This is an optimization exercise on Yosys and OpenROAD, whose aim is small area and a short achievable clock period, not a production implementation. Only simulation tests tie the RTL to the original design; equivalence was not proved. Some runs may be left out. An edit can pass the tests and still lose a function that they never use. Power is estimated from default activity; no workload was simulated.

==> run.sh <==
#!/bin/bash
# synth_recipe.tcl (not shown) runs the flow's synth.tcl, then flattens the netlist and writes it again
# the make line also repeats each setting of config.mk as NAME=value (left out here)
make -C /OpenROAD-flow-scripts/flow DESIGN_CONFIG=/design/flow/config.mk WORK_HOME=/design/flow/orfs CLKGATE_MAP_FILE= SYNTH_SCRIPT=/design/flow/synth_recipe.tcl finish
==> config.mk <==
export PLATFORM = sky130hd
export DESIGN_NAME = mips
export DESIGN_NICKNAME = mips
export VERILOG_FILES = /design/flow/design.v
export SDC_FILE = /design/flow/constraint.sdc
export NUM_CORES = 4
export LEC_CHECK = 0
export CAP_MARGIN = 20
export CORE_MARGIN = 2
export CORE_UTILIZATION = 40
export SLEW_MARGIN = 20
==> constraint.sdc <==
create_clock -name core_clock -period 9.0 [get_ports {clk}]
set_input_delay 1.8000 -clock core_clock [delete_from_list [all_inputs] [get_ports {clk}]]
set_output_delay 1.8000 -clock core_clock [all_outputs]
set_load 0.01 [all_outputs]
==> design.v <==
module adder_1_bit (input A, input B, input carryIn, output R);
	xor xor1(R,A,B,carryIn);
endmodule
module mux2x1_1bit (output out, input in1, in2, selection);
	wire selection_not;
	wire w1, w2;
	not not1(selection_not, selection);
	and and1(w1, in1, selection_not);
	and and2(w2, in2, selection);
	or or1(out, w1, w2);
endmodule
module mux2x1_32bit (output [31:0] out, input [31:0] in1, in2, input selection);
	mux2x1_1bit mux1(out[0], in1[0], in2[0], selection);
	mux2x1_1bit mux2(out[1], in1[1], in2[1], selection);
	mux2x1_1bit mux3(out[2], in1[2], in2[2], selection);
	mux2x1_1bit mux4(out[3], in1[3], in2[3], selection);
	mux2x1_1bit mux5(out[4], in1[4], in2[4], selection);
	mux2x1_1bit mux6(out[5], in1[5], in2[5], selection);
	mux2x1_1bit mux7(out[6], in1[6], in2[6], selection);
	mux2x1_1bit mux8(out[7], in1[7], in2[7], selection);
	mux2x1_1bit mux9(out[8], in1[8], in2[8], selection);
	mux2x1_1bit mux10(out[9], in1[9], in2[9], selection);
	mux2x1_1bit mux11(out[10], in1[10], in2[10], selection);
	mux2x1_1bit mux12(out[11], in1[11], in2[11], selection);
	mux2x1_1bit mux13(out[12], in1[12], in2[12], selection);
	mux2x1_1bit mux14(out[13], in1[13], in2[13], selection);
	mux2x1_1bit mux15(out[14], in1[14], in2[14], selection);
	mux2x1_1bit mux16(out[15], in1[15], in2[15], selection);
	mux2x1_1bit mux17(out[16], in1[16], in2[16], selection);
	mux2x1_1bit mux18(out[17], in1[17], in2[17], selection);
	mux2x1_1bit mux19(out[18], in1[18], in2[18], selection);
	mux2x1_1bit mux20(out[19], in1[19], in2[19], selection);
	mux2x1_1bit mux21(out[20], in1[20], in2[20], selection);
	mux2x1_1bit mux22(out[21], in1[21], in2[21], selection);
	mux2x1_1bit mux23(out[22], in1[22], in2[22], selection);
	mux2x1_1bit mux24(out[23], in1[23], in2[23], selection);
	mux2x1_1bit mux25(out[24], in1[24], in2[24], selection);
	mux2x1_1bit mux26(out[25], in1[25], in2[25], selection);
	mux2x1_1bit mux27(out[26], in1[26], in2[26], selection);
	mux2x1_1bit mux28(out[27], in1[27], in2[27], selection);
	mux2x1_1bit mux29(out[28], in1[28], in2[28], selection);
	mux2x1_1bit mux30(out[29], in1[29], in2[29], selection);
	mux2x1_1bit mux31(out[30], in1[30], in2[30], selection);
	mux2x1_1bit mux32(out[31], in1[31], in2[31], selection);
endmodule
module mux8x1_1bit (output R, input in1, in2, in3, in4, in5, in6, in7, in8, input [2:0] selection);
	wire [2:0] selection_not;
	wire w1, w2, w3, w4, w5, w6, w7, w8;
	not not1(selection_not[0], selection[0]);
	not not2(selection_not[1], selection[1]);
	not not3(selection_not[2], selection[2]);
	and and1(w1, in1, selection_not[2], selection_not[1], selection_not[0]);
	and and2(w2, in2, selection_not[2], selection_not[1], selection[0]);
	and and3(w3, in3, selection_not[2], selection[1], selection_not[0]);
	and and4(w4, in4, selection_not[2], selection[1], selection[0]);
	and and5(w5, in5, selection[2], selection_not[1], selection_not[0]);
	and and6(w6, in6, selection[2], selection_not[1], selection[0]);
	and and7(w7, in7, selection[2], selection[1], selection_not[0]);
	and and8(w8, in8, selection[2], selection[1], selection[0]);
	or or1(R, w1, w2, w3, w4, w5, w6, w7, w8);
endmodule
module mux8x1_32bit (output [31:0] out, input [31:0] in1, in2, in3, in4, in5, in6, in7, in8, input [2:0] selection);
	mux8x1_1bit mux1(out[0], in1[0], in2[0], in3[0], in4[0], in5[0], in6[0], in7[0], in8[0], selection);
	mux8x1_1bit mux2(out[1], in1[1], in2[1], in3[1], in4[1], in5[1], in6[1], in7[1], in8[1], selection);
	mux8x1_1bit mux3(out[2], in1[2], in2[2], in3[2], in4[2], in5[2], in6[2], in7[2], in8[2], selection);
	mux8x1_1bit mux4(out[3], in1[3], in2[3], in3[3], in4[3], in5[3], in6[3], in7[3], in8[3], selection);
	mux8x1_1bit mux5(out[4], in1[4], in2[4], in3[4], in4[4], in5[4], in6[4], in7[4], in8[4], selection);
	mux8x1_1bit mux6(out[5], in1[5], in2[5], in3[5], in4[5], in5[5], in6[5], in7[5], in8[5], selection);
	mux8x1_1bit mux7(out[6], in1[6], in2[6], in3[6], in4[6], in5[6], in6[6], in7[6], in8[6], selection);
	mux8x1_1bit mux8(out[7], in1[7], in2[7], in3[7], in4[7], in5[7], in6[7], in7[7], in8[7], selection);
	mux8x1_1bit mux9(out[8], in1[8], in2[8], in3[8], in4[8], in5[8], in6[8], in7[8], in8[8], selection);
	mux8x1_1bit mux10(out[9], in1[9], in2[9], in3[9], in4[9], in5[9], in6[9], in7[9], in8[9], selection);
	mux8x1_1bit mux11(out[10], in1[10], in2[10], in3[10], in4[10], in5[10], in6[10], in7[10], in8[10], selection);
	mux8x1_1bit mux12(out[11], in1[11], in2[11], in3[11], in4[11], in5[11], in6[11], in7[11], in8[11], selection);
	mux8x1_1bit mux13(out[12], in1[12], in2[12], in3[12], in4[12], in5[12], in6[12], in7[12], in8[12], selection);
	mux8x1_1bit mux14(out[13], in1[13], in2[13], in3[13], in4[13], in5[13], in6[13], in7[13], in8[13], selection);
	mux8x1_1bit mux15(out[14], in1[14], in2[14], in3[14], in4[14], in5[14], in6[14], in7[14], in8[14], selection);
	mux8x1_1bit mux16(out[15], in1[15], in2[15], in3[15], in4[15], in5[15], in6[15], in7[15], in8[15], selection);
	mux8x1_1bit mux17(out[16], in1[16], in2[16], in3[16], in4[16], in5[16], in6[16], in7[16], in8[16], selection);
	mux8x1_1bit mux18(out[17], in1[17], in2[17], in3[17], in4[17], in5[17], in6[17], in7[17], in8[17], selection);
	mux8x1_1bit mux19(out[18], in1[18], in2[18], in3[18], in4[18], in5[18], in6[18], in7[18], in8[18], selection);
	mux8x1_1bit mux20(out[19], in1[19], in2[19], in3[19], in4[19], in5[19], in6[19], in7[19], in8[19], selection);
	mux8x1_1bit mux21(out[20], in1[20], in2[20], in3[20], in4[20], in5[20], in6[20], in7[20], in8[20], selection);
	mux8x1_1bit mux22(out[21], in1[21], in2[21], in3[21], in4[21], in5[21], in6[21], in7[21], in8[21], selection);
	mux8x1_1bit mux23(out[22], in1[22], in2[22], in3[22], in4[22], in5[22], in6[22], in7[22], in8[22], selection);
	mux8x1_1bit mux24(out[23], in1[23], in2[23], in3[23], in4[23], in5[23], in6[23], in7[23], in8[23], selection);
	mux8x1_1bit mux25(out[24], in1[24], in2[24], in3[24], in4[24], in5[24], in6[24], in7[24], in8[24], selection);
	mux8x1_1bit mux26(out[25], in1[25], in2[25], in3[25], in4[25], in5[25], in6[25], in7[25], in8[25], selection);
	mux8x1_1bit mux27(out[26], in1[26], in2[26], in3[26], in4[26], in5[26], in6[26], in7[26], in8[26], selection);
	mux8x1_1bit mux28(out[27], in1[27], in2[27], in3[27], in4[27], in5[27], in6[27], in7[27], in8[27], selection);
	mux8x1_1bit mux29(out[28], in1[28], in2[28], in3[28], in4[28], in5[28], in6[28], in7[28], in8[28], selection);
	mux8x1_1bit mux30(out[29], in1[29], in2[29], in3[29], in4[29], in5[29], in6[29], in7[29], in8[29], selection);
	mux8x1_1bit mux31(out[30], in1[30], in2[30], in3[30], in4[30], in5[30], in6[30], in7[30], in8[30], selection);
	mux8x1_1bit mux32(out[31], in1[31], in2[31], in3[31], in4[31], in5[31], in6[31], in7[31], in8[31], selection);
endmodule
module my_and (output out, input in1, in2);
	and and1(out, in1, in2);
endmodule
module my_and_32_bit (output [31:0] out, input [31:0] in1, in2);
	my_and and1 (out[0], in1[0], in2[0]);
	my_and and2 (out[1], in1[1], in2[1]);
	my_and and3 (out[2], in1[2], in2[2]);
	my_and and4 (out[3], in1[3], in2[3]);
	my_and and5 (out[4], in1[4], in2[4]);
	my_and and6 (out[5], in1[5], in2[5]);
	my_and and7 (out[6], in1[6], in2[6]);
	my_and and8 (out[7], in1[7], in2[7]);
	my_and and9 (out[8], in1[8], in2[8]);
	my_and and10 (out[9], in1[9], in2[9]);
	my_and and11 (out[10], in1[10], in2[10]);
	my_and and12 (out[11], in1[11], in2[11]);
	my_and and13 (out[12], in1[12], in2[12]);
	my_and and14 (out[13], in1[13], in2[13]);
	my_and and15 (out[14], in1[14], in2[14]);
	my_and and16 (out[15], in1[15], in2[15]);
	my_and and17 (out[16], in1[16], in2[16]);
	my_and and18 (out[17], in1[17], in2[17]);
	my_and and19 (out[18], in1[18], in2[18]);
	my_and and20 (out[19], in1[19], in2[19]);
	my_and and21 (out[20], in1[20], in2[20]);
	my_and and22 (out[21], in1[21], in2[21]);
	my_and and23 (out[22], in1[22], in2[22]);
	my_and and24 (out[23], in1[23], in2[23]);
	my_and and25 (out[24], in1[24], in2[24]);
	my_and and26 (out[25], in1[25], in2[25]);
	my_and and27 (out[26], in1[26], in2[26]);
	my_and and28 (out[27], in1[27], in2[27]);
	my_and and29 (out[28], in1[28], in2[28]);
	my_and and30 (out[29], in1[29], in2[29]);
	my_and and31 (out[30], in1[30], in2[30]);
	my_and and32 (out[31], in1[31], in2[31]);
endmodule
module my_or (output out, input in1, in2);
	or or1(out, in1, in2);
endmodule
module my_or_32_bit (output [31:0] out, input [31:0] in1, in2);
	my_or or1 (out[0], in1[0], in2[0]);
	my_or or2 (out[1], in1[1], in2[1]);
	my_or or3 (out[2], in1[2], in2[2]);
	my_or or4 (out[3], in1[3], in2[3]);
	my_or or5 (out[4], in1[4], in2[4]);
	my_or or6 (out[5], in1[5], in2[5]);
	my_or or7 (out[6], in1[6], in2[6]);
	my_or or8 (out[7], in1[7], in2[7]);
	my_or or9 (out[8], in1[8], in2[8]);
	my_or or10 (out[9], in1[9], in2[9]);
	my_or or11 (out[10], in1[10], in2[10]);
	my_or or12 (out[11], in1[11], in2[11]);
	my_or or13 (out[12], in1[12], in2[12]);
	my_or or14 (out[13], in1[13], in2[13]);
	my_or or15 (out[14], in1[14], in2[14]);
	my_or or16 (out[15], in1[15], in2[15]);
	my_or or17 (out[16], in1[16], in2[16]);
	my_or or18 (out[17], in1[17], in2[17]);
	my_or or19 (out[18], in1[18], in2[18]);
	my_or or20 (out[19], in1[19], in2[19]);
	my_or or21 (out[20], in1[20], in2[20]);
	my_or or22 (out[21], in1[21], in2[21]);
	my_or or23 (out[22], in1[22], in2[22]);
	my_or or24 (out[23], in1[23], in2[23]);
	my_or or25 (out[24], in1[24], in2[24]);
	my_or or26 (out[25], in1[25], in2[25]);
	my_or or27 (out[26], in1[26], in2[26]);
	my_or or28 (out[27], in1[27], in2[27]);
	my_or or29 (out[28], in1[28], in2[28]);
	my_or or30 (out[29], in1[29], in2[29]);
	my_or or31 (out[30], in1[30], in2[30]);
	my_or or32 (out[31], in1[31], in2[31]);
endmodule
module my_xor (output out, input in1, in2);
	xor xor1(out, in1, in2);
endmodule
module my_xor_32_bit (output [31:0] out, input [31:0] in1, in2);
	my_xor xor1 (out[0], in1[0], in2[0]);
	my_xor xor2 (out[1], in1[1], in2[1]);
	my_xor xor3 (out[2], in1[2], in2[2]);
	my_xor xor4 (out[3], in1[3], in2[3]);
	my_xor xor5 (out[4], in1[4], in2[4]);
	my_xor xor6 (out[5], in1[5], in2[5]);
	my_xor xor7 (out[6], in1[6], in2[6]);
	my_xor xor8 (out[7], in1[7], in2[7]);
	my_xor xor9 (out[8], in1[8], in2[8]);
	my_xor xor10 (out[9], in1[9], in2[9]);
	my_xor xor11 (out[10], in1[10], in2[10]);
	my_xor xor12 (out[11], in1[11], in2[11]);
	my_xor xor13 (out[12], in1[12], in2[12]);
	my_xor xor14 (out[13], in1[13], in2[13]);
	my_xor xor15 (out[14], in1[14], in2[14]);
	my_xor xor16 (out[15], in1[15], in2[15]);
	my_xor xor17 (out[16], in1[16], in2[16]);
	my_xor xor18 (out[17], in1[17], in2[17]);
	my_xor xor19 (out[18], in1[18], in2[18]);
	my_xor xor20 (out[19], in1[19], in2[19]);
	my_xor xor21 (out[20], in1[20], in2[20]);
	my_xor xor22 (out[21], in1[21], in2[21]);
	my_xor xor23 (out[22], in1[22], in2[22]);
	my_xor xor24 (out[23], in1[23], in2[23]);
	my_xor xor25 (out[24], in1[24], in2[24]);
	my_xor xor26 (out[25], in1[25], in2[25]);
	my_xor xor27 (out[26], in1[26], in2[26]);
	my_xor xor28 (out[27], in1[27], in2[27]);
	my_xor xor29 (out[28], in1[28], in2[28]);
	my_xor xor30 (out[29], in1[29], in2[29]);
	my_xor xor31 (out[30], in1[30], in2[30]);
	my_xor xor32 (out[31], in1[31], in2[31]);
endmodule
module my_nor (output out, input in1, in2);
	wire temp;
	or or1(temp, in1, in2);
	not not1(out, temp);
endmodule
module my_nor_32_bit (output [31:0] out, input [31:0] in1, in2);
	my_nor nor1 (out[0], in1[0], in2[0]);
	my_nor nor2 (out[1], in1[1], in2[1]);
	my_nor nor3 (out[2], in1[2], in2[2]);
	my_nor nor4 (out[3], in1[3], in2[3]);
	my_nor nor5 (out[4], in1[4], in2[4]);
	my_nor nor6 (out[5], in1[5], in2[5]);
	my_nor nor7 (out[6], in1[6], in2[6]);
	my_nor nor8 (out[7], in1[7], in2[7]);
	my_nor nor9 (out[8], in1[8], in2[8]);
	my_nor nor10 (out[9], in1[9], in2[9]);
	my_nor nor11 (out[10], in1[10], in2[10]);
	my_nor nor12 (out[11], in1[11], in2[11]);
	my_nor nor13 (out[12], in1[12], in2[12]);
	my_nor nor14 (out[13], in1[13], in2[13]);
	my_nor nor15 (out[14], in1[14], in2[14]);
	my_nor nor16 (out[15], in1[15], in2[15]);
	my_nor nor17 (out[16], in1[16], in2[16]);
	my_nor nor18 (out[17], in1[17], in2[17]);
	my_nor nor19 (out[18], in1[18], in2[18]);
	my_nor nor20 (out[19], in1[19], in2[19]);
	my_nor nor21 (out[20], in1[20], in2[20]);
	my_nor nor22 (out[21], in1[21], in2[21]);
	my_nor nor23 (out[22], in1[22], in2[22]);
	my_nor nor24 (out[23], in1[23], in2[23]);
	my_nor nor25 (out[24], in1[24], in2[24]);
	my_nor nor26 (out[25], in1[25], in2[25]);
	my_nor nor27 (out[26], in1[26], in2[26]);
	my_nor nor28 (out[27], in1[27], in2[27]);
	my_nor nor29 (out[28], in1[28], in2[28]);
	my_nor nor30 (out[29], in1[29], in2[29]);
	my_nor nor31 (out[30], in1[30], in2[30]);
	my_nor nor32 (out[31], in1[31], in2[31]);
endmodule
module cla_4_bit (input [3:0] G, input [3:0] P, input carryIn, output [2:0] C);
	wire X, X0, X1, X2, X3, X4; 
	and i0(X, P[0], carryIn);
	or i1(C[0], G[0], X);
	and i2(X0, P[1], P[0], carryIn);
	and i3(X1, G[0], P[1]);
	or i4(C[1], G[1], X1, X0);
	and i5(X2, P[2], P[1], P[0], carryIn);
	and i6(X3, P[2], P[1], G[0]);
	and i7(X4, P[2], G[1]);
	or i8(C[2], G[2], X2, X3, X4);
endmodule
module cla_32_bit (input [7:0] G, input [7:0] P, input carryIn, output [7:0] C);
	wire x0, x1, x2, x3, x4, x5, x6, x7, x8, x9, x10, x11, x12, x13, x14, x15, x16, x17, x18, x19, x20, x21, x22, x23, x24, x25, x26, x27, x28, x29, x30, x31, x32, x33, x34, x35;
	and and1(x0, P[0], carryIn);
	or or1(C[0], x0, G[0]);  
	and and2(x1, P[1], P[0], carryIn);
	and and3(x2, G[0], P[1]);
	or or2(C[1], x2, x1, G[1]);  
	and and4(x3, P[2], G[1]);
	and and5(x4, P[2], P[1], G[0]);
	and and6(x5, P[2], P[1], P[0], carryIn);
	or or3(C[2], x5, x4, x3, G[2]);  
	and and7(x6, P[3], G[2]);
	and and8(x7, P[3], P[2], G[1]);
	and and9(x8, P[3], P[2], P[1], G[0]);
	and and10(x9, P[3], P[2], P[1], P[0], carryIn);
	or or4(C[3], x9, x8, x7, x6, G[3]);
	and and11(x10, P[4], G[3]);
	and and12(x11, P[4], P[3], G[2]);
	and and13(x12, P[4], P[3], P[2], G[1]);
	and and14(x13, P[4], P[3], P[2], P[1], G[0]);
	and and15(x14, P[4], P[3], P[2], P[1], P[0], carryIn);
	or or5(C[4], x14, x13, x12, x11, x10, G[4]);
	and and16(x15, P[5], G[4]);
	and and17(x16, P[5], P[4], G[3]);
	and and18(x17, P[5], P[4], P[3], G[2]);
	and and19(x18, P[5], P[4], P[3], P[2], G[1]);
	and and20(x19, P[5], P[4], P[3], P[2], P[1], G[0]);
	and and21(x20, P[5], P[4], P[3], P[2], P[1], P[0], carryIn);
	or or6(C[5], x20, x19, x18, x17, x16, x15, G[5]);
	and and22(x21, P[6], G[5]);
	and and23(x22, P[6], P[5], G[4]);
	and and24(x23, P[6], P[5], P[4], G[3]);
	and and25(x24, P[6], P[5], P[4], P[3], G[2]);
	and and26(x25, P[6], P[5], P[4], P[3], P[2], G[1]);
	and and27(x26, P[6], P[5], P[4], P[3], P[2], P[1], G[0]);
	and and28(x27, P[6], P[5], P[4], P[3], P[2], P[1], P[0], carryIn);
	or or7(C[6], x27, x26, x25, x24, x23, x22, x21, G[6]);
	and and29(x28, P[7], G[6]);
	and and30(x29, P[7], P[6], G[5]);
	and and31(x30, P[7], P[6], P[5], G[4]);
	and and32(x31, P[7], P[6], P[5], P[4], G[3]);
	and and33(x32, P[7], P[6], P[5], P[4], P[3], G[2]);
	and and34(x33, P[7], P[6], P[5], P[4], P[3], P[2], G[1]);
	and and35(x34, P[7], P[6], P[5], P[4], P[3], P[2], P[1], G[0]);
	and and36(x35, P[7], P[6], P[5], P[4], P[3], P[2], P[1], P[0], carryIn);
	or or8(C[7], x35, x34, x33, x32, x31, x30, x29, x28, G[7]);
endmodule
module design_p_and_g (output [31:0] G1, P1, output [7:0] G2, P2, input [31:0] A, B);
	wire x0,x1,x2,x3,x4,x5,x6,x7,x8,x9,x10,x11,x12,x13,x14,x15,x16,x17,x18,x19,x20,x21,x22,x23;
	and and1(G1[0], A[0], B[0]);
	or or1(P1[0], A[0], B[0]);
	and and2(G1[1], A[1], B[1]);
	or or2(P1[1], A[1], B[1]);
	and and3(G1[2], A[2], B[2]);
	or or3(P1[2], A[2], B[2]);
	and and4(G1[3], A[3], B[3]);
	or or4(P1[3], A[3], B[3]);
	and and33(x0, G1[0], P1[1], P1[2], P1[3]); 
	and and34(x1, P1[3], P1[2], G1[1]);
	and and35(x2, P1[3], G1[2]);
	or or33(G2[0], G1[3], x0, x1, x2);  
	and and36(P2[0], P1[0], P1[1], P1[2], P1[3]);  
	and and5(G1[4], A[4], B[4]);
	or or5(P1[4], A[4], B[4]);
	and and6(G1[5], A[5], B[5]);
	or or6(P1[5], A[5], B[5]);
	and and7(G1[6], A[6], B[6]);
	or or7(P1[6], A[6], B[6]);
	and and8(G1[7], A[7], B[7]);
	or or8(P1[7], A[7], B[7]);
	and and37(x3, G1[4], P1[5], P1[6], P1[7]); 
	and and38(x4, P1[7], P1[6], G1[5]);
	and and39(x5, P1[7], G1[6]);
	or or34(G2[1], G1[7], x3, x4, x5);  
	and and40(P2[1], P1[4], P1[5], P1[6], P1[7]);  
	and and9(G1[8], A[8], B[8]);
	or or9(P1[8], A[8], B[8]);
	and and10(G1[9], A[9], B[9]);
	or or10(P1[9], A[9], B[9]);
	and and11(G1[10], A[10], B[10]);
	or or11(P1[10], A[10], B[10]);
	and and12(G1[11], A[11], B[11]);
	or or12(P1[11], A[11], B[11]);
	and and41(x6, G1[8], P1[9], P1[10], P1[11]); 
	and and42(x7, P1[11], P1[10], G1[9]);
	and and43(x8, P1[11], G1[10]);
	or or35(G2[2], G1[11], x6, x7, x8);  
	and and44(P2[2], P1[8], P1[9], P1[10], P1[11]);  
	and and13(G1[12], A[12], B[12]);
	or or13(P1[12], A[12], B[12]);
	and and14(G1[13], A[13], B[13]);
	or or14(P1[13], A[13], B[13]);
	and and15(G1[14], A[14], B[14]);
	or or15(P1[14], A[14], B[14]);
	and and16(G1[15], A[15], B[15]);
	or or16(P1[15], A[15], B[15]);
	and and45(x9, G1[12], P1[13], P1[14], P1[15]); 
	and and46(x10, P1[15], P1[14], G1[13]);
	and and47(x11, P1[15], G1[14]);
	or or36(G2[3], G1[15], x9, x10, x11);  
	and and48(P2[3], P1[12], P1[13], P1[14], P1[15]);  
	and and17(G1[16], A[16], B[16]);
	or or17(P1[16], A[16], B[16]);
	and and18(G1[17], A[17], B[17]);
	or or18(P1[17], A[17], B[17]);
	and and19(G1[18], A[18], B[18]);
	or or19(P1[18], A[18], B[18]);
	and and20(G1[19], A[19], B[19]);
	or or20(P1[19], A[19], B[19]);
	and and49(x12, G1[16], P1[17], P1[18], P1[19]); 
	and and50(x13, P1[19], P1[18], G1[17]);
	and and51(x14, P1[19], G1[18]);
	or or37(G2[4], G1[19], x12, x13, x14);  
	and and52(P2[4], P1[16], P1[17], P1[18], P1[19]);  
	and and21(G1[20], A[20], B[20]);
	or or21(P1[20], A[20], B[20]);
	and and22(G1[21], A[21], B[21]);
	or or22(P1[21], A[21], B[21]);
	and and23(G1[22], A[22], B[22]);
	or or23(P1[22], A[22], B[22]);
	and and24(G1[23], A[23], B[23]);
	or or24(P1[23], A[23], B[23]);
	and and53(x15, G1[20], P1[21], P1[22], P1[23]); 
	and and54(x16, P1[23], P1[22], G1[21]);
	and and55(x17, P1[23], G1[22]);
	or or38(G2[5], G1[23], x15, x16, x17);  
	and and56(P2[5], P1[20], P1[21], P1[22], P1[23]);  
	and and25(G1[24], A[24], B[24]);
	or or25(P1[24], A[24], B[24]);
	and and26(G1[25], A[25], B[25]);
	or or26(P1[25], A[25], B[25]);
	and and27(G1[26], A[26], B[26]);
	or or27(P1[26], A[26], B[26]);
	and and28(G1[27], A[27], B[27]);
	or or28(P1[27], A[27], B[27]);
	and and57(x18, G1[24], P1[25], P1[26], P1[27]); 
	and and58(x19, P1[27], P1[26], G1[25]);
	and and59(x20, P1[27], G1[26]);
	or or39(G2[6], G1[27], x18, x19, x20);  
	and and60(P2[6], P1[24], P1[25], P1[26], P1[27]);  
	and and29(G1[28], A[28], B[28]);
	or or29(P1[28], A[28], B[28]);
	and and30(G1[29], A[29], B[29]);
	or or30(P1[29], A[29], B[29]);
	and and31(G1[30], A[30], B[30]);
	or or31(P1[30], A[30], B[30]);
	and and32(G1[31], A[31], B[31]);
	or or32(P1[31], A[31], B[31]);
	and and61(x21, G1[28], P1[29], P1[30], P1[31]); 
	and and62(x22, P1[31], P1[30], G1[29]);
	and and63(x23, P1[31], G1[30]);
	or or40(G2[7], G1[31], x21, x22, x23);  
	and and64(P2[7], P1[28], P1[29], P1[30], P1[31]);  
endmodule
module my_add (input [31:0] A, input [31:0] B, input [2:0] alu_op, output [31:0] Result);
wire w1,w2,w3,w4,w5;  
wire [31:0] temp;  
wire [31:0] xor_B;  
wire [31:0] R;  
wire [31:0] g,p,c;
wire [7:0] G,P,C;
xnor xnor1(w1, alu_op[2], alu_op[1]);
xnor xnor2(w2, alu_op[1], alu_op[0]);
or or1(w3, w2, w1);  
xor xor1(xor_B[0], w3, B[0]);
xor xor2(xor_B[1], w3, B[1]);
xor xor3(xor_B[2], w3, B[2]);
xor xor4(xor_B[3], w3, B[3]);
xor xor5(xor_B[4], w3, B[4]);
xor xor6(xor_B[5], w3, B[5]);
xor xor7(xor_B[6], w3, B[6]);
xor xor8(xor_B[7], w3, B[7]);
xor xor9(xor_B[8], w3, B[8]);
xor xor10(xor_B[9], w3, B[9]);
xor xor11(xor_B[10], w3, B[10]);
xor xor12(xor_B[11], w3, B[11]);
xor xor13(xor_B[12], w3, B[12]);
xor xor14(xor_B[13], w3, B[13]);
xor xor15(xor_B[14], w3, B[14]);
xor xor16(xor_B[15], w3, B[15]);
xor xor17(xor_B[16], w3, B[16]);
xor xor18(xor_B[17], w3, B[17]);
xor xor19(xor_B[18], w3, B[18]);
xor xor20(xor_B[19], w3, B[19]);
xor xor21(xor_B[20], w3, B[20]);
xor xor22(xor_B[21], w3, B[21]);
xor xor23(xor_B[22], w3, B[22]);
xor xor24(xor_B[23], w3, B[23]);
xor xor25(xor_B[24], w3, B[24]);
xor xor26(xor_B[25], w3, B[25]);
xor xor27(xor_B[26], w3, B[26]);
xor xor28(xor_B[27], w3, B[27]);
xor xor29(xor_B[28], w3, B[28]);
xor xor30(xor_B[29], w3, B[29]);
xor xor31(xor_B[30], w3, B[30]);
xor xor32(xor_B[31], w3, B[31]);
design_p_and_g p_and_g(.A(A), .B(xor_B), .G1(g), .P1(p), .G2(G), .P2(P));
cla_32_bit cla_32_bit_1(.G(G), .P(P), .carryIn(w3), .C(C));
cla_4_bit cla_4_bit_1(.G(g[3:0]), .P(p[3:0]), .carryIn(w3), .C(c[2:0]));
adder_1_bit adder_1_bit_1(.A(A[0]), .B(xor_B[0]), .carryIn(w3), .R(R[0]));
adder_1_bit adder_1_bit_2(.A(A[1]), .B(xor_B[1]), .carryIn(c[0]), .R(R[1]));
adder_1_bit adder_1_bit_3(.A(A[2]), .B(xor_B[2]), .carryIn(c[1]), .R(R[2]));
adder_1_bit adder_1_bit_4(.A(A[3]), .B(xor_B[3]), .carryIn(c[2]), .R(R[3]));
cla_4_bit cla_4_bit_2(.G(g[7:4]), .P(p[7:4]), .carryIn(C[0]), .C(c[6:4]));
adder_1_bit adder_1_bit_5(.A(A[4]), .B(xor_B[4]), .carryIn(C[0]), .R(R[4])); 
adder_1_bit adder_1_bit_6(.A(A[5]), .B(xor_B[5]), .carryIn(c[4]), .R(R[5]));
adder_1_bit adder_1_bit_7(.A(A[6]), .B(xor_B[6]), .carryIn(c[5]), .R(R[6]));
adder_1_bit adder_1_bit_8(.A(A[7]), .B(xor_B[7]), .carryIn(c[6]), .R(R[7]));
cla_4_bit cla_4_bit_3(.G(g[11:8]), .P(p[11:8]), .carryIn(C[1]), .C(c[10:8]));
adder_1_bit adder_1_bit_9(.A(A[8]), .B(xor_B[8]), .carryIn(C[1]), .R(R[8])); 
adder_1_bit adder_1_bit_10(.A(A[9]), .B(xor_B[9]), .carryIn(c[8]), .R(R[9]));
adder_1_bit adder_1_bit_11(.A(A[10]), .B(xor_B[10]), .carryIn(c[9]), .R(R[10]));
adder_1_bit adder_1_bit_12(.A(A[11]), .B(xor_B[11]), .carryIn(c[10]), .R(R[11]));
cla_4_bit cla_4_bit_4(.G(g[15:12]), .P(p[15:12]), .carryIn(C[2]), .C(c[14:12]));
adder_1_bit adder_1_bit_13(.A(A[12]), .B(xor_B[12]), .carryIn(C[2]), .R(R[12])); 
adder_1_bit adder_1_bit_14(.A(A[13]), .B(xor_B[13]), .carryIn(c[12]), .R(R[13]));
adder_1_bit adder_1_bit_15(.A(A[14]), .B(xor_B[14]), .carryIn(c[13]), .R(R[14]));
adder_1_bit adder_1_bit_16(.A(A[15]), .B(xor_B[15]), .carryIn(c[14]), .R(R[15]));
cla_4_bit cla_4_bit_5(.G(g[19:16]), .P(p[19:16]), .carryIn(C[3]), .C(c[18:16]));
adder_1_bit adder_1_bit_17(.A(A[16]), .B(xor_B[16]), .carryIn(C[3]), .R(R[16])); 
adder_1_bit adder_1_bit_18(.A(A[17]), .B(xor_B[17]), .carryIn(c[16]), .R(R[17]));
adder_1_bit adder_1_bit_19(.A(A[18]), .B(xor_B[18]), .carryIn(c[17]), .R(R[18]));
adder_1_bit adder_1_bit_20(.A(A[19]), .B(xor_B[19]), .carryIn(c[18]), .R(R[19]));
cla_4_bit cla_4_bit_6(.G(g[23:20]), .P(p[23:20]), .carryIn(C[4]), .C(c[22:20]));
adder_1_bit adder_1_bit_21(.A(A[20]), .B(xor_B[20]), .carryIn(C[4]), .R(R[20])); 
adder_1_bit adder_1_bit_22(.A(A[21]), .B(xor_B[21]), .carryIn(c[20]), .R(R[21]));
adder_1_bit adder_1_bit_23(.A(A[22]), .B(xor_B[22]), .carryIn(c[21]), .R(R[22]));
adder_1_bit adder_1_bit_24(.A(A[23]), .B(xor_B[23]), .carryIn(c[22]), .R(R[23]));
cla_4_bit cla_4_bit_7(.G(g[27:24]), .P(p[27:24]), .carryIn(C[5]), .C(c[26:24]));
adder_1_bit adder_1_bit_25(.A(A[24]), .B(xor_B[24]), .carryIn(C[5]), .R(R[24])); 
adder_1_bit adder_1_bit_26(.A(A[25]), .B(xor_B[25]), .carryIn(c[24]), .R(R[25]));
adder_1_bit adder_1_bit_27(.A(A[26]), .B(xor_B[26]), .carryIn(c[25]), .R(R[26]));
adder_1_bit adder_1_bit_28(.A(A[27]), .B(xor_B[27]), .carryIn(c[26]), .R(R[27]));
cla_4_bit cla_4_bit_8(.G(g[31:28]), .P(p[31:28]), .carryIn(C[6]), .C(c[30:28]));
adder_1_bit adder_1_bit_29(.A(A[28]), .B(xor_B[28]), .carryIn(C[6]), .R(R[28])); 
adder_1_bit adder_1_bit_30(.A(A[29]), .B(xor_B[29]), .carryIn(c[28]), .R(R[29]));
adder_1_bit adder_1_bit_31(.A(A[30]), .B(xor_B[30]), .carryIn(c[29]), .R(R[30]));
adder_1_bit adder_1_bit_32(.A(A[31]), .B(xor_B[31]), .carryIn(c[30]), .R(R[31]));
xor xor33(w4, C[7], c[30]);
xor xor34(temp[0], w4, R[31]);  
not not1(temp[1], alu_op[2]);
not not2(temp[2], alu_op[2]);
not not3(temp[3], alu_op[2]);
not not4(temp[4], alu_op[2]);
not not5(temp[5], alu_op[2]);
not not6(temp[6], alu_op[2]);
not not7(temp[7], alu_op[2]);
not not8(temp[8], alu_op[2]);
not not9(temp[9], alu_op[2]);
not not10(temp[10], alu_op[2]);
not not11(temp[11], alu_op[2]);
not not12(temp[12], alu_op[2]);
not not13(temp[13], alu_op[2]);
not not14(temp[14], alu_op[2]);
not not15(temp[15], alu_op[2]);
not not16(temp[16], alu_op[2]);
not not17(temp[17], alu_op[2]);
not not18(temp[18], alu_op[2]);
not not19(temp[19], alu_op[2]);
not not20(temp[20], alu_op[2]);
not not21(temp[21], alu_op[2]);
not not22(temp[22], alu_op[2]);
not not23(temp[23], alu_op[2]);
not not24(temp[24], alu_op[2]);
not not25(temp[25], alu_op[2]);
not not26(temp[26], alu_op[2]);
not not27(temp[27], alu_op[2]);
not not28(temp[28], alu_op[2]);
not not29(temp[29], alu_op[2]);
not not30(temp[30], alu_op[2]);
not not31(temp[31], alu_op[2]);
or or2(w5, alu_op[0], alu_op[1]);  
mux2x1_32bit mux1(Result, temp, R, w5);  
endmodule
module my_alu (output [31:0] alu_result, output zero_bit, input [31:0] alu_src1, alu_src2, input [2:0] alu_ctr);
wire [31:0] r1,r2,r3,r4,r5,r6;
wire temp;
my_and_32_bit my_and_32_bit_1(r1, alu_src1, alu_src2);
my_or_32_bit my_or_32_bit_1(r2, alu_src1, alu_src2);
my_xor_32_bit my_xor_32_bit_1(r3, alu_src1, alu_src2);
my_nor_32_bit my_nor_32_bit_1(r4, alu_src1, alu_src2);
my_add my_add_1(alu_src1, alu_src2, alu_ctr, r5);
mux8x1_32bit mux8x1_32bit_1(alu_result, r1,r2,r3,r4,r5,r5,r5,r5, alu_ctr);  
my_add my_add_2(alu_result, 32'b00000000000000000000000000000001, 3'b100, r6);
not not1(temp, alu_src1[31]);
and and1(zero_bit, temp, r6[0]);
endmodule
module alu_control (input [2:0] ALUop, input [5:0] function_code, output [2:0] alu_ctr);
wire n0,n1,n2,n3,n4,n5;
wire [3:0] r1;
wire t0,t1,t2,t3,t4,t5;
not not1(n0, function_code[0]);
not not2(n1, function_code[1]);
not not3(n2, function_code[2]);
not not4(n3, function_code[3]);
not not5(n4, function_code[4]);
not not6(n5, function_code[5]);
and and1(r1[0], ALUop[0], 1'b1);
and and2(r1[1], ALUop[1], 1'b1);
and and3(r1[2], ALUop[2], 1'b1);
and and6(t0, function_code[1], n0);  
and and7(t1, function_code[0], n1, function_code[2]);  
or or1(t2, t0, t1);
and and8(t4, function_code[0], function_code[1], n2);  
and and9(t3, function_code[0], function_code[1], function_code[2]);  
or or2(t5, t4, t0, t3);  
mux8x1_1bit my_mux1(alu_ctr[0], r1[0], r1[0], r1[0], r1[0], r1[0], r1[0], r1[0], t2, ALUop);
mux8x1_1bit my_mux2(alu_ctr[1], r1[1], r1[1], r1[1], r1[1], r1[1], r1[1], r1[1], t4, ALUop);
mux8x1_1bit my_mux3(alu_ctr[2], r1[2], r1[2], r1[2], r1[2], r1[2], r1[2], r1[2], t5, ALUop);
endmodule
module control_unit(output regDst, output branch, output memRead, output memWrite, output ALUsrc, output regWrite, output jump, output byteOperations, output move, output [2:0] ALUop, input [5:0] opcode);
	wire [5:0] opcode_not;
	wire r_type, lw, sw, bne, beq;
	wire andi, ori, slti, addi, subi, lb, sb, j, jal;
	wire temp1;
	not not1(opcode_not[0],opcode[0]);
	not not2(opcode_not[1],opcode[1]);
	not not3(opcode_not[2],opcode[2]);
	not not4(opcode_not[3],opcode[3]);
	not not5(opcode_not[4],opcode[4]);
	not not6(opcode_not[5],opcode[5]);
	and is_r_type(r_type,opcode_not[0],opcode_not[1],opcode_not[2],opcode_not[3],opcode_not[4],opcode_not[5]);
	and is_addi(addi, opcode_not[5], opcode_not[4], opcode_not[3], opcode_not[2], opcode[1], opcode_not[0]);
	and is_subi(subi,opcode_not[5], opcode_not[4], opcode_not[3], opcode_not[2], opcode[1], opcode[0]);
	and is_andi(andi, opcode_not[5], opcode_not[4], opcode_not[3], opcode[2], opcode_not[1], opcode_not[0]);
	and is_ori(ori, opcode_not[5], opcode_not[4], opcode_not[3], opcode[2], opcode_not[1], opcode[0]);
	and is_lw(lw, opcode_not[5], opcode_not[4], opcode[3], opcode_not[2], opcode_not[1], opcode_not[0]);
	and is_sw(sw, opcode_not[5], opcode[4], opcode_not[3], opcode_not[2], opcode_not[1], opcode_not[0]);
	and is_lb(lb,opcode_not[5], opcode_not[4], opcode[3], opcode_not[2], opcode_not[1], opcode[0]);
	and is_sb(sb,opcode_not[5], opcode[4], opcode_not[3], opcode_not[2], opcode_not[1], opcode[0]);
	and is_beq(beq, opcode[5], opcode_not[4], opcode_not[3], opcode_not[2], opcode[1], opcode[0]);
	and is_bne(bne, opcode[5], opcode_not[4], opcode_not[3], opcode[2], opcode[1], opcode[0]);
	and is_slti(slti, opcode_not[5], opcode_not[4], opcode_not[3], opcode[2], opcode[1], opcode[0]);
	and is_j(j,opcode[5], opcode[4], opcode[3], opcode_not[2], opcode_not[1], opcode_not[0]);
	and is_jal(jal,opcode[5], opcode[4], opcode[3], opcode_not[2], opcode_not[1], opcode[0]);
	and is_move(move,opcode[5], opcode_not[4], opcode_not[3], opcode_not[2], opcode_not[1], opcode_not[0]);
	and regDestination(regDst,r_type,1'b1);
	or isBranch(branch,bne,beq,j,jal);
	or isMemRead(memRead,lw,lb);
	or isMemWrite(memWrite,sw,sb);
	or orr1(temp1, r_type, beq, bne);
	not isALUsrc(ALUsrc, temp1);
	or isRegWrite(regWrite,r_type,lw,andi,ori,slti,addi,subi,lb,move, jal);
	or isJump(jump,j,jal);
	or isByteOperation(byteOperations,sb,lb);
	or aluop2(ALUop[2],r_type,slti,addi,lb,sb,lw,sw,subi,beq,bne,move);
	or aluop1(ALUop[1],r_type,subi,beq,bne);
	or aluop0(ALUop[0],r_type,ori,addi,lb,sb,lw,sw,move);
endmodule
module sign_extend (input [15:0] imm, output [31:0] sign_ext_imm);
and and1(sign_ext_imm[0], imm[0], 1'b1);
and and2(sign_ext_imm[1], imm[1], 1'b1);
and and3(sign_ext_imm[2], imm[2], 1'b1);
and and4(sign_ext_imm[3], imm[3], 1'b1);
and and5(sign_ext_imm[4], imm[4], 1'b1);
and and6(sign_ext_imm[5], imm[5], 1'b1);
and and7(sign_ext_imm[6], imm[6], 1'b1);
and and8(sign_ext_imm[7], imm[7], 1'b1);
and and9(sign_ext_imm[8], imm[8], 1'b1);
and and10(sign_ext_imm[9], imm[9], 1'b1);
and and11(sign_ext_imm[10], imm[10], 1'b1);
and and12(sign_ext_imm[11], imm[11], 1'b1);
and and13(sign_ext_imm[12], imm[12], 1'b1);
and and14(sign_ext_imm[13], imm[13], 1'b1);
and and15(sign_ext_imm[14], imm[14], 1'b1);
and and16(sign_ext_imm[15], imm[15], 1'b1);
and and17(sign_ext_imm[16], imm[15], 1'b1);
and and18(sign_ext_imm[17], imm[15], 1'b1);
and and19(sign_ext_imm[18], imm[15], 1'b1);
and and20(sign_ext_imm[19], imm[15], 1'b1);
and and21(sign_ext_imm[20], imm[15], 1'b1);
and and22(sign_ext_imm[21], imm[15], 1'b1);
and and23(sign_ext_imm[22], imm[15], 1'b1);
and and24(sign_ext_imm[23], imm[15], 1'b1);
and and25(sign_ext_imm[24], imm[15], 1'b1);
and and26(sign_ext_imm[25], imm[15], 1'b1);
and and27(sign_ext_imm[26], imm[15], 1'b1);
and and28(sign_ext_imm[27], imm[15], 1'b1);
and and29(sign_ext_imm[28], imm[15], 1'b1);
and and30(sign_ext_imm[29], imm[15], 1'b1);
and and31(sign_ext_imm[30], imm[15], 1'b1);
and and32(sign_ext_imm[31], imm[15], 1'b1);
endmodule
module shift_left_2(input [31:0] address, output [31:0] shifted_address);
and and1(shifted_address[2], 1'b1, address[0]);
and and2(shifted_address[3], 1'b1, address[1]);
and and3(shifted_address[4], 1'b1, address[2]);
and and4(shifted_address[5], 1'b1, address[3]);
and and5(shifted_address[6], 1'b1, address[4]);
and and6(shifted_address[7], 1'b1, address[5]);
and and7(shifted_address[8], 1'b1, address[6]);
and and8(shifted_address[9], 1'b1, address[7]);
and and9(shifted_address[10], 1'b1, address[8]);
and and10(shifted_address[11], 1'b1, address[9]);
and and11(shifted_address[12], 1'b1, address[10]);
and and12(shifted_address[13], 1'b1, address[11]);
and and13(shifted_address[14], 1'b1, address[12]);
and and14(shifted_address[15], 1'b1, address[13]);
and and15(shifted_address[16], 1'b1, address[14]);
and and16(shifted_address[17], 1'b1, address[15]);
and and17(shifted_address[18], 1'b1, address[16]);
and and18(shifted_address[19], 1'b1, address[17]);
and and19(shifted_address[20], 1'b1, address[18]);
and and20(shifted_address[21], 1'b1, address[19]);
and and21(shifted_address[22], 1'b1, address[20]);
and and22(shifted_address[23], 1'b1, address[21]);
and and23(shifted_address[24], 1'b1, address[22]);
and and24(shifted_address[25], 1'b1, address[23]);
and and25(shifted_address[26], 1'b1, address[24]);
and and26(shifted_address[27], 1'b1, address[25]);
and and27(shifted_address[28], 1'b1, address[26]);
and and28(shifted_address[29], 1'b1, address[27]);
and and29(shifted_address[30], 1'b1, address[28]);
and and30(shifted_address[31], 1'b1, address[29]);
not not1(shifted_address[0], 1'b1);
not not2(shifted_address[1], 1'b1);
endmodule
module extendForJump (input [25:0] jumpAdd, input [3:0] pcFirst4, output [31:0] out);
	not not1 (out[0], 1'b1);
	not not2 (out[1], 1'b1);
	and and1 (out[2], jumpAdd[0], 1'b1);
	and and2 (out[3], jumpAdd[1], 1'b1);
	and and3 (out[4], jumpAdd[2], 1'b1);
	and and4 (out[5], jumpAdd[3], 1'b1);
	and and5 (out[6], jumpAdd[4], 1'b1);
	and and6 (out[7], jumpAdd[5], 1'b1);
	and and7 (out[8], jumpAdd[6], 1'b1);
	and and8 (out[9], jumpAdd[7], 1'b1);
	and and9 (out[10], jumpAdd[8], 1'b1);
	and and10 (out[11], jumpAdd[9], 1'b1);
	and and11 (out[12], jumpAdd[10], 1'b1);
	and and12 (out[13], jumpAdd[11], 1'b1);
	and and13 (out[14], jumpAdd[12], 1'b1);
	and and14 (out[15], jumpAdd[13], 1'b1);
	and and15 (out[16], jumpAdd[14], 1'b1);
	and and16 (out[17], jumpAdd[15], 1'b1);
	and and17 (out[18], jumpAdd[16], 1'b1);
	and and18 (out[19], jumpAdd[17], 1'b1);
	and and19 (out[20], jumpAdd[18], 1'b1);
	and and20 (out[21], jumpAdd[19], 1'b1);
	and and21 (out[22], jumpAdd[20], 1'b1);
	and and22 (out[23], jumpAdd[21], 1'b1);
	and and23 (out[24], jumpAdd[22], 1'b1);
	and and24 (out[25], jumpAdd[23], 1'b1);
	and and25 (out[26], jumpAdd[24], 1'b1);
	and and26 (out[27], jumpAdd[25], 1'b1);
	and and27 (out[28], pcFirst4[0], 1'b1);
	and and28 (out[29], pcFirst4[1], 1'b1);
	and and29 (out[30], pcFirst4[2], 1'b1);
	and and30 (out[31], pcFirst4[3], 1'b1);
endmodule
module register_block(input clk, input rst, input [31:0] write_data, input [4:0] read_reg1, read_reg2, write_reg, input regWrite, byteOperations, output reg [31:0] read_data1, read_data2);
	reg [31:0] registers [31:0];
	integer i;
	always @ (posedge clk) begin
		if (rst) begin
			for (i = 0; i < 32; i = i + 1)
				registers[i] <= 32'b0;
		end else if (regWrite != 0) begin
			if (write_reg != 5'b00000) begin
				if (byteOperations) begin
					case (write_data[7])
						1'b1: registers[write_reg] <= {24'b111111111111111111111111, write_data[7:0]};
						1'b0: registers[write_reg] <= {24'b000000000000000000000000, write_data[7:0]};
					endcase
				end else begin
					registers[write_reg] <= write_data;
				end
			end
		end
	end
	always @ (*) begin
		if (byteOperations) begin
			case (registers[read_reg1][7])
				1'b1: read_data1 = {24'b111111111111111111111111, registers[read_reg1][7:0]};
				1'b0: read_data1 = {24'b000000000000000000000000, registers[read_reg1][7:0]};
			endcase
			case (registers[read_reg2][7])
				1'b1: read_data2 = {24'b111111111111111111111111, registers[read_reg2][7:0]};
				1'b0: read_data2 = {24'b000000000000000000000000, registers[read_reg2][7:0]};
			endcase
		end else begin
			read_data1 = registers[read_reg1];
			read_data2 = registers[read_reg2];
		end
	end
endmodule
module mips (
	input clk,
	input rst,
	output [31:0] imem_addr,
	input [31:0] imem_data,
	output [7:0] dmem_addr,
	output [31:0] dmem_wdata,
	output dmem_we,
	output dmem_re,
	output dmem_byte,
	input [31:0] dmem_rdata
);
	reg [31:0] pc;
	wire [31:0] instruction;
	wire [31:0] pc_4, writeData, readData1, readData2, sign_ext_imm, tempShift, addAluResult, aluInputTemp, aluResult, read_data, jOutput;
	wire regDst, branch, memRead, memWrite, ALUsrc, regWrite, jump, byteOperations, move, zero, resultOfAnd, jumpOrJumpAndLink, beq, bne, t1, t2, t3, notZero;
	wire [2:0] ALUop, alu_ctr;
	wire [4:0] writeRegister;
	wire [5:0] opcode_not;
		assign imem_addr = pc;
		assign instruction = imem_data;
		my_add add1(.A(pc), .B(32'b00000000000000000000000000000100), .alu_op(3'b101), .Result(pc_4));
		control_unit controlUnit(.regDst(regDst), .branch(branch), .memRead(memRead), .memWrite(memWrite), .ALUsrc(ALUsrc), .regWrite(regWrite), .jump(jump), .byteOperations(byteOperations), .move(move), .ALUop(ALUop), .opcode(instruction[31:26]));
		and and999 (jumpOrJumpAndLink, jump, instruction[26]);
		mux2x1_1bit mux1(.out(writeRegister[0]), .in1(instruction[16]), .in2(instruction[11]), .selection(regDst));
		mux2x1_1bit mux2(.out(writeRegister[1]), .in1(instruction[17]), .in2(instruction[12]), .selection(regDst));
		mux2x1_1bit mux3(.out(writeRegister[2]), .in1(instruction[18]), .in2(instruction[13]), .selection(regDst));
		mux2x1_1bit mux4(.out(writeRegister[3]), .in1(instruction[19]), .in2(instruction[14]), .selection(regDst));
		mux2x1_1bit mux5(.out(writeRegister[4]), .in1(instruction[20]), .in2(instruction[15]), .selection(regDst));
		extendForJump forJump(instruction[25:0], pc[31:28], jOutput);
		register_block registerBlock(.clk(clk), .rst(rst), .write_data(writeData), .read_reg1(instruction[25:21]), .read_reg2(instruction[20:16]), .write_reg(writeRegister), .regWrite(regWrite), .byteOperations(byteOperations), .read_data1(readData1), .read_data2(readData2));
		sign_extend signExtend(.imm(instruction[15:0]), .sign_ext_imm(sign_ext_imm));
		shift_left_2 shiftLeft2(.shifted_address(tempShift), .address(sign_ext_imm));
		my_add add2(.A(tempShift), .B(pc_4), .alu_op(3'b101), .Result(addAluResult));
		mux2x1_32bit mux6(.out(aluInputTemp), .in1(readData2), .in2(sign_ext_imm), .selection(ALUsrc));
		alu_control aluControl(.ALUop(ALUop), .function_code(instruction[5:0]), .alu_ctr(alu_ctr));
		my_alu myAlu(.alu_result(aluResult), .zero_bit(zero), .alu_src1(readData1), .alu_src2(aluInputTemp), .alu_ctr(alu_ctr));
		assign dmem_addr = aluResult[7:0];
		assign dmem_wdata = readData2;
		assign dmem_we = memWrite;
		assign dmem_re = memRead;
		assign dmem_byte = byteOperations;
		assign read_data = dmem_rdata;
		mux2x1_32bit mux7(.out(writeData), .in1(aluResult), .in2(read_data), .selection(memRead));
		not nott1 (opcode_not[5], instruction[31]);
		not nott2 (opcode_not[4], instruction[30]);
		not nott3 (opcode_not[3], instruction[29]);
		not nott4 (opcode_not[2], instruction[28]);
		not nott5 (opcode_not[1], instruction[27]);
		not nott6 (opcode_not[0], instruction[26]);
		not nott7 (notZero, zero);
		and is_beq(beq, instruction[31], opcode_not[4], opcode_not[3], opcode_not[2], instruction[27], instruction[26]);
		and is_bne(bne, instruction[31], opcode_not[4], opcode_not[3], instruction[28], instruction[27], instruction[26]);
		and andd1 (t1, beq, zero);
		and andd2 (t2, bne, notZero);
		or orr1 (t3, t1, t2);
		and and94(resultOfAnd, branch, t3);
		always @ (posedge clk) begin
			if (rst) begin
				pc <= 32'b0;
			end else if (jump) begin
				pc <= jOutput;
			end else begin
				case(resultOfAnd)
				1'b0: pc <= pc_4;
				1'b1: pc <= addAluResult;
				endcase
			end
		end
endmodule
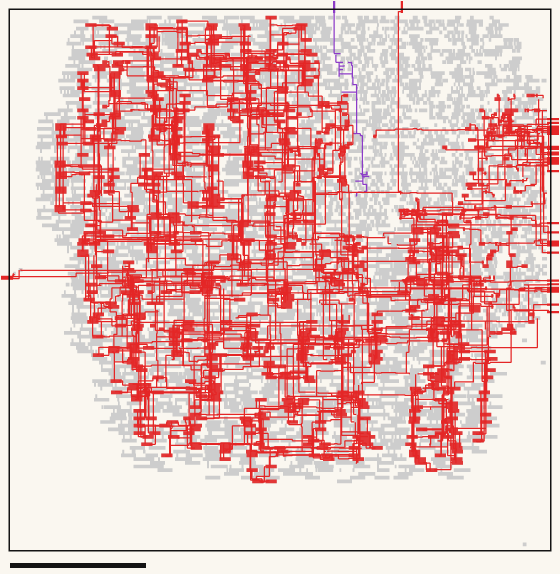
*Wires at chosen ports, followed through buffers, run 1*
Scale bar: 100 µm.
legend:
  `imem_data`:
    color: red
    bits: 32
    direction: input
    edge: 29 right, 2 left, 1 top
    end_cells: 875
    wire: 34.1 mm
  `dmem_byte`:
    color: purple
    bits: 1
    direction: output
    edge: top
    end_cells: 1
    wire: 224 µm
Ports: 141
buffers added on ports: 138

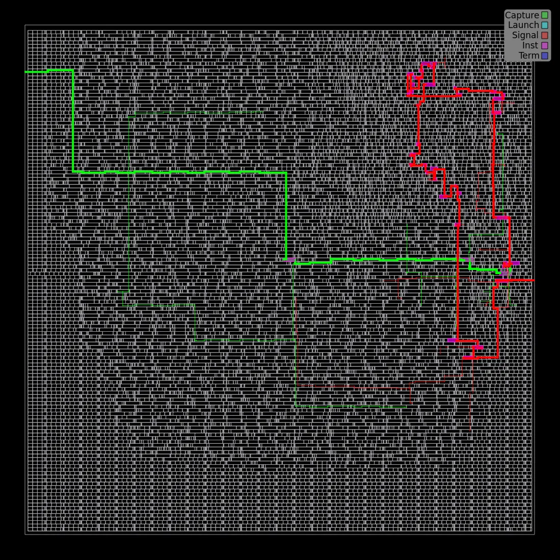
*Worst path highlighted, run 1*
non-filler cells, final: 7,156
final core occ: 48.2%

==> results.json, run 1 <==
{
  "clock-sinks": 1054,
  "multi_input_area_share_pct": 38.2,
  "grt-ovfl-total": 0,
  "nFlopsAndLatches": 1054,
  "cts.reportedPaths.clkPinSlew_ps": 60,
  "async_flop_share_pct": 0,
  "cts.root.buffer_cell": "clkbuf_16",
  "wl_um": 226000,
  "outcome": "timing/DRC/antenna clean",
  "worst_slack_ps": 281,
  "wl_met2_um": 101000,
  "drtIter0Drc": 6648,
  "ant_nets": 0,
  "cellPowerDensity_nw_per_um2": 180,
  "antenna_found_initial": 7,
  "finalSetupTns_ps": 0,
  "fmaxAchievable_ghz": 0.115,
  "finClkSkew_ps": 83.9,
  "route.met3.wl_um": 29700,
  "fp.dieH_um": 396,
  "end_kind": "flop",
  "hpwlAfterDp_um": 147000,
  "synth_top_flop_cell": "edfxtp_1",
  "cp_max_fo": 16,
  "fin_nets": 5302,
  "max-slew-margin-rel_pct": 22.5,
  "synth_area_per_cell_um2": 13.3,
  "worstSetupPathType": "primary input to flop",
  "die_area_um2": 157000,
  "yosysSeqAreaShare_pct": 51.0,
  "grt_usage_pct": 28.5,
  "avgRoutedWirePerCell_um": 31.5,
  "coreArea_um2": 152000,
  "worstMarginPinSlew_ps": 1160,
  "synth_area_leaders": "edfxtp_1 50%, mux4_2 22%, nor2_1 7.0%"
}
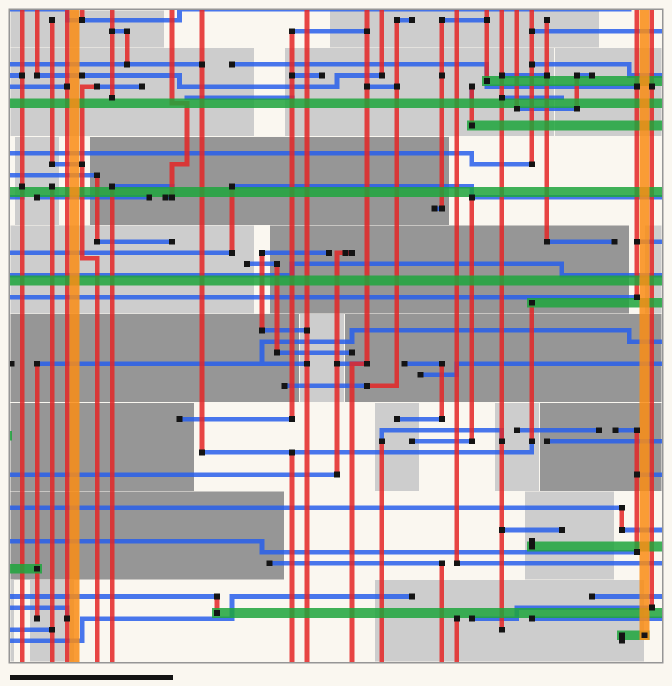
*Layout detail, run 1*
Scale bar: 5 µm. Region (188, 109) to (208, 129) µm. Cells in gray, sequential cells in the stronger gray; small squares are vias.
legend:
  met3:
    color: green
  met2:
    color: red
  met1:
    color: blue
  met4:
    color: orange
sequential cells in the window: 6
netlist names of flops here include: `registerBlock.registers` (6)
most frequent: edfxtp_1 (6), nor2_1 (5), mux4_2 (3)
cells with their middle in the window: 16

## run 1: report_power, final
part	internal (mW)	leakage, nW	switching [mW]
clock	2.72	1.85	2.09
sequential	5.60	10.4	0.113
combinational	1.19	15.1	1.47
total	9.51	27.4	3.67
## run 1: cells in the mapped netlist (17+ instances only)
cell type and n:
nor2_1 1148, edfxtp_1 1024, mux4_2 613, clkbuf_1 313
ha_1 194, inv_1 172, nand2_1 126, a21oi_1 115
o21ai_0 80, mux2i_1 75, buf_4 73, xnor2_1 61
buf_1 56, nand2b_1 51, mux2_2 49, buf_2 35
nand3_1 33, dfxtp_1 30, nor3_1 27, a311oi_1 26
nor2b_1 23, xor2_1 21, and3_1 18, or3_1 18
a31oi_1 17
## run 1: what timing repair did
action | in CTS | in global routing
setup buffers | 0 | 21
gates resized for setup | 8 | 57
setup endpoints to repair | 14 | 33
hold endpoints to repair | 0 | 0
pin swaps | 2 | 11
cloned | 0 | 6
hold buffers | 0 | 0
## run 1: cells by family after synthesis
| logic type | Yosys count | synth area share [%] |
|---|---|---|
| flops | 1054 | 51.0 |
| mux | 738 | 24.6 |
| xor+xnor | 83 | 1.20 |
| buf+inv | 658 | 4.60 |
| simple gates | 1507 | 10.2 |
| fa+ha+maj | 209 | 4.44 |
| compound gates | 368 | 3.95 |
| other cells | 1 | 0.00610 |
## run 1: registers in the layout, summed over array words and instances, names as in the netlist
name and count:
pc 30, registerBlock.registers 1024
## run 1: tightest hold or removal path: stages (launching register included)
cell	delay (ps)
dfxtp_1	350
nor2_1	110
a311oi_1	50
## run 1: per-layer routing
metal / GRT usage, % / vias up
met1: 39.2 / 22500
met3: 7.18 / 511
met4: 11.6 / 4
met5: 0 / -
met2: 43.1 / 3154
li1: - / 18000
## run 1: worst paths after layout
check | startpoint | end | slack, ps | depth (start not counted)
hold / removal | pc[28]$_SDFFE_PP0N_ | pc[28]$_SDFFE_PP0N_ | 550 | 2
setup / recovery | imem_data[16] | pc[27]$_SDFF_PP0_ | 280 | 38
setup reg to reg | registerBlock.registers[15][5]$_SDFFCE_PN0P_ | pc[27]$_SDFF_PP0_ | 1270 | 36
hold reg to reg | pc[28]$_SDFFE_PP0N_ | pc[28]$_SDFFE_PP0N_ | 550 | 2
### Where the registers sit, run 1

Other cells in gray.
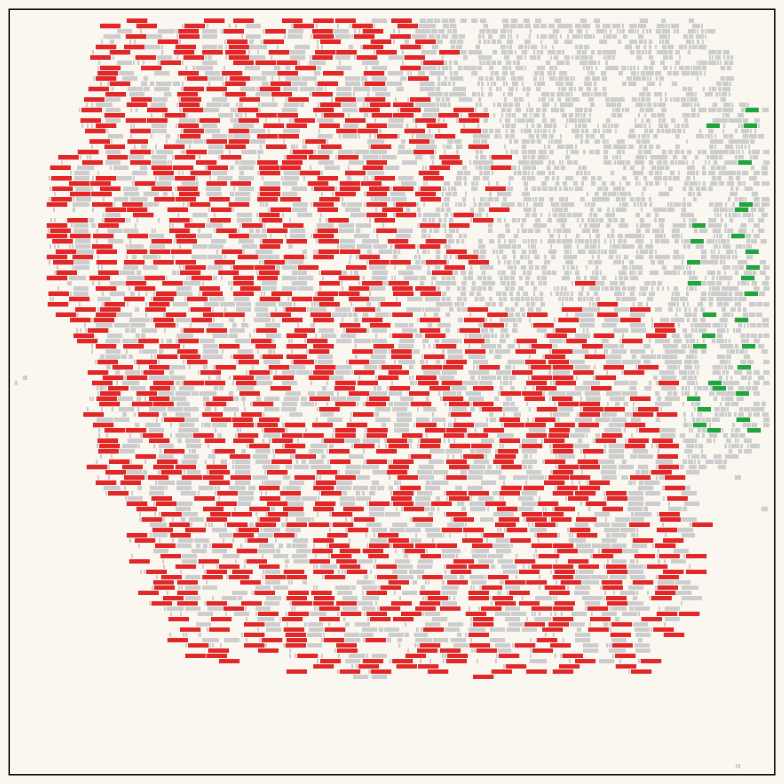

--- run 2 (changed files replaced; the others as in run 1) ---
==> design.v <==
module mips (
	input clk,
	input rst,
	output [31:0] imem_addr,
	input [31:0] imem_data,
	output [7:0] dmem_addr,
	output [31:0] dmem_wdata,
	output dmem_we,
	output dmem_re,
	output dmem_byte,
	input [31:0] dmem_rdata
);
	reg [31:2] pc;
	assign imem_addr = {pc, 2'b00};
	wire [5:0] op = imem_data[31:26];
	wire [4:0] rs = imem_data[25:21];
	wire [4:0] rt = imem_data[20:16];
	wire [4:0] rd = imem_data[15:11];
	wire [2:0] fn = imem_data[2:0];
	wire [15:0] imm = imem_data[15:0];
	wire [31:0] se = {{16{imm[15]}}, imm};
	wire r_type = (op == 6'b000000);
	wire addi   = (op == 6'b000010);
	wire subi   = (op == 6'b000011);
	wire andi   = (op == 6'b000100);
	wire ori    = (op == 6'b000101);
	wire slti   = (op == 6'b000111);
	wire move   = (op == 6'b100000);
	wire lw     = (op == 6'b001000);
	wire lb     = (op == 6'b001001);
	wire sw     = (op == 6'b010000);
	wire sb     = (op == 6'b010001);
	wire beq    = (op == 6'b100011);
	wire bne    = (op == 6'b100111);
	wire j      = (op == 6'b111000);
	wire jal    = (op == 6'b111001);
	wire reg_write = r_type | lw | lb | andi | ori | slti | addi | subi | move | jal;
	wire [4:0] wa = r_type ? rd : rt;
	wire r_add = fn[1] & ~fn[0];
	wire r_sub = fn[1] & fn[0] & ~fn[2];
	wire r_slt = fn[1] & fn[0] & fn[2];
	wire r_or  = ~fn[1] & fn[0] & fn[2];
	wire use_rt  = r_type | beq | bne;
	wire do_sub  = r_type ? (fn[1] & fn[0]) : (subi | slti | beq | bne);
	wire res_or  = r_type ? r_or : ori;
	wire res_slt = r_type ? r_slt : slti;
	wire res_sum = r_type ? fn[1] & ~(fn[2] & fn[0]) : (addi | subi | move);
	wire [31:0] q [0:31];
	assign q[0] = 32'b0;
	wire [31:0] wd;
	wire [31:0] wd_r = rst ? 32'b0 : wd;
	genvar gi;
	generate
		for (gi = 1; gi < 32; gi = gi + 1) begin : g_reg
			wire en = rst | (reg_write & (wa == gi));
			reg [31:0] r;
			always @(posedge clk)
				if (en) r <= wd_r;
			assign q[gi] = r;
		end
	endgenerate
	reg [31:0] a, rtv;
	integer i;
	always @(*) begin
		a = 32'b0;
		rtv = 32'b0;
		for (i = 1; i < 32; i = i + 1) begin
			a   = a   | (q[i] & {32{rs == i}});
			rtv = rtv | (q[i] & {32{rt == i}});
		end
	end
	wire [31:0] b = use_rt ? rtv : se;
	wire [31:0] bx = b ^ {32{do_sub}};
	wire [31:0] sum = a + bx + {31'b0, do_sub};
	wire lt = (a[31] ^ b[31]) ? a[31] : sum[31];
	wire [31:0] res = res_sum ? sum :
	                  res_slt ? {31'b0, lt} :
	                  res_or  ? (a | b) : (a & b);
	assign wd = lw ? dmem_rdata :
	            lb ? {{24{dmem_rdata[7]}}, dmem_rdata[7:0]} : res;
	assign dmem_addr  = a[7:0] + imm[7:0];
	assign dmem_wdata = rtv;
	assign dmem_we    = sw | sb;
	assign dmem_re    = lw | lb;
	assign dmem_byte  = sb | lb;
	wire z = ~a[31] & (sum[31] | (a == rtv));
	wire take = (beq & z) | (bne & ~z);
	wire [31:2] pc4 = pc + 30'd1;
	wire [31:2] pcb = pc4 + se[29:0];
	always @(posedge clk) begin
		if (rst)
			pc <= 30'b0;
		else if (j | jal)
			pc <= {pc[31:28], imem_data[25:0]};
		else if (take)
			pc <= pcb;
		else
			pc <= pc4;
	end
endmodule
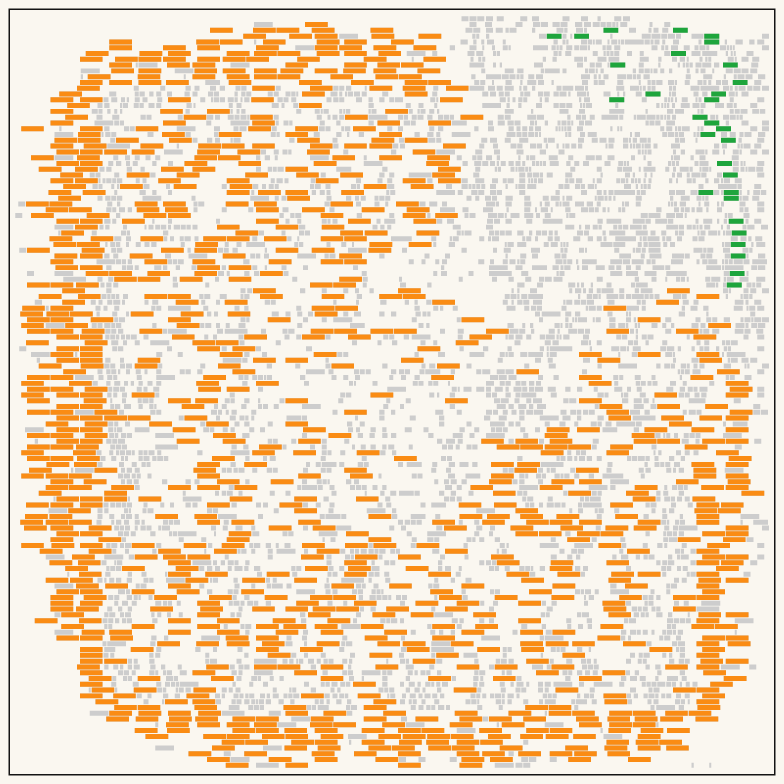
*Where the registers sit, run 2*
Other cells in gray.
legend:
  `g_reg.r`:
    color: orange
    placed_flops: 992
    where: widely spread
  `pc`:
    color: green
    placed_flops: 30
    where: top right
Seq area share: 50.3%
final core occ: 48.2%

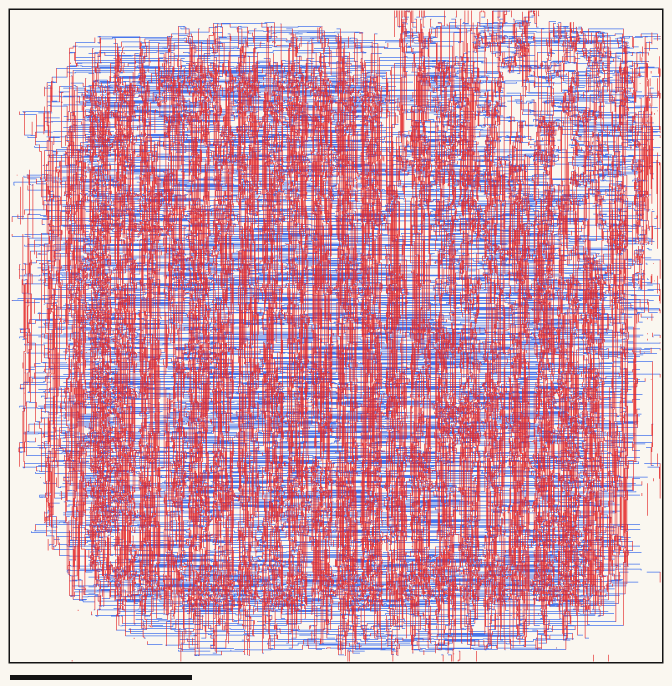
*Routed metal, one color a layer, run 2*
Scale bar: 100 µm. Only two layers are drawn.
legend:
  met2:
    color: red
    wire_length: 120 mm
  met1:
    color: blue
    wire_length: 106 mm
via count: 47,000
overall routing resource usage: 45.3%
wire per inst: 49.2 µm
DRT Wirelength: 301,000 µm

==> results.json, run 2 <==
{
  "fin_nets": 4514,
  "synthMuxAreaShare_pct": 0.633,
  "outcome": "complete, but fails checks",
  "holdBufCountCts": 0,
  "max-slew-margin-rel_pct": 14.1,
  "ant_nets": 0,
  "largest_reg_flops": 992,
  "reg_top3": "g.r: 992 flops, pc: 30 flops",
  "antenna_found_initial": 25,
  "synth_top_family_by_area": "compound AO/OA/AOI/OAI gates",
  "synth_xor_xnor_area_share_pct": 2.57,
  "cp_max_fo": 14,
  "clkPwrFrac_pct": 37.3,
  "die_area_um2": 129000,
  "cts.reportedPaths.clkPinSlew_ps": 60,
  "io_buffers": 138,
  "synthSimpleGateAreaFrac_pct": 14.0,
  "setup_violations": 1,
  "boundaryPins": 141,
  "synth_area_per_cell_um2": 12.4,
  "yosysSeqAreaShare_pct": 60.3,
  "drtIter0Drc": 10400,
  "met3_usage_pct": 18.0,
  "worstMarginPinSlew_ps": 1290,
  "fp.dieH_um": 359,
  "async_flop_share_pct": 0,
  "worst_slack_ps": -9.77,
  "violations": "setup timing",
  "synth_commonest_cells": "992 x edfxtp_1, 624 x a22oi_1, 413 x and3_1",
  "seqPwrFrac_pct": 46.5,
  "hold_viol": 0,
  "synth_top_flop_cell": "edfxtp_1",
  "switchingPower_mw": 3.78,
  "gr-usage-met2_pct": 63.0,
  "worstSetupPathType": "primary input to output port",
  "synth_compound_area_share_pct": 17.3,
  "switching_share_pct": 29.4,
  "power_frac_comb_pct": 16.1,
  "synth_most_common_cell": "edfxtp_1",
  "grt.busiest_layer": "met2",
  "cts.root.buffer_cell": "clkbuf_16",
  "end_kind": "output port",
  "crit_required_ps": 7200,
  "most-common-layout-cells": "992 x edfxtp_1, 624 x a22oi_1, 412 x and3_1",
  "p_int_mw": 9.09,
  "grt_max_degree": 50,
  "finClkSkew_ps": 45.9,
  "synthAdderAreaFrac_pct": 2.43,
  "grt-ovfl-total": 0,
  "regMostFlops": "g.r",
  "place.gp.congestion": 1.02,
  "clock-sinks": 1022,
  "grtUsageMet1_pct": 57.4
}
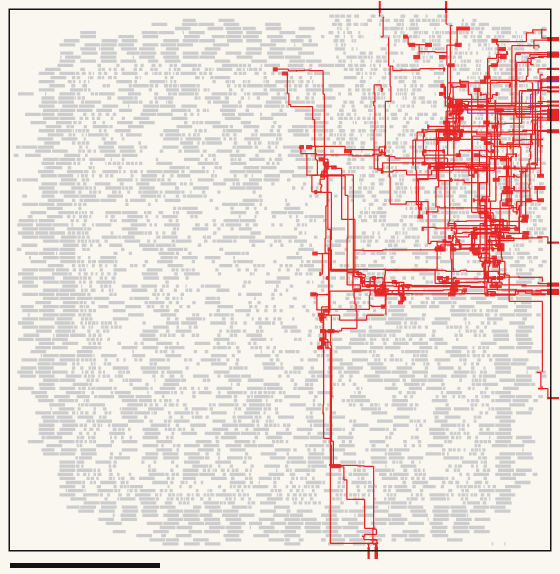
*Wires at chosen ports, followed through buffers, run 2*
Scale bar: 100 µm.
legend:
  `dmem_byte`:
    color: purple
    bits: 1
    direction: output
    edge: right
    end_cells: 1
    wire: 78.0 µm
  `imem_data`:
    color: red
    bits: 32
    direction: input
    edge: 27 right, 3 bottom, 2 top
    end_cells: 240
    wire: 9,260 µm

==> run 2: final timing paths <==
| kind | startpoint | endpoint | slack (ps) | cells past startpoint |
|---|---|---|---|---|
| setup / recovery | imem_data[23] | dmem_addr[7] | -10 | 17 |
| hold / removal | pc[28]$_SDFFE_PP0N_ | pc[28]$_SDFFE_PP0N_ | 560 | 2 |
| hold reg to reg | pc[28]$_SDFFE_PP0N_ | pc[28]$_SDFFE_PP0N_ | 560 | 2 |
| setup reg to reg | g_reg[9].r[3]$_DFFE_PP_ | g_reg[10].r[30]$_DFFE_PP_ | 2400 | 23 |
==> run 2: layout make-up <==
type	count	area share [%]
inverters	22	0.137
clock inverters	80	1.44
diodes	14	0.0579
multi-input cells	2691	32.0
flip-flops and latches	1022	50.3
repair buffers	528	7.95
well taps	1650	3.41
clock buffers	125	4.75
==> run 2: what timing repair did <==
item	4_1_cts	5_1_grt
gates resized for setup	0	1
setup endpoints to repair	0	1
setup buffers	0	0
==> run 2: through the flow <==
| step | setup WS, ps | power [mW] | instances | instance area [µm²] | setup TNS [ps] |
|---|---|---|---|---|---|
| floorplan | 427 | 6.82 | 4061 | 50400 | 0 |
| global placement | -427 | 8.03 | 5908 | 56600 | -33640 |
| detailed placement | -207 | 8.02 | 5912 | 56700 | -12210 |
| CTS | 130 | 12.7 | 6117 | 60400 | 0 |
| global route | 6.76 | 13.1 | 6118 | 60400 | 0 |
| finish | -9.77 | 12.9 | 6132 | 60500 | -9.77 |
==> run 2: routing by layer <==
layer,up-vias,share of wire [%]
met5,-,0.077
met4,22,9.1
met3,1561,16
met2,5069,40
met1,23200,35
li1,17200,-
==> run 2: power by group through the flow <==
stage | registers (mW) | logic, mW | clock network, mW
3_3_place_gp | 6.08 | 1.95 | 0
4_1_cts | 5.97 | 1.96 | 4.81
3_5_place_dp | 6.06 | 1.96 | 0
6_report | 5.99 | 2.08 | 4.80
2_1_floorplan | 5.95 | 0.869 | 0
5_1_grt | 6.01 | 2.08 | 4.99
==> run 2: worst max-delay path, delay by kind of cell <==
| kind | cells | cell delay (ps) |
|---|---|---|
| buf+inv | 5 | 2420 |
| simple gates | 4 | 1550 |
| compound gates | 6 | 960 |
| fa+ha+maj | 1 | 280 |
| xor+xnor | 1 | 140 |
### Layout detail, run 2

Scale bar: 5 µm. Region (170, 98) to (190, 118) µm. Cells in gray, sequential cells in the stronger gray; small squares are vias.
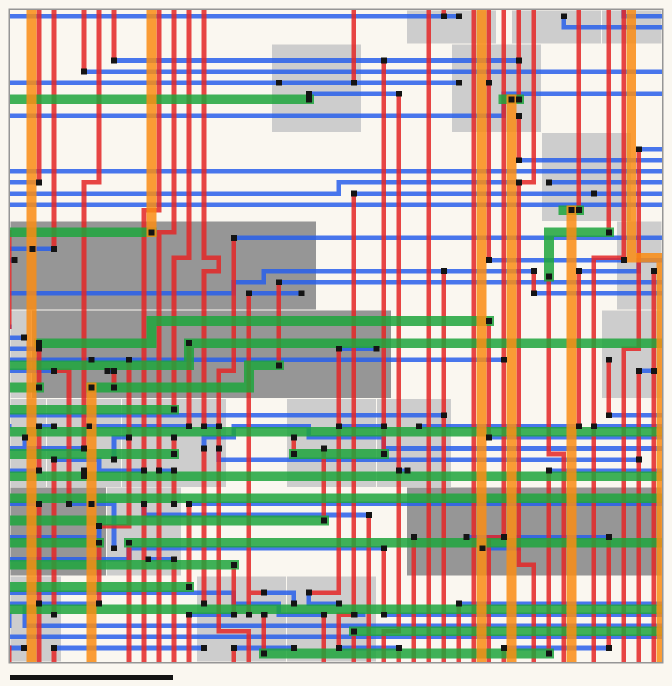

==> run 3: changes to the inputs <==
--- a/design.v
+++ b/design.v
@@ -59,26 +59,36 @@
 			assign q[gi] = r;
 		end
 	endgenerate
-	reg [31:0] a, rtv;
-	integer i;
-	always @(*) begin
-		a = 32'b0;
-		rtv = 32'b0;
-		for (i = 1; i < 32; i = i + 1) begin
-			a   = a   | (q[i] & {32{rs == i}});
-			rtv = rtv | (q[i] & {32{rt == i}});
+	wire [32*31-1:0] q_all;
+	wire [8*31-1:0]  q_lo;
+	wire [24*31-1:0] q_hi;
+	genvar gk;
+	generate
+		for (gk = 1; gk < 32; gk = gk + 1) begin : g_flat
+			assign q_all[32*gk-1 -: 32] = q[gk];
+			assign q_lo[8*gk-1 -: 8]    = q[gk][7:0];
+			assign q_hi[24*gk-1 -: 24]  = q[gk][31:8];
 		end
-	end
+	endgenerate
+	wire [31:0] a, rtv;
+	wire [31:1] hot_a_lo, hot_a_hi, hot_b;
+	rf_dec u_dec_a_lo (.sel(rs), .hot(hot_a_lo));
+	rf_dec u_dec_a_hi (.sel(rs), .hot(hot_a_hi));
+	rf_dec u_dec_b    (.sel(rt), .hot(hot_b));
+	rf_mux #(.W(8))  u_rd_a_lo (.hot(hot_a_lo), .q(q_lo),  .d(a[7:0]));
+	rf_mux #(.W(24)) u_rd_a_hi (.hot(hot_a_hi), .q(q_hi),  .d(a[31:8]));
+	rf_mux #(.W(32)) u_rd_b    (.hot(hot_b),    .q(q_all), .d(rtv));
 	wire [31:0] b = use_rt ? rtv : se;
 	wire [31:0] bx = b ^ {32{do_sub}};
-	wire [31:0] sum = a + bx + {31'b0, do_sub};
+	wire [31:0] sum;
+	ks_add #(.W(32), .L(5)) u_alu_add (.x(a), .y(bx), .ci(do_sub), .s(sum));
 	wire lt = (a[31] ^ b[31]) ? a[31] : sum[31];
 	wire [31:0] res = res_sum ? sum :
 	                  res_slt ? {31'b0, lt} :
 	                  res_or  ? (a | b) : (a & b);
 	assign wd = lw ? dmem_rdata :
 	            lb ? {{24{dmem_rdata[7]}}, dmem_rdata[7:0]} : res;
-	assign dmem_addr  = a[7:0] + imm[7:0];
+	ks_add #(.W(8), .L(3)) u_addr_add (.x(a[7:0]), .y(imm[7:0]), .ci(1'b0), .s(dmem_addr));
 	assign dmem_wdata = rtv;
 	assign dmem_we    = sw | sb;
 	assign dmem_re    = lw | lb;
@@ -98,3 +108,53 @@
 			pc <= pc4;
 	end
 endmodule
+module ks_add #(parameter W = 32, parameter L = 5) (
+	input  [W-1:0] x,
+	input  [W-1:0] y,
+	input          ci,
+	output [W-1:0] s
+);
+	wire [W-1:0] g [0:L];
+	wire [W-1:0] p [0:L];
+	wire [W-1:0] hp = x ^ y;
+	assign g[0] = (x & y) | {{(W-1){1'b0}}, hp[0] & ci};
+	assign p[0] = hp;
+	genvar l, k;
+	generate
+		for (l = 0; l < L; l = l + 1) begin : g_lvl
+			for (k = 0; k < W; k = k + 1) begin : g_bit
+				if (k >= (1 << l)) begin : g_op
+					assign g[l+1][k] = g[l][k] | (p[l][k] & g[l][k - (1 << l)]);
+					assign p[l+1][k] = p[l][k] & p[l][k - (1 << l)];
+				end else begin : g_pass
+					assign g[l+1][k] = g[l][k];
+					assign p[l+1][k] = p[l][k];
+				end
+			end
+		end
+	endgenerate
+	assign s = hp ^ {g[L][W-2:0], ci};
+endmodule
+module rf_dec (
+	input  [4:0]  sel,
+	output [31:1] hot
+);
+	genvar i;
+	generate
+		for (i = 1; i < 32; i = i + 1) begin : g_hot
+			assign hot[i] = (sel == i);
+		end
+	endgenerate
+endmodule
+module rf_mux #(parameter W = 32) (
+	input  [31:1]       hot,
+	input  [W*31-1:0]   q,
+	output reg [W-1:0]  d
+);
+	integer i;
+	always @(*) begin
+		d = {W{1'b0}};
+		for (i = 1; i < 32; i = i + 1)
+			d = d | (q[W*i-1 -: W] & {W{hot[i]}});
+	end
+endmodule
--- a/config.mk
+++ b/config.mk
@@ -7,5 +7,7 @@
 export LEC_CHECK = 0
 export CAP_MARGIN = 20
 export CORE_MARGIN = 2
-export CORE_UTILIZATION = 40
+export CORE_UTILIZATION = 45
+export SETUP_SLACK_MARGIN = 2.5
 export SLEW_MARGIN = 20
+export SYNTH_HIERARCHICAL = 1
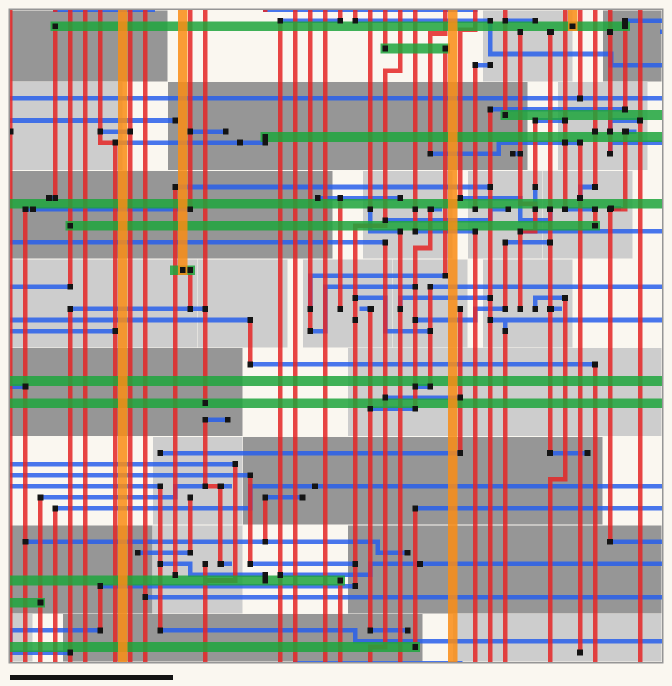
*Layout detail, run 3*
Scale bar: 5 µm. Region (158, 91) to (178, 111) µm. Cells in gray, sequential cells in the stronger gray; small squares are vias.
legend:
  met3:
    color: green
  met4:
    color: orange
  met1:
    color: blue
  met2:
    color: red
sequential cells in the window: 6
netlist names of flops here include: `g_reg.r` (6)
cells with their middle in the window: 21
most frequent: a22oi_1 (8), edfxtp_1 (6), nand4_1 (2)

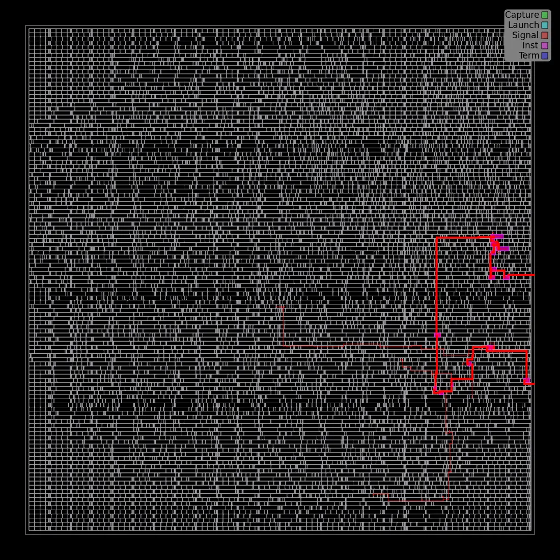
*Worst path highlighted, run 3*
setup TNS: 0 ps
final core occ: 56.3%

==> results.json, run 3 <==
{
  "synth_top_family_by_area": "compound AO/OA/AOI/OAI gates",
  "async_flop_share_pct": 0,
  "post-place-ws_ps": 151,
  "io_buffers": 138,
  "cts.root.buffer_cell": "clkbuf_16",
  "fp.dieH_um": 337,
  "wl_um": 213000,
  "yosysSeqAreaShare_pct": 61.0,
  "max-slew-margin-rel_pct": 23.9,
  "grt-ovfl-total": 0,
  "fmaxAchievable_ghz": 0.141,
  "worstSetupPathType": "primary input to output port",
  "synth_top_flop_cell": "edfxtp_1",
  "reg2reg_setup_slack_ps": 3570,
  "holdPathStages": 2,
  "crit_required_ps": 7200,
  "synthMuxAreaShare_pct": 0.588,
  "antenna_cells": 3,
  "clk_share_pct": 5.50,
  "hold_viol": 0,
  "cellPowerDensity_nw_per_um2": 204,
  "most-common-layout-cells": "992 x edfxtp_1, 760 x a22oi_1, 363 x buf_4",
  "boundaryPins": 141,
  "synth_xor_xnor_area_share_pct": 2.50,
  "hp-start": "pc[31]$_SDFFE_PP0N_",
  "bufAreaShareNonClock_pct": 9.88,
  "num_vias": 41500,
  "synth_area_leaders": "edfxtp_1 60%, a22oi_1 12%, a221oi_2 2.1%",
  "rr_startpoint": "g_reg[14].r[0]$_DFFE_PP_",
  "synth_area_per_cell_um2": 13.0,
  "met3_usage_pct": 9.49,
  "cts_resized": 272,
  "worst_slack_ps": 1920,
  "grt_usage_pct": 36.7,
  "grtUsageMet1_pct": 46.9,
  "synthSimpleGateAreaFrac_pct": 9.37,
  "synth_compound_area_share_pct": 21.3,
  "regMostFlops": "g.r",
  "cp_max_fo": 8,
  "place.gp.congestion": 1.04,
  "inv_count": 38,
  "cts.reportedPaths.clkPinSlew_ps": 60,
  "crit_family": "simple AND/OR/NAND/NOR gates",
  "biggestCellCategory": "flip-flops and latches",
  "outcome": "timing/DRC/antenna clean",
  "reg_top3": "g.r: 992 flops, pc: 30 flops",
  "multi_input_cells": 2509,
  "tap_cells": 1488,
  "worstMarginPinSlew_ps": 1140,
  "multi_input_area_share_pct": 32.4
}
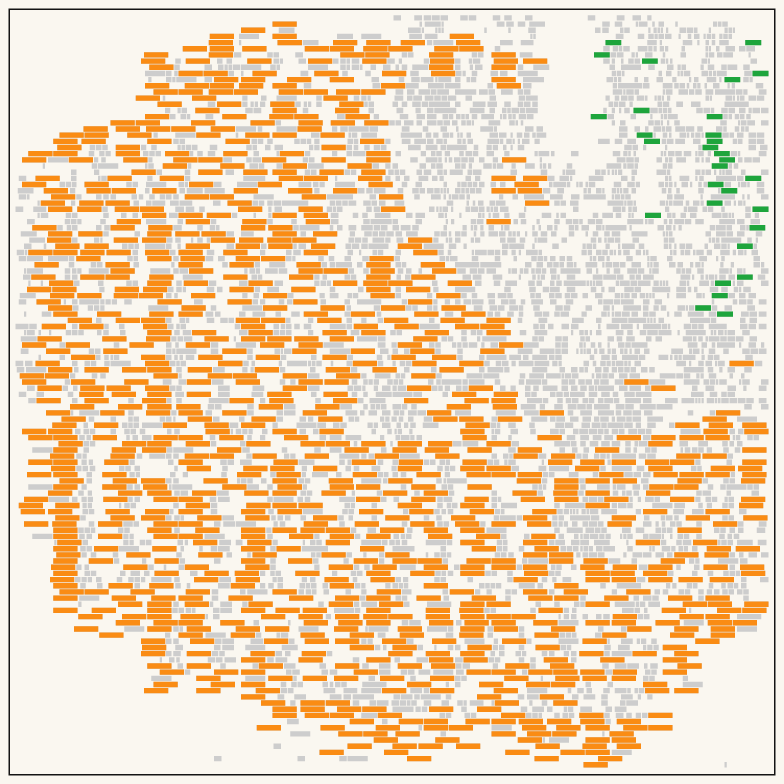
*Where the registers sit, run 3*
Other cells in gray.
legend:
  `g_reg.r`:
    color: orange
    placed_flops: 992
    where: widely spread
  `pc`:
    color: green
    placed_flops: 30
    where: top right
Reg area: 30,400 µm²
Seq group: 5.92 mW
Seq area share: 49.0%

## run 3: cell types whose count changed in the layout (fill, tap and decap cells not counted), sizes merged, moves of 37 or more
cell / before / now
a22oi: 624 / 768
o21ai: 84 / 47
nand2: 171 / 98
and2: 52 / 15
buf: 391 / 484
and3: 413 / 13
a22o: 14 / 64
nand4: 105 / 159
a221oi: 32 / 98
a2111oi: 134 / 2
nor2: 137 / 214
## run 3: per-module statistics from Yosys (local to each module, per instance), a selection
module	cell area (µm²)	cells	times used
rf_dec	218	46	3
mips	36200	1893	1
## run 3: stage by stage
| stage | area (µm²) | total power, mW | std cells | hold WS [ps] | utilization (%) |
|---|---|---|---|---|---|
| after floorplan | 50200 | 6.95 | 3827 | 586 | - |
| after global placement | 55600 | 7.92 | 5494 | 599 | 50.5 |
| after detailed placement | 55600 | 7.93 | 5496 | 623 | 50.5 |
| after CTS | 61000 | 12.4 | 5807 | 633 | 55.3 |
| after global routing | 62000 | 12.9 | 5867 | 681 | 56.3 |
| final | 62000 | 12.6 | 5869 | 623 | 56.3 |
## run 3: logic make-up (layout without fill, tap and decap cells)
kind of cell             count (synthesis)  in the layout
AO/OA/AOI/OAI                         1349           1350
other                                    1              6
flip-flops                            1022           1022
buffers and inverters                  304            847
adder cells (fa/ha/maj)                100            100
XOR/XNOR                               142            142
multiplexers                            28             28
AND/OR/NAND/NOR                        879            886
## run 3: worst max path at each step
stage                        from           endpoint  slack [ps]  cells after the start
floorplan           imem_data[20]  pc[19]$_SDFF_PP0_        2430                     21
CTS                 imem_data[22]       dmem_addr[6]        1990                     16
detailed placement  imem_data[16]  pc[22]$_SDFF_PP0_         150                     24
global placement    imem_data[16]  pc[22]$_SDFF_PP0_         190                     24
global route        imem_data[25]       dmem_addr[6]        1860                     15
finish              imem_data[24]       dmem_addr[6]        1920                     15
## run 3: layer usage
metal / wire, µm / vias to the layer above
li1: - / 16900
met1: 75400 / 20400
met2: 91800 / 3462
met3: 27800 / 708
met4: 17700 / 10
met5: 60 / -
## run 3: report_power, final
| group | leakage, nW | internal [mW] | switching [mW] |
|---|---|---|---|
| sequential | 10.4 | 5.71 | 0.213 |
| clock | 1.65 | 2.51 | 1.91 |
| combinational | 9.85 | 0.863 | 1.44 |
| total | 21.9 | 9.08 | 3.56 |
### Routed metal, one color a layer, run 3

Scale bar: 100 µm. Only two layers are drawn.
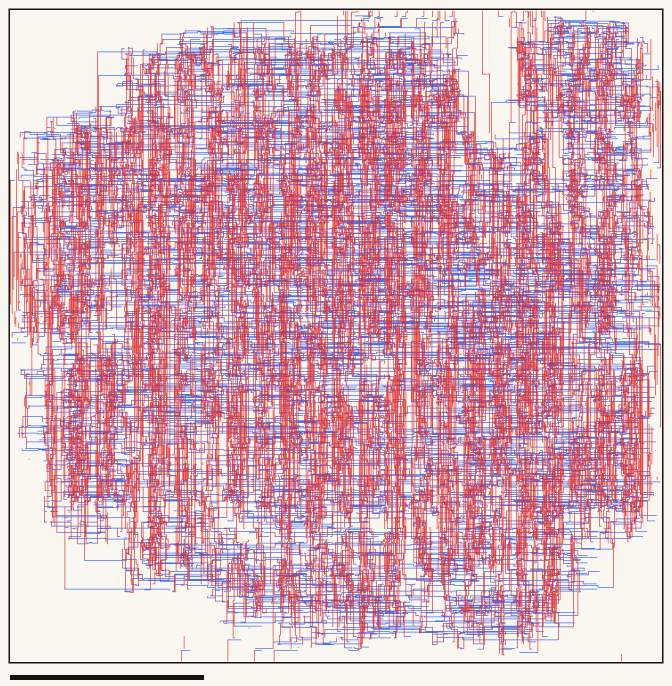

==> run 4: changes to the inputs <==
--- a/config.mk
+++ b/config.mk
@@ -8,6 +8,6 @@
 export CAP_MARGIN = 20
 export CORE_MARGIN = 2
 export CORE_UTILIZATION = 45
-export SETUP_SLACK_MARGIN = 2.5
+export SETUP_SLACK_MARGIN = 1.0
 export SLEW_MARGIN = 20
 export SYNTH_HIERARCHICAL = 1
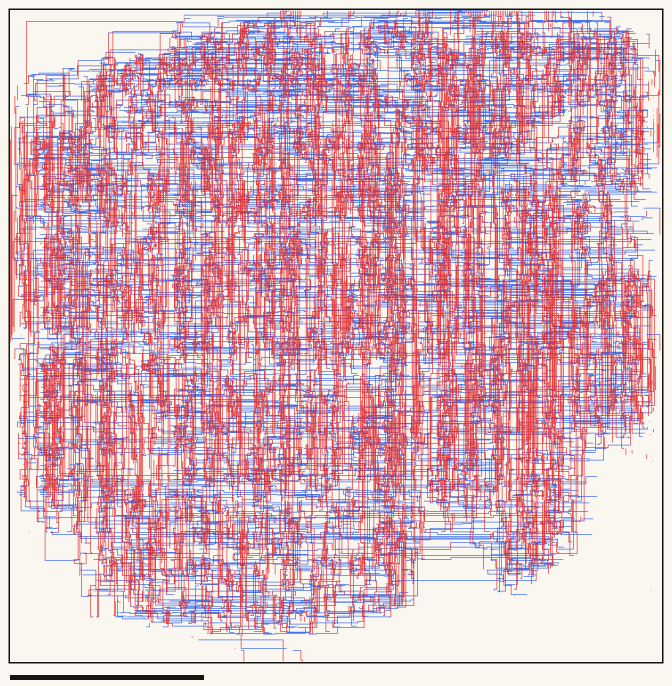
*Routed metal, one color a layer, run 4*
Scale bar: 100 µm. Only two layers are drawn.
legend:
  met1:
    color: blue
    wire_length: 72.1 mm
  met2:
    color: red
    wire_length: 85.9 mm
DRT Wirelength: 192,000 µm
wire per inst: 34.0 µm
via count: 39,200
overall routing resource usage: 33.2%

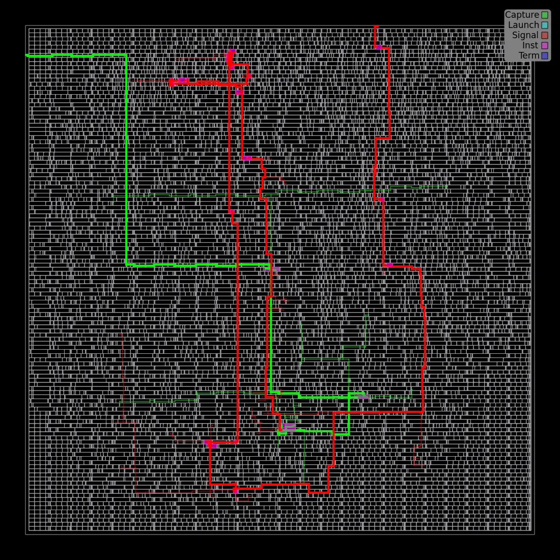
*Worst path highlighted, run 4*
worst setup margin: 1130 ps
non-filler cells, final: 5,632

==> results.json, run 4 <==
{
  "cp.buffers_inverters": 3,
  "synth_most_common_cell": "edfxtp_1",
  "finalSetupTns_ps": 0,
  "worstPathArrival_ps": 8340,
  "async_flop_share_pct": 0,
  "synthAdderAreaFrac_pct": 2.49,
  "hpwlAfterDp_um": 132000,
  "synthMuxAreaShare_pct": 0.588,
  "grt-ovfl-total": 0,
  "p_int_mw": 8.65,
  "reg2reg_depth": 16,
  "antenna_found_initial": 9,
  "synth_xor_xnor_area_share_pct": 2.50,
  "cp.depth": 20,
  "seqPwrFrac_pct": 49.4,
  "switchingPower_mw": 3.32,
  "ant_nets": 0,
  "regMostFlops": "g.r",
  "synth_commonest_cells": "992 x edfxtp_1, 768 x a22oi_1, 213 x nor2_1",
  "most-common-layout-cells": "992 x edfxtp_1, 768 x a22oi_1, 232 x buf_4",
  "cellPowerDensity_nw_per_um2": 206,
  "place_inst": 5439,
  "synth-edff-count": 992,
  "grt_pass1_vias": 37000,
  "setup_violations": 0,
  "end_kind": "flop",
  "holdPathStages": 2,
  "crit_family": "simple AND/OR/NAND/NOR gates",
  "hold-worst-slack_ps": 615,
  "synthSimpleGateAreaFrac_pct": 9.37,
  "drtIter0Drc": 5520,
  "switching_share_pct": 27.8,
  "clkPwrFrac_pct": 34.9,
  "hold_viol": 0,
  "synth_compound_area_share_pct": 21.3,
  "synth_area_per_cell_um2": 13.0,
  "max-slew-margin-rel_pct": 17.2,
  "fin_nets": 4206,
  "cts.root.buffer_cell": "clkbuf_16",
  "largest_reg_flops": 992,
  "fp.dieH_um": 337,
  "boundaryPins": 141,
  "grt_max_degree": 77,
  "synth_top_flop_cell": "edfxtp_1",
  "synth_top_family_by_area": "compound AO/OA/AOI/OAI gates",
  "cts.reportedPaths.clkPinSlew_ps": 60,
  "coreArea_um2": 110000,
  "crit_required_ps": 9470,
  "cp_max_fo": 31,
  "outcome": "timing/DRC/antenna clean",
  "power_frac_comb_pct": 15.8,
  "place.gp.congestion": 0.961,
  "worstMarginPinSlew_ps": 1240,
  "synth_area_leaders": "edfxtp_1 60%, a22oi_1 12%, a221oi_2 2.1%",
  "reg_top3": "g.r: 992 flops, pc: 30 flops",
  "yosysSeqAreaShare_pct": 61.0
}
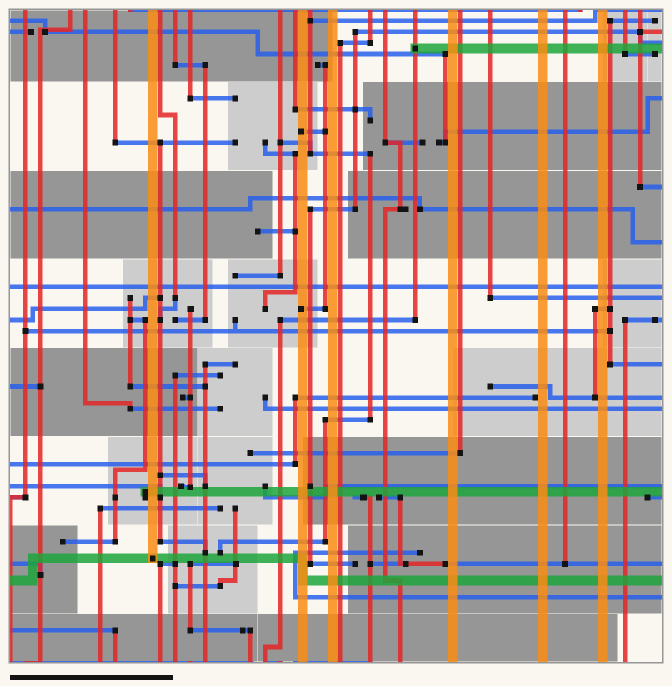
*Layout detail, run 4*
Scale bar: 5 µm. Region (158, 91) to (178, 111) µm. Cells in gray, sequential cells in the stronger gray; small squares are vias.
legend:
  met4:
    color: orange
  met3:
    color: green
  met1:
    color: blue
  met2:
    color: red
cells with their middle in the window: 19
most frequent: edfxtp_1 (9), a22oi_1 (5), nand4_1 (2)
netlist names of flops here include: `g_reg.r` (9)
sequential cells in the window: 9

[run 4: repair_timing]
| item | 4_1_cts | 5_1_grt |
|---|---|---|
| hold endpoints to repair | 0 | 0 |
| pin swaps | 2 | 2 |
| setup buffers | 2 | 4 |
| cloned | 0 | 0 |
| endpoints found under the setup margin | 7 | 143 |
| gates resized for setup | 20 | 7 |
[run 4: area by class of cell]
class                      count  area (µm²)
antenna                        4        10.0
clock buffer                 131        2730
clock inverter                52         473
fill                        9395       52100
inverter                      38         143
multi-input combinational   2501       18800
sequential                  1022       30400
tap                         1488        1860
timing repair buffer         396        3640
[run 4: power by group through the flow]
stage	sequential (mW)	clock [mW]	combinational (mW)
global route	5.95	4.38	1.97
floorplan	5.96	0	0.955
finish	5.91	4.17	1.89
CTS	5.91	4.20	1.85
detailed placement	6.00	0	1.84
global placement	5.99	0	1.83
[run 4: through the flow]
stage / area (µm²) / power [mW] / util [%] / setup slack, ps
final: 58100 / 12.0 / 52.7 / 1130
after global routing: 58100 / 12.3 / 52.7 / 1020
after CTS: 58000 / 11.9 / 52.6 / 1010
after detailed placement: 54700 / 7.84 / 49.7 / 275
after global placement: 54700 / 7.82 / 49.7 / 329
after floorplan: 49800 / 6.91 / - / 1290
[run 4: cells by family after synthesis]
group,count (synthesis)
AO/OA/AOI/OAI,1349
XOR/XNOR,142
adder cells (fa/ha/maj),100
buffers and inverters,304
flip-flops,1022
multiplexers,28
other,1
AND/OR/NAND/NOR,879
[run 4: Yosys stat by module (local to each module, per instance), a selection]
| module | cell area (µm²) | cells | copies in the design |
|---|---|---|---|
| rf_dec | 218 | 46 | 3 |
| mips | 36200 | 1893 | 1 |
[run 4: per-layer routing]
metal  track usage (%)  routed length (µm)
met3              5.52               17800
met1              42.8               72100
met4              23.2               15700
met2              51.4               85900
met5                 0                  48
[run 4: path summary, 6_finish.rpt]
kind	slack [ps]	end	start
max	1130	g_reg[8].r[30]$_DFFE_PP_	imem_data[19]
min	610	pc[31]$_SDFFE_PP0N_	pc[31]$_SDFFE_PP0N_
max reg2reg	3220	g_reg[8].r[30]$_DFFE_PP_	g_reg[14].r[0]$_DFFE_PP_
min reg2reg	610	pc[31]$_SDFFE_PP0N_	pc[31]$_SDFFE_PP0N_
[run 4: worst min-delay path, stage by stage (launching register included)]
cell and delay [ps]:
dfxtp_1 330, nand2b_1 110, o2111ai_1 120
### Wires at chosen ports, followed through buffers, run 4

Scale bar: 100 µm.
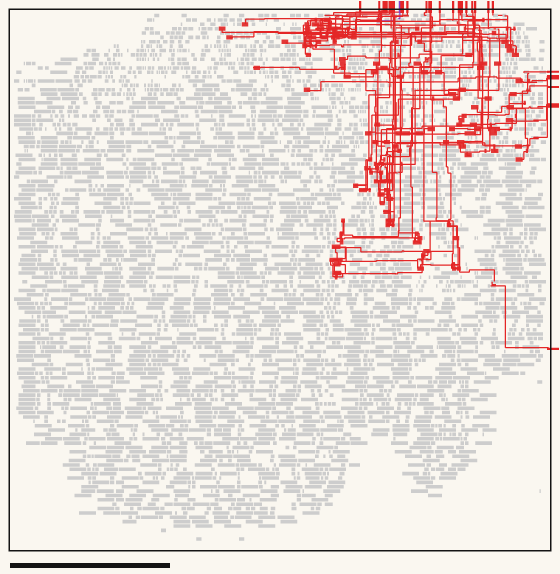

==> run 5: changes to the inputs <==
--- a/design.v
+++ b/design.v
@@ -81,14 +81,18 @@
 	wire [31:0] b = use_rt ? rtv : se;
 	wire [31:0] bx = b ^ {32{do_sub}};
 	wire [31:0] sum;
-	ks_add #(.W(32), .L(5)) u_alu_add (.x(a), .y(bx), .ci(do_sub), .s(sum));
+	wire [31:0] alu_c;
+	ks_carry #(.W(32), .L(5)) u_alu_carry (.x(a), .y(bx), .ci(do_sub), .c(alu_c));
+	assign sum = a ^ bx ^ alu_c;
 	wire lt = (a[31] ^ b[31]) ? a[31] : sum[31];
 	wire [31:0] res = res_sum ? sum :
 	                  res_slt ? {31'b0, lt} :
 	                  res_or  ? (a | b) : (a & b);
 	assign wd = lw ? dmem_rdata :
 	            lb ? {{24{dmem_rdata[7]}}, dmem_rdata[7:0]} : res;
-	ks_add #(.W(8), .L(3)) u_addr_add (.x(a[7:0]), .y(imm[7:0]), .ci(1'b0), .s(dmem_addr));
+	wire [7:0] addr_c;
+	ks_carry #(.W(8), .L(3)) u_addr_carry (.x(a[7:0]), .y(imm[7:0]), .ci(1'b0), .c(addr_c));
+	assign dmem_addr = a[7:0] ^ imm[7:0] ^ addr_c;
 	assign dmem_wdata = rtv;
 	assign dmem_we    = sw | sb;
 	assign dmem_re    = lw | lb;
@@ -108,17 +112,16 @@
 			pc <= pc4;
 	end
 endmodule
-module ks_add #(parameter W = 32, parameter L = 5) (
+module ks_carry #(parameter W = 32, parameter L = 5) (
 	input  [W-1:0] x,
 	input  [W-1:0] y,
 	input          ci,
-	output [W-1:0] s
+	output [W-1:0] c
 );
 	wire [W-1:0] g [0:L];
 	wire [W-1:0] p [0:L];
-	wire [W-1:0] hp = x ^ y;
-	assign g[0] = (x & y) | {{(W-1){1'b0}}, hp[0] & ci};
-	assign p[0] = hp;
+	assign g[0] = {x[W-2:0] & y[W-2:0], ci};
+	assign p[0] = {x[W-2:0] | y[W-2:0], 1'b0};
 	genvar l, k;
 	generate
 		for (l = 0; l < L; l = l + 1) begin : g_lvl
@@ -133,7 +136,7 @@
 			end
 		end
 	endgenerate
-	assign s = hp ^ {g[L][W-2:0], ci};
+	assign c = g[L];
 endmodule
 module rf_dec (
 	input  [4:0]  sel,
--- a/config.mk
+++ b/config.mk
@@ -8,6 +8,6 @@
 export CAP_MARGIN = 20
 export CORE_MARGIN = 2
 export CORE_UTILIZATION = 45
-export SETUP_SLACK_MARGIN = 1.0
+export SETUP_SLACK_MARGIN = 2.5
 export SLEW_MARGIN = 20
 export SYNTH_HIERARCHICAL = 1
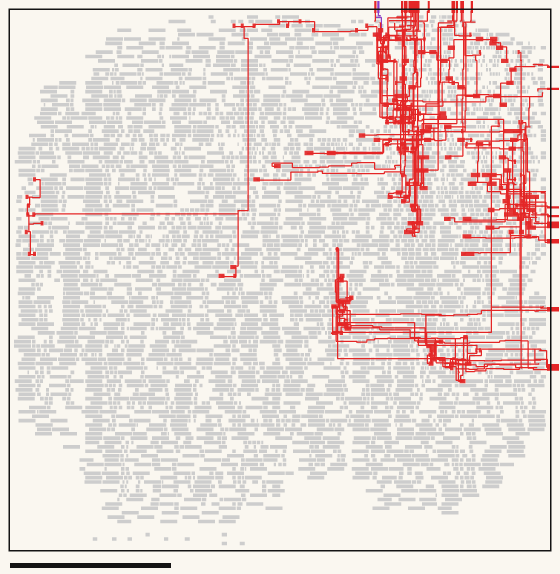
*Wires at chosen ports, followed through buffers, run 5*
Scale bar: 100 µm.
legend:
  `dmem_byte`:
    color: purple
    bits: 1
    direction: output
    edge: top
    end_cells: 1
    wire: 18.2 µm
  `imem_data`:
    color: red
    bits: 32
    direction: input
    edge: 18 top, 14 right
    end_cells: 215
    wire: 7,570 µm

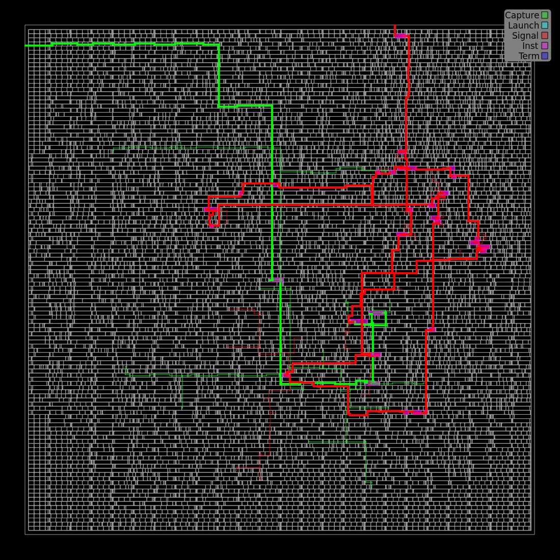
*Worst path highlighted, run 5*
min Tclk post-route: 7590 ps
worst setup margin: 1410 ps
non-filler cells, final: 5,750
final core occ: 57.9%

==> results.json, run 5 <==
{
  "avgRoutedWirePerCell_um": 37.0,
  "fin_area_um2": 62900,
  "holdPathStages": 2,
  "die_area_um2": 112000,
  "coreArea_um2": 109000,
  "cp_max_fo": 15,
  "antenna_found_initial": 8,
  "regMostFlops": "g.r",
  "p_int_mw": 9.10,
  "reg_top3": "g.r: 992 flops, pc: 30 flops",
  "boundaryPins": 141,
  "power_frac_comb_pct": 18.0,
  "fp.dieH_um": 335,
  "cts.root.buffer_cell": "clkbuf_16",
  "hold_end": "pc[31]$_SDFFE_PP0N_",
  "wl_um": 213000,
  "final_common_cell": "edfxtp_1",
  "crit_required_ps": 9570,
  "grt-ovfl-total": 0,
  "hold-worst-slack_ps": 618,
  "outcome": "timing/DRC/antenna clean",
  "switchingPower_mw": 3.51,
  "worstMarginPinSlew_ps": 1270,
  "hold_viol": 0,
  "cellPowerDensity_nw_per_um2": 200,
  "max-slew-margin-rel_pct": 14.9,
  "end_kind": "flop",
  "switching_share_pct": 27.8,
  "synth_area_per_cell_um2": 13.2,
  "grt_pass1_wl_um": 290000,
  "hp-start": "pc[31]$_SDFFE_PP0N_",
  "drtIter0Drc": 6883,
  "cp.buffers_inverters": 8,
  "num_vias": 41400,
  "vdd_drop_max_v": 0.000177,
  "worstSetupPathType": "primary input to flop",
  "clkPwrFrac_pct": 35.0,
  "largest_reg_flops": 992,
  "hpwlAfterDp_um": 129000,
  "timing.rr.end": "g_reg[6].r[0]$_DFFE_PP_",
  "fmaxAchievable_ghz": 0.132,
  "placed_cell_area_um2": 54500,
  "place.gp.congestion": 0.989,
  "grt_usage_pct": 36.4,
  "io_buffers": 138,
  "finClkSkew_ps": 29.9,
  "reg2reg_setup_slack_ps": 2720,
  "reg2reg_depth": 23,
  "rr_startpoint": "g_reg[14].r[1]$_DFFE_PP_",
  "clock-sinks": 1022,
  "seqPwrFrac_pct": 47.0,
  "grt_pass1_vias": 38700,
  "crit_family": "simple AND/OR/NAND/NOR gates",
  "most-common-layout-cells": "992 x edfxtp_1, 768 x a22oi_1, 342 x buf_4",
  "grt_max_degree": 59,
  "worstPathArrival_ps": 8160,
  "cts.reportedPaths.clkPinSlew_ps": 60,
  "ant_nets": 0,
  "fin_nets": 4348
}
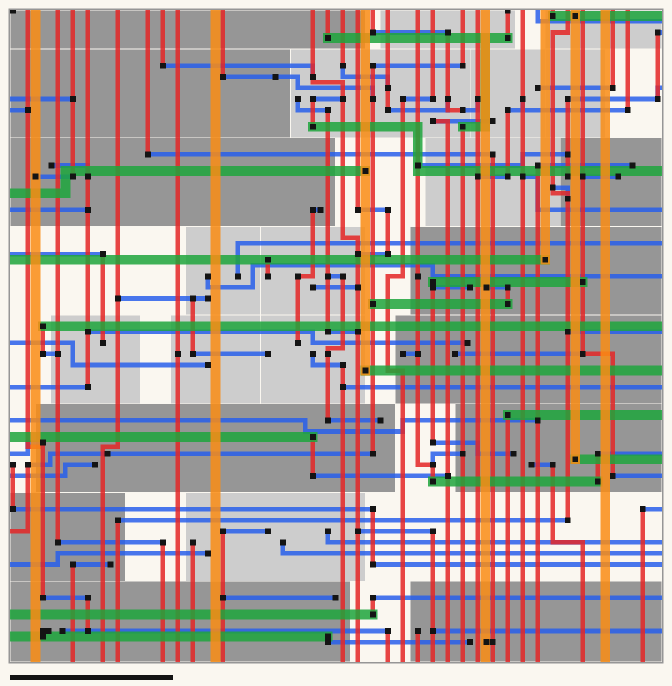
*Layout detail, run 5*
Scale bar: 5 µm. Region (157, 90) to (177, 110) µm. Cells in gray, sequential cells in the stronger gray; small squares are vias.
legend:
  met1:
    color: blue
  met4:
    color: orange
  met3:
    color: green
  met2:
    color: red
most frequent: edfxtp_1 (8)
sequential cells in the window: 8
netlist names of flops here include: `g_reg.r` (8)
cells with their middle in the window: 18

## run 5: timing repair
| action | in CTS | in global routing |
|---|---|---|
| setup endpoints to repair | 950 | 749 |
| setup buffers | 170 | 51 |
| hold buffers | 0 | 0 |
| cloned | 32 | 21 |
| pin swaps | 204 | 105 |
| resized for setup | 401 | 140 |
## run 5: how the worst max path moves through the flow
stage | slack (ps) | to | startpoint | depth (start not counted)
after CTS | 1800 | pc[27]$_SDFF_PP0_ | imem_data[18] | 25
final | 1410 | g_reg[6].r[0]$_DFFE_PP_ | imem_data[16] | 30
after floorplan | 2170 | pc[27]$_SDFF_PP0_ | imem_data[20] | 24
after global routing | 1380 | pc[26]$_SDFF_PP0_ | imem_data[16] | 27
after detailed placement | -10 | pc[27]$_SDFF_PP0_ | imem_data[16] | 25
after global placement | 100 | pc[27]$_SDFF_PP0_ | imem_data[16] | 25
## run 5: area by class of cell
class | instances | area, µm²
clock inverter | 81 | 738
antenna | 2 | 5.00
tap | 1414 | 1770
multi-input combinational | 2444 | 20400
clock buffer | 116 | 2710
timing repair buffer | 649 | 6790
sequential | 1022 | 30400
fill | 8599 | 45800
inverter | 22 | 82.6
## run 5: layer usage
metal | vias to the layer above | share of wire [%] | wire length (µm) | track usage [%]
li1 | 16700 | - | - | -
met1 | 20600 | 35 | 74000 | 45.0
met2 | 3327 | 43 | 91700 | 54.4
met3 | 859 | 13 | 27400 | 11.2
met4 | 6 | 9.1 | 19400 | 26.0
met5 | - | 0.022 | 47 | 0
## run 5: metrics by stage
stage,worst slack [ps],utilization (%),setup TNS [ps]
final,1410,57.9,0
after global routing,1380,57.9,0
after CTS,1800,56.4,0
after detailed placement,-14.3,50.2,-14.3
after global placement,95.9,50.1,0
after floorplan,2170,-,0
## run 5: power by group through the flow
| stage | Combinational [mW] | Clock (mW) | Sequential [mW] |
|---|---|---|---|
| after floorplan | 0.942 | 0 | 5.97 |
| after global placement | 1.74 | 0 | 6.00 |
| after detailed placement | 1.75 | 0 | 6.01 |
| after CTS | 2.01 | 4.43 | 5.92 |
| after global routing | 2.32 | 4.61 | 5.97 |
| final | 2.27 | 4.41 | 5.93 |
## run 5: tightest hold or removal path: stages (launching register included)
cell	delay, ps
dfxtp_1	360
nor2_1	110
mux2_1	120
### Where the registers sit, run 5

Other cells in gray.
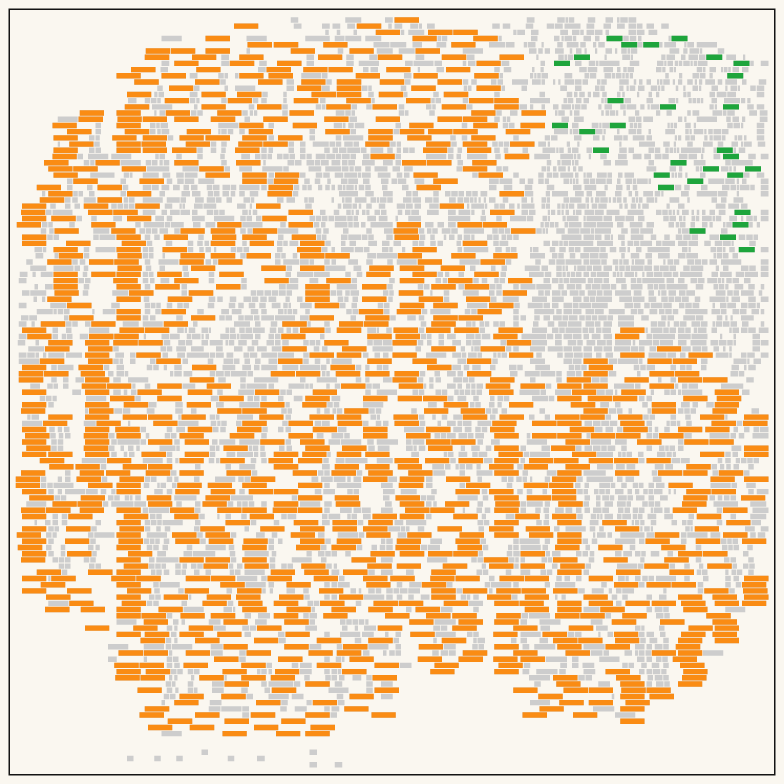

==> run 6: changes to the inputs <==
--- a/config.mk
+++ b/config.mk
@@ -5,9 +5,10 @@
 export SDC_FILE = /design/flow/constraint.sdc
 export NUM_CORES = 4
 export LEC_CHECK = 0
+export ABC_AREA = 1
 export CAP_MARGIN = 20
 export CORE_MARGIN = 2
-export CORE_UTILIZATION = 45
-export SETUP_SLACK_MARGIN = 2.5
+export CORE_UTILIZATION = 50
+export SETUP_SLACK_MARGIN = 3.0
 export SLEW_MARGIN = 20
 export SYNTH_HIERARCHICAL = 1
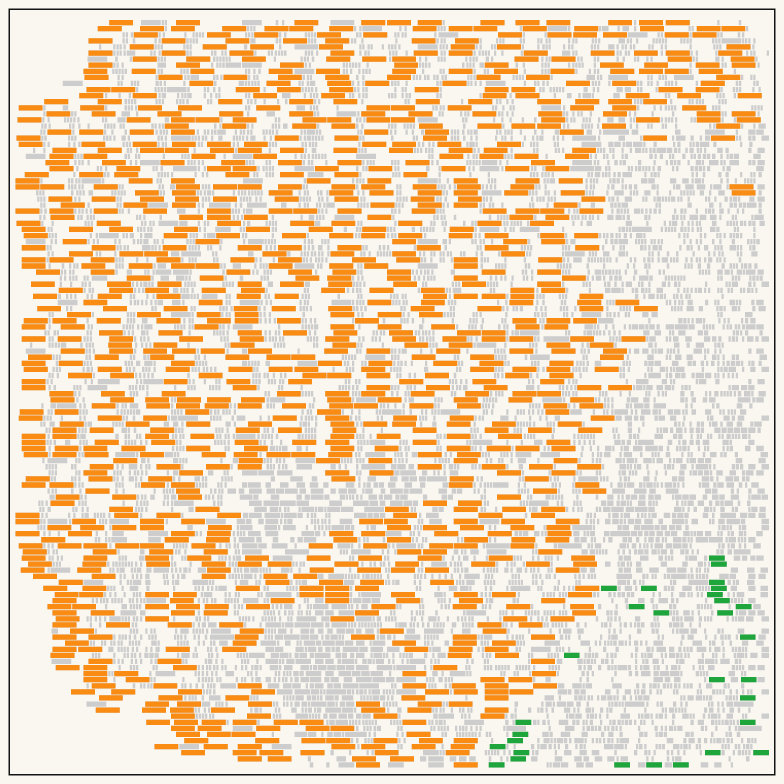
*Where the registers sit, run 6*
Other cells in gray.
legend:
  `pc`:
    color: green
    placed_flops: 30
    where: bottom right
  `g_reg.r`:
    color: orange
    placed_flops: 992
    where: widely spread
Seq area share: 44.9%
Seq group: 6.00 mW
final core occ: 60.0%

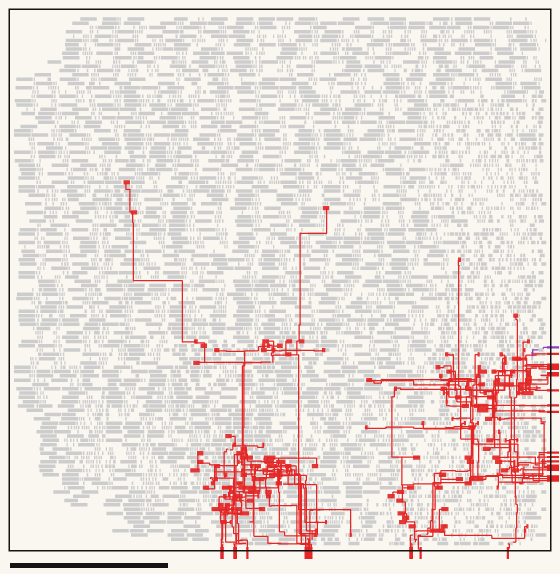
*Wires at chosen ports, followed through buffers, run 6*
Scale bar: 100 µm.
legend:
  `dmem_byte`:
    color: purple
    bits: 1
    direction: output
    edge: right
    end_cells: 1
    wire: 10.5 µm
  `imem_data`:
    color: red
    bits: 32
    direction: input
    edge: 18 right, 14 bottom
    end_cells: 212
    wire: 5,210 µm

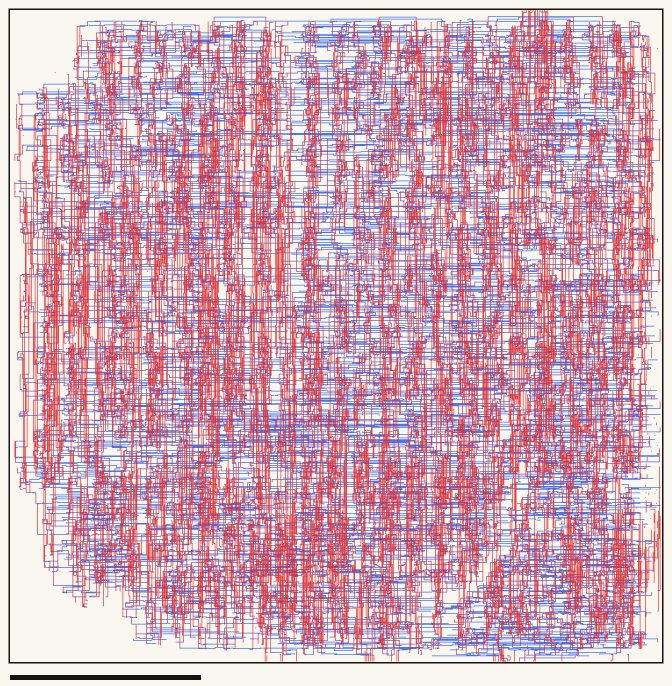
*Routed metal, one color a layer, run 6*
Scale bar: 100 µm. Only two layers are drawn.
legend:
  met1:
    color: blue
    wire_length: 84.3 mm
  met2:
    color: red
    wire_length: 94.3 mm
via count: 51,000
wire per inst: 23.2 µm
DRT Wirelength: 213,000 µm

==> results.json, run 6 <==
{
  "period_minus_slack_ps": 6040,
  "grt_pass1_vias": 46800,
  "final_common_cell": "nand2_1",
  "coreArea_um2": 113000,
  "cts.root.buffer_cell": "clkbuf_16",
  "clock-sinks": 1022,
  "reg_top3": "g.r: 992 flops, pc: 30 flops",
  "crit_family": "simple AND/OR/NAND/NOR gates",
  "antenna_found_initial": 4,
  "holdPathStages": 2,
  "finalSetupTns_ps": 0,
  "regMostFlops": "g.r",
  "grt_usage_pct": 35.0,
  "synth_area_per_cell_um2": 7.83,
  "end_kind": "output port",
  "die_area_um2": 117000,
  "ant_nets": 0,
  "hpwlAfterDp_um": 135000,
  "drv_cap": 1,
  "violations": "capacitance limit, slew limit",
  "most-common-layout-cells": "3,835 x nand2_1, 992 x edfxtp_1, 744 x nor2_1",
  "cellPowerDensity_nw_per_um2": 188,
  "vdd_drop_max_v": 0.000172,
  "worstSetupPathType": "primary input to output port",
  "outcome": "complete, but fails checks",
  "crit_required_ps": 7200,
  "largest_reg_flops": 992,
  "fmaxAchievable_ghz": 0.166,
  "finClkSkew_ps": 50.8,
  "fin_nets": 7693,
  "worstMarginPinSlew_ps": 2060,
  "hold_viol": 0,
  "cp.buffers_inverters": 4,
  "place.gp.congestion": 0.964,
  "cp_max_fo": 11,
  "slew_viol_final": 3
}
run 6: layer usage:
| metal | global-route usage [%] | vias to the layer above | routed length, µm | part of all wire (%) |
|---|---|---|---|---|
| met4 | 13.9 | 2 | 9230 | 4.3 |
| met5 | 0 | - | 13 | 0.0061 |
| met3 | 7.47 | 516 | 25000 | 12 |
| met2 | 54.6 | 2901 | 94300 | 44 |
| met1 | 47.9 | 23900 | 84300 | 40 |
| li1 | - | 23700 | - | - |
run 6: where the power goes:
group | internal [mW] | switching [mW]
clock | 2.53 | 2.01
combinational | 0.652 | 1.54
sequential | 5.78 | 0.218
run 6: worst paths after layout:
| check | startpoint | end | slack (ps) |
|---|---|---|---|
| worst max-delay path | imem_data[24] | dmem_addr[7] | 2960 |
| worst min-delay path | pc[30]$_SDFFE_PP0N_ | pc[30]$_SDFFE_PP0N_ | 620 |
| worst max register to register | pc[2]$_SDFF_PP0_ | pc[31]$_SDFFE_PP0N_ | 4660 |
| worst min register to register | pc[30]$_SDFFE_PP0N_ | pc[30]$_SDFFE_PP0N_ | 620 |
run 6: repair_timing:
| action | in CTS | in global routing |
|---|---|---|
| buffers inserted | 74 | 63 |
| resized for setup | 474 | 178 |
| setup endpoints to repair | 979 | 556 |
| pin swaps | 49 | 85 |
| cloned | 10 | 12 |
run 6: final cells by class:
| type | instances | area, µm² | share of cell area, % |
|---|---|---|---|
| clock inverter | 69 | 652 | 0.962 |
| inverter | 394 | 1530 | 2.26 |
| timing repair buffer | 429 | 4610 | 6.81 |
| sequential | 1022 | 30400 | 44.9 |
| antenna | 2 | 5.00 | 0.00739 |
| clock buffer | 139 | 2900 | 4.29 |
| multi-input combinational | 5632 | 25800 | 38.0 |
| tap | 1500 | 1880 | 2.77 |
run 6: per-stage QoR:
step                      hold slack [ps]  worst slack [ps]  cell area (µm²)  total power, mW  instances
after global placement                602              1190            60500             8.01       8818
final                                 619              2960            67700             12.7       9187
after CTS                             630              2870            66300             12.6       9110
after global routing                  656              2820            67700             13.1       9185
after floorplan                       526              3010            57000             7.20       7281
after detailed placement              616              1120            60500             8.04       8818
run 6: tightest hold or removal path, stage by stage, from the launching register on:
cell and delay, ps:
dfxtp_1 410, nand2_1 110, a21oi_1 60
### Layout detail, run 6

Scale bar: 5 µm. Region (161, 92) to (181, 112) µm. Cells in gray, sequential cells in the stronger gray; small squares are vias.
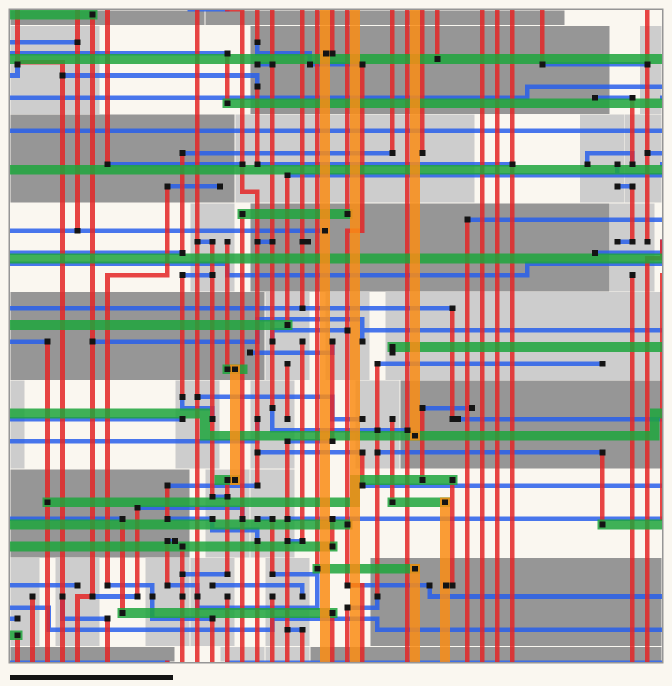

## Run 7: files that changed since run 6, shown whole
==> design.v <==
module mips (
	input clk,
	input rst,
	output [31:0] imem_addr,
	input [31:0] imem_data,
	output [7:0] dmem_addr,
	output [31:0] dmem_wdata,
	output dmem_we,
	output dmem_re,
	output dmem_byte,
	input [31:0] dmem_rdata
);
	reg [31:2] pc;
	assign imem_addr = {pc, 2'b00};
	wire [5:0] op = imem_data[31:26];
	wire [4:0] rs = imem_data[25:21];
	wire [4:0] rt = imem_data[20:16];
	wire [4:0] rd = imem_data[15:11];
	wire [2:0] fn = imem_data[2:0];
	wire [15:0] imm = imem_data[15:0];
	wire [31:0] se = {{16{imm[15]}}, imm};
	wire r_type = (op == 6'b000000);
	wire addi   = (op == 6'b000010);
	wire subi   = (op == 6'b000011);
	wire andi   = (op == 6'b000100);
	wire ori    = (op == 6'b000101);
	wire slti   = (op == 6'b000111);
	wire move   = (op == 6'b100000);
	wire lw     = (op == 6'b001000);
	wire lb     = (op == 6'b001001);
	wire sw     = (op == 6'b010000);
	wire sb     = (op == 6'b010001);
	wire beq    = (op == 6'b100011);
	wire bne    = (op == 6'b100111);
	wire j      = (op == 6'b111000);
	wire jal    = (op == 6'b111001);
	wire reg_write = r_type | lw | lb | andi | ori | slti | addi | subi | move | jal;
	wire [4:0] wa = r_type ? rd : rt;
	wire r_slt = fn[1] & fn[0] & fn[2];
	wire r_or  = ~fn[1] & fn[0] & fn[2];
	wire use_rt  = r_type | beq | bne;
	wire do_sub  = r_type ? (fn[1] & fn[0]) : (subi | slti | beq | bne);
	wire res_or  = r_type ? r_or : ori;
	wire res_slt = r_type ? r_slt : slti;
	wire res_sum = r_type ? fn[1] & ~(fn[2] & fn[0]) : (addi | subi | move);
	wire [31:0] q [0:31];
	assign q[0] = 32'b0;
	wire [31:0] wd_r;
	genvar gi;
	generate
		for (gi = 1; gi < 32; gi = gi + 1) begin : g_reg
			wire en = rst | (reg_write & (wa == gi));
			reg [31:0] r;
			always @(posedge clk)
				if (en) r <= wd_r;
			assign q[gi] = r;
		end
	endgenerate
	wire [32*31-1:0] q_all;
	wire [8*31-1:0]  q_lo;
	wire [24*31-1:0] q_hi;
	genvar gk;
	generate
		for (gk = 1; gk < 32; gk = gk + 1) begin : g_flat
			assign q_all[32*gk-1 -: 32] = q[gk];
			assign q_lo[8*gk-1 -: 8]    = q[gk][7:0];
			assign q_hi[24*gk-1 -: 24]  = q[gk][31:8];
		end
	endgenerate
	wire [31:0] a_n, r_n;
	wire [31:1] hot_a_lo, hot_a_hi, hot_b;
	rf_dec u_dec_a_lo (.sel(rs), .hot(hot_a_lo));
	rf_dec u_dec_a_hi (.sel(rs), .hot(hot_a_hi));
	rf_dec u_dec_b    (.sel(rt), .hot(hot_b));
	rf_port #(.W(8))  u_rd_a_lo (.hot(hot_a_lo), .q(q_lo),  .d_n(a_n[7:0]));
	rf_port #(.W(24)) u_rd_a_hi (.hot(hot_a_hi), .q(q_hi),  .d_n(a_n[31:8]));
	rf_port #(.W(32)) u_rd_b    (.hot(hot_b),    .q(q_all), .d_n(r_n));
	wire [31:0] a   = ~a_n;
	wire [31:0] rtv = ~r_n;
	wire [31:0] b, bx_n;
	wire [31:0] se_n = ~se;
	genvar gb;
	generate
		for (gb = 0; gb < 32; gb = gb + 1) begin : g_bop
			c_mux2i u_bm (.s(use_rt), .a1(r_n[gb]), .a0(se_n[gb]), .y(b[gb]));
			c_xnor2 u_bx (.a(b[gb]), .b(do_sub), .y(bx_n[gb]));
		end
	endgenerate
	wire [31:0] sum;
	ks_add_n #(.W(32), .L(5)) u_alu_add (.x_n(a_n), .y_n(bx_n), .ci(do_sub), .s(sum));
	wire lt_x = a[31] ^ b[31];
	wire lt_1 = lt_x ? a[31] : 1'b1;	 
	wire lt_0 = lt_x ? a[31] : 1'b0;	 
	wire sel_mem  = lw | lb;
	wire sel_sum  = ~rst & ~sel_mem & res_sum;
	wire sel_slt  = ~rst & ~sel_mem & ~res_sum & res_slt;
	wire [31:0] logic_res = res_or ? (a | b) : (a & b);
	wire [31:0] other = rst ? 32'b0 :
	                    lw ? dmem_rdata :
	                    lb ? {{24{dmem_rdata[7]}}, dmem_rdata[7:0]} :
	                    (res_sum | res_slt) ? 32'b0 : logic_res;
	wire early0 = other[0] | (sel_sum & sum[0]);
	wire wd0_1  = early0 | (sel_slt & lt_1);
	wire wd0_0  = early0 | (sel_slt & lt_0);
	c_mux2 u_wd0 (.s(sum[31]), .a1(wd0_1), .a0(wd0_0), .y(wd_r[0]));
	genvar gw;
	generate
		for (gw = 1; gw < 32; gw = gw + 1) begin : g_wd
			c_a21o u_wd (.a1(sum[gw]), .a2(sel_sum), .b1(other[gw]), .y(wd_r[gw]));
		end
	endgenerate
	wire [7:0] imm_n = ~imm[7:0];
	ks_add_n #(.W(8), .L(3)) u_addr_add (.x_n(a_n[7:0]), .y_n(imm_n), .ci(1'b0), .s(dmem_addr));
	assign dmem_wdata = rtv;
	assign dmem_we    = sw | sb;
	assign dmem_re    = lw | lb;
	assign dmem_byte  = sb | lb;
	wire eq = (a_n == r_n);
	wire take1 = (beq & ~a[31]) | (bne & a[31]);
	wire take0 = (beq & ~a[31] & eq) | (bne & ~(~a[31] & eq));
	wire [31:2] pc4 = pc + 30'd1;
	wire [31:2] pcb = pc4 + se[29:0];
	wire jump = j | jal;
	wire [31:2] pc_nt = rst ? 30'b0 : jump ? {pc[31:28], imem_data[25:0]} : pc4;
	wire [31:2] pc_tk = rst ? 30'b0 : jump ? {pc[31:28], imem_data[25:0]} : pcb;
	wire [31:2] pc_s1 = take1 ? pc_tk : pc_nt;
	wire [31:2] pc_s0 = take0 ? pc_tk : pc_nt;
	wire [31:2] pc_next;
	genvar gp;
	generate
		for (gp = 2; gp < 32; gp = gp + 1) begin : g_pc
			c_mux2 u_pc (.s(sum[31]), .a1(pc_s1[gp]), .a0(pc_s0[gp]), .y(pc_next[gp]));
		end
	endgenerate
	always @(posedge clk)
		pc <= pc_next;
endmodule
module rf_dec (
	input  [4:0]  sel,
	output [31:1] hot
);
	genvar i;
	generate
		for (i = 1; i < 32; i = i + 1) begin : g_hot
			assign hot[i] = (sel == i);
		end
	endgenerate
endmodule
module rf_port #(parameter W = 32) (
	input  [31:1]     hot,
	input  [W*31-1:0] q,
	output [W-1:0]    d_n
);
	genvar b, t;
	generate
		for (b = 0; b < W; b = b + 1) begin : g_bit
			wire [10:0] t_n;
			for (t = 0; t < 10; t = t + 1) begin : g_grp
				c_a222oi u_g (
					.a1(q[W*(3*t+1)-W+b]), .a2(hot[3*t+1]),
					.b1(q[W*(3*t+2)-W+b]), .b2(hot[3*t+2]),
					.c1(q[W*(3*t+3)-W+b]), .c2(hot[3*t+3]),
					.y(t_n[t]));
			end
			c_nand2 u_g31 (.a(q[W*31-W+b]), .b(hot[31]), .y(t_n[10]));
			wire [2:0] u;
			c_nand4 u_u0 (.a(t_n[0]), .b(t_n[1]), .c(t_n[2]), .d(t_n[3]), .y(u[0]));
			c_nand4 u_u1 (.a(t_n[4]), .b(t_n[5]), .c(t_n[6]), .d(t_n[7]), .y(u[1]));
			c_nand3 u_u2 (.a(t_n[8]), .b(t_n[9]), .c(t_n[10]), .y(u[2]));
			c_nor3  u_d  (.a(u[0]), .b(u[1]), .c(u[2]), .y(d_n[b]));
		end
	endgenerate
endmodule
module ks_add_n #(parameter W = 32, parameter L = 5) (
	input  [W-1:0] x_n,
	input  [W-1:0] y_n,
	input          ci,
	output [W-1:0] s
);
	wire [W-1:0] h;
	wire [W-1:0] g [0:L];
	wire [W-1:0] p [0:L];
	genvar l, k;
	generate
		for (k = 0; k < W; k = k + 1) begin : g_pg
			c_xor2 u_h (.a(x_n[k]), .b(y_n[k]), .y(h[k]));
			if (k < W - 1) begin : g_gp
				c_nor2  u_g (.a(x_n[k]), .b(y_n[k]), .y(g[0][k+1]));
				c_nand2 u_p (.a(x_n[k]), .b(y_n[k]), .y(p[0][k+1]));
			end
		end
		assign g[0][0] = ci;
		assign p[0][0] = 1'b0;
		for (l = 1; l <= L; l = l + 1) begin : g_lvl
			for (k = 0; k < W; k = k + 1) begin : g_pos
				if (k >= (1 << (l - 1))) begin : g_op
					if (l % 2 == 1) begin : g_odd
						c_a21oi u_g (.a1(p[l-1][k]), .a2(g[l-1][k - (1 << (l - 1))]), .b1(g[l-1][k]), .y(g[l][k]));
						if (l < L && k >= (1 << l)) begin : g_p
							c_nand2 u_p (.a(p[l-1][k]), .b(p[l-1][k - (1 << (l - 1))]), .y(p[l][k]));
						end else begin : g_np
							assign p[l][k] = 1'b0;
						end
					end else begin : g_even
						c_o21ai u_g (.a1(p[l-1][k]), .a2(g[l-1][k - (1 << (l - 1))]), .b1(g[l-1][k]), .y(g[l][k]));
						if (l < L && k >= (1 << l)) begin : g_p
							c_nor2 u_p (.a(p[l-1][k]), .b(p[l-1][k - (1 << (l - 1))]), .y(p[l][k]));
						end else begin : g_np
							assign p[l][k] = 1'b0;
						end
					end
				end else begin : g_pass
					c_inv u_g (.a(g[l-1][k]), .y(g[l][k]));
					assign p[l][k] = 1'b0;
				end
			end
		end
		for (k = 0; k < W; k = k + 1) begin : g_sum
			c_xnor2 u_s (.a(h[k]), .b(g[L][k]), .y(s[k]));
		end
	endgenerate
endmodule
module c_inv   (input a, output y); assign y = ~a; endmodule
module c_nand2 (input a, b, output y); assign y = ~(a & b); endmodule
module c_nand3 (input a, b, c, output y); assign y = ~(a & b & c); endmodule
module c_nand4 (input a, b, c, d, output y); assign y = ~(a & b & c & d); endmodule
module c_nor2  (input a, b, output y); assign y = ~(a | b); endmodule
module c_nor3  (input a, b, c, output y); assign y = ~(a | b | c); endmodule
module c_xor2  (input a, b, output y); assign y = a ^ b; endmodule
module c_xnor2 (input a, b, output y); assign y = ~(a ^ b); endmodule
module c_a21oi (input a1, a2, b1, output y); assign y = ~((a1 & a2) | b1); endmodule
module c_o21ai (input a1, a2, b1, output y); assign y = ~((a1 | a2) & b1); endmodule
module c_a21o  (input a1, a2, b1, output y); assign y = (a1 & a2) | b1; endmodule
module c_mux2i (input s, a1, a0, output y); assign y = ~(s ? a1 : a0); endmodule
module c_mux2  (input s, a1, a0, output y); assign y = s ? a1 : a0; endmodule
module c_a222oi (input a1, a2, b1, b2, c1, c2, output y);
	assign y = ~((a1 & a2) | (b1 & b2) | (c1 & c2));
endmodule
==> config.mk <==
export PLATFORM = sky130hd
export DESIGN_NAME = mips
export DESIGN_NICKNAME = mips
export VERILOG_FILES = /design/flow/design.v
export SDC_FILE = /design/flow/constraint.sdc
export NUM_CORES = 4
export LEC_CHECK = 0
export CAP_MARGIN = 20
export CORE_MARGIN = 2
export CORE_UTILIZATION = 45
export SETUP_SLACK_MARGIN = 2.5
export SLEW_MARGIN = 20
export SYNTH_HIERARCHICAL = 1
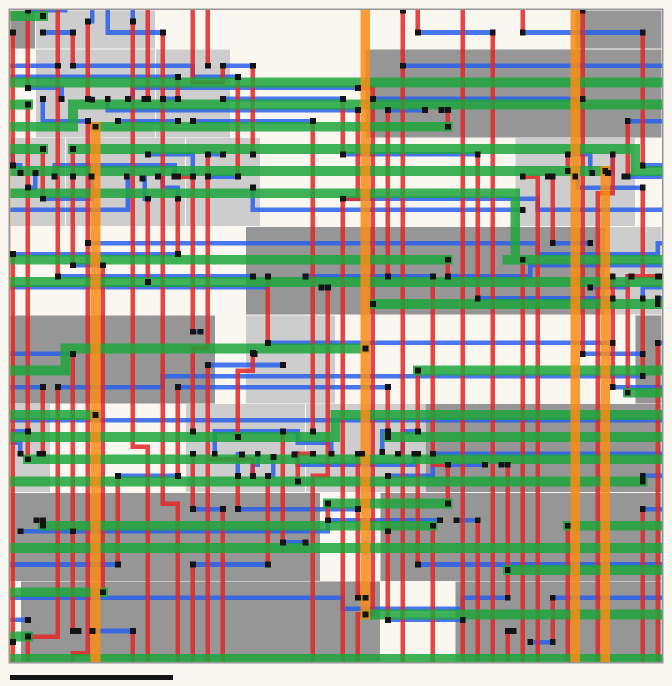
*Layout detail, run 7*
Scale bar: 5 µm. Region (157, 90) to (177, 110) µm. Cells in gray, sequential cells in the stronger gray; small squares are vias.
legend:
  met1:
    color: blue
  met3:
    color: green
  met4:
    color: orange
  met2:
    color: red
most frequent: edfxtp_1 (8), a222oi_1 (5), nand4_1 (2)
netlist names of flops here include: `g_reg.r` (8)
sequential cells in the window: 8
cells with their middle in the window: 16

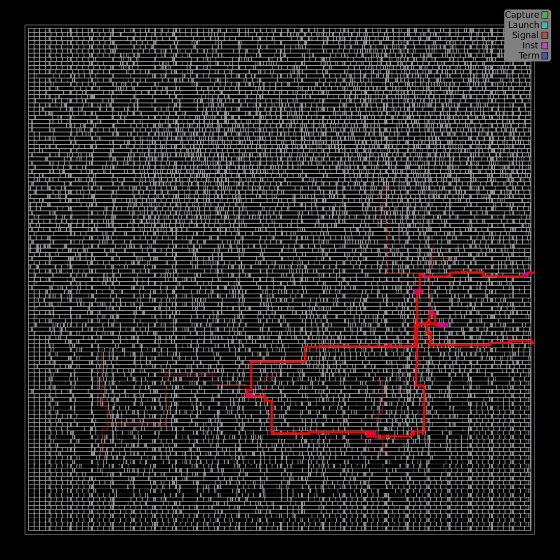
*Worst path highlighted, run 7*
min Tclk post-route: 6560 ps
non-filler cells, final: 5,625
final core occ: 54.4%
worst setup margin: 2440 ps

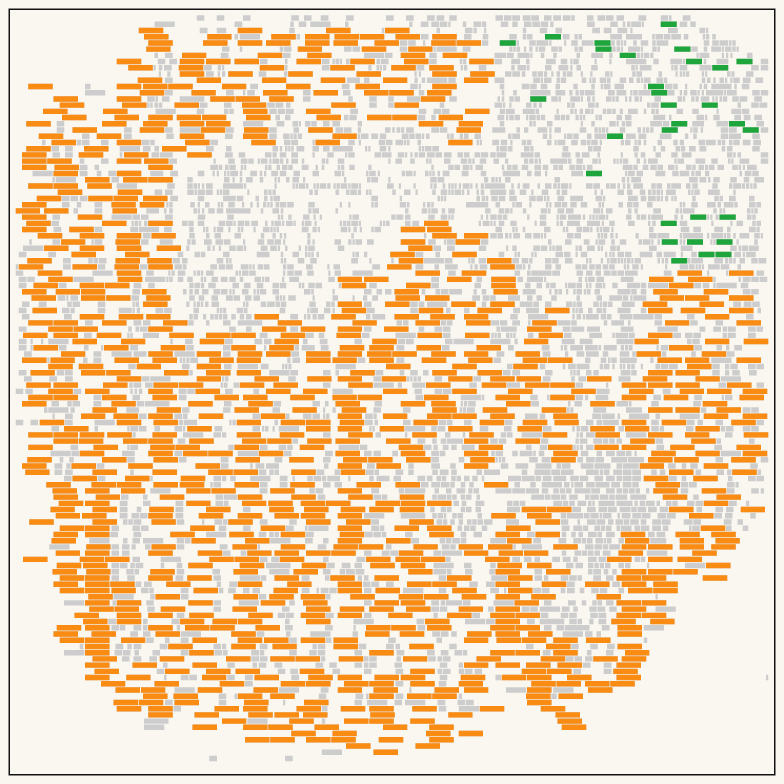
*Where the registers sit, run 7*
Other cells in gray.
legend:
  `g_reg.r`:
    color: orange
    placed_flops: 992
    where: widely spread
  `pc`:
    color: green
    placed_flops: 30
    where: top right
Seq area share: 51.5%
Seq group: 5.99 mW

==> results.json, run 7 <==
{
  "clock-sinks": 1022,
  "vdd_drop_max_v": 0.000178,
  "crit_required_ps": 7200,
  "clock_power_mw": 4.30,
  "seqPwrFrac_pct": 47.3,
  "boundaryPins": 141,
  "finalSetupTns_ps": 0,
  "worstSetupPathType": "primary input to output port",
  "antenna_found_initial": 3,
  "avgRoutedWirePerCell_um": 36.7,
  "synth_area_leaders": "edfxtp_1 61%, a222oi_1 13%, xnor2_1 2.3%",
  "fin_nets": 4228,
  "pg_comb_mw": 2.37,
  "reg2reg_depth": 15,
  "synth_xor_xnor_area_share_pct": 3.49,
  "holdPathStages": 4,
  "synth_compound_area_share_pct": 19.6,
  "worstPathArrival_ps": 4760,
  "cellPowerDensity_nw_per_um2": 214,
  "fmaxAchievable_ghz": 0.153,
  "power_frac_comb_pct": 18.7,
  "largest_reg_flops": 992,
  "async_flop_share_pct": 0,
  "coreArea_um2": 108000,
  "io_buffers": 138,
  "end_kind": "output port",
  "post-place-ws_ps": 950,
  "reg2reg_setup_slack_ps": 4240,
  "cts.root.buffer_cell": "clkbuf_16",
  "clkPwrFrac_pct": 34.0,
  "grt_pass1_vias": 39100,
  "grt_max_degree": 66,
  "synth-edff-count": 992,
  "synth_most_common_cell": "edfxtp_1",
  "setup_violations": 0,
  "synthMuxAreaShare_pct": 2.22,
  "wl_um": 207000,
  "hpwlAfterDp_um": 131000,
  "fp.dieH_um": 334,
  "hold_end": "pc[2]$_DFF_P_",
  "hp-start": "pc[2]$_DFF_P_",
  "met3_usage_pct": 10.2,
  "rr_startpoint": "g_reg[15].r[10]$_DFFE_PP_",
  "outcome": "timing/DRC/antenna clean",
  "grt_usage_pct": 36.1,
  "timing.rr.end": "g_reg[18].r[0]$_DFFE_PP_",
  "finClkSkew_ps": 35.9,
  "synth_top_flop_cell": "edfxtp_1",
  "drtIter0Drc": 8927,
  "switchingPower_mw": 3.73,
  "grt_pass1_wl_um": 287000,
  "crit_family": "buffers and inverters",
  "switching_share_pct": 29.5,
  "cp_max_fo": 16
}
[run 7: changes by cell type in the layout (fill, tap and decap cells not counted), moves of 48 or more]
cell | before | now
inv_1 | 358 | 104
nand2_1 | 3835 | 274
nand2_2 | 81 | 1
mux2i_1 | 0 | 50
nor2_1 | 744 | 207
xnor2_1 | 77 | 125
a21oi_2 | 22 | 89
a21oi_1 | 63 | 123
o21ai_0 | 97 | 32
nor2_4 | 115 | 66
a222oi_1 | 0 | 640
buf_4 | 197 | 245
nand4_1 | 11 | 147
[run 7: area by class of cell]
type | count | area, µm² | area share (%)
multi-input cells | 2479 | 19400 | 32.9
clock inverters | 64 | 583 | 0.988
clock buffers | 129 | 2760 | 4.68
repair buffers | 412 | 3710 | 6.29
flip-flops and latches | 1022 | 30400 | 51.5
well taps | 1414 | 1770 | 3.00
inverters | 105 | 395 | 0.670
[run 7: through the flow]
stage	instances	utilization (%)	instance area, µm²	hold slack (ps)
finish	5625	54.4	59000	854
global route	5625	54.4	59000	905
CTS	5608	54.1	58700	855
detailed placement	5311	49.8	53900	841
global placement	5311	49.8	53900	833
floorplan	3669	-	49100	795
[run 7: timing repair]
item	4_1_cts	5_1_grt
gates resized for setup	165	52
buffers inserted	94	16
pin swaps	69	37
setup endpoints to repair	873	283
hold buffers	0	0
cloned	10	0
[run 7: how the worst max path moves through the flow]
stage / from / end / slack [ps] / cells past startpoint
after floorplan: imem_data[27] / g_reg[10].r[0]$_DFFE_PP_ / 2400 / 14
after global placement: imem_data[17] / g_reg[14].r[31]$_DFFE_PP_ / 890 / 17
after detailed placement: imem_data[17] / g_reg[15].r[31]$_DFFE_PP_ / 950 / 17
after CTS: imem_data[22] / dmem_addr[5] / 2470 / 13
after global routing: imem_data[25] / dmem_addr[0] / 2470 / 11
final: imem_data[18] / dmem_wdata[4] / 2440 / 10
[run 7: modules after synthesis (local to each module, per instance), a selection]
module / flip-flops and latches / times used / cells inside
c_mux2: 0 / 31 / 1
c_nand2: 0 / 162 / 1
c_nor2: 0 / 86 / 1
c_nand3: 0 / 64 / 1
c_nor3: 0 / 64 / 1
c_a21oi: 0 / 86 / 1
c_nand4: 0 / 128 / 1
c_o21ai: 0 / 60 / 1
[run 7: per-layer routing]
layer | share of wire [%] | vias to the layer above
met2 | 43 | 3659
met1 | 35 | 20200
met3 | 15 | 653
met4 | 7.3 | 4
li1 | - | 16800
met5 | 0.012 | -
### Routed metal, one color a layer, run 7

Scale bar: 100 µm. Only two layers are drawn.
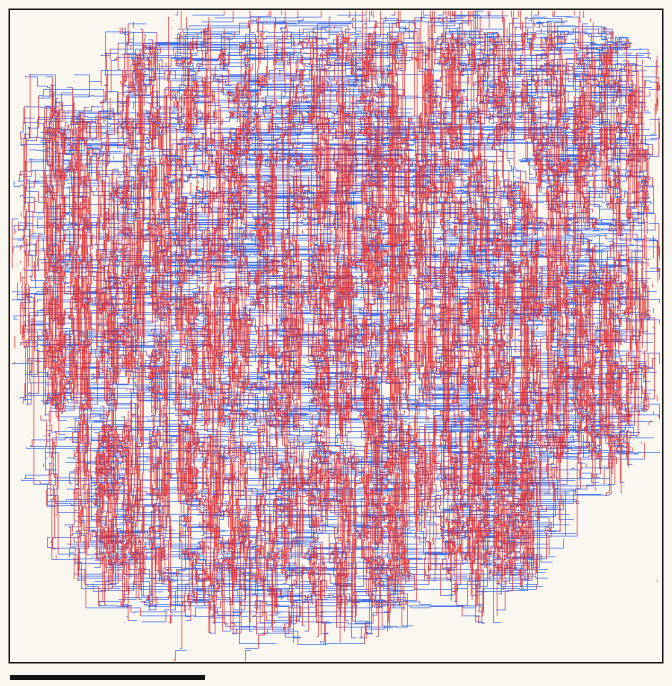

==> run 8: changes to the inputs <==
--- a/design.v
+++ b/design.v
@@ -72,7 +72,9 @@
 	rf_dec u_dec_a_lo (.sel(rs), .hot(hot_a_lo));
 	rf_dec u_dec_a_hi (.sel(rs), .hot(hot_a_hi));
 	rf_dec u_dec_b    (.sel(rt), .hot(hot_b));
-	rf_port #(.W(8))  u_rd_a_lo (.hot(hot_a_lo), .q(q_lo),  .d_n(a_n[7:0]));
+	wire [7:0] a_lo;
+	rf_port_fast #(.W(8)) u_rd_a_lo (.hot(hot_a_lo), .q(q_lo), .d(a_lo));
+	assign a_n[7:0] = ~a_lo;
 	rf_port #(.W(24)) u_rd_a_hi (.hot(hot_a_hi), .q(q_hi),  .d_n(a_n[31:8]));
 	rf_port #(.W(32)) u_rd_b    (.hot(hot_b),    .q(q_all), .d_n(r_n));
 	wire [31:0] a   = ~a_n;
@@ -109,8 +111,7 @@
 			c_a21o u_wd (.a1(sum[gw]), .a2(sel_sum), .b1(other[gw]), .y(wd_r[gw]));
 		end
 	endgenerate
-	wire [7:0] imm_n = ~imm[7:0];
-	ks_add_n #(.W(8), .L(3)) u_addr_add (.x_n(a_n[7:0]), .y_n(imm_n), .ci(1'b0), .s(dmem_addr));
+	ks_add_p8 u_addr_add (.x(a_lo), .y(imm[7:0]), .s(dmem_addr));
 	assign dmem_wdata = rtv;
 	assign dmem_we    = sw | sb;
 	assign dmem_re    = lw | lb;
@@ -168,6 +169,81 @@
 			c_nand4 u_u1 (.a(t_n[4]), .b(t_n[5]), .c(t_n[6]), .d(t_n[7]), .y(u[1]));
 			c_nand3 u_u2 (.a(t_n[8]), .b(t_n[9]), .c(t_n[10]), .y(u[2]));
 			c_nor3  u_d  (.a(u[0]), .b(u[1]), .c(u[2]), .y(d_n[b]));
+		end
+	endgenerate
+endmodule
+module rf_port_fast #(parameter W = 8) (
+	input  [31:1]     hot,
+	input  [W*31-1:0] q,
+	output [W-1:0]    d
+);
+	genvar b, t;
+	generate
+		for (b = 0; b < W; b = b + 1) begin : g_bit
+			wire [15:0] t_n;
+			for (t = 0; t < 15; t = t + 1) begin : g_grp
+				c_a22oi u_g (
+					.a1(q[W*(2*t+1)-W+b]), .a2(hot[2*t+1]),
+					.b1(q[W*(2*t+2)-W+b]), .b2(hot[2*t+2]),
+					.y(t_n[t]));
+			end
+			c_nand2 u_g31 (.a(q[W*31-W+b]), .b(hot[31]), .y(t_n[15]));
+			wire [3:0] u;
+			wire [1:0] v_n;
+			c_nand4 u_u0 (.a(t_n[0]),  .b(t_n[1]),  .c(t_n[2]),  .d(t_n[3]),  .y(u[0]));
+			c_nand4 u_u1 (.a(t_n[4]),  .b(t_n[5]),  .c(t_n[6]),  .d(t_n[7]),  .y(u[1]));
+			c_nand4 u_u2 (.a(t_n[8]),  .b(t_n[9]),  .c(t_n[10]), .d(t_n[11]), .y(u[2]));
+			c_nand4 u_u3 (.a(t_n[12]), .b(t_n[13]), .c(t_n[14]), .d(t_n[15]), .y(u[3]));
+			c_nor2  u_v0 (.a(u[0]), .b(u[1]), .y(v_n[0]));
+			c_nor2  u_v1 (.a(u[2]), .b(u[3]), .y(v_n[1]));
+			c_nand2 u_d  (.a(v_n[0]), .b(v_n[1]), .y(d[b]));
+		end
+	endgenerate
+endmodule
+module ks_add_p8 (
+	input  [7:0] x,
+	input  [7:0] y,
+	output [7:0] s
+);
+	wire [7:0] h, gn0, pn0;
+	wire [7:0] g1, p1;	 
+	wire [7:0] gn2, pn2;	 
+	wire [7:0] g3;		 
+	genvar k;
+	generate
+		for (k = 0; k < 8; k = k + 1) begin : g_pg
+			c_xor2  u_h (.a(x[k]), .b(y[k]), .y(h[k]));
+			c_nand2 u_g (.a(x[k]), .b(y[k]), .y(gn0[k]));
+			c_nor2  u_p (.a(x[k]), .b(y[k]), .y(pn0[k]));
+		end
+		for (k = 0; k < 7; k = k + 1) begin : g_l1
+			if (k == 0) begin : g_pass
+				c_inv u_g (.a(gn0[0]), .y(g1[0]));
+				assign p1[0] = 1'b0;
+			end else begin : g_op
+				c_o21ai u_g (.a1(pn0[k]), .a2(gn0[k-1]), .b1(gn0[k]), .y(g1[k]));
+				c_nor2  u_p (.a(pn0[k]), .b(pn0[k-1]), .y(p1[k]));
+			end
+		end
+		for (k = 0; k < 7; k = k + 1) begin : g_l2
+			if (k < 2) begin : g_pass
+				c_inv u_g (.a(g1[k]), .y(gn2[k]));
+				assign pn2[k] = 1'b1;
+			end else begin : g_op
+				c_a21oi u_g (.a1(p1[k]), .a2(g1[k-2]), .b1(g1[k]), .y(gn2[k]));
+				c_nand2 u_p (.a(p1[k]), .b(p1[k-2]), .y(pn2[k]));
+			end
+		end
+		for (k = 0; k < 7; k = k + 1) begin : g_l3
+			if (k < 4) begin : g_pass
+				c_inv u_g (.a(gn2[k]), .y(g3[k]));
+			end else begin : g_op
+				c_o21ai u_g (.a1(pn2[k]), .a2(gn2[k-4]), .b1(gn2[k]), .y(g3[k]));
+			end
+		end
+		assign s[0] = h[0];
+		for (k = 1; k < 8; k = k + 1) begin : g_sum
+			c_xor2 u_s (.a(h[k]), .b(g3[k-1]), .y(s[k]));
 		end
 	endgenerate
 endmodule
@@ -233,6 +309,7 @@
 module c_a21o  (input a1, a2, b1, output y); assign y = (a1 & a2) | b1; endmodule
 module c_mux2i (input s, a1, a0, output y); assign y = ~(s ? a1 : a0); endmodule
 module c_mux2  (input s, a1, a0, output y); assign y = s ? a1 : a0; endmodule
+module c_a22oi (input a1, a2, b1, b2, output y); assign y = ~((a1 & a2) | (b1 & b2)); endmodule
 module c_a222oi (input a1, a2, b1, b2, c1, c2, output y);
 	assign y = ~((a1 & a2) | (b1 & b2) | (c1 & c2));
 endmodule
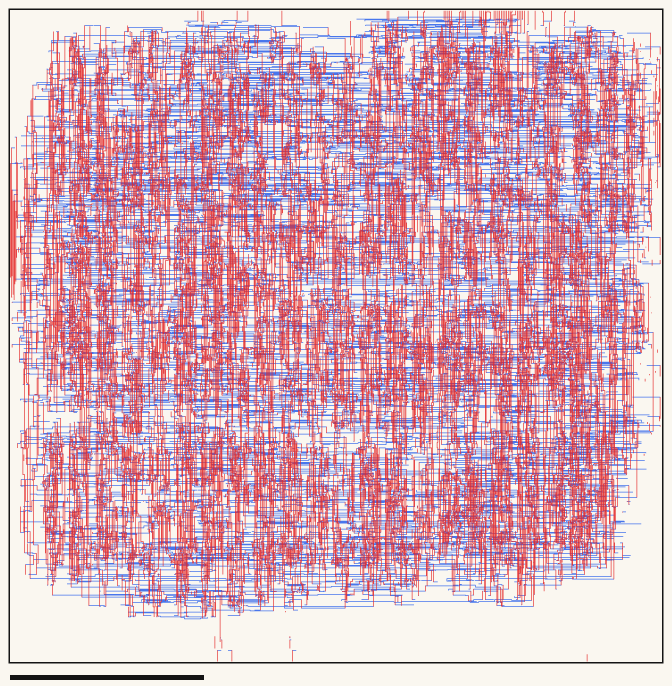
*Routed metal, one color a layer, run 8*
Scale bar: 100 µm. Only two layers are drawn.
legend:
  met1:
    color: blue
    wire_length: 77.0 mm
  met2:
    color: red
    wire_length: 87.5 mm
via count: 41,200
wire per inst: 35.5 µm
DRT Wirelength: 205,000 µm

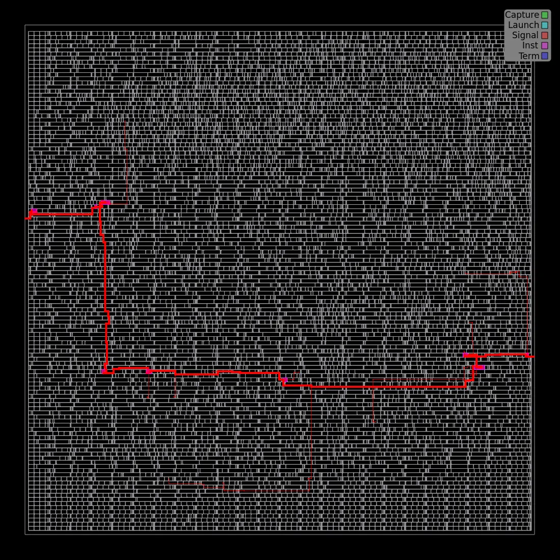
*Worst path highlighted, run 8*
final core occ: 55.1%
non-filler cells, final: 5,763
worst setup margin: 2430 ps

==> results.json, run 8 <==
{
  "gr-usage-met2_pct": 51.8,
  "max-slew-margin-rel_pct": 25.9,
  "grt_pass1_wl_um": 285000,
  "drv_cap": 0,
  "met1_length_um": 77000,
  "synthSimpleGateAreaFrac_pct": 10.0,
  "regMostFlops": "g.r",
  "clock-sinks": 1022,
  "synth-edff-count": 992,
  "hpwlAfterDp_um": 130000,
  "highest_layer": "met5",
  "wl_met2_um": 87500,
  "synthMuxAreaShare_pct": 2.04,
  "holdBufCountCts": 0,
  "antenna_found_initial": 2,
  "hold-worst-slack_ps": 878,
  "crit_family": "buffers and inverters",
  "route.met3.wl_um": 26700,
  "fin_nets": 4293,
  "cp.buffers_inverters": 5,
  "fin_area_um2": 60100,
  "hold_viol": 0,
  "grt-ovfl-total": 0,
  "cp_max_fo": 8,
  "reg_top3": "g.r: 992 flops, pc: 30 flops",
  "power_frac_comb_pct": 18.0,
  "outcome": "timing/DRC/antenna clean",
  "synthAdderAreaFrac_pct": 1.08,
  "switchingPower_mw": 3.78
}
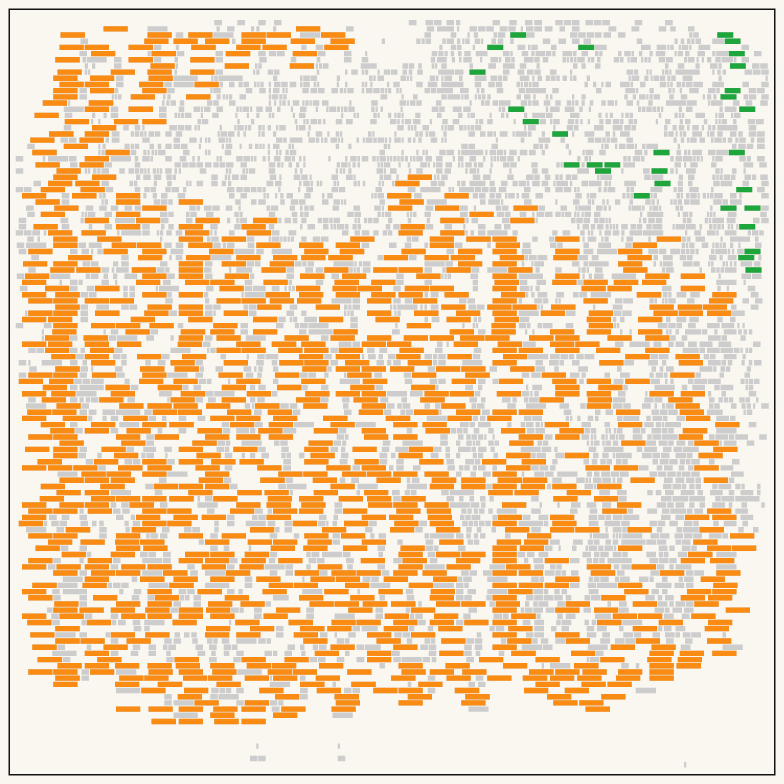
*Where the registers sit, run 8*
Other cells in gray.
legend:
  `pc`:
    color: green
    placed_flops: 30
    where: top right
  `g_reg.r`:
    color: orange
    placed_flops: 992
Seq area share: 50.5%
Seq group: 6.00 mW

[run 8: changes by cell type after synthesis, moves of 13 or more]
cell and change:
o21ai_0 -31, nand3_1 -13, xor2_1 +19, nand4_1 +13, a22oi_2 +120, xnor2_1 -15, a222oi_1 -79, o21ai_1 +40
nor2_1 -15
[run 8: timing repair]
| action | in CTS | in global routing |
|---|---|---|
| setup endpoints to repair | 484 | 118 |
| setup buffers | 77 | 29 |
| gates resized for setup | 144 | 29 |
| pin swaps | 44 | 27 |
| gates cloned | 15 | 0 |
| endpoints found under the hold margin | 0 | 0 |
[run 8: area by class of cell]
| type | count | area [µm²] | share of cell area [%] |
|---|---|---|---|
| sequential | 1022 | 30400 | 50.5 |
| multi-input combinational | 2503 | 19800 | 33.0 |
| timing repair buffer | 445 | 3970 | 6.61 |
| clock buffer | 121 | 2730 | 4.54 |
| tap | 1476 | 1850 | 3.07 |
| clock inverter | 83 | 956 | 1.59 |
| inverter | 112 | 422 | 0.701 |
| antenna | 1 | 2.50 | 0.00416 |
[run 8: worst register-to-register path: stages, from the launching register on]
cell and delay, ps:
dfxtp_1 600, ha_1 400, and3_1 410, and2_1 330
nand2_1 100, xnor2_1 240, ha_1 370, a21oi_1 270
o21ai_1 170, or3b_1 390, nor3_1 280, o31ai_1 210
a311oi_1 390, xor2_1 250, a221oi_1 130, mux2_4 310
[run 8: through the flow]
| stage | std cells | utilization [%] | setup WS, ps |
|---|---|---|---|
| finish | 5763 | 55.1 | 2430 |
| detailed placement | 5437 | 50.3 | 882 |
| global route | 5762 | 55.1 | 2500 |
| global placement | 5437 | 50.3 | 864 |
| floorplan | 3692 | - | 2510 |
| CTS | 5733 | 54.8 | 2440 |
[run 8: logic make-up (layout without fill, tap and decap cells)]
family                   Yosys count  in the layout
AO/OA/AOI/OAI                   1170           1170
other                              1              3
AND/OR/NAND/NOR                  988           1002
XOR/XNOR                         199            200
flip-flops                      1022           1022
buffers and inverters            182            761
multiplexers                      85             85
adder cells (fa/ha/maj)           44             44
[run 8: final timing paths]
path	start	end	slack, ps	depth (start not counted)
setup / recovery	imem_data[19]	dmem_wdata[20]	2430	10
hold / removal	pc[31]$_DFF_P_	pc[31]$_DFF_P_	880	3
setup reg to reg	pc[2]$_DFF_P_	pc[29]$_DFF_P_	4070	15
hold reg to reg	pc[31]$_DFF_P_	pc[31]$_DFF_P_	880	3
### Layout detail, run 8

Scale bar: 5 µm. Region (158, 91) to (178, 111) µm. Cells in gray, sequential cells in the stronger gray; small squares are vias.
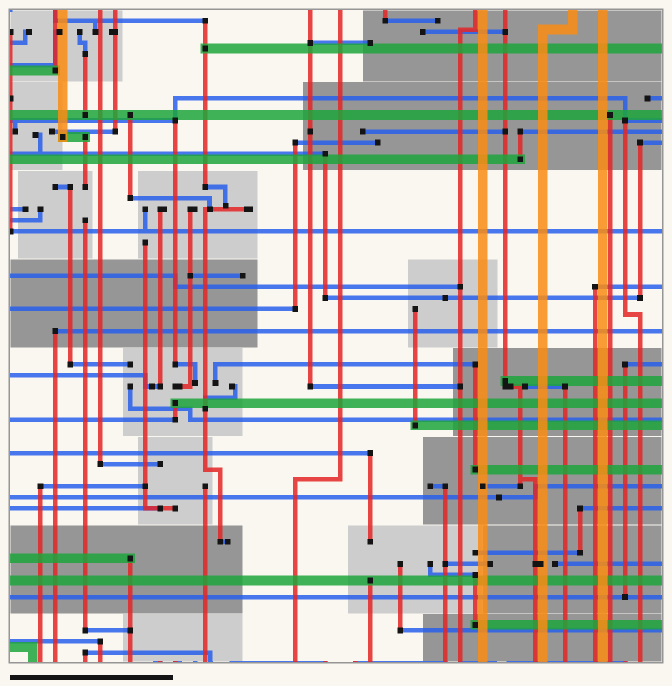

==> run 9: changes to the inputs <==
--- a/config.mk
+++ b/config.mk
@@ -7,7 +7,8 @@
 export LEC_CHECK = 0
 export CAP_MARGIN = 20
 export CORE_MARGIN = 2
-export CORE_UTILIZATION = 45
+export CORE_UTILIZATION = 55
+export CTS_BUF_LIST = sky130_fd_sc_hd__clkbuf_4 sky130_fd_sc_hd__clkbuf_8
 export SETUP_SLACK_MARGIN = 2.5
 export SLEW_MARGIN = 20
 export SYNTH_HIERARCHICAL = 1
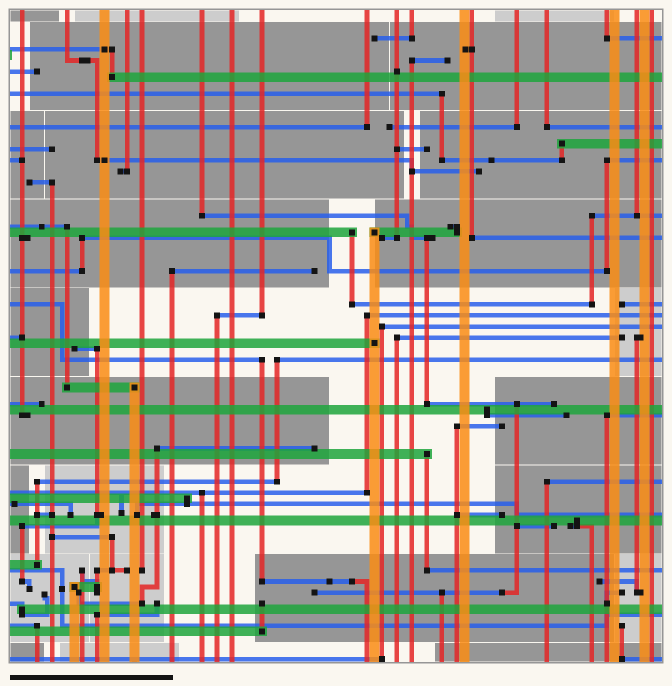
*Layout detail, run 9*
Scale bar: 5 µm. Region (142, 81) to (162, 101) µm. Cells in gray, sequential cells in the stronger gray; small squares are vias.
legend:
  met1:
    color: blue
  met2:
    color: red
  met4:
    color: orange
  met3:
    color: green
netlist names of flops here include: `g_reg.r` (8)
most frequent: edfxtp_1 (8), a222oi_1 (2), nand4_1 (1)
cells with their middle in the window: 11
sequential cells in the window: 8

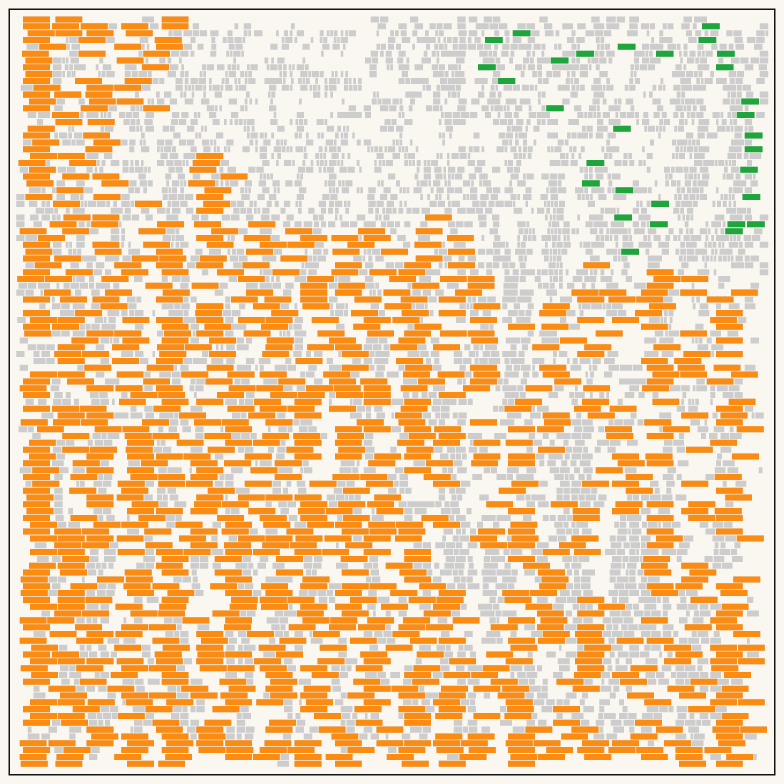
*Where the registers sit, run 9*
Other cells in gray.
legend:
  `g_reg.r`:
    color: orange
    placed_flops: 992
    where: widely spread
  `pc`:
    color: green
    placed_flops: 30
    where: top right
Seq area share: 51.8%
Seq group: 6.02 mW

==> results.json, run 9 <==
{
  "synth-edff-count": 992,
  "vdd_drop_max_v": 0.000160,
  "num_vias": 41600,
  "grt_pass1_vias": 39900,
  "synth_top_family_by_area": "compound AO/OA/AOI/OAI gates",
  "bufAreaShareNonClock_pct": 5.62,
  "holdBufCountCts": 0,
  "reg_top3": "g.r: 992 flops, pc: 30 flops",
  "crit_family": "buffers and inverters",
  "cts_resized": 193,
  "synthMuxAreaShare_pct": 2.04,
  "grt_usage_pct": 41.2,
  "cts.reportedPaths.clkPinSlew_ps": 50,
  "clk_share_pct": 5.46,
  "outcome": "timing/DRC/antenna clean",
  "multi_input_area_share_pct": 33.9,
  "yosysSeqAreaShare_pct": 61.2,
  "setup_violations": 0,
  "synthSimpleGateAreaFrac_pct": 10.0,
  "placed_cell_area_um2": 54100,
  "drv_cap": 0,
  "hold-worst-slack_ps": 871,
  "cellPowerDensity_nw_per_um2": 210,
  "synthAdderAreaFrac_pct": 1.08,
  "clock-sinks": 1022,
  "num-nonclk-buffers": 372,
  "post_cts_buffers": 62,
  "regMostFlops": "g.r",
  "antenna_found_initial": 10,
  "io_buffers": 138,
  "drtIter0Drc": 8440,
  "fp.dieH_um": 304,
  "inv_count": 112,
  "biggestCellCategory": "flip-flops and latches",
  "slew_viol_final": 0,
  "avgRoutedWirePerCell_um": 35.9,
  "nFlopsAndLatches": 1022,
  "end_kind": "output port",
  "worstSetupPathType": "primary input to output port",
  "antenna_cells": 8,
  "place_inst": 5089,
  "post-place-ws_ps": 636,
  "boundaryPins": 141,
  "die_area_um2": 92600,
  "synth_commonest_cells": "992 x edfxtp_1, 561 x a222oi_1, 287 x nor2_1",
  "synth_xor_xnor_area_share_pct": 3.51,
  "fmaxAchievable_ghz": 0.152,
  "layout.area.seq_um2": 30400,
  "cp_max_fo": 9,
  "most-common-layout-cells": "992 x edfxtp_1, 561 x a222oi_1, 260 x nand2_1",
  "hold_viol": 0,
  "nClkBuffers": 213
}
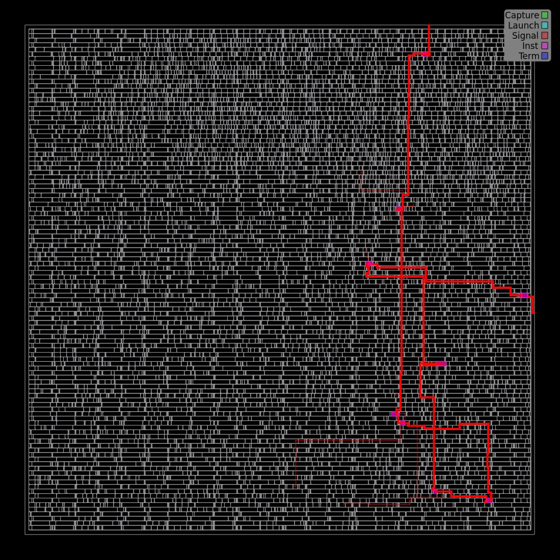
*Worst path highlighted, run 9*
worst setup margin: 2410 ps
final core occ: 65.4%
non-filler cells, final: 5,470
min Tclk post-route: 6590 ps

-- run 9: cell types whose count changed in the layout (fill, tap and decap cells not counted), sizes merged, moves of 2 or more --
cell | previous run | this run
clkinvlp | 7 | 5
clkbuf | 121 | 213
inv | 117 | 121
buf | 318 | 243
nor2 | 301 | 288
diode | 1 | 8
bufinv | 17 | 4
clkinv | 54 | 60
-- run 9: kinds of logic after synthesis --
| family | after synthesis |
|---|---|
| AND/OR/NAND/NOR | 988 |
| flip-flops | 1022 |
| multiplexers | 85 |
| other | 1 |
| AO/OA/AOI/OAI | 1170 |
| adder cells (fa/ha/maj) | 44 |
| buffers and inverters | 182 |
| XOR/XNOR | 199 |
-- run 9: worst register-to-register path, cell delays in order (launching register included) --
cell and delay, ps:
dfxtp_1 620, ha_1 440, and3_1 370, and2_1 310
nand2_1 100, xnor2_1 270, ha_1 390, a21oi_1 290
o21ai_1 160, or3b_1 390, nor3_1 360, o31ai_1 220
a311oi_1 350, xor2_1 260, a221oi_1 140, mux2_4 300
-- run 9: where the power goes --
part	switching (mW)	internal, mW	leakage, nW
combinational	1.54	0.758	8.28
clock	1.92	2.07	1.68
sequential	0.268	5.75	10.5
total	3.73	8.57	20.4
-- run 9: layer usage --
metal	vias up	GRT usage (%)	routed length (µm)
met5	-	0.413	26
met4	4	27.4	15300
met3	722	10.6	28800
met2	3882	62.3	85800
met1	20100	52.8	66200
li1	16800	-	-
-- run 9: path summary, 6_finish.rpt --
| kind | startpoint | endpoint | slack [ps] | cells past startpoint |
|---|---|---|---|---|
| hold reg to reg | pc[31]$_DFF_P_ | pc[31]$_DFF_P_ | 870 | 3 |
| setup reg to reg | pc[2]$_DFF_P_ | pc[29]$_DFF_P_ | 3890 | 15 |
| hold / removal | pc[31]$_DFF_P_ | pc[31]$_DFF_P_ | 870 | 3 |
| setup / recovery | imem_data[19] | dmem_wdata[3] | 2410 | 10 |
-- run 9: per-module statistics from Yosys, one instance, submodules excluded, excerpt --
module,cell area (µm²),cells inside,copies in the design,flip-flops and latches
c_a22oi,12.5,1,120,0
c_nand4,6.26,1,144,0
c_a21oi,8.76,1,80,0
c_nor2,3.75,1,102,0
c_inv,3.75,1,38,0
c_xor2,8.76,1,47,0
c_mux2,15.0,1,31,0
c_nor3,10.0,1,56,0
c_mux2i,10.0,1,32,0
c_nand2,3.75,1,167,0
### Routed metal, one color a layer, run 9

Scale bar: 100 µm. Only two layers are drawn.
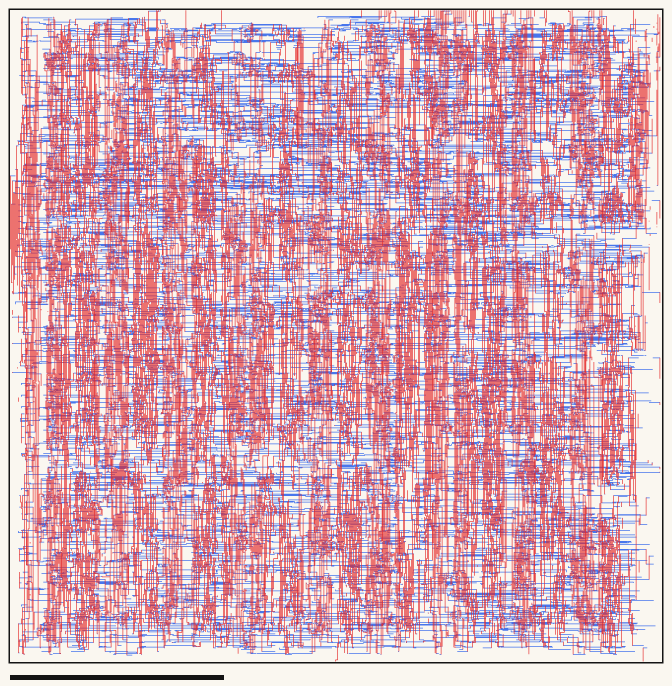

==> run 10: changes to the inputs <==
==> flow/run.sh (new file) <==
#!/bin/bash
# The standard layout, with the port buffers made from plain buffers
# (buffer_ports otherwise picks a delay buffer for every port).
set -euo pipefail
export BUFFER_PORTS_ARGS="-buffer_cell sky130_fd_sc_hd__buf_4"
bash standard.sh > standard.log 2>&1
==> standard.sh (new file) <==
#!/bin/bash
# synth_recipe.tcl (not shown) runs the flow's synth.tcl, then flattens the netlist and writes it again
# the make line also repeats each setting of config.mk as NAME=value (left out here)
make -C /OpenROAD-flow-scripts/flow DESIGN_CONFIG=/design/flow/config.mk WORK_HOME=/design/flow/orfs CLKGATE_MAP_FILE= SYNTH_SCRIPT=/design/flow/synth_recipe.tcl "${@:-finish}"
removed: run.sh
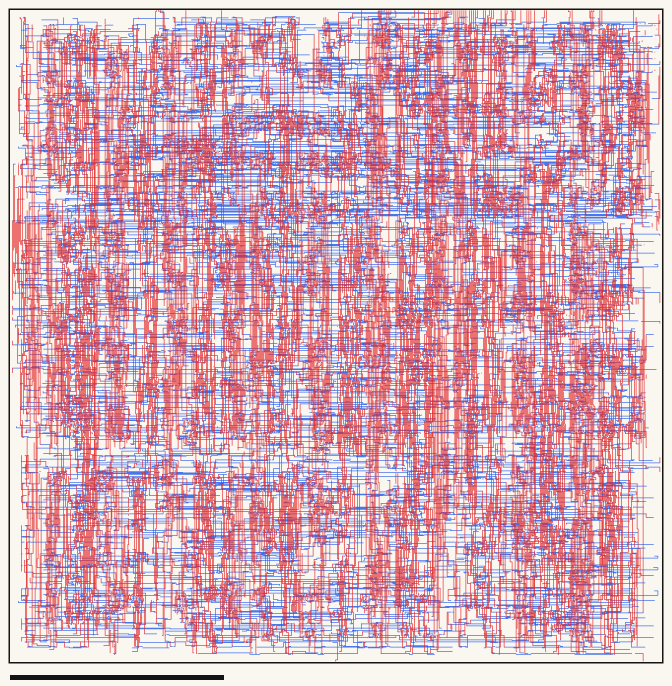
*Routed metal, one color a layer, run 10*
Scale bar: 100 µm. Only two layers are drawn.
legend:
  met1:
    color: blue
    wire_length: 68.3 mm
  met2:
    color: red
    wire_length: 83.4 mm
wire per inst: 36.4 µm
overall routing resource usage: 41.3%
via count: 41,300
DRT Wirelength: 196,000 µm

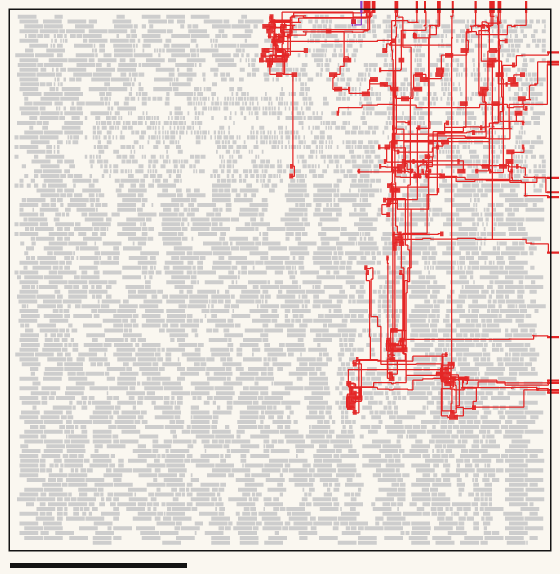
*Wires at chosen ports, followed through buffers, run 10*
Scale bar: 100 µm.
legend:
  `imem_data`:
    color: red
    bits: 32
    direction: input
    edge: 20 top, 12 right
    end_cells: 186
    wire: 6,270 µm
  `dmem_byte`:
    color: purple
    bits: 1
    direction: output
    edge: top
    end_cells: 1
    wire: 14.3 µm

==> results.json, run 10 <==
{
  "holdBufCountCts": 0,
  "hold_viol": 0,
  "crit_required_ps": 7200,
  "vdd_drop_max_v": 0.000159,
  "die_area_um2": 92600,
  "multi_input_area_um2": 19600,
  "slew_viol_final": 0,
  "antenna_found_initial": 4,
  "outcome": "timing/DRC/antenna clean",
  "boundaryPins": 141,
  "drtIter0Drc": 9559,
  "finClkSkew_ps": 51.7,
  "ant_nets": 0,
  "final_common_cell": "edfxtp_1",
  "cts.root.buffer_cell": "clkbuf_8",
  "synthSimpleGateAreaFrac_pct": 10.0,
  "end_kind": "output port",
  "max-slew-margin-rel_pct": 21.9,
  "synth_compound_area_share_pct": 20.6,
  "grt_pass1_vias": 39800,
  "reg2reg_depth": 14,
  "synth_most_common_cell": "edfxtp_1",
  "setup_violations": 0,
  "largest_reg_flops": 992,
  "crit_path_start_kind": "primary input",
  "cts.reportedPaths.clkPinSlew_ps": 70,
  "regMostFlops": "g.r",
  "hpwlAfterDp_um": 127000,
  "finalSetupTns_ps": 0,
  "worst_slack_ps": 2360,
  "layout.area.seq_um2": 30400,
  "fmaxAchievable_ghz": 0.151,
  "worstPathArrival_ps": 4840,
  "worstMarginPinSlew_ps": 1170,
  "grt-ovfl-total": 0,
  "clock-sinks": 1022,
  "drv_cap": 0,
  "synth_area_per_cell_um2": 13.4,
  "synth_top_family_by_area": "compound AO/OA/AOI/OAI gates",
  "synthAdderAreaFrac_pct": 1.08,
  "cp.depth": 9,
  "async_flop_share_pct": 0,
  "reg_top3": "g.r: 992 flops, pc: 30 flops",
  "io_buffers": 138,
  "synth-edff-count": 992,
  "holdPathStages": 3,
  "yosysSeqAreaShare_pct": 61.2,
  "synth_top_flop_cell": "edfxtp_1",
  "synth_area_leaders": "edfxtp_1 60%, a222oi_1 11%, a22oi_2 3.0%",
  "fp.dieH_um": 304,
  "grt_pass1_wl_um": 277000,
  "synth_commonest_cells": "992 x edfxtp_1, 561 x a222oi_1, 287 x nor2_1",
  "cellPowerDensity_nw_per_um2": 212,
  "coreArea_um2": 89700
}
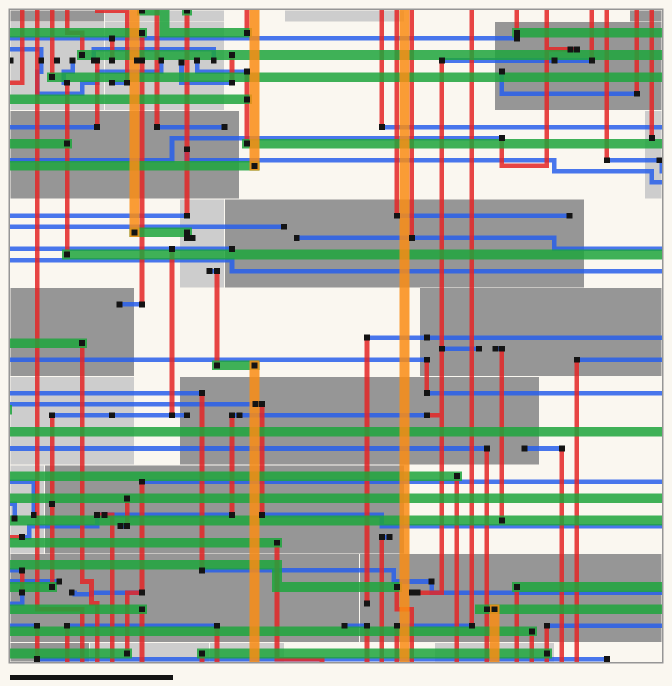
*Layout detail, run 10*
Scale bar: 5 µm. Region (142, 81) to (162, 101) µm. Cells in gray, sequential cells in the stronger gray; small squares are vias.
legend:
  met4:
    color: orange
  met3:
    color: green
  met2:
    color: red
  met1:
    color: blue
most frequent: edfxtp_1 (7), a222oi_1 (2)
netlist names of flops here include: `g_reg.r` (7)
sequential cells in the window: 7
cells with their middle in the window: 11

==> run 10: timing repair <==
item / in CTS / in global routing
setup buffers: 2 / 35
pin swaps: 0 / 17
cloned: 0 / 0
resized for setup: 67 / 28
endpoints found under the setup margin: 38 / 630
==> run 10: area by class of cell <==
cell class | count | area share [%]
tap | 1176 | 2.57
antenna | 2 | 0.00874
inverter | 112 | 0.736
timing repair buffer | 294 | 3.96
multi-input combinational | 2488 | 34.1
sequential | 1022 | 53.1
clock buffer | 214 | 4.64
clock inverter | 76 | 0.891
==> run 10: final timing paths <==
path	startpoint	endpoint	slack, ps
worst max-delay path	imem_data[19]	dmem_wdata[30]	2360
worst min-delay path	pc[31]$_DFF_P_	pc[31]$_DFF_P_	880
worst max register to register	g_reg[10].r[3]$_DFFE_PP_	g_reg[12].r[0]$_DFFE_PP_	3820
worst min register to register	pc[31]$_DFF_P_	pc[31]$_DFF_P_	880
==> run 10: per-module statistics from Yosys (local to each module, per instance), a selection <==
module,copies in the design,cell area [µm²],cells inside
mips,1,35900,1961
rf_dec,3,218,46
c_mux2i,32,10.0,1
c_a222oi,560,10.0,1
c_nor3,56,10.0,1
c_xnor2,64,8.76,1
c_o21ai,63,5.00,1
c_nand3,56,5.00,1
==> run 10: stage by stage <==
stage	util, %	cells	cell area (µm²)	total power [mW]	hold WS (ps)
floorplan	-	3692	49700	7.27	812
global placement	59.5	5055	53400	8.10	815
detailed placement	59.5	5055	53400	8.15	862
CTS	63.3	5347	56800	12.1	870
global route	63.8	5384	57300	12.5	926
finish	63.8	5384	57300	12.2	883
==> run 10: per-layer routing <==
metal	up-vias	track usage [%]	wire length, µm
met5	-	0	13
met4	2	28.2	16000
met3	738	11.8	28100
met2	3816	60.5	83400
met1	20100	53.5	68300
li1	16700	-	-
==> run 10: worst register-to-register path, stage by stage (launching register included) <==
cell and delay (ps):
edfxtp_1 420, a222oi_1 570, nand4_1 420, nor3_2 630, mux2i_1 240, xnor2_1 360
nor2_1 140, a21oi_2 180, o21ai_1 150, a21oi_2 210, o21ai_1 160, a21oi_2 320
xnor2_4 170, buf_8 360, mux2_4 520
==> run 10: where the power goes <==
group | total, mW | leakage (nW) | switching (mW) | internal [mW]
combinational | 2.18 | 7.89 | 1.51 | 0.668
clock | 3.97 | 1.66 | 1.87 | 2.10
sequential | 6.02 | 10.5 | 0.268 | 5.75
total | 12.2 | 20.0 | 3.65 | 8.52
### Worst path highlighted, run 10

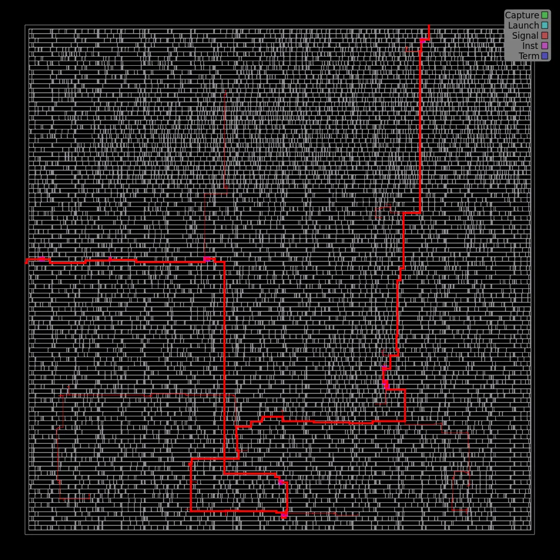

==> run 11: changes to the inputs <==
--- a/config.mk
+++ b/config.mk
@@ -9,6 +9,6 @@
 export CORE_MARGIN = 2
 export CORE_UTILIZATION = 55
 export CTS_BUF_LIST = sky130_fd_sc_hd__clkbuf_4 sky130_fd_sc_hd__clkbuf_8
-export SETUP_SLACK_MARGIN = 2.5
+export SETUP_SLACK_MARGIN = 3.0
 export SLEW_MARGIN = 20
 export SYNTH_HIERARCHICAL = 1
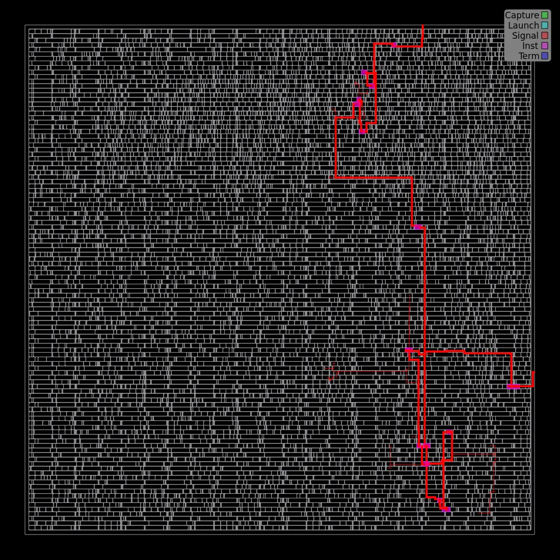
*Worst path highlighted, run 11*
min Tclk post-route: 6180 ps
final core occ: 65.3%
worst setup margin: 2820 ps

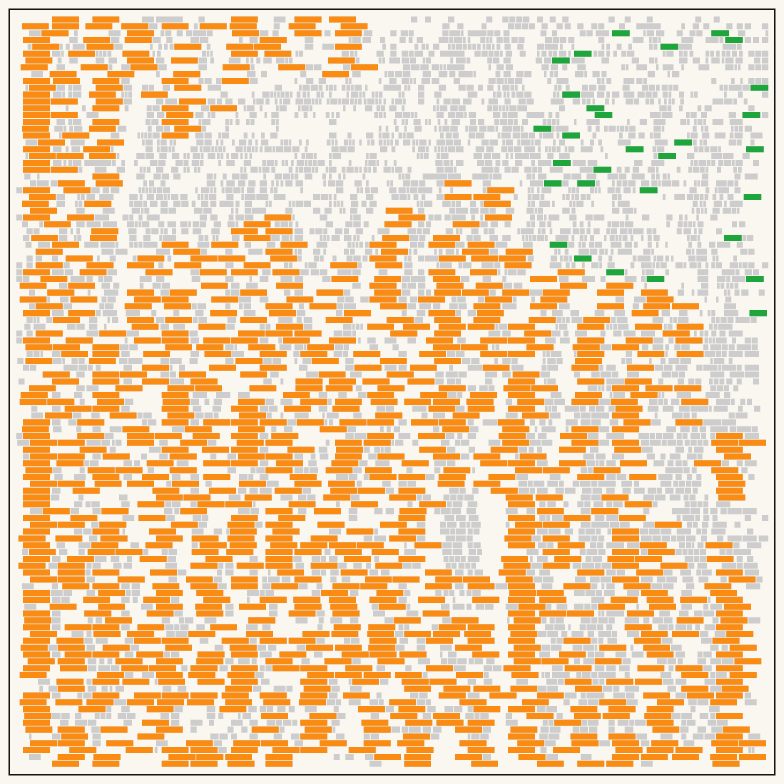
*Where the registers sit, run 11*
Other cells in gray.
legend:
  `pc`:
    color: green
    placed_flops: 30
    where: top right
  `g_reg.r`:
    color: orange
    placed_flops: 992
    where: widely spread
Seq group: 6.01 mW
Seq area share: 51.9%

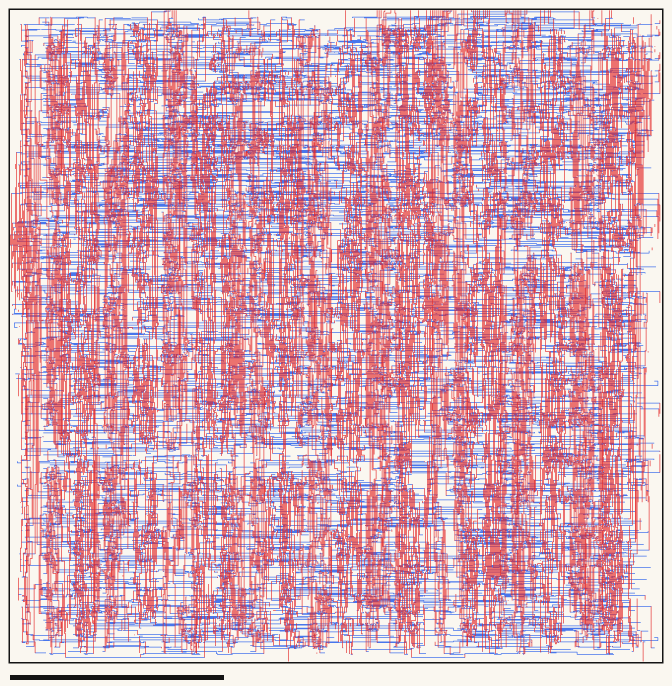
*Routed metal, one color a layer, run 11*
Scale bar: 100 µm. Only two layers are drawn.
legend:
  met1:
    color: blue
    wire_length: 68.8 mm
  met2:
    color: red
    wire_length: 87.1 mm
DRT Wirelength: 199,000 µm
overall routing resource usage: 41.4%
via count: 41,500

==> results.json, run 11 <==
{
  "synth_commonest_cells": "992 x edfxtp_1, 561 x a222oi_1, 287 x nor2_1",
  "die_area_um2": 92600,
  "grt_max_degree": 59,
  "reg2reg_setup_slack_ps": 4050,
  "synth-edff-count": 992,
  "max-slew-margin-rel_pct": 16.9,
  "yosysSeqAreaShare_pct": 61.2,
  "setup_violations": 0,
  "rr_startpoint": "pc[2]$_DFF_P_",
  "place.gp.congestion": 1.05,
  "hp-start": "pc[30]$_DFF_P_",
  "synth_compound_area_share_pct": 20.6,
  "vdd_drop_max_v": 0.000141,
  "instances_no_fill": 5481,
  "end_kind": "output port",
  "ant_nets": 0,
  "finClkSkew_ps": 51.0,
  "fin_nets": 4275,
  "worstMarginPinSlew_ps": 1230,
  "outcome": "timing/DRC/antenna clean",
  "reg_top3": "g.r: 992 flops, pc: 30 flops",
  "slew_viol_final": 0,
  "drtIter0Drc": 8419,
  "grt_pass1_vias": 39900,
  "largest_reg_flops": 992,
  "synth_most_common_cell": "edfxtp_1",
  "synth_xor_xnor_area_share_pct": 3.51,
  "crit_family": "simple AND/OR/NAND/NOR gates",
  "post-place-ws_ps": 1620,
  "synth_top_flop_cell": "edfxtp_1",
  "holdPathStages": 3,
  "drv_cap": 0,
  "coreArea_um2": 89700,
  "place_inst": 5063,
  "grt_pass1_wl_um": 276000,
  "finalSetupTns_ps": 0,
  "synth_top_family_by_area": "compound AO/OA/AOI/OAI gates",
  "boundaryPins": 141,
  "cp.buffers_inverters": 4,
  "hpwlAfterDp_um": 127000,
  "cts.reportedPaths.clkPinSlew_ps": 60,
  "final_common_cell": "edfxtp_1",
  "fmaxAchievable_ghz": 0.162,
  "crit_path_start_kind": "primary input",
  "io_buffers": 138,
  "timing.rr.end": "pc[29]$_DFF_P_"
}
==> run 11: cell counts after synthesis <==
No cell type changed its count.
==> run 11: cell families after synthesis <==
group / count (synthesis)
AOI/OAI and AO/OA: 1170
xor gates and xnor gates: 199
adders and majority gates: 44
buffers and inverters: 182
DFF: 1022
muxes: 85
other: 1
and+or+nand+nor: 988
==> run 11: through the flow <==
stage	hold WS [ps]	area [µm²]	total power [mW]	util, %
3_3_place_gp	831	53500	8.12	59.6
4_1_cts	864	57400	12.1	63.9
5_1_grt	920	58600	12.6	65.3
2_1_floorplan	812	49700	7.27	-
3_5_place_dp	834	53500	8.17	59.6
6_report	860	58600	12.3	65.3
==> run 11: worst max-delay path by stage <==
stage                   from                        to  slack, ps  cells past startpoint
2_1_floorplan  imem_data[31]  g_reg[10].r[0]$_DFFE_PP_       2640                     13
3_3_place_gp   imem_data[17]            pc[30]$_DFF_P_       1640                     18
3_5_place_dp   imem_data[17]             pc[3]$_DFF_P_       1620                     18
4_1_cts        imem_data[24]              dmem_addr[4]       2690                     13
5_1_grt        imem_data[23]             pc[6]$_DFF_P_       2810                     16
6_report       imem_data[21]              dmem_addr[6]       2820                     15
==> run 11: layout make-up <==
type / count / area [µm²]
timing repair buffer: 383 / 3180
inverter: 112 / 422
sequential: 1022 / 30400
multi-input combinational: 2488 / 20000
tap: 1176 / 1470
fill: 6652 / 31100
clock inverter: 84 / 526
antenna: 2 / 5.00
clock buffer: 214 / 2650
==> run 11: timing repair <==
item	in CTS	in global routing
gates resized for setup	117	103
hold buffers	0	0
buffers inserted	30	87
setup endpoints to repair	971	846
pin swaps	39	76
==> run 11: power breakdown <==
group / internal [mW] / switching (mW)
Combinational: 0.763 / 1.56
Sequential: 5.75 / 0.264
Clock: 2.00 / 1.92
Total: 8.51 / 3.74
==> run 11: modules after synthesis (local to each module, per instance), excerpt <==
module    times used  flops+latches  area [µm²]
c_nor2           102              0        3.75
c_nand3           56              0        5.00
mips               1           1022       35900
c_a21o            31              0        7.51
c_o21ai           63              0        5.00
c_a222oi         560              0        10.0
==> run 11: routing by layer <==
metal / vias up / part of all wire, % / global-route usage, %
li1: 16900 / - / -
met1: 20200 / 35 / 53.2
met2: 3776 / 44 / 62.2
met3: 687 / 14 / 11.0
met4: 2 / 7.6 / 27.6
met5: - / 0.0081 / 0
### Wires at chosen ports, followed through buffers, run 11

Scale bar: 100 µm.
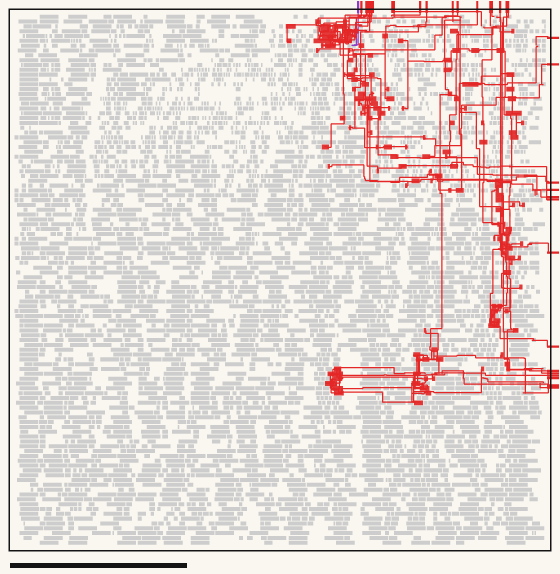

==> run 12: changes to the inputs <==
--- a/config.mk
+++ b/config.mk
@@ -9,6 +9,6 @@
 export CORE_MARGIN = 2
 export CORE_UTILIZATION = 55
 export CTS_BUF_LIST = sky130_fd_sc_hd__clkbuf_4 sky130_fd_sc_hd__clkbuf_8
-export SETUP_SLACK_MARGIN = 3.0
+export SETUP_SLACK_MARGIN = 3.5
 export SLEW_MARGIN = 20
 export SYNTH_HIERARCHICAL = 1
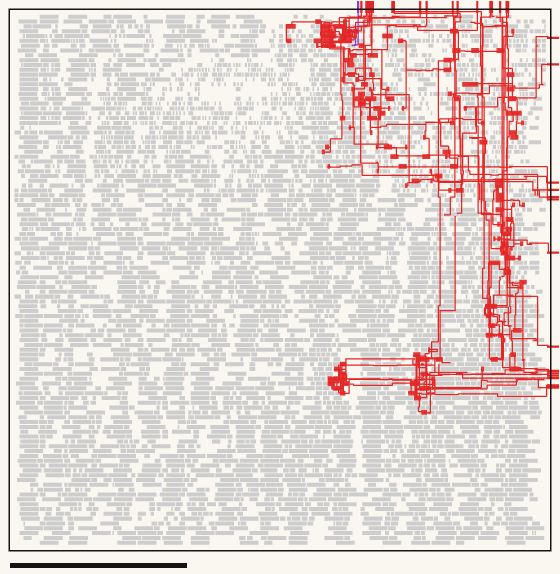
*Wires at chosen ports, followed through buffers, run 12*
Scale bar: 100 µm.
legend:
  `imem_data`:
    color: red
    bits: 32
    direction: input
    edge: 18 top, 14 right
    end_cells: 186
    wire: 6,480 µm
  `dmem_byte`:
    color: purple
    bits: 1
    direction: output
    edge: top
    end_cells: 1
    wire: 32.0 µm

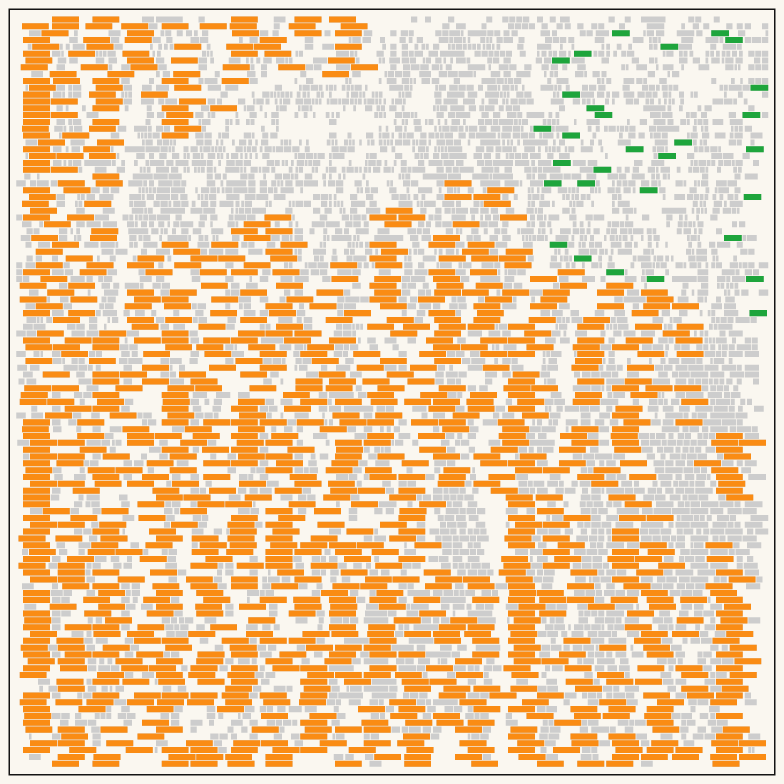
*Where the registers sit, run 12*
Other cells in gray.
legend:
  `pc`:
    color: green
    placed_flops: 30
    where: top right
  `g_reg.r`:
    color: orange
    placed_flops: 992
    where: widely spread
Seq area share: 49.1%
Seq group: 6.02 mW
final core occ: 69.0%

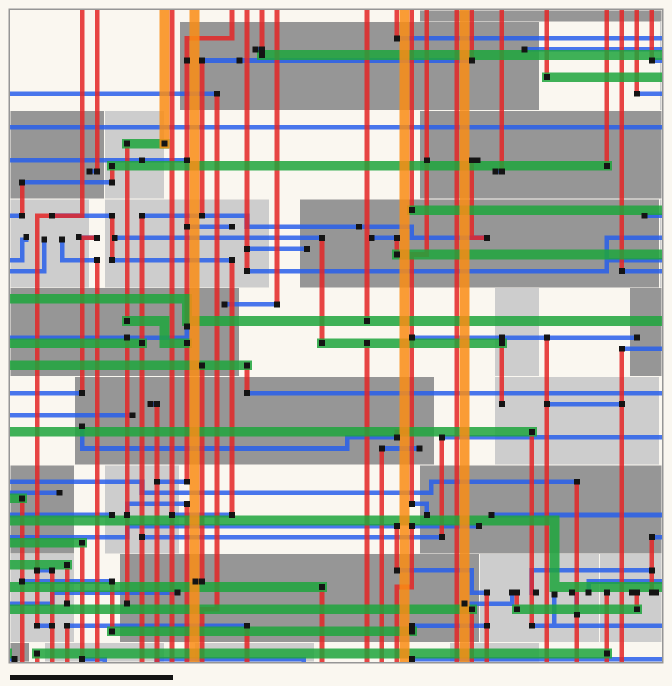
*Layout detail, run 12*
Scale bar: 5 µm. Region (142, 81) to (162, 101) µm. Cells in gray, sequential cells in the stronger gray; small squares are vias.
legend:
  met1:
    color: blue
  met2:
    color: red
  met3:
    color: green
  met4:
    color: orange
most frequent: edfxtp_1 (7), a222oi_1 (3)
netlist names of flops here include: `g_reg.r` (7)
cells with their middle in the window: 16
sequential cells in the window: 7

==> results.json, run 12 <==
{
  "outcome": "timing/DRC/antenna clean",
  "hpwlAfterDp_um": 127000,
  "crit_path_start_kind": "primary input",
  "worstSetupPathType": "primary input to output port",
  "finalSetupTns_ps": 0,
  "cellPowerDensity_nw_per_um2": 204,
  "synth-edff-count": 992,
  "reg2reg_setup_slack_ps": 4010,
  "io_buffers": 138,
  "synth_area_leaders": "edfxtp_1 60%, a222oi_1 11%, a22oi_2 3.0%",
  "hold_end": "pc[30]$_DFF_P_",
  "hp-start": "pc[30]$_DFF_P_",
  "finClkSkew_ps": 62.2,
  "cp.buffers_inverters": 3,
  "placed_cell_area_um2": 53500,
  "place_inst": 5063,
  "final_common_cell": "edfxtp_1",
  "grt_usage_pct": 44.0,
  "fin_area_um2": 61900,
  "drv_cap": 0,
  "synth_top_flop_cell": "edfxtp_1",
  "fin_total_pwr_mw": 12.7,
  "setup_violations": 0,
  "worstPathArrival_ps": 4210,
  "cts.reportedPaths.clkPinSlew_ps": 60,
  "grt_max_degree": 59,
  "rr_startpoint": "pc[2]$_DFF_P_",
  "crit_family": "simple AND/OR/NAND/NOR gates",
  "instances_no_fill": 5629,
  "crit_required_ps": 7200,
  "layout.area.seq_um2": 30400,
  "hold_viol": 0,
  "grt_pass1_vias": 40700,
  "place.gp.congestion": 1.05,
  "synth_most_common_cell": "edfxtp_1",
  "fmaxAchievable_ghz": 0.166,
  "cp_max_fo": 8,
  "ant_nets": 0,
  "largest_reg_flops": 992,
  "antenna_found_initial": 6,
  "die_area_um2": 92600,
  "slew_viol_final": 0,
  "max-slew-margin-rel_pct": 13.4,
  "fp.dieH_um": 304,
  "hold-worst-slack_ps": 867,
  "coreArea_um2": 89700,
  "multi_input_area_um2": 20900,
  "synth_commonest_cells": "992 x edfxtp_1, 561 x a222oi_1, 287 x nor2_1",
  "worst_slack_ps": 2990,
  "wl_um": 215000,
  "clock-sinks": 1022,
  "grt-ovfl-total": 0,
  "fin_nets": 4423,
  "fillers": 6293
}
==> run 12: cell counts after synthesis <==
No cell type changed its count.
==> run 12: cells by family (layout without fill, tap and decap cells) <==
logic type / Yosys count / after routing / synth area share, %
compound gates: 1170 / 1175 / 20.6
mux: 85 / 87 / 2.04
fa+ha+maj: 44 / 44 / 1.08
buf+inv: 182 / 934 / 1.44
xor+xnor: 199 / 199 / 3.51
flops: 1022 / 1022 / 61.2
other cells: 1 / 4 / 0.00756
simple gates: 988 / 988 / 10.0
==> run 12: area by class of cell <==
class	count	share of cell area (%)
clock inverter	84	0.848
tap	1176	2.38
timing repair buffer	524	8.92
multi-input combinational	2495	33.8
antenna	2	0.00808
sequential	1022	49.1
clock buffer	214	4.27
inverter	112	0.701
==> run 12: modules after synthesis, one instance, submodules excluded, excerpt <==
| module | cells | area [µm²] | flip-flops and latches | times used |
|---|---|---|---|---|
| c_nor3 | 1 | 10.0 | 0 | 56 |
| c_a21oi | 1 | 8.76 | 0 | 80 |
| ks_add_p8 | 1 | 7.51 | 0 | 1 |
| c_a21o | 1 | 7.51 | 0 | 31 |
| c_nand3 | 1 | 5.00 | 0 | 56 |
| c_inv | 1 | 3.75 | 0 | 38 |
==> run 12: routing by layer <==
metal / global-route usage, % / wire length [µm] / vias up
li1: - / - / 17200
met1: 56.1 / 71100 / 21000
met2: 64.3 / 90600 / 4275
met3: 13.5 / 33300 / 881
met4: 31.0 / 19500 / 4
met5: 0 / 27 / -
==> run 12: worst max path at each step <==
stage | slack [ps] | to | startpoint | cells past startpoint
floorplan | 2640 | g_reg[10].r[0]$_DFFE_PP_ | imem_data[31] | 13
global placement | 1640 | pc[30]$_DFF_P_ | imem_data[17] | 18
detailed placement | 1620 | pc[3]$_DFF_P_ | imem_data[17] | 18
CTS | 3070 | dmem_addr[7] | imem_data[23] | 15
global route | 3000 | dmem_addr[6] | imem_data[24] | 14
finish | 2990 | dmem_addr[6] | imem_data[23] | 14
==> run 12: repair_timing <==
action | CTS | global route
cloned | 24 | 13
setup buffers | 135 | 94
pin swaps | 178 | 126
endpoints found under the setup margin | 1062 | 991
gates resized for setup | 371 | 234
hold buffers | 0 | 0
==> run 12: where the power goes <==
part	internal [mW]	switching, mW
combinational	0.973	1.73
sequential	5.75	0.267
clock	2.00	1.94
### Worst path highlighted, run 12

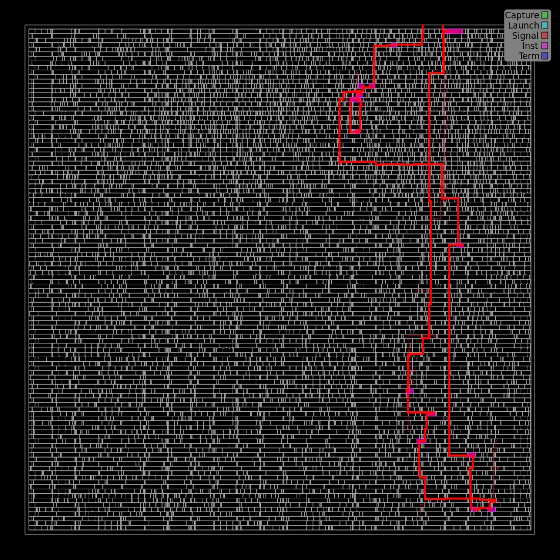

==> run 13: changes to the inputs <==
--- a/config.mk
+++ b/config.mk
@@ -7,8 +7,8 @@
 export LEC_CHECK = 0
 export CAP_MARGIN = 20
 export CORE_MARGIN = 2
-export CORE_UTILIZATION = 55
+export CORE_UTILIZATION = 65
 export CTS_BUF_LIST = sky130_fd_sc_hd__clkbuf_4 sky130_fd_sc_hd__clkbuf_8
-export SETUP_SLACK_MARGIN = 3.5
+export SETUP_SLACK_MARGIN = 3.0
 export SLEW_MARGIN = 20
 export SYNTH_HIERARCHICAL = 1
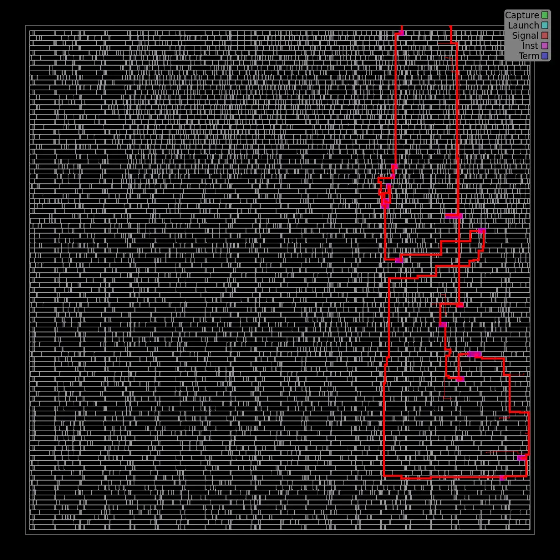
*Worst path highlighted, run 13*
non-filler cells, final: 5,307
worst setup margin: 2470 ps

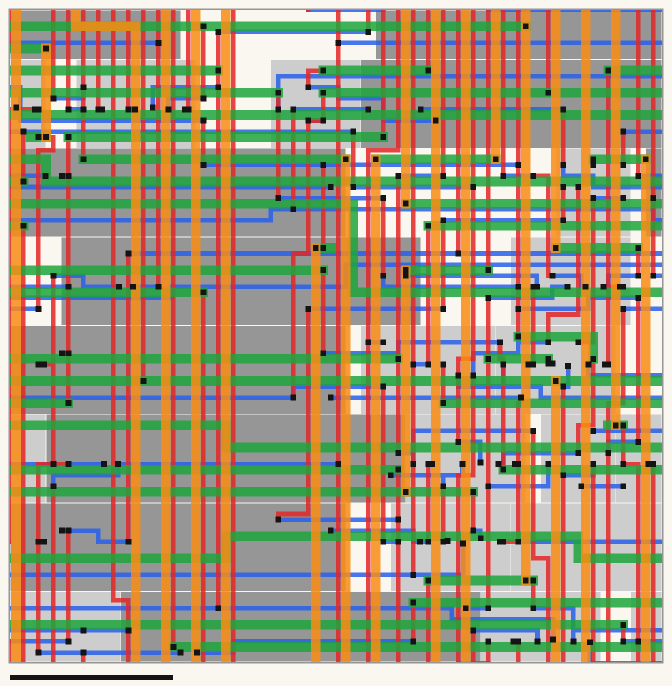
*Layout detail, run 13*
Scale bar: 5 µm. Region (130, 74) to (150, 94) µm. Cells in gray, sequential cells in the stronger gray; small squares are vias.
legend:
  met4:
    color: orange
  met1:
    color: blue
  met2:
    color: red
  met3:
    color: green
cells with their middle in the window: 20
netlist names of flops here include: `g_reg.r` (8)
sequential cells in the window: 8
most frequent: edfxtp_1 (8), a222oi_1 (6), nand4_1 (2)

==> results.json, run 13 <==
{
  "synth_top_flop_cell": "edfxtp_1",
  "worstPathArrival_ps": 4730,
  "met1_length_um": 61300,
  "drv_cap": 0,
  "grt_pass1_vias": 41700,
  "route.met3.wl_um": 38200,
  "yosysSeqAreaShare_pct": 61.2,
  "cts.reportedPaths.clkPinSlew_ps": 50,
  "fin_total_pwr_mw": 12.5,
  "crit_family": "simple AND/OR/NAND/NOR gates",
  "crit_required_ps": 7200,
  "avgRoutedWirePerCell_um": 39.2,
  "fin_nets": 4302,
  "place.gp.congestion": 1.04,
  "fmaxAchievable_ghz": 0.153,
  "gr-usage-met2_pct": 71.8,
  "slew_viol_final": 0,
  "finalSetupTns_ps": 0,
  "worstSetupPathType": "primary input to output port",
  "end_kind": "output port",
  "hold-worst-slack_ps": 899,
  "max-slew-margin-rel_pct": 14.4,
  "cts.root.buffer_cell": "clkbuf_8",
  "cp_max_fo": 8,
  "synth_commonest_cells": "992 x edfxtp_1, 561 x a222oi_1, 287 x nor2_1",
  "most-common-layout-cells": "992 x edfxtp_1, 561 x a222oi_1, 327 x buf_4",
  "grt_max_degree": 59,
  "reg_top3": "g.r: 992 flops, pc: 30 flops",
  "period_minus_slack_ps": 6530,
  "boundaryPins": 141,
  "grt-ovfl-total": 0,
  "highest_layer": "met5",
  "outcome": "timing/DRC/antenna clean",
  "synth_area_per_cell_um2": 13.4,
  "die_area_um2": 78600,
  "ant_nets": 0,
  "largest_reg_flops": 992,
  "wl_met2_um": 86300,
  "hpwlAfterDp_um": 124000,
  "fin_util_pct": 78.5,
  "finClkSkew_ps": 73.9,
  "wl_um": 208000,
  "crit_path_start_kind": "primary input",
  "grt_usage_pct": 50.0,
  "coreArea_um2": 75700,
  "setup_violations": 0,
  "grt_pass1_wl_um": 281000,
  "met3_usage_pct": 19.6,
  "hold_viol": 0,
  "holdBufCountCts": 0,
  "cellPowerDensity_nw_per_um2": 210,
  "fp.dieH_um": 280,
  "grt.busiest_layer": "met2",
  "post_cts_buffers": 65,
  "clock-sinks": 1022,
  "io_buffers": 138,
  "antenna_found_initial": 7,
  "grtUsageMet1_pct": 59.5,
  "regMostFlops": "g.r"
}
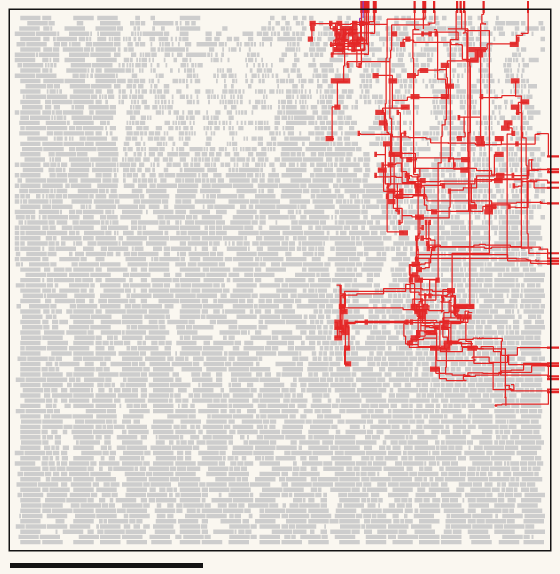
*Wires at chosen ports, followed through buffers, run 13*
Scale bar: 100 µm.
legend:
  `dmem_byte`:
    color: purple
    bits: 1
    direction: output
    edge: top
    end_cells: 1
    wire: 6.20 µm
  `imem_data`:
    color: red
    bits: 32
    direction: input
    edge: 17 right, 15 top
    end_cells: 186
    wire: 5,460 µm

==> run 13: changes by cell type in the layout (fill, tap and decap cells not counted), sizes merged <==
cell,delta
mux2,-2
buf,-108
diode,+2
bufinv,+3
clkinv,-7
inv,-1
clkinvlp,-1
bufbuf,-2
a21o,-5
nor2,+5
clkbuf,-8
==> run 13: per-stage QoR <==
stage / instances / instance area (µm²)
4_1_cts: 5198 / 57800
2_1_floorplan: 3692 / 49700
3_3_place_gp: 4844 / 53100
6_report: 5307 / 59400
5_1_grt: 5304 / 59400
3_5_place_dp: 4844 / 53100
==> run 13: cell families after synthesis <==
kind of cell             after synthesis  synth area share [%]
XOR/XNOR                             199                  3.51
AO/OA/AOI/OAI                       1170                  20.6
adder cells (fa/ha/maj)               44                  1.08
flip-flops                          1022                  61.2
AND/OR/NAND/NOR                      988                  10.0
multiplexers                          85                  2.04
other                                  1               0.00756
buffers and inverters                182                  1.44
==> run 13: worst register-to-register path, cell delays in order (launching register included) <==
cell	delay (ps)
dfxtp_1	620
ha_1	400
and3_1	330
and2_1	300
nand2_1	120
xnor2_1	260
ha_1	390
a21oi_1	280
o21ai_1	160
or3b_1	410
nor3_1	320
o31ai_1	210
a311oi_1	430
xor2_1	230
a221oi_1	120
mux2_4	300
==> run 13: final timing paths <==
kind | from | to | slack [ps] | cells past startpoint
setup / recovery | imem_data[23] | dmem_addr[7] | 2470 | 15
hold / removal | pc[31]$_DFF_P_ | pc[31]$_DFF_P_ | 900 | 3
setup reg to reg | pc[2]$_DFF_P_ | pc[29]$_DFF_P_ | 3970 | 15
hold reg to reg | pc[31]$_DFF_P_ | pc[31]$_DFF_P_ | 900 | 3
==> run 13: report_power, final <==
| part | internal [mW] | switching [mW] | leakage [nW] |
|---|---|---|---|
| registers | 5.75 | 0.288 | 10.5 |
| clock network | 2.05 | 1.95 | 1.68 |
| logic | 0.804 | 1.64 | 8.85 |
| total | 8.60 | 3.88 | 21.0 |
==> run 13: final cells by class <==
type | instances | area, µm²
Fill cell | 4371 | 16300
Tap cell | 978 | 1220
Sequential cell | 1022 | 30400
Inverter | 112 | 422
Multi-Input combinational cell | 2493 | 20300
Timing Repair Buffer | 411 | 3920
Antenna cell | 4 | 10.0
Clock buffer | 209 | 2580
Clock inverter | 78 | 614
### Routed metal, one color a layer, run 13

Scale bar: 100 µm. Only two layers are drawn.
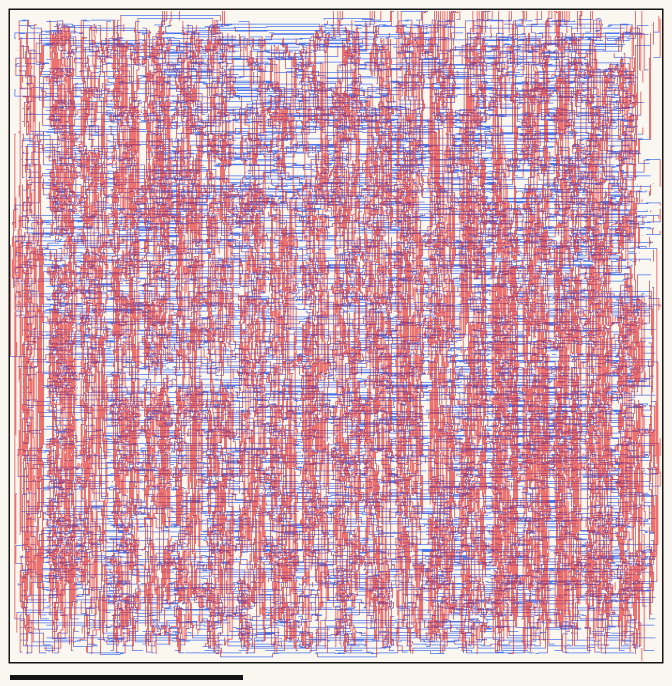

==> run 14: changes to the inputs <==
--- a/config.mk
+++ b/config.mk
@@ -7,8 +7,10 @@
 export LEC_CHECK = 0
 export CAP_MARGIN = 20
 export CORE_MARGIN = 2
-export CORE_UTILIZATION = 65
+export CORE_UTILIZATION = 55
 export CTS_BUF_LIST = sky130_fd_sc_hd__clkbuf_4 sky130_fd_sc_hd__clkbuf_8
+export CTS_CLUSTER_DIAMETER = 80
+export CTS_CLUSTER_SIZE = 15
 export SETUP_SLACK_MARGIN = 3.0
 export SLEW_MARGIN = 20
 export SYNTH_HIERARCHICAL = 1
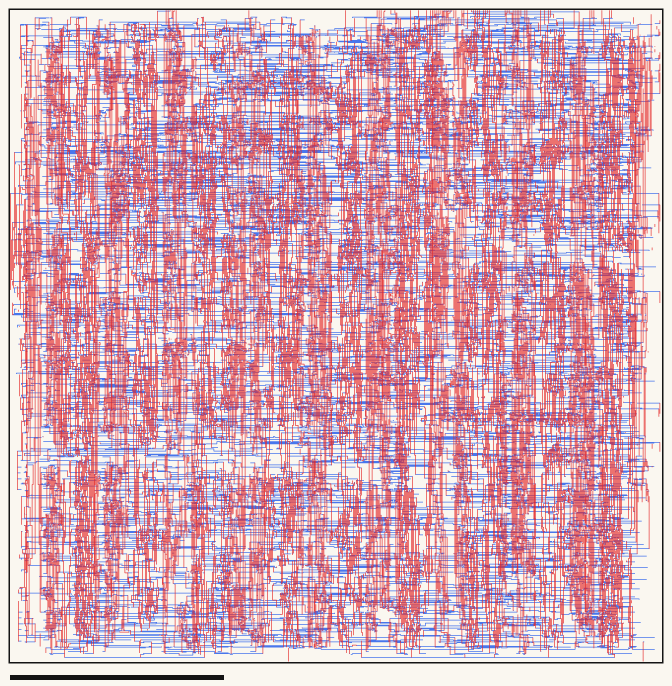
*Routed metal, one color a layer, run 14*
Scale bar: 100 µm. Only two layers are drawn.
legend:
  met1:
    color: blue
    wire_length: 68.8 mm
  met2:
    color: red
    wire_length: 86.4 mm
DRT Wirelength: 197,000 µm
wire per inst: 37.5 µm

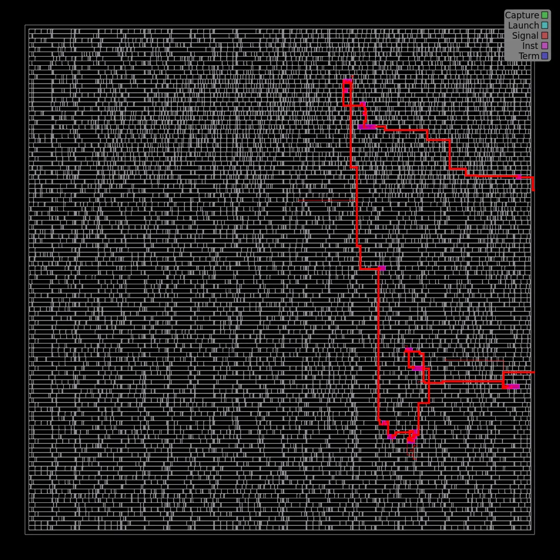
*Worst path highlighted, run 14*
final core occ: 62.9%
worst setup margin: 2860 ps
min Tclk post-route: 6140 ps
non-filler cells, final: 5,247

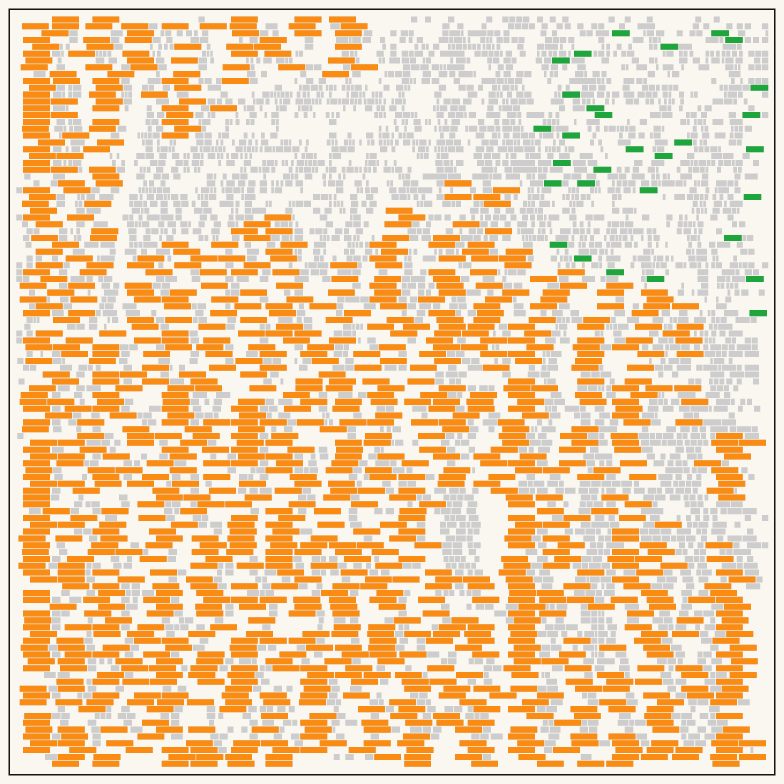
*Where the registers sit, run 14*
Other cells in gray.
legend:
  `g_reg.r`:
    color: orange
    placed_flops: 992
    where: widely spread
  `pc`:
    color: green
    placed_flops: 30
    where: top right
Seq group: 6.00 mW
Seq area share: 53.8%

==> results.json, run 14 <==
{
  "cellPowerDensity_nw_per_um2": 191,
  "num-nonclk-buffers": 345,
  "end_kind": "output port",
  "route.met3.wl_um": 26200,
  "most-common-layout-cells": "992 x edfxtp_1, 561 x a222oi_1, 311 x buf_4",
  "ant_nets": 0,
  "fp.dieH_um": 304,
  "async_flop_share_pct": 0,
  "multi_input_area_share_pct": 35.4,
  "synth_compound_area_share_pct": 20.6,
  "grt.busiest_layer": "met2",
  "synth_area_leaders": "edfxtp_1 60%, a222oi_1 11%, a22oi_2 3.0%",
  "setup_violations": 0,
  "synth-edff-count": 992,
  "grtUsageMet1_pct": 53.3,
  "synth_top_family_by_area": "compound AO/OA/AOI/OAI gates",
  "worstSetupPathType": "primary input to output port",
  "outcome": "timing/DRC/antenna clean",
  "multi_input_cells": 2488,
  "clock-sinks": 1022,
  "cp_max_fo": 5,
  "synth_most_common_cell": "edfxtp_1",
  "crit_required_ps": 7200,
  "num_vias": 40800,
  "largest_reg_flops": 992,
  "crit_path_start_kind": "primary input",
  "synth_commonest_cells": "992 x edfxtp_1, 561 x a222oi_1, 287 x nor2_1",
  "reg_top3": "g.r: 992 flops, pc: 30 flops",
  "regMostFlops": "g.r",
  "place.gp.congestion": 1.05
}
-- run 14: cells by family (layout without fill, tap and decap cells) --
| family | Yosys count | count (layout) |
|---|---|---|
| AOI/OAI and AO/OA | 1170 | 1170 |
| other | 1 | 4 |
| xor gates and xnor gates | 199 | 199 |
| DFF | 1022 | 1022 |
| buffers and inverters | 182 | 559 |
| and+or+nand+nor | 988 | 988 |
| adders and majority gates | 44 | 44 |
| muxes | 85 | 85 |
-- run 14: Yosys stat by module (local to each module, per instance), excerpt --
module / copies in the design / area (µm²) / cells inside / flops+latches
mips: 1 / 35900 / 1961 / 1022
c_nor2: 102 / 3.75 / 1 / 0
c_o21ai: 63 / 5.00 / 1 / 0
c_nand3: 56 / 5.00 / 1 / 0
c_xnor2: 64 / 8.76 / 1 / 0
c_mux2: 31 / 15.0 / 1 / 0
ks_add_p8: 1 / 7.51 / 1 / 0
c_a22oi: 120 / 12.5 / 1 / 0
c_nand4: 144 / 6.26 / 1 / 0
c_a21oi: 80 / 8.76 / 1 / 0
c_mux2i: 32 / 10.0 / 1 / 0
c_xor2: 47 / 8.76 / 1 / 0
c_a222oi: 560 / 10.0 / 1 / 0
c_inv: 38 / 3.75 / 1 / 0
rf_dec: 3 / 218 / 46 / 0
c_nand2: 167 / 3.75 / 1 / 0
-- run 14: metrics by stage --
| step | instances | area (µm²) | util [%] | hold WS (ps) | worst slack (ps) |
|---|---|---|---|---|---|
| floorplan | 3692 | 49700 | - | 812 | 2640 |
| global placement | 5063 | 53500 | 59.6 | 831 | 1640 |
| detailed placement | 5063 | 53500 | 59.6 | 834 | 1620 |
| CTS | 5214 | 55800 | 62.2 | 875 | 2920 |
| global route | 5247 | 56500 | 62.9 | 931 | 2850 |
| finish | 5247 | 56500 | 62.9 | 870 | 2860 |
-- run 14: final timing paths --
kind	cells past startpoint	to	start
max	17	dmem_addr[4]	imem_data[21]
min	3	pc[30]$_DFF_P_	pc[30]$_DFF_P_
max reg2reg	15	pc[31]$_DFF_P_	pc[2]$_DFF_P_
min reg2reg	3	pc[30]$_DFF_P_	pc[30]$_DFF_P_
-- run 14: where the power goes --
part	switching (mW)	internal, mW
clock	1.56	0.904
combinational	1.56	0.757
sequential	0.264	5.74
### Wires at chosen ports, followed through buffers, run 14

Scale bar: 100 µm.
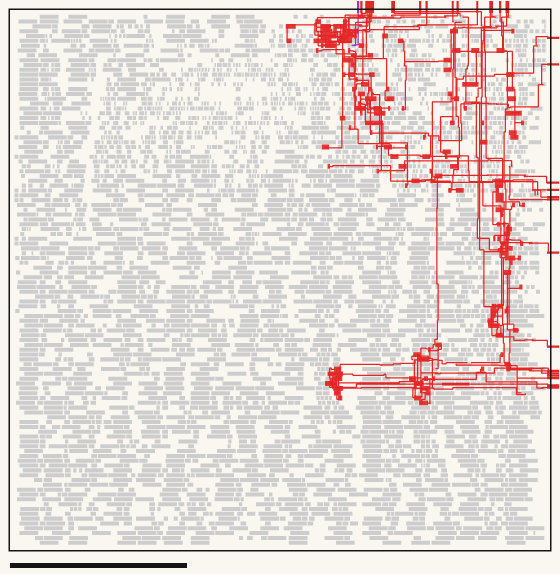

==> run 15: changes to the inputs <==
--- a/config.mk
+++ b/config.mk
@@ -9,8 +9,7 @@
 export CORE_MARGIN = 2
 export CORE_UTILIZATION = 55
 export CTS_BUF_LIST = sky130_fd_sc_hd__clkbuf_4 sky130_fd_sc_hd__clkbuf_8
-export CTS_CLUSTER_DIAMETER = 80
-export CTS_CLUSTER_SIZE = 15
+export PLACE_DENSITY = 0.75
 export SETUP_SLACK_MARGIN = 3.0
 export SLEW_MARGIN = 20
 export SYNTH_HIERARCHICAL = 1
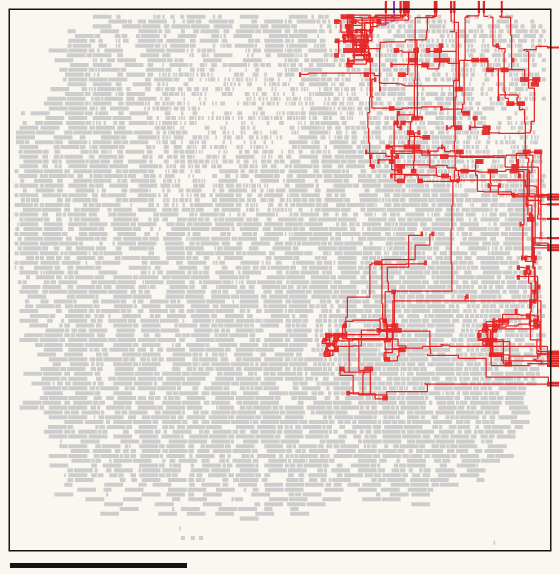
*Wires at chosen ports, followed through buffers, run 15*
Scale bar: 100 µm.
legend:
  `dmem_byte`:
    color: purple
    bits: 1
    direction: output
    edge: top
    end_cells: 1
    wire: 15.1 µm
  `imem_data`:
    color: red
    bits: 32
    direction: input
    edge: 19 right, 13 top
    end_cells: 186
    wire: 5,050 µm

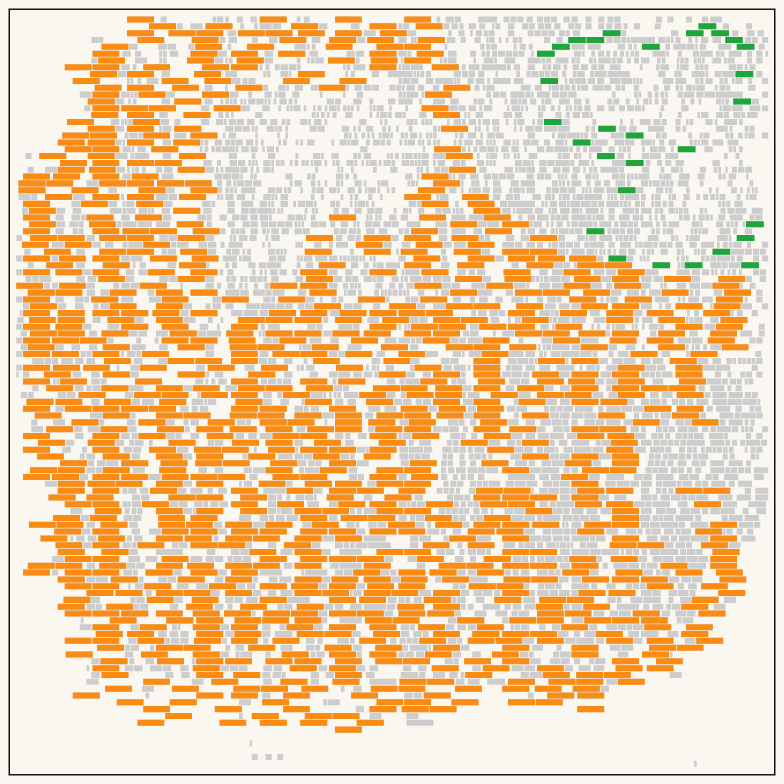
*Where the registers sit, run 15*
Other cells in gray.
legend:
  `pc`:
    color: green
    placed_flops: 30
    where: top right
  `g_reg.r`:
    color: orange
    placed_flops: 992
    where: widely spread
Seq area share: 51.3%
final core occ: 66.0%
Seq group: 6.02 mW

==> results.json, run 15 <==
{
  "vdd_drop_max_v": 0.000186,
  "fin_nets": 4288,
  "highest_layer": "met5",
  "regMostFlops": "g.r",
  "worstPathArrival_ps": 4390,
  "antenna_found_initial": 2,
  "finalSetupTns_ps": 0,
  "finClkSkew_ps": 44.1,
  "place.gp.congestion": 1.00,
  "instances_no_fill": 5486,
  "clock-sinks": 1022,
  "grt_pass1_wl_um": 271000,
  "hold_viol": 0,
  "grt_pass1_vias": 40200,
  "boundaryPins": 141,
  "grt.busiest_layer": "met2",
  "cts.root.buffer_cell": "clkbuf_8",
  "synth-edff-count": 992,
  "most-common-layout-cells": "992 x edfxtp_1, 561 x a222oi_1, 326 x buf_4",
  "fp.dieH_um": 304,
  "setup_violations": 0,
  "met3_usage_pct": 14.3,
  "synth_commonest_cells": "992 x edfxtp_1, 561 x a222oi_1, 287 x nor2_1",
  "outcome": "timing/DRC/antenna clean",
  "crit_path_start_kind": "primary input",
  "cp_max_fo": 10,
  "route.met3.wl_um": 35400,
  "end_kind": "output port",
  "final_common_cell": "edfxtp_1",
  "synth_area_leaders": "edfxtp_1 60%, a222oi_1 11%, a22oi_2 3.0%",
  "synth_most_common_cell": "edfxtp_1",
  "fmaxAchievable_ghz": 0.162,
  "gr-usage-met2_pct": 57.6,
  "cellPowerDensity_nw_per_um2": 209,
  "cts.reportedPaths.clkPinSlew_ps": 60,
  "largest_reg_flops": 992
}
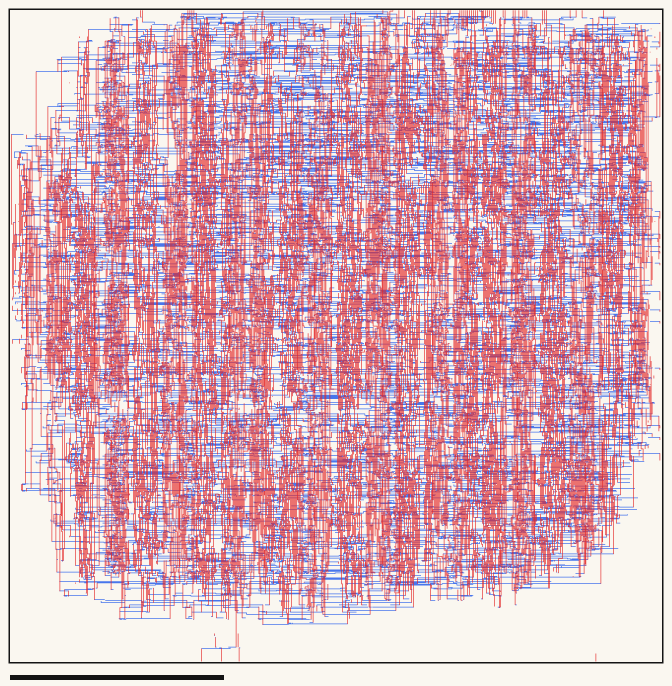
*Routed metal, one color a layer, run 15*
Scale bar: 100 µm. Only two layers are drawn.
legend:
  met2:
    color: red
    wire_length: 81.9 mm
  met1:
    color: blue
    wire_length: 64.0 mm
overall routing resource usage: 40.2%
wire per inst: 36.5 µm
via count: 42,900

-- run 15: cell types whose count changed in the layout (fill, tap and decap cells not counted), moves of 6 or more --
cell | previous run | this run
clkbuf_8 | 81 | 162
clkbuf_4 | 7 | 47
clkinv_1 | 1 | 32
buf_12 | 12 | 35
clkinv_2 | 1 | 24
buf_4 | 311 | 326
clkbuf_16 | 1 | 12
a21o_1 | 10 | 19
nand2_2 | 9 | 3
nor3_2 | 19 | 25
nor3_4 | 38 | 32
-- run 15: metrics by stage --
stage	area, µm²	setup WS (ps)	power [mW]
2_1_floorplan	49700	2640	7.27
3_3_place_gp	53400	1650	8.07
3_5_place_dp	53400	1530	8.12
4_1_cts	57600	2940	12.1
5_1_grt	59200	2860	12.7
6_report	59200	2810	12.4
-- run 15: layout make-up --
cell class,count,area [µm²]
timing repair buffer,396,3740
fill,6342,30500
inverter,112,422
antenna,1,2.50
clock buffer,209,2580
clock inverter,77,621
tap,1176,1470
multi-input combinational,2493,20000
sequential,1022,30400
-- run 15: kinds of logic after synthesis --
| logic type | count (synthesis) | synth area share, % |
|---|---|---|
| AO/OA/AOI/OAI | 1170 | 20.6 |
| XOR/XNOR | 199 | 3.51 |
| adder cells (fa/ha/maj) | 44 | 1.08 |
| buffers and inverters | 182 | 1.44 |
| flip-flops | 1022 | 61.2 |
| multiplexers | 85 | 2.04 |
| other | 1 | 0.00756 |
| AND/OR/NAND/NOR | 988 | 10.0 |
-- run 15: final timing paths --
| kind | start | to | slack, ps | depth (start not counted) |
|---|---|---|---|---|
| setup / recovery | imem_data[20] | dmem_wdata[8] | 2810 | 11 |
| hold / removal | pc[31]$_DFF_P_ | pc[31]$_DFF_P_ | 860 | 3 |
| setup reg to reg | pc[2]$_DFF_P_ | pc[29]$_DFF_P_ | 3900 | 15 |
| hold reg to reg | pc[31]$_DFF_P_ | pc[31]$_DFF_P_ | 860 | 3 |
-- run 15: timing repair --
item                       in CTS  in global routing
gates cloned                    1                 16
buffers inserted               42                 84
setup endpoints to repair     705                939
pin swaps                      38                 64
gates resized for setup       122                148
-- run 15: worst min-delay path, cell delays in order (launching register included) --
cell and delay (ps):
dfxtp_1 380, o21ai_0 100, a221oi_1 70, mux2_4 260
-- run 15: power by group --
part | switching (mW) | internal [mW] | leakage [nW]
clock network | 1.93 | 2.07 | 1.68
logic | 1.57 | 0.779 | 8.75
registers | 0.270 | 5.75 | 10.5
### Layout detail, run 15

Scale bar: 5 µm. Region (142, 81) to (162, 101) µm. Cells in gray, sequential cells in the stronger gray; small squares are vias.
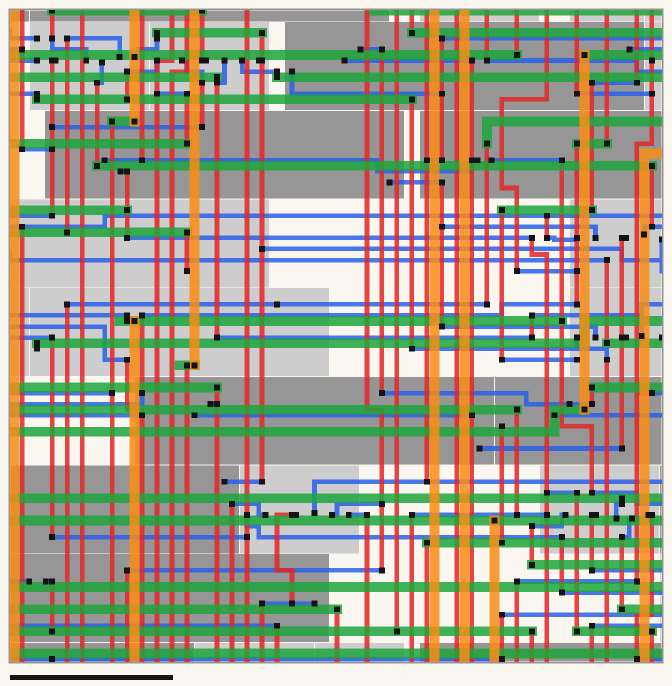

==> run 16: changes to the inputs <==
--- a/config.mk
+++ b/config.mk
@@ -9,7 +9,8 @@
 export CORE_MARGIN = 2
 export CORE_UTILIZATION = 55
 export CTS_BUF_LIST = sky130_fd_sc_hd__clkbuf_4 sky130_fd_sc_hd__clkbuf_8
-export PLACE_DENSITY = 0.75
-export SETUP_SLACK_MARGIN = 3.0
+export CTS_CLUSTER_DIAMETER = 80
+export CTS_CLUSTER_SIZE = 15
+export SETUP_SLACK_MARGIN = 3.3
 export SLEW_MARGIN = 20
 export SYNTH_HIERARCHICAL = 1
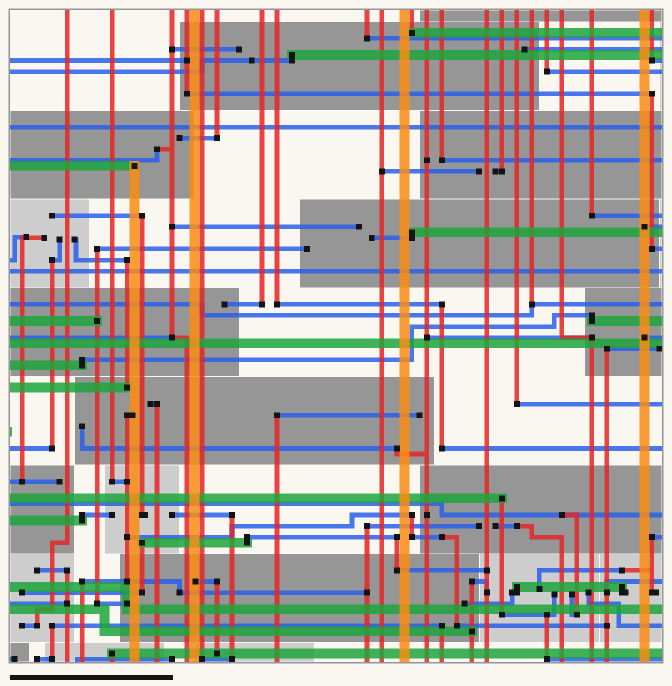
*Layout detail, run 16*
Scale bar: 5 µm. Region (142, 81) to (162, 101) µm. Cells in gray, sequential cells in the stronger gray; small squares are vias.
legend:
  met2:
    color: red
  met4:
    color: orange
  met3:
    color: green
  met1:
    color: blue
sequential cells in the window: 8
cells with their middle in the window: 13
netlist names of flops here include: `g_reg.r` (8)
most frequent: edfxtp_1 (8), a222oi_1 (3), nand4_1 (2)

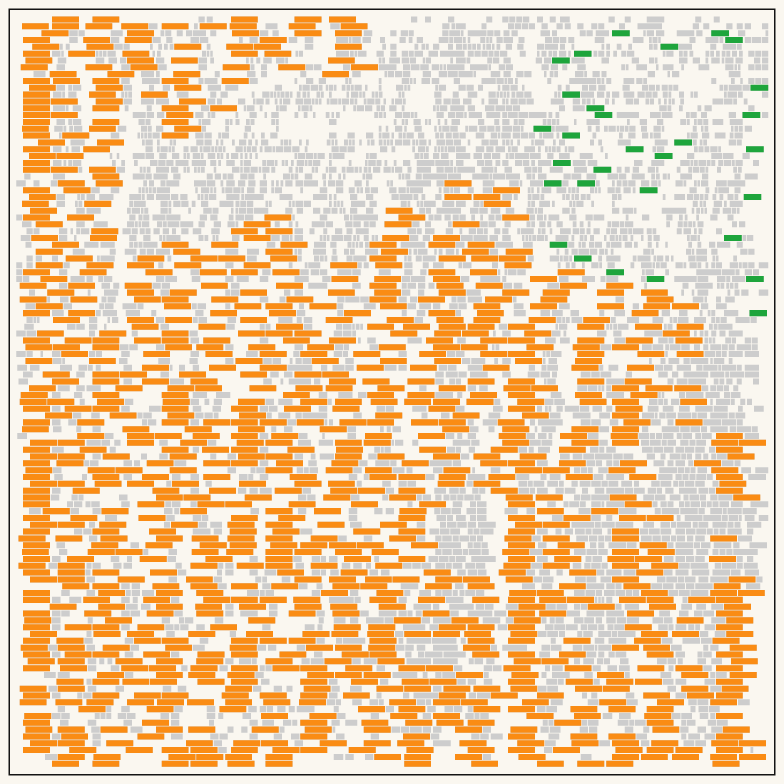
*Where the registers sit, run 16*
Other cells in gray.
legend:
  `pc`:
    color: green
    placed_flops: 30
    where: top right
  `g_reg.r`:
    color: orange
    placed_flops: 992
    where: widely spread
final core occ: 67.6%
Seq area share: 50.1%
Seq group: 6.00 mW

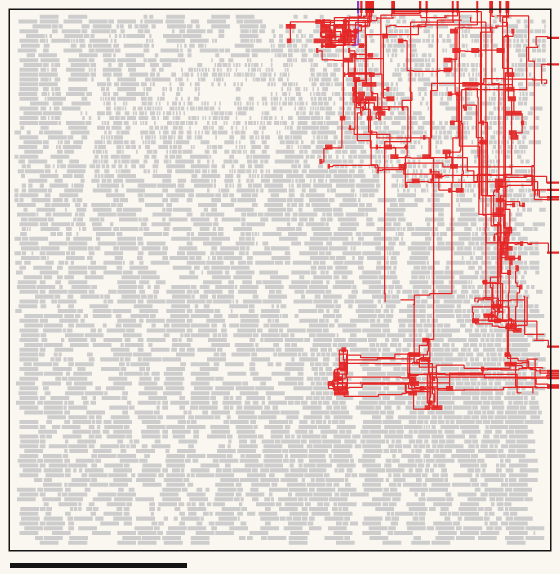
*Wires at chosen ports, followed through buffers, run 16*
Scale bar: 100 µm.
legend:
  `imem_data`:
    color: red
    bits: 32
    direction: input
    edge: 18 top, 14 right
    end_cells: 186
    wire: 7,040 µm
  `dmem_byte`:
    color: purple
    bits: 1
    direction: output
    edge: top
    end_cells: 1
    wire: 32.0 µm

==> results.json, run 16 <==
{
  "synth_commonest_cells": "992 x edfxtp_1, 561 x a222oi_1, 287 x nor2_1",
  "outcome": "complete, but fails checks",
  "place.gp.congestion": 1.05,
  "worstSetupPathType": "primary input to output port",
  "violations": "capacitance limit, slew limit",
  "place_inst": 5063,
  "synth_compound_area_share_pct": 20.6,
  "end_kind": "output port",
  "vdd_drop_max_v": 0.000146,
  "crit_required_ps": 7200,
  "power_frac_comb_pct": 24.2,
  "coreArea_um2": 89700,
  "hold_viol": 0,
  "cellPowerDensity_nw_per_um2": 184,
  "pg_comb_mw": 2.71,
  "drv_cap": 2,
  "grt_usage_pct": 43.6,
  "finClkSkew_ps": 44.1,
  "slew_viol_final": 8,
  "avgRoutedWirePerCell_um": 39.4,
  "max-slew-margin-rel_pct": -13.8,
  "async_flop_share_pct": 0,
  "ant_nets": 0,
  "multi_input_area_um2": 20800,
  "synth_xor_xnor_area_share_pct": 3.51,
  "cts.reportedPaths.clkPinSlew_ps": 100,
  "worstPathArrival_ps": 4290,
  "synth_top_flop_cell": "edfxtp_1",
  "grt_pass1_vias": 40100,
  "antenna_found_initial": 2,
  "synth_area_per_cell_um2": 13.4,
  "regMostFlops": "g.r",
  "synthSimpleGateAreaFrac_pct": 10.0
}
-- run 16: cell types whose count changed in the layout (fill, tap and decap cells not counted), moves of 35 or more --
cell / previous run / this run
buf_6: 16 / 78
clkbuf_4: 47 / 7
clkbuf_8: 162 / 82
buf_4: 326 / 390
buf_12: 35 / 70
-- run 16: kinds of logic after synthesis --
group | after synthesis
AO/OA/AOI/OAI | 1170
flip-flops | 1022
AND/OR/NAND/NOR | 988
XOR/XNOR | 199
buffers and inverters | 182
multiplexers | 85
adder cells (fa/ha/maj) | 44
other | 1
-- run 16: Yosys stat by module (local to each module, per instance), excerpt --
module   cells inside  copies in the design
c_xor2              1                    47
c_a21oi             1                    80
c_o21ai             1                    63
rf_dec             46                     3
c_nand4             1                   144
c_a22oi             1                   120
c_mux2              1                    31
-- run 16: how the worst min path moves through the flow --
stage                          end  slack [ps]  depth (start not counted)
finish              pc[30]$_DFF_P_         870                          3
global placement    pc[31]$_DFF_P_         830                          3
detailed placement  pc[30]$_DFF_P_         830                          3
CTS                 pc[30]$_DFF_P_         870                          3
floorplan           pc[30]$_DFF_P_         810                          3
global route        pc[30]$_DFF_P_         930                          3
-- run 16: metrics by stage --
step	total power [mW]	hold slack [ps]	setup slack [ps]
floorplan	7.27	812	2640
finish	11.2	873	2910
global route	11.4	931	2930
global placement	8.12	831	1640
detailed placement	8.17	834	1620
CTS	10.8	875	3030
-- run 16: area by class of cell --
class	count	area share, %
Sequential cell	1022	50.1
Timing Repair Buffer	583	10.3
Antenna cell	2	0.00825
Tap cell	1176	2.43
Inverter	112	0.720
Multi-Input combinational cell	2495	34.3
Clock inverter	14	0.274
Clock buffer	88	1.92
-- run 16: worst max-delay path, cell delays in order --
cell and delay, ps:
buf_12 90, buf_8 100, buf_6 100, or3b_4 170, buf_6 120, nor2_4 40, buf_12 140, buf_12 140
a222oi_1 460, nand4_1 570, nor3_4 360, inv_2 60, buf_6 120
-- run 16: routing by layer --
metal | track usage [%] | part of all wire, % | vias to the layer above
met5 | 0 | 0.036 | -
met4 | 30.8 | 9.1 | 2
met3 | 11.7 | 16 | 846
met2 | 63.7 | 42 | 4317
met1 | 56.7 | 33 | 20900
li1 | - | - | 17000
-- run 16: repair_timing --
action,CTS,global route
setup buffers,164,124
gates resized for setup,358,224
pin swaps,187,177
gates cloned,20,15
setup endpoints to repair,1062,968
### Routed metal, one color a layer, run 16

Scale bar: 100 µm. Only two layers are drawn.
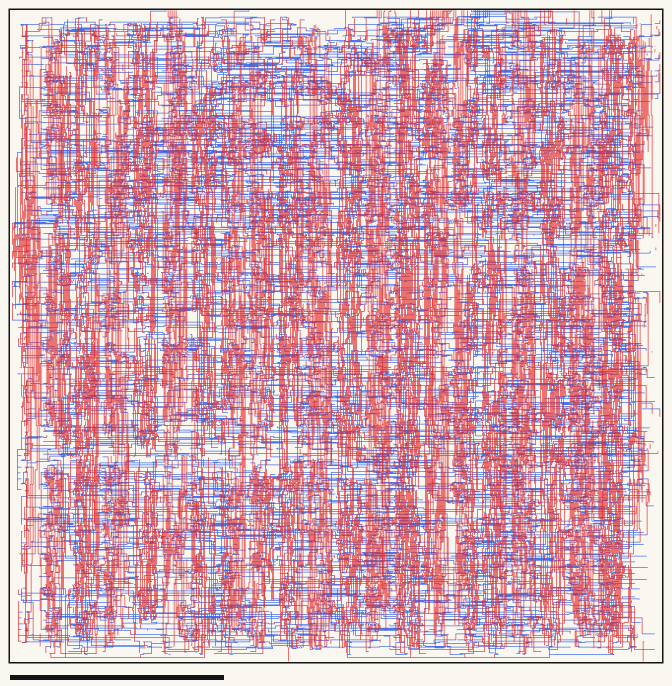

## Run 17: files that changed since run 16, shown whole
removed: flow/run.sh
removed: standard.sh
==> design.v <==
module mips (
	input clk,
	input rst,
	output [31:0] imem_addr,
	input [31:0] imem_data,
	output [7:0] dmem_addr,
	output [31:0] dmem_wdata,
	output dmem_we,
	output dmem_re,
	output dmem_byte,
	input [31:0] dmem_rdata
);
	reg [31:2] pc;
	assign imem_addr = {pc, 2'b00};
	wire [5:0] op = imem_data[31:26];
	wire [4:0] rs = imem_data[25:21];
	wire [4:0] rt = imem_data[20:16];
	wire [4:0] rd = imem_data[15:11];
	wire [2:0] fn = imem_data[2:0];
	wire [15:0] imm = imem_data[15:0];
	wire [31:0] se = {{16{imm[15]}}, imm};
	wire r_type = (op == 6'b000000);
	wire addi   = (op == 6'b000010);
	wire subi   = (op == 6'b000011);
	wire andi   = (op == 6'b000100);
	wire ori    = (op == 6'b000101);
	wire slti   = (op == 6'b000111);
	wire move   = (op == 6'b100000);
	wire lw     = (op == 6'b001000);
	wire lb     = (op == 6'b001001);
	wire sw     = (op == 6'b010000);
	wire sb     = (op == 6'b010001);
	wire beq    = (op == 6'b100011);
	wire bne    = (op == 6'b100111);
	wire j      = (op == 6'b111000);
	wire jal    = (op == 6'b111001);
	wire reg_write = r_type | lw | lb | andi | ori | slti | addi | subi | move | jal;
	wire [4:0] wa = r_type ? rd : rt;
	wire r_slt = fn[1] & fn[0] & fn[2];
	wire r_or  = ~fn[1] & fn[0] & fn[2];
	wire use_rt  = r_type | beq | bne;
	wire do_sub  = r_type ? (fn[1] & fn[0]) : (subi | slti | beq | bne);
	wire res_or  = r_type ? r_or : ori;
	wire res_slt = r_type ? r_slt : slti;
	wire res_sum = r_type ? fn[1] & ~(fn[2] & fn[0]) : (addi | subi | move);
	wire [31:0] q [0:31];
	assign q[0] = 32'b0;
	wire [31:0] wd_r;
	genvar gi;
	generate
		for (gi = 1; gi < 32; gi = gi + 1) begin : g_reg
			wire en = rst | (reg_write & (wa == gi));
			reg [31:0] r;
			always @(posedge clk)
				if (en) r <= wd_r;
			assign q[gi] = r;
		end
	endgenerate
	wire [32*31-1:0] q_all;
	wire [8*31-1:0]  q_lo;
	wire [24*31-1:0] q_hi;
	genvar gk;
	generate
		for (gk = 1; gk < 32; gk = gk + 1) begin : g_flat
			assign q_all[32*gk-1 -: 32] = q[gk];
			assign q_lo[8*gk-1 -: 8]    = q[gk][7:0];
			assign q_hi[24*gk-1 -: 24]  = q[gk][31:8];
		end
	endgenerate
	wire [31:0] a, rtv;
	wire [31:1] hot_a_lo, hot_a_hi, hot_b;
	rf_dec u_dec_a_lo (.sel(rs), .hot(hot_a_lo));
	rf_dec u_dec_a_hi (.sel(rs), .hot(hot_a_hi));
	rf_dec u_dec_b    (.sel(rt), .hot(hot_b));
	rf_port_fast #(.W(8))  u_rd_a_lo (.hot(hot_a_lo), .q(q_lo),  .d(a[7:0]));
	rf_port_fast #(.W(24)) u_rd_a_hi (.hot(hot_a_hi), .q(q_hi),  .d(a[31:8]));
	rf_port_fast #(.W(32)) u_rd_b    (.hot(hot_b),    .q(q_all), .d(rtv));
	wire [31:0] b_n, bx;
	genvar gb;
	generate
		for (gb = 0; gb < 32; gb = gb + 1) begin : g_bop
			c_mux2i u_bm (.s(use_rt), .a1(rtv[gb]), .a0(se[gb]), .y(b_n[gb]));
			c_xnor2 u_bx (.a(b_n[gb]), .b(do_sub), .y(bx[gb]));
		end
	endgenerate
	wire [31:0] b = ~b_n;
	wire [31:0] sum;
	ks_add_p #(.W(32), .L(5)) u_alu_add (.x(a), .y(bx), .ci_n(~do_sub), .s(sum));
	wire lt_x = a[31] ^ b[31];
	wire lt_1 = lt_x ? a[31] : 1'b1;	 
	wire lt_0 = lt_x ? a[31] : 1'b0;	 
	wire sel_mem  = lw | lb;
	wire sel_sum  = ~rst & ~sel_mem & res_sum;
	wire sel_slt  = ~rst & ~sel_mem & ~res_sum & res_slt;
	wire [31:0] logic_res = res_or ? (a | b) : (a & b);
	wire [31:0] other = rst ? 32'b0 :
	                    lw ? dmem_rdata :
	                    lb ? {{24{dmem_rdata[7]}}, dmem_rdata[7:0]} :
	                    (res_sum | res_slt) ? 32'b0 : logic_res;
	wire early0 = other[0] | (sel_sum & sum[0]);
	wire wd0_1  = early0 | (sel_slt & lt_1);
	wire wd0_0  = early0 | (sel_slt & lt_0);
	c_mux2 u_wd0 (.s(sum[31]), .a1(wd0_1), .a0(wd0_0), .y(wd_r[0]));
	genvar gw;
	generate
		for (gw = 1; gw < 32; gw = gw + 1) begin : g_wd
			c_a21o u_wd (.a1(sum[gw]), .a2(sel_sum), .b1(other[gw]), .y(wd_r[gw]));
		end
	endgenerate
	ks_add_p8 u_addr_add (.x(a[7:0]), .y(imm[7:0]), .s(dmem_addr));
	assign dmem_wdata = rtv;
	assign dmem_we    = sw | sb;
	assign dmem_re    = lw | lb;
	assign dmem_byte  = sb | lb;
	wire eq = (a == rtv);
	wire take1 = (beq & ~a[31]) | (bne & a[31]);
	wire take0 = (beq & ~a[31] & eq) | (bne & ~(~a[31] & eq));
	wire [31:2] pc4 = pc + 30'd1;
	wire [31:2] pcb = pc4 + se[29:0];
	wire jump = j | jal;
	wire [31:2] pc_nt = rst ? 30'b0 : jump ? {pc[31:28], imem_data[25:0]} : pc4;
	wire [31:2] pc_tk = rst ? 30'b0 : jump ? {pc[31:28], imem_data[25:0]} : pcb;
	wire [31:2] pc_s1 = take1 ? pc_tk : pc_nt;
	wire [31:2] pc_s0 = take0 ? pc_tk : pc_nt;
	wire [31:2] pc_next;
	genvar gp;
	generate
		for (gp = 2; gp < 32; gp = gp + 1) begin : g_pc
			c_mux2 u_pc (.s(sum[31]), .a1(pc_s1[gp]), .a0(pc_s0[gp]), .y(pc_next[gp]));
		end
	endgenerate
	always @(posedge clk)
		pc <= pc_next;
endmodule
module rf_dec (
	input  [4:0]  sel,
	output [31:1] hot
);
	genvar i;
	generate
		for (i = 1; i < 32; i = i + 1) begin : g_hot
			assign hot[i] = (sel == i);
		end
	endgenerate
endmodule
module rf_port_fast #(parameter W = 8) (
	input  [31:1]     hot,
	input  [W*31-1:0] q,
	output [W-1:0]    d
);
	genvar b, t;
	generate
		for (b = 0; b < W; b = b + 1) begin : g_bit
			wire [15:0] t_n;
			for (t = 0; t < 15; t = t + 1) begin : g_grp
				c_a22oi u_g (
					.a1(q[W*(2*t+1)-W+b]), .a2(hot[2*t+1]),
					.b1(q[W*(2*t+2)-W+b]), .b2(hot[2*t+2]),
					.y(t_n[t]));
			end
			c_nand2 u_g31 (.a(q[W*31-W+b]), .b(hot[31]), .y(t_n[15]));
			wire [3:0] u;
			wire [1:0] v_n;
			c_nand4 u_u0 (.a(t_n[0]),  .b(t_n[1]),  .c(t_n[2]),  .d(t_n[3]),  .y(u[0]));
			c_nand4 u_u1 (.a(t_n[4]),  .b(t_n[5]),  .c(t_n[6]),  .d(t_n[7]),  .y(u[1]));
			c_nand4 u_u2 (.a(t_n[8]),  .b(t_n[9]),  .c(t_n[10]), .d(t_n[11]), .y(u[2]));
			c_nand4 u_u3 (.a(t_n[12]), .b(t_n[13]), .c(t_n[14]), .d(t_n[15]), .y(u[3]));
			c_nor2  u_v0 (.a(u[0]), .b(u[1]), .y(v_n[0]));
			c_nor2  u_v1 (.a(u[2]), .b(u[3]), .y(v_n[1]));
			c_nand2 u_d  (.a(v_n[0]), .b(v_n[1]), .y(d[b]));
		end
	endgenerate
endmodule
module ks_add_p8 (
	input  [7:0] x,
	input  [7:0] y,
	output [7:0] s
);
	wire [7:0] h, gn0, pn0;
	wire [7:0] g1, p1;	 
	wire [7:0] gn2, pn2;	 
	wire [7:0] g3;		 
	genvar k;
	generate
		for (k = 0; k < 8; k = k + 1) begin : g_pg
			c_xor2  u_h (.a(x[k]), .b(y[k]), .y(h[k]));
			c_nand2 u_g (.a(x[k]), .b(y[k]), .y(gn0[k]));
			c_nor2  u_p (.a(x[k]), .b(y[k]), .y(pn0[k]));
		end
		for (k = 0; k < 7; k = k + 1) begin : g_l1
			if (k == 0) begin : g_pass
				c_inv u_g (.a(gn0[0]), .y(g1[0]));
				assign p1[0] = 1'b0;
			end else begin : g_op
				c_o21ai u_g (.a1(pn0[k]), .a2(gn0[k-1]), .b1(gn0[k]), .y(g1[k]));
				c_nor2  u_p (.a(pn0[k]), .b(pn0[k-1]), .y(p1[k]));
			end
		end
		for (k = 0; k < 7; k = k + 1) begin : g_l2
			if (k < 2) begin : g_pass
				c_inv u_g (.a(g1[k]), .y(gn2[k]));
				assign pn2[k] = 1'b1;
			end else begin : g_op
				c_a21oi u_g (.a1(p1[k]), .a2(g1[k-2]), .b1(g1[k]), .y(gn2[k]));
				c_nand2 u_p (.a(p1[k]), .b(p1[k-2]), .y(pn2[k]));
			end
		end
		for (k = 0; k < 7; k = k + 1) begin : g_l3
			if (k < 4) begin : g_pass
				c_inv u_g (.a(gn2[k]), .y(g3[k]));
			end else begin : g_op
				c_o21ai u_g (.a1(pn2[k]), .a2(gn2[k-4]), .b1(gn2[k]), .y(g3[k]));
			end
		end
		assign s[0] = h[0];
		for (k = 1; k < 8; k = k + 1) begin : g_sum
			c_xor2 u_s (.a(h[k]), .b(g3[k-1]), .y(s[k]));
		end
	endgenerate
endmodule
module ks_add_p #(parameter W = 32, parameter L = 5) (
	input  [W-1:0] x,
	input  [W-1:0] y,
	input          ci_n,
	output [W-1:0] s
);
	wire [W-1:0] h;
	wire [W-1:0] g [0:L];
	wire [W-1:0] p [0:L];
	genvar l, k;
	generate
		for (k = 0; k < W; k = k + 1) begin : g_pg
			c_xor2 u_h (.a(x[k]), .b(y[k]), .y(h[k]));
			if (k < W - 1) begin : g_gp
				c_nand2 u_g (.a(x[k]), .b(y[k]), .y(g[0][k+1]));
				c_nor2  u_p (.a(x[k]), .b(y[k]), .y(p[0][k+1]));
			end
		end
		assign g[0][0] = ci_n;
		assign p[0][0] = 1'b1;
		for (l = 1; l <= L; l = l + 1) begin : g_lvl
			for (k = 0; k < W; k = k + 1) begin : g_pos
				if (k >= (1 << (l - 1))) begin : g_op
					if (l % 2 == 1) begin : g_odd
						c_o21ai u_g (.a1(p[l-1][k]), .a2(g[l-1][k - (1 << (l - 1))]), .b1(g[l-1][k]), .y(g[l][k]));
						if (l < L && k >= (1 << l)) begin : g_p
							c_nor2 u_p (.a(p[l-1][k]), .b(p[l-1][k - (1 << (l - 1))]), .y(p[l][k]));
						end else begin : g_np
							assign p[l][k] = 1'b0;
						end
					end else begin : g_even
						c_a21oi u_g (.a1(p[l-1][k]), .a2(g[l-1][k - (1 << (l - 1))]), .b1(g[l-1][k]), .y(g[l][k]));
						if (l < L && k >= (1 << l)) begin : g_p
							c_nand2 u_p (.a(p[l-1][k]), .b(p[l-1][k - (1 << (l - 1))]), .y(p[l][k]));
						end else begin : g_np
							assign p[l][k] = 1'b1;
						end
					end
				end else begin : g_pass
					c_inv u_g (.a(g[l-1][k]), .y(g[l][k]));
					assign p[l][k] = (l % 2 == 1) ? 1'b0 : 1'b1;
				end
			end
		end
		for (k = 0; k < W; k = k + 1) begin : g_sum
			c_xor2 u_s (.a(h[k]), .b(g[L][k]), .y(s[k]));
		end
	endgenerate
endmodule
module c_inv   (input a, output y); assign y = ~a; endmodule
module c_nand2 (input a, b, output y); assign y = ~(a & b); endmodule
module c_nand3 (input a, b, c, output y); assign y = ~(a & b & c); endmodule
module c_nand4 (input a, b, c, d, output y); assign y = ~(a & b & c & d); endmodule
module c_nor2  (input a, b, output y); assign y = ~(a | b); endmodule
module c_nor3  (input a, b, c, output y); assign y = ~(a | b | c); endmodule
module c_xor2  (input a, b, output y); assign y = a ^ b; endmodule
module c_xnor2 (input a, b, output y); assign y = ~(a ^ b); endmodule
module c_a21oi (input a1, a2, b1, output y); assign y = ~((a1 & a2) | b1); endmodule
module c_o21ai (input a1, a2, b1, output y); assign y = ~((a1 | a2) & b1); endmodule
module c_a21o  (input a1, a2, b1, output y); assign y = (a1 & a2) | b1; endmodule
module c_mux2i (input s, a1, a0, output y); assign y = ~(s ? a1 : a0); endmodule
module c_mux2  (input s, a1, a0, output y); assign y = s ? a1 : a0; endmodule
module c_a22oi (input a1, a2, b1, b2, output y); assign y = ~((a1 & a2) | (b1 & b2)); endmodule
module c_a222oi (input a1, a2, b1, b2, c1, c2, output y);
	assign y = ~((a1 & a2) | (b1 & b2) | (c1 & c2));
endmodule
==> run.sh <==
#!/bin/bash
# synth_recipe.tcl (not shown) runs the flow's synth.tcl, then flattens the netlist and writes it again
# the make line also repeats each setting of config.mk as NAME=value (left out here)
make -C /OpenROAD-flow-scripts/flow DESIGN_CONFIG=/design/flow/config.mk WORK_HOME=/design/flow/orfs CLKGATE_MAP_FILE= SYNTH_SCRIPT=/design/flow/synth_recipe.tcl finish
==> config.mk <==
export PLATFORM = sky130hd
export DESIGN_NAME = mips
export DESIGN_NICKNAME = mips
export VERILOG_FILES = /design/flow/design.v
export SDC_FILE = /design/flow/constraint.sdc
export NUM_CORES = 4
export LEC_CHECK = 0
export CAP_MARGIN = 20
export CORE_MARGIN = 2
export CORE_UTILIZATION = 55
export CTS_BUF_LIST = sky130_fd_sc_hd__clkbuf_4 sky130_fd_sc_hd__clkbuf_8
export SETUP_SLACK_MARGIN = 2.5
export SLEW_MARGIN = 20
export SYNTH_HIERARCHICAL = 1
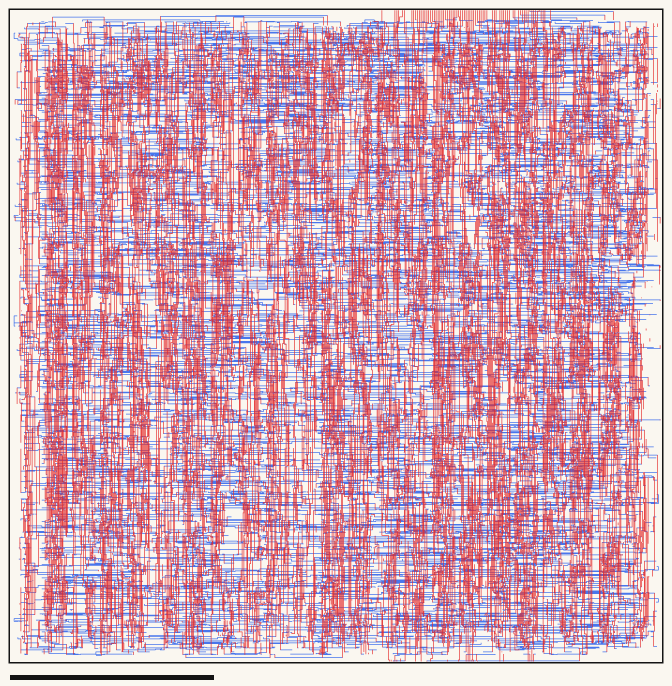
*Routed metal, one color a layer, run 17*
Scale bar: 100 µm. Only two layers are drawn.
legend:
  met1:
    color: blue
    wire_length: 80.7 mm
  met2:
    color: red
    wire_length: 92.9 mm
wire per inst: 32.8 µm
via count: 42,200
overall routing resource usage: 38.6%

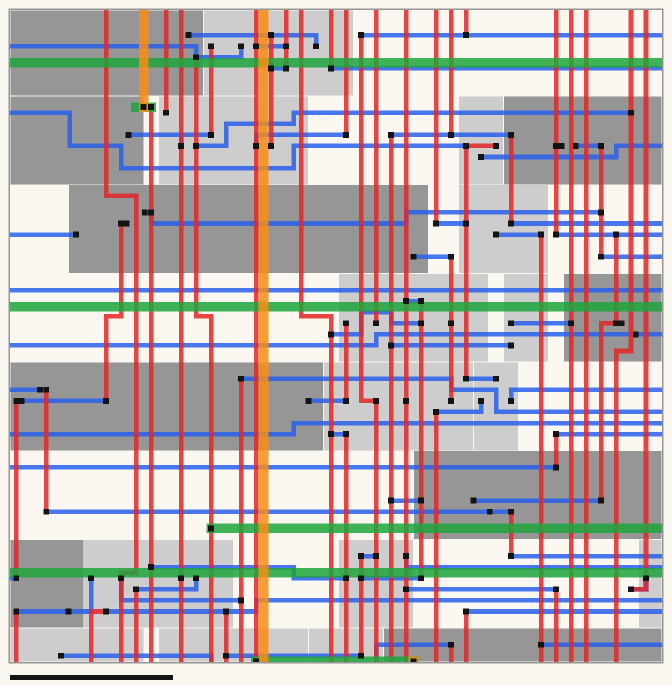
*Layout detail, run 17*
Scale bar: 5 µm. Region (150, 86) to (170, 106) µm. Cells in gray, sequential cells in the stronger gray; small squares are vias.
legend:
  met2:
    color: red
  met3:
    color: green
  met1:
    color: blue
  met4:
    color: orange
sequential cells in the window: 4
cells with their middle in the window: 14
netlist names of flops here include: `g_reg.r` (4)
most frequent: a22oi_2 (5), edfxtp_1 (4)

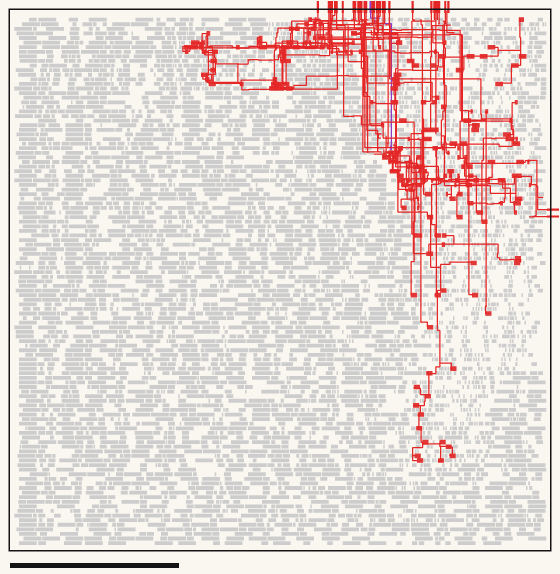
*Wires at chosen ports, followed through buffers, run 17*
Scale bar: 100 µm.
legend:
  `dmem_byte`:
    color: purple
    bits: 1
    direction: output
    edge: top
    end_cells: 1
    wire: 96.4 µm
  `imem_data`:
    color: red
    bits: 32
    direction: input
    edge: 30 top, 2 right
    end_cells: 211
    wire: 6,680 µm

==> results.json, run 17 <==
{
  "outcome": "timing/DRC/antenna clean",
  "fmaxAchievable_ghz": 0.152,
  "hold_end": "pc[2]$_DFF_P_",
  "io_buffers": 138,
  "holdPathStages": 4,
  "cts.root.buffer_cell": "clkbuf_8",
  "hp-start": "pc[2]$_DFF_P_",
  "cp.buffers_inverters": 6,
  "crit_family": "buffers and inverters",
  "largest_reg_flops": 992,
  "instances_no_fill": 6132,
  "synth_top_flop_cell": "edfxtp_1",
  "synth-edff-count": 992,
  "hold_viol": 0,
  "crit_chain": "clkdlybuf4s15_2, nand3b_1, buf_4, buf_4, nor2_4, buf_12, buf_12, a22oi_2, nand4_1, nor2_1, nand2_1, clkdlybuf4s50_1",
  "cellPowerDensity_nw_per_um2": 191,
  "worstSetupPathType": "primary input to output port",
  "regMostFlops": "g.r",
  "cp.depth": 12,
  "antenna_found_initial": 8,
  "coreArea_um2": 98700,
  "reg2reg_depth": 15,
  "final_common_cell": "edfxtp_1",
  "setup_violations": 0,
  "grt_pass1_wl_um": 285000,
  "worstMarginPinSlew_ps": 1200,
  "grt_max_degree": 63,
  "async_flop_share_pct": 0,
  "boundaryPins": 141,
  "crit_required_ps": 7200,
  "timing.rr.end": "pc[31]$_DFF_P_",
  "wl_um": 201000,
  "max-slew-margin-rel_pct": 19.5,
  "most-common-layout-cells": "992 x edfxtp_1, 960 x a22oi_2, 352 x nand2_1",
  "startpoint": "imem_data[17]",
  "slew_viol_final": 0,
  "reg2reg_setup_slack_ps": 4190,
  "finalSetupTns_ps": 0,
  "fin_nets": 4798,
  "fp.dieH_um": 320,
  "yosysSeqAreaShare_pct": 55.4,
  "synth_commonest_cells": "992 x edfxtp_1, 960 x a22oi_2, 411 x nor2_1",
  "synth_most_common_cell": "edfxtp_1",
  "fin_total_pwr_mw": 12.5,
  "vdd_drop_max_v": 0.000145
}
## run 17: changes by cell type after synthesis, moves of 56 or more
| cell | delta |
|---|---|
| a222oi_1 | -561 |
| a22oi_2 | +840 |
| nor2_1 | +124 |
| nand4_1 | +114 |
| nand2_1 | +111 |
| nor3_2 | -56 |
## run 17: timing repair
item | CTS | global route
cloned | 7 | 0
resized for setup | 117 | 38
buffers inserted | 116 | 11
endpoints found under the setup margin | 582 | 259
hold buffers | 0 | 0
pin swaps | 46 | 8
## run 17: cell type report
cell class / instances / area [µm²] / share of cell area, %
Timing Repair Buffer: 457 / 4630 / 7.09
Antenna cell: 7 / 17.5 / 0.0268
Sequential cell: 1022 / 30400 / 46.5
Tap cell: 1287 / 1610 / 2.47
Clock inverter: 81 / 513 / 0.786
Multi-Input combinational cell: 2971 / 25000 / 38.3
Clock buffer: 235 / 2870 / 4.39
Inverter: 72 / 274 / 0.420
## run 17: tightest hold or removal path: cells and delay by family, from the launching register on
family / cells / cell delay, ps
AND/OR/NAND/NOR: 1 / 90
flip-flops: 1 / 400
AO/OA/AOI/OAI: 2 / 220
multiplexers: 1 / 150
## run 17: cell families (layout without fill, tap and decap cells)
family	count (synthesis)	count (layout)	synth area share [%]
AOI/OAI and AO/OA	1430	1430	27.3
xor gates and xnor gates	199	199	3.18
adders and majority gates	42	42	0.944
buffers and inverters	140	845	1.08
DFF	1022	1022	55.4
muxes	85	85	1.86
other	1	9	0.00683
and+or+nand+nor	1206	1213	10.3
## run 17: metal layers
metal | GRT usage, % | share of wire [%] | wire length [µm] | vias up
met5 | 0 | 0 | 0 | -
met4 | 15.6 | 4.0 | 8070 | 0
met3 | 7.55 | 9.6 | 19200 | 459
met2 | 60.8 | 46 | 92900 | 2405
met1 | 52.7 | 40 | 80700 | 21400
li1 | - | - | - | 17900
## run 17: through the flow
step / instance area (µm²) / setup WS, ps / hold slack, ps / util, %
global route: 65300 / 2440 / 1000 / 66.2
detailed placement: 60000 / 861 / 885 / 60.8
CTS: 65000 / 2510 / 897 / 65.9
floorplan: 55200 / 2510 / 793 / -
finish: 65300 / 2400 / 895 / 66.2
global placement: 60000 / 907 / 854 / 60.8
## run 17: where the power goes
part           internal [mW]  switching [mW]
logic                  0.719            1.52
clock network           2.17            1.96
registers               5.77           0.353
total                   8.65            3.83

==> what the ideal ports hide <==
The results above use ideal ports. As a check the final layouts listed here were re-extracted and re-timed, cells and wires unchanged. Step 1 (the two cells are an assumption about what drives the block):
set clk [get_ports {clk}]
set_driving_cell -lib_cell sky130_fd_sc_hd__clkbuf_16 $clk
set_driving_cell -lib_cell sky130_fd_sc_hd__buf_2 [delete_from_list [all_inputs] $clk]
Step 2 adds t to the input delays and takes it off the output delays; t is the mean of the earliest and latest rising clock arrival at the registers after step 1. Input paths then give back, and output paths get back, about the clock's delay inside the block. Three values: ideal, step 1, step 2; two values: the first two.
run | shift t [ns] | setup WS [ns] | worst hold slack (ns)
run 1 | 0.834 | 0.281 / 0.104 / -0.715 | 0.552 / 0.552 / 0.552
run 2 | 0.837 | -0.010 / -0.037 / -0.491 | 0.564 / 0.564 / 0.564
run 3 | 0.774 | 1.916 / 1.869 / 1.364 | 0.623 / 0.623 / 0.623
run 4 | 0.766 | 1.128 / 1.069 / 0.404 | 0.615 / 0.615 / 0.615
run 5 | 0.781 | 1.406 / 1.432 / 0.651 | 0.618 / 0.618 / 0.618
run 6 | 0.791 | 2.962 / 2.886 / 2.210 | 0.619 / 0.619 / 0.619
run 7 | 0.781 | 2.444 / 2.382 / 1.871 | 0.854 / 0.854 / 0.854
run 8 | 0.788 | 2.435 / 2.413 / 1.741 | 0.878 / 0.878 / 0.878
run 9 | 0.918 | 2.414 / 2.377 / 1.717 | 0.871 / 0.871 / 0.871
run 10 | 0.944 | 2.358 / 2.325 / 1.542 | 0.883 / 0.883 / 0.883
run 11 | 0.909 | 2.823 / 2.769 / 1.955 | 0.860 / 0.860 / 0.860
run 12 | 0.926 | 2.987 / 2.787 / 2.065 | 0.867 / 0.867 / 0.867
run 13 | 0.908 | 2.467 / 2.256 / 1.782 | 0.899 / 0.899 / 0.899
run 14 | 0.843 | 2.865 / 2.764 / 2.011 | 0.870 / 0.870 / 0.870
run 15 | 0.921 | 2.810 / 2.722 / 1.965 | 0.862 / 0.862 / 0.862
run 16 | 0.854 | 2.913 / 2.650 / 2.065 | 0.873 / 0.873 / 0.873
run 17 | 0.917 | 2.404 / 2.379 / 1.734 | 0.895 / 0.895 / 0.895
With both steps, setup timing fails in run 1, where it was met with ideal ports. For run 1, which loses most, drivers alone change the setup slack by -0.177 ns; drivers and shift together by -0.996 ns.
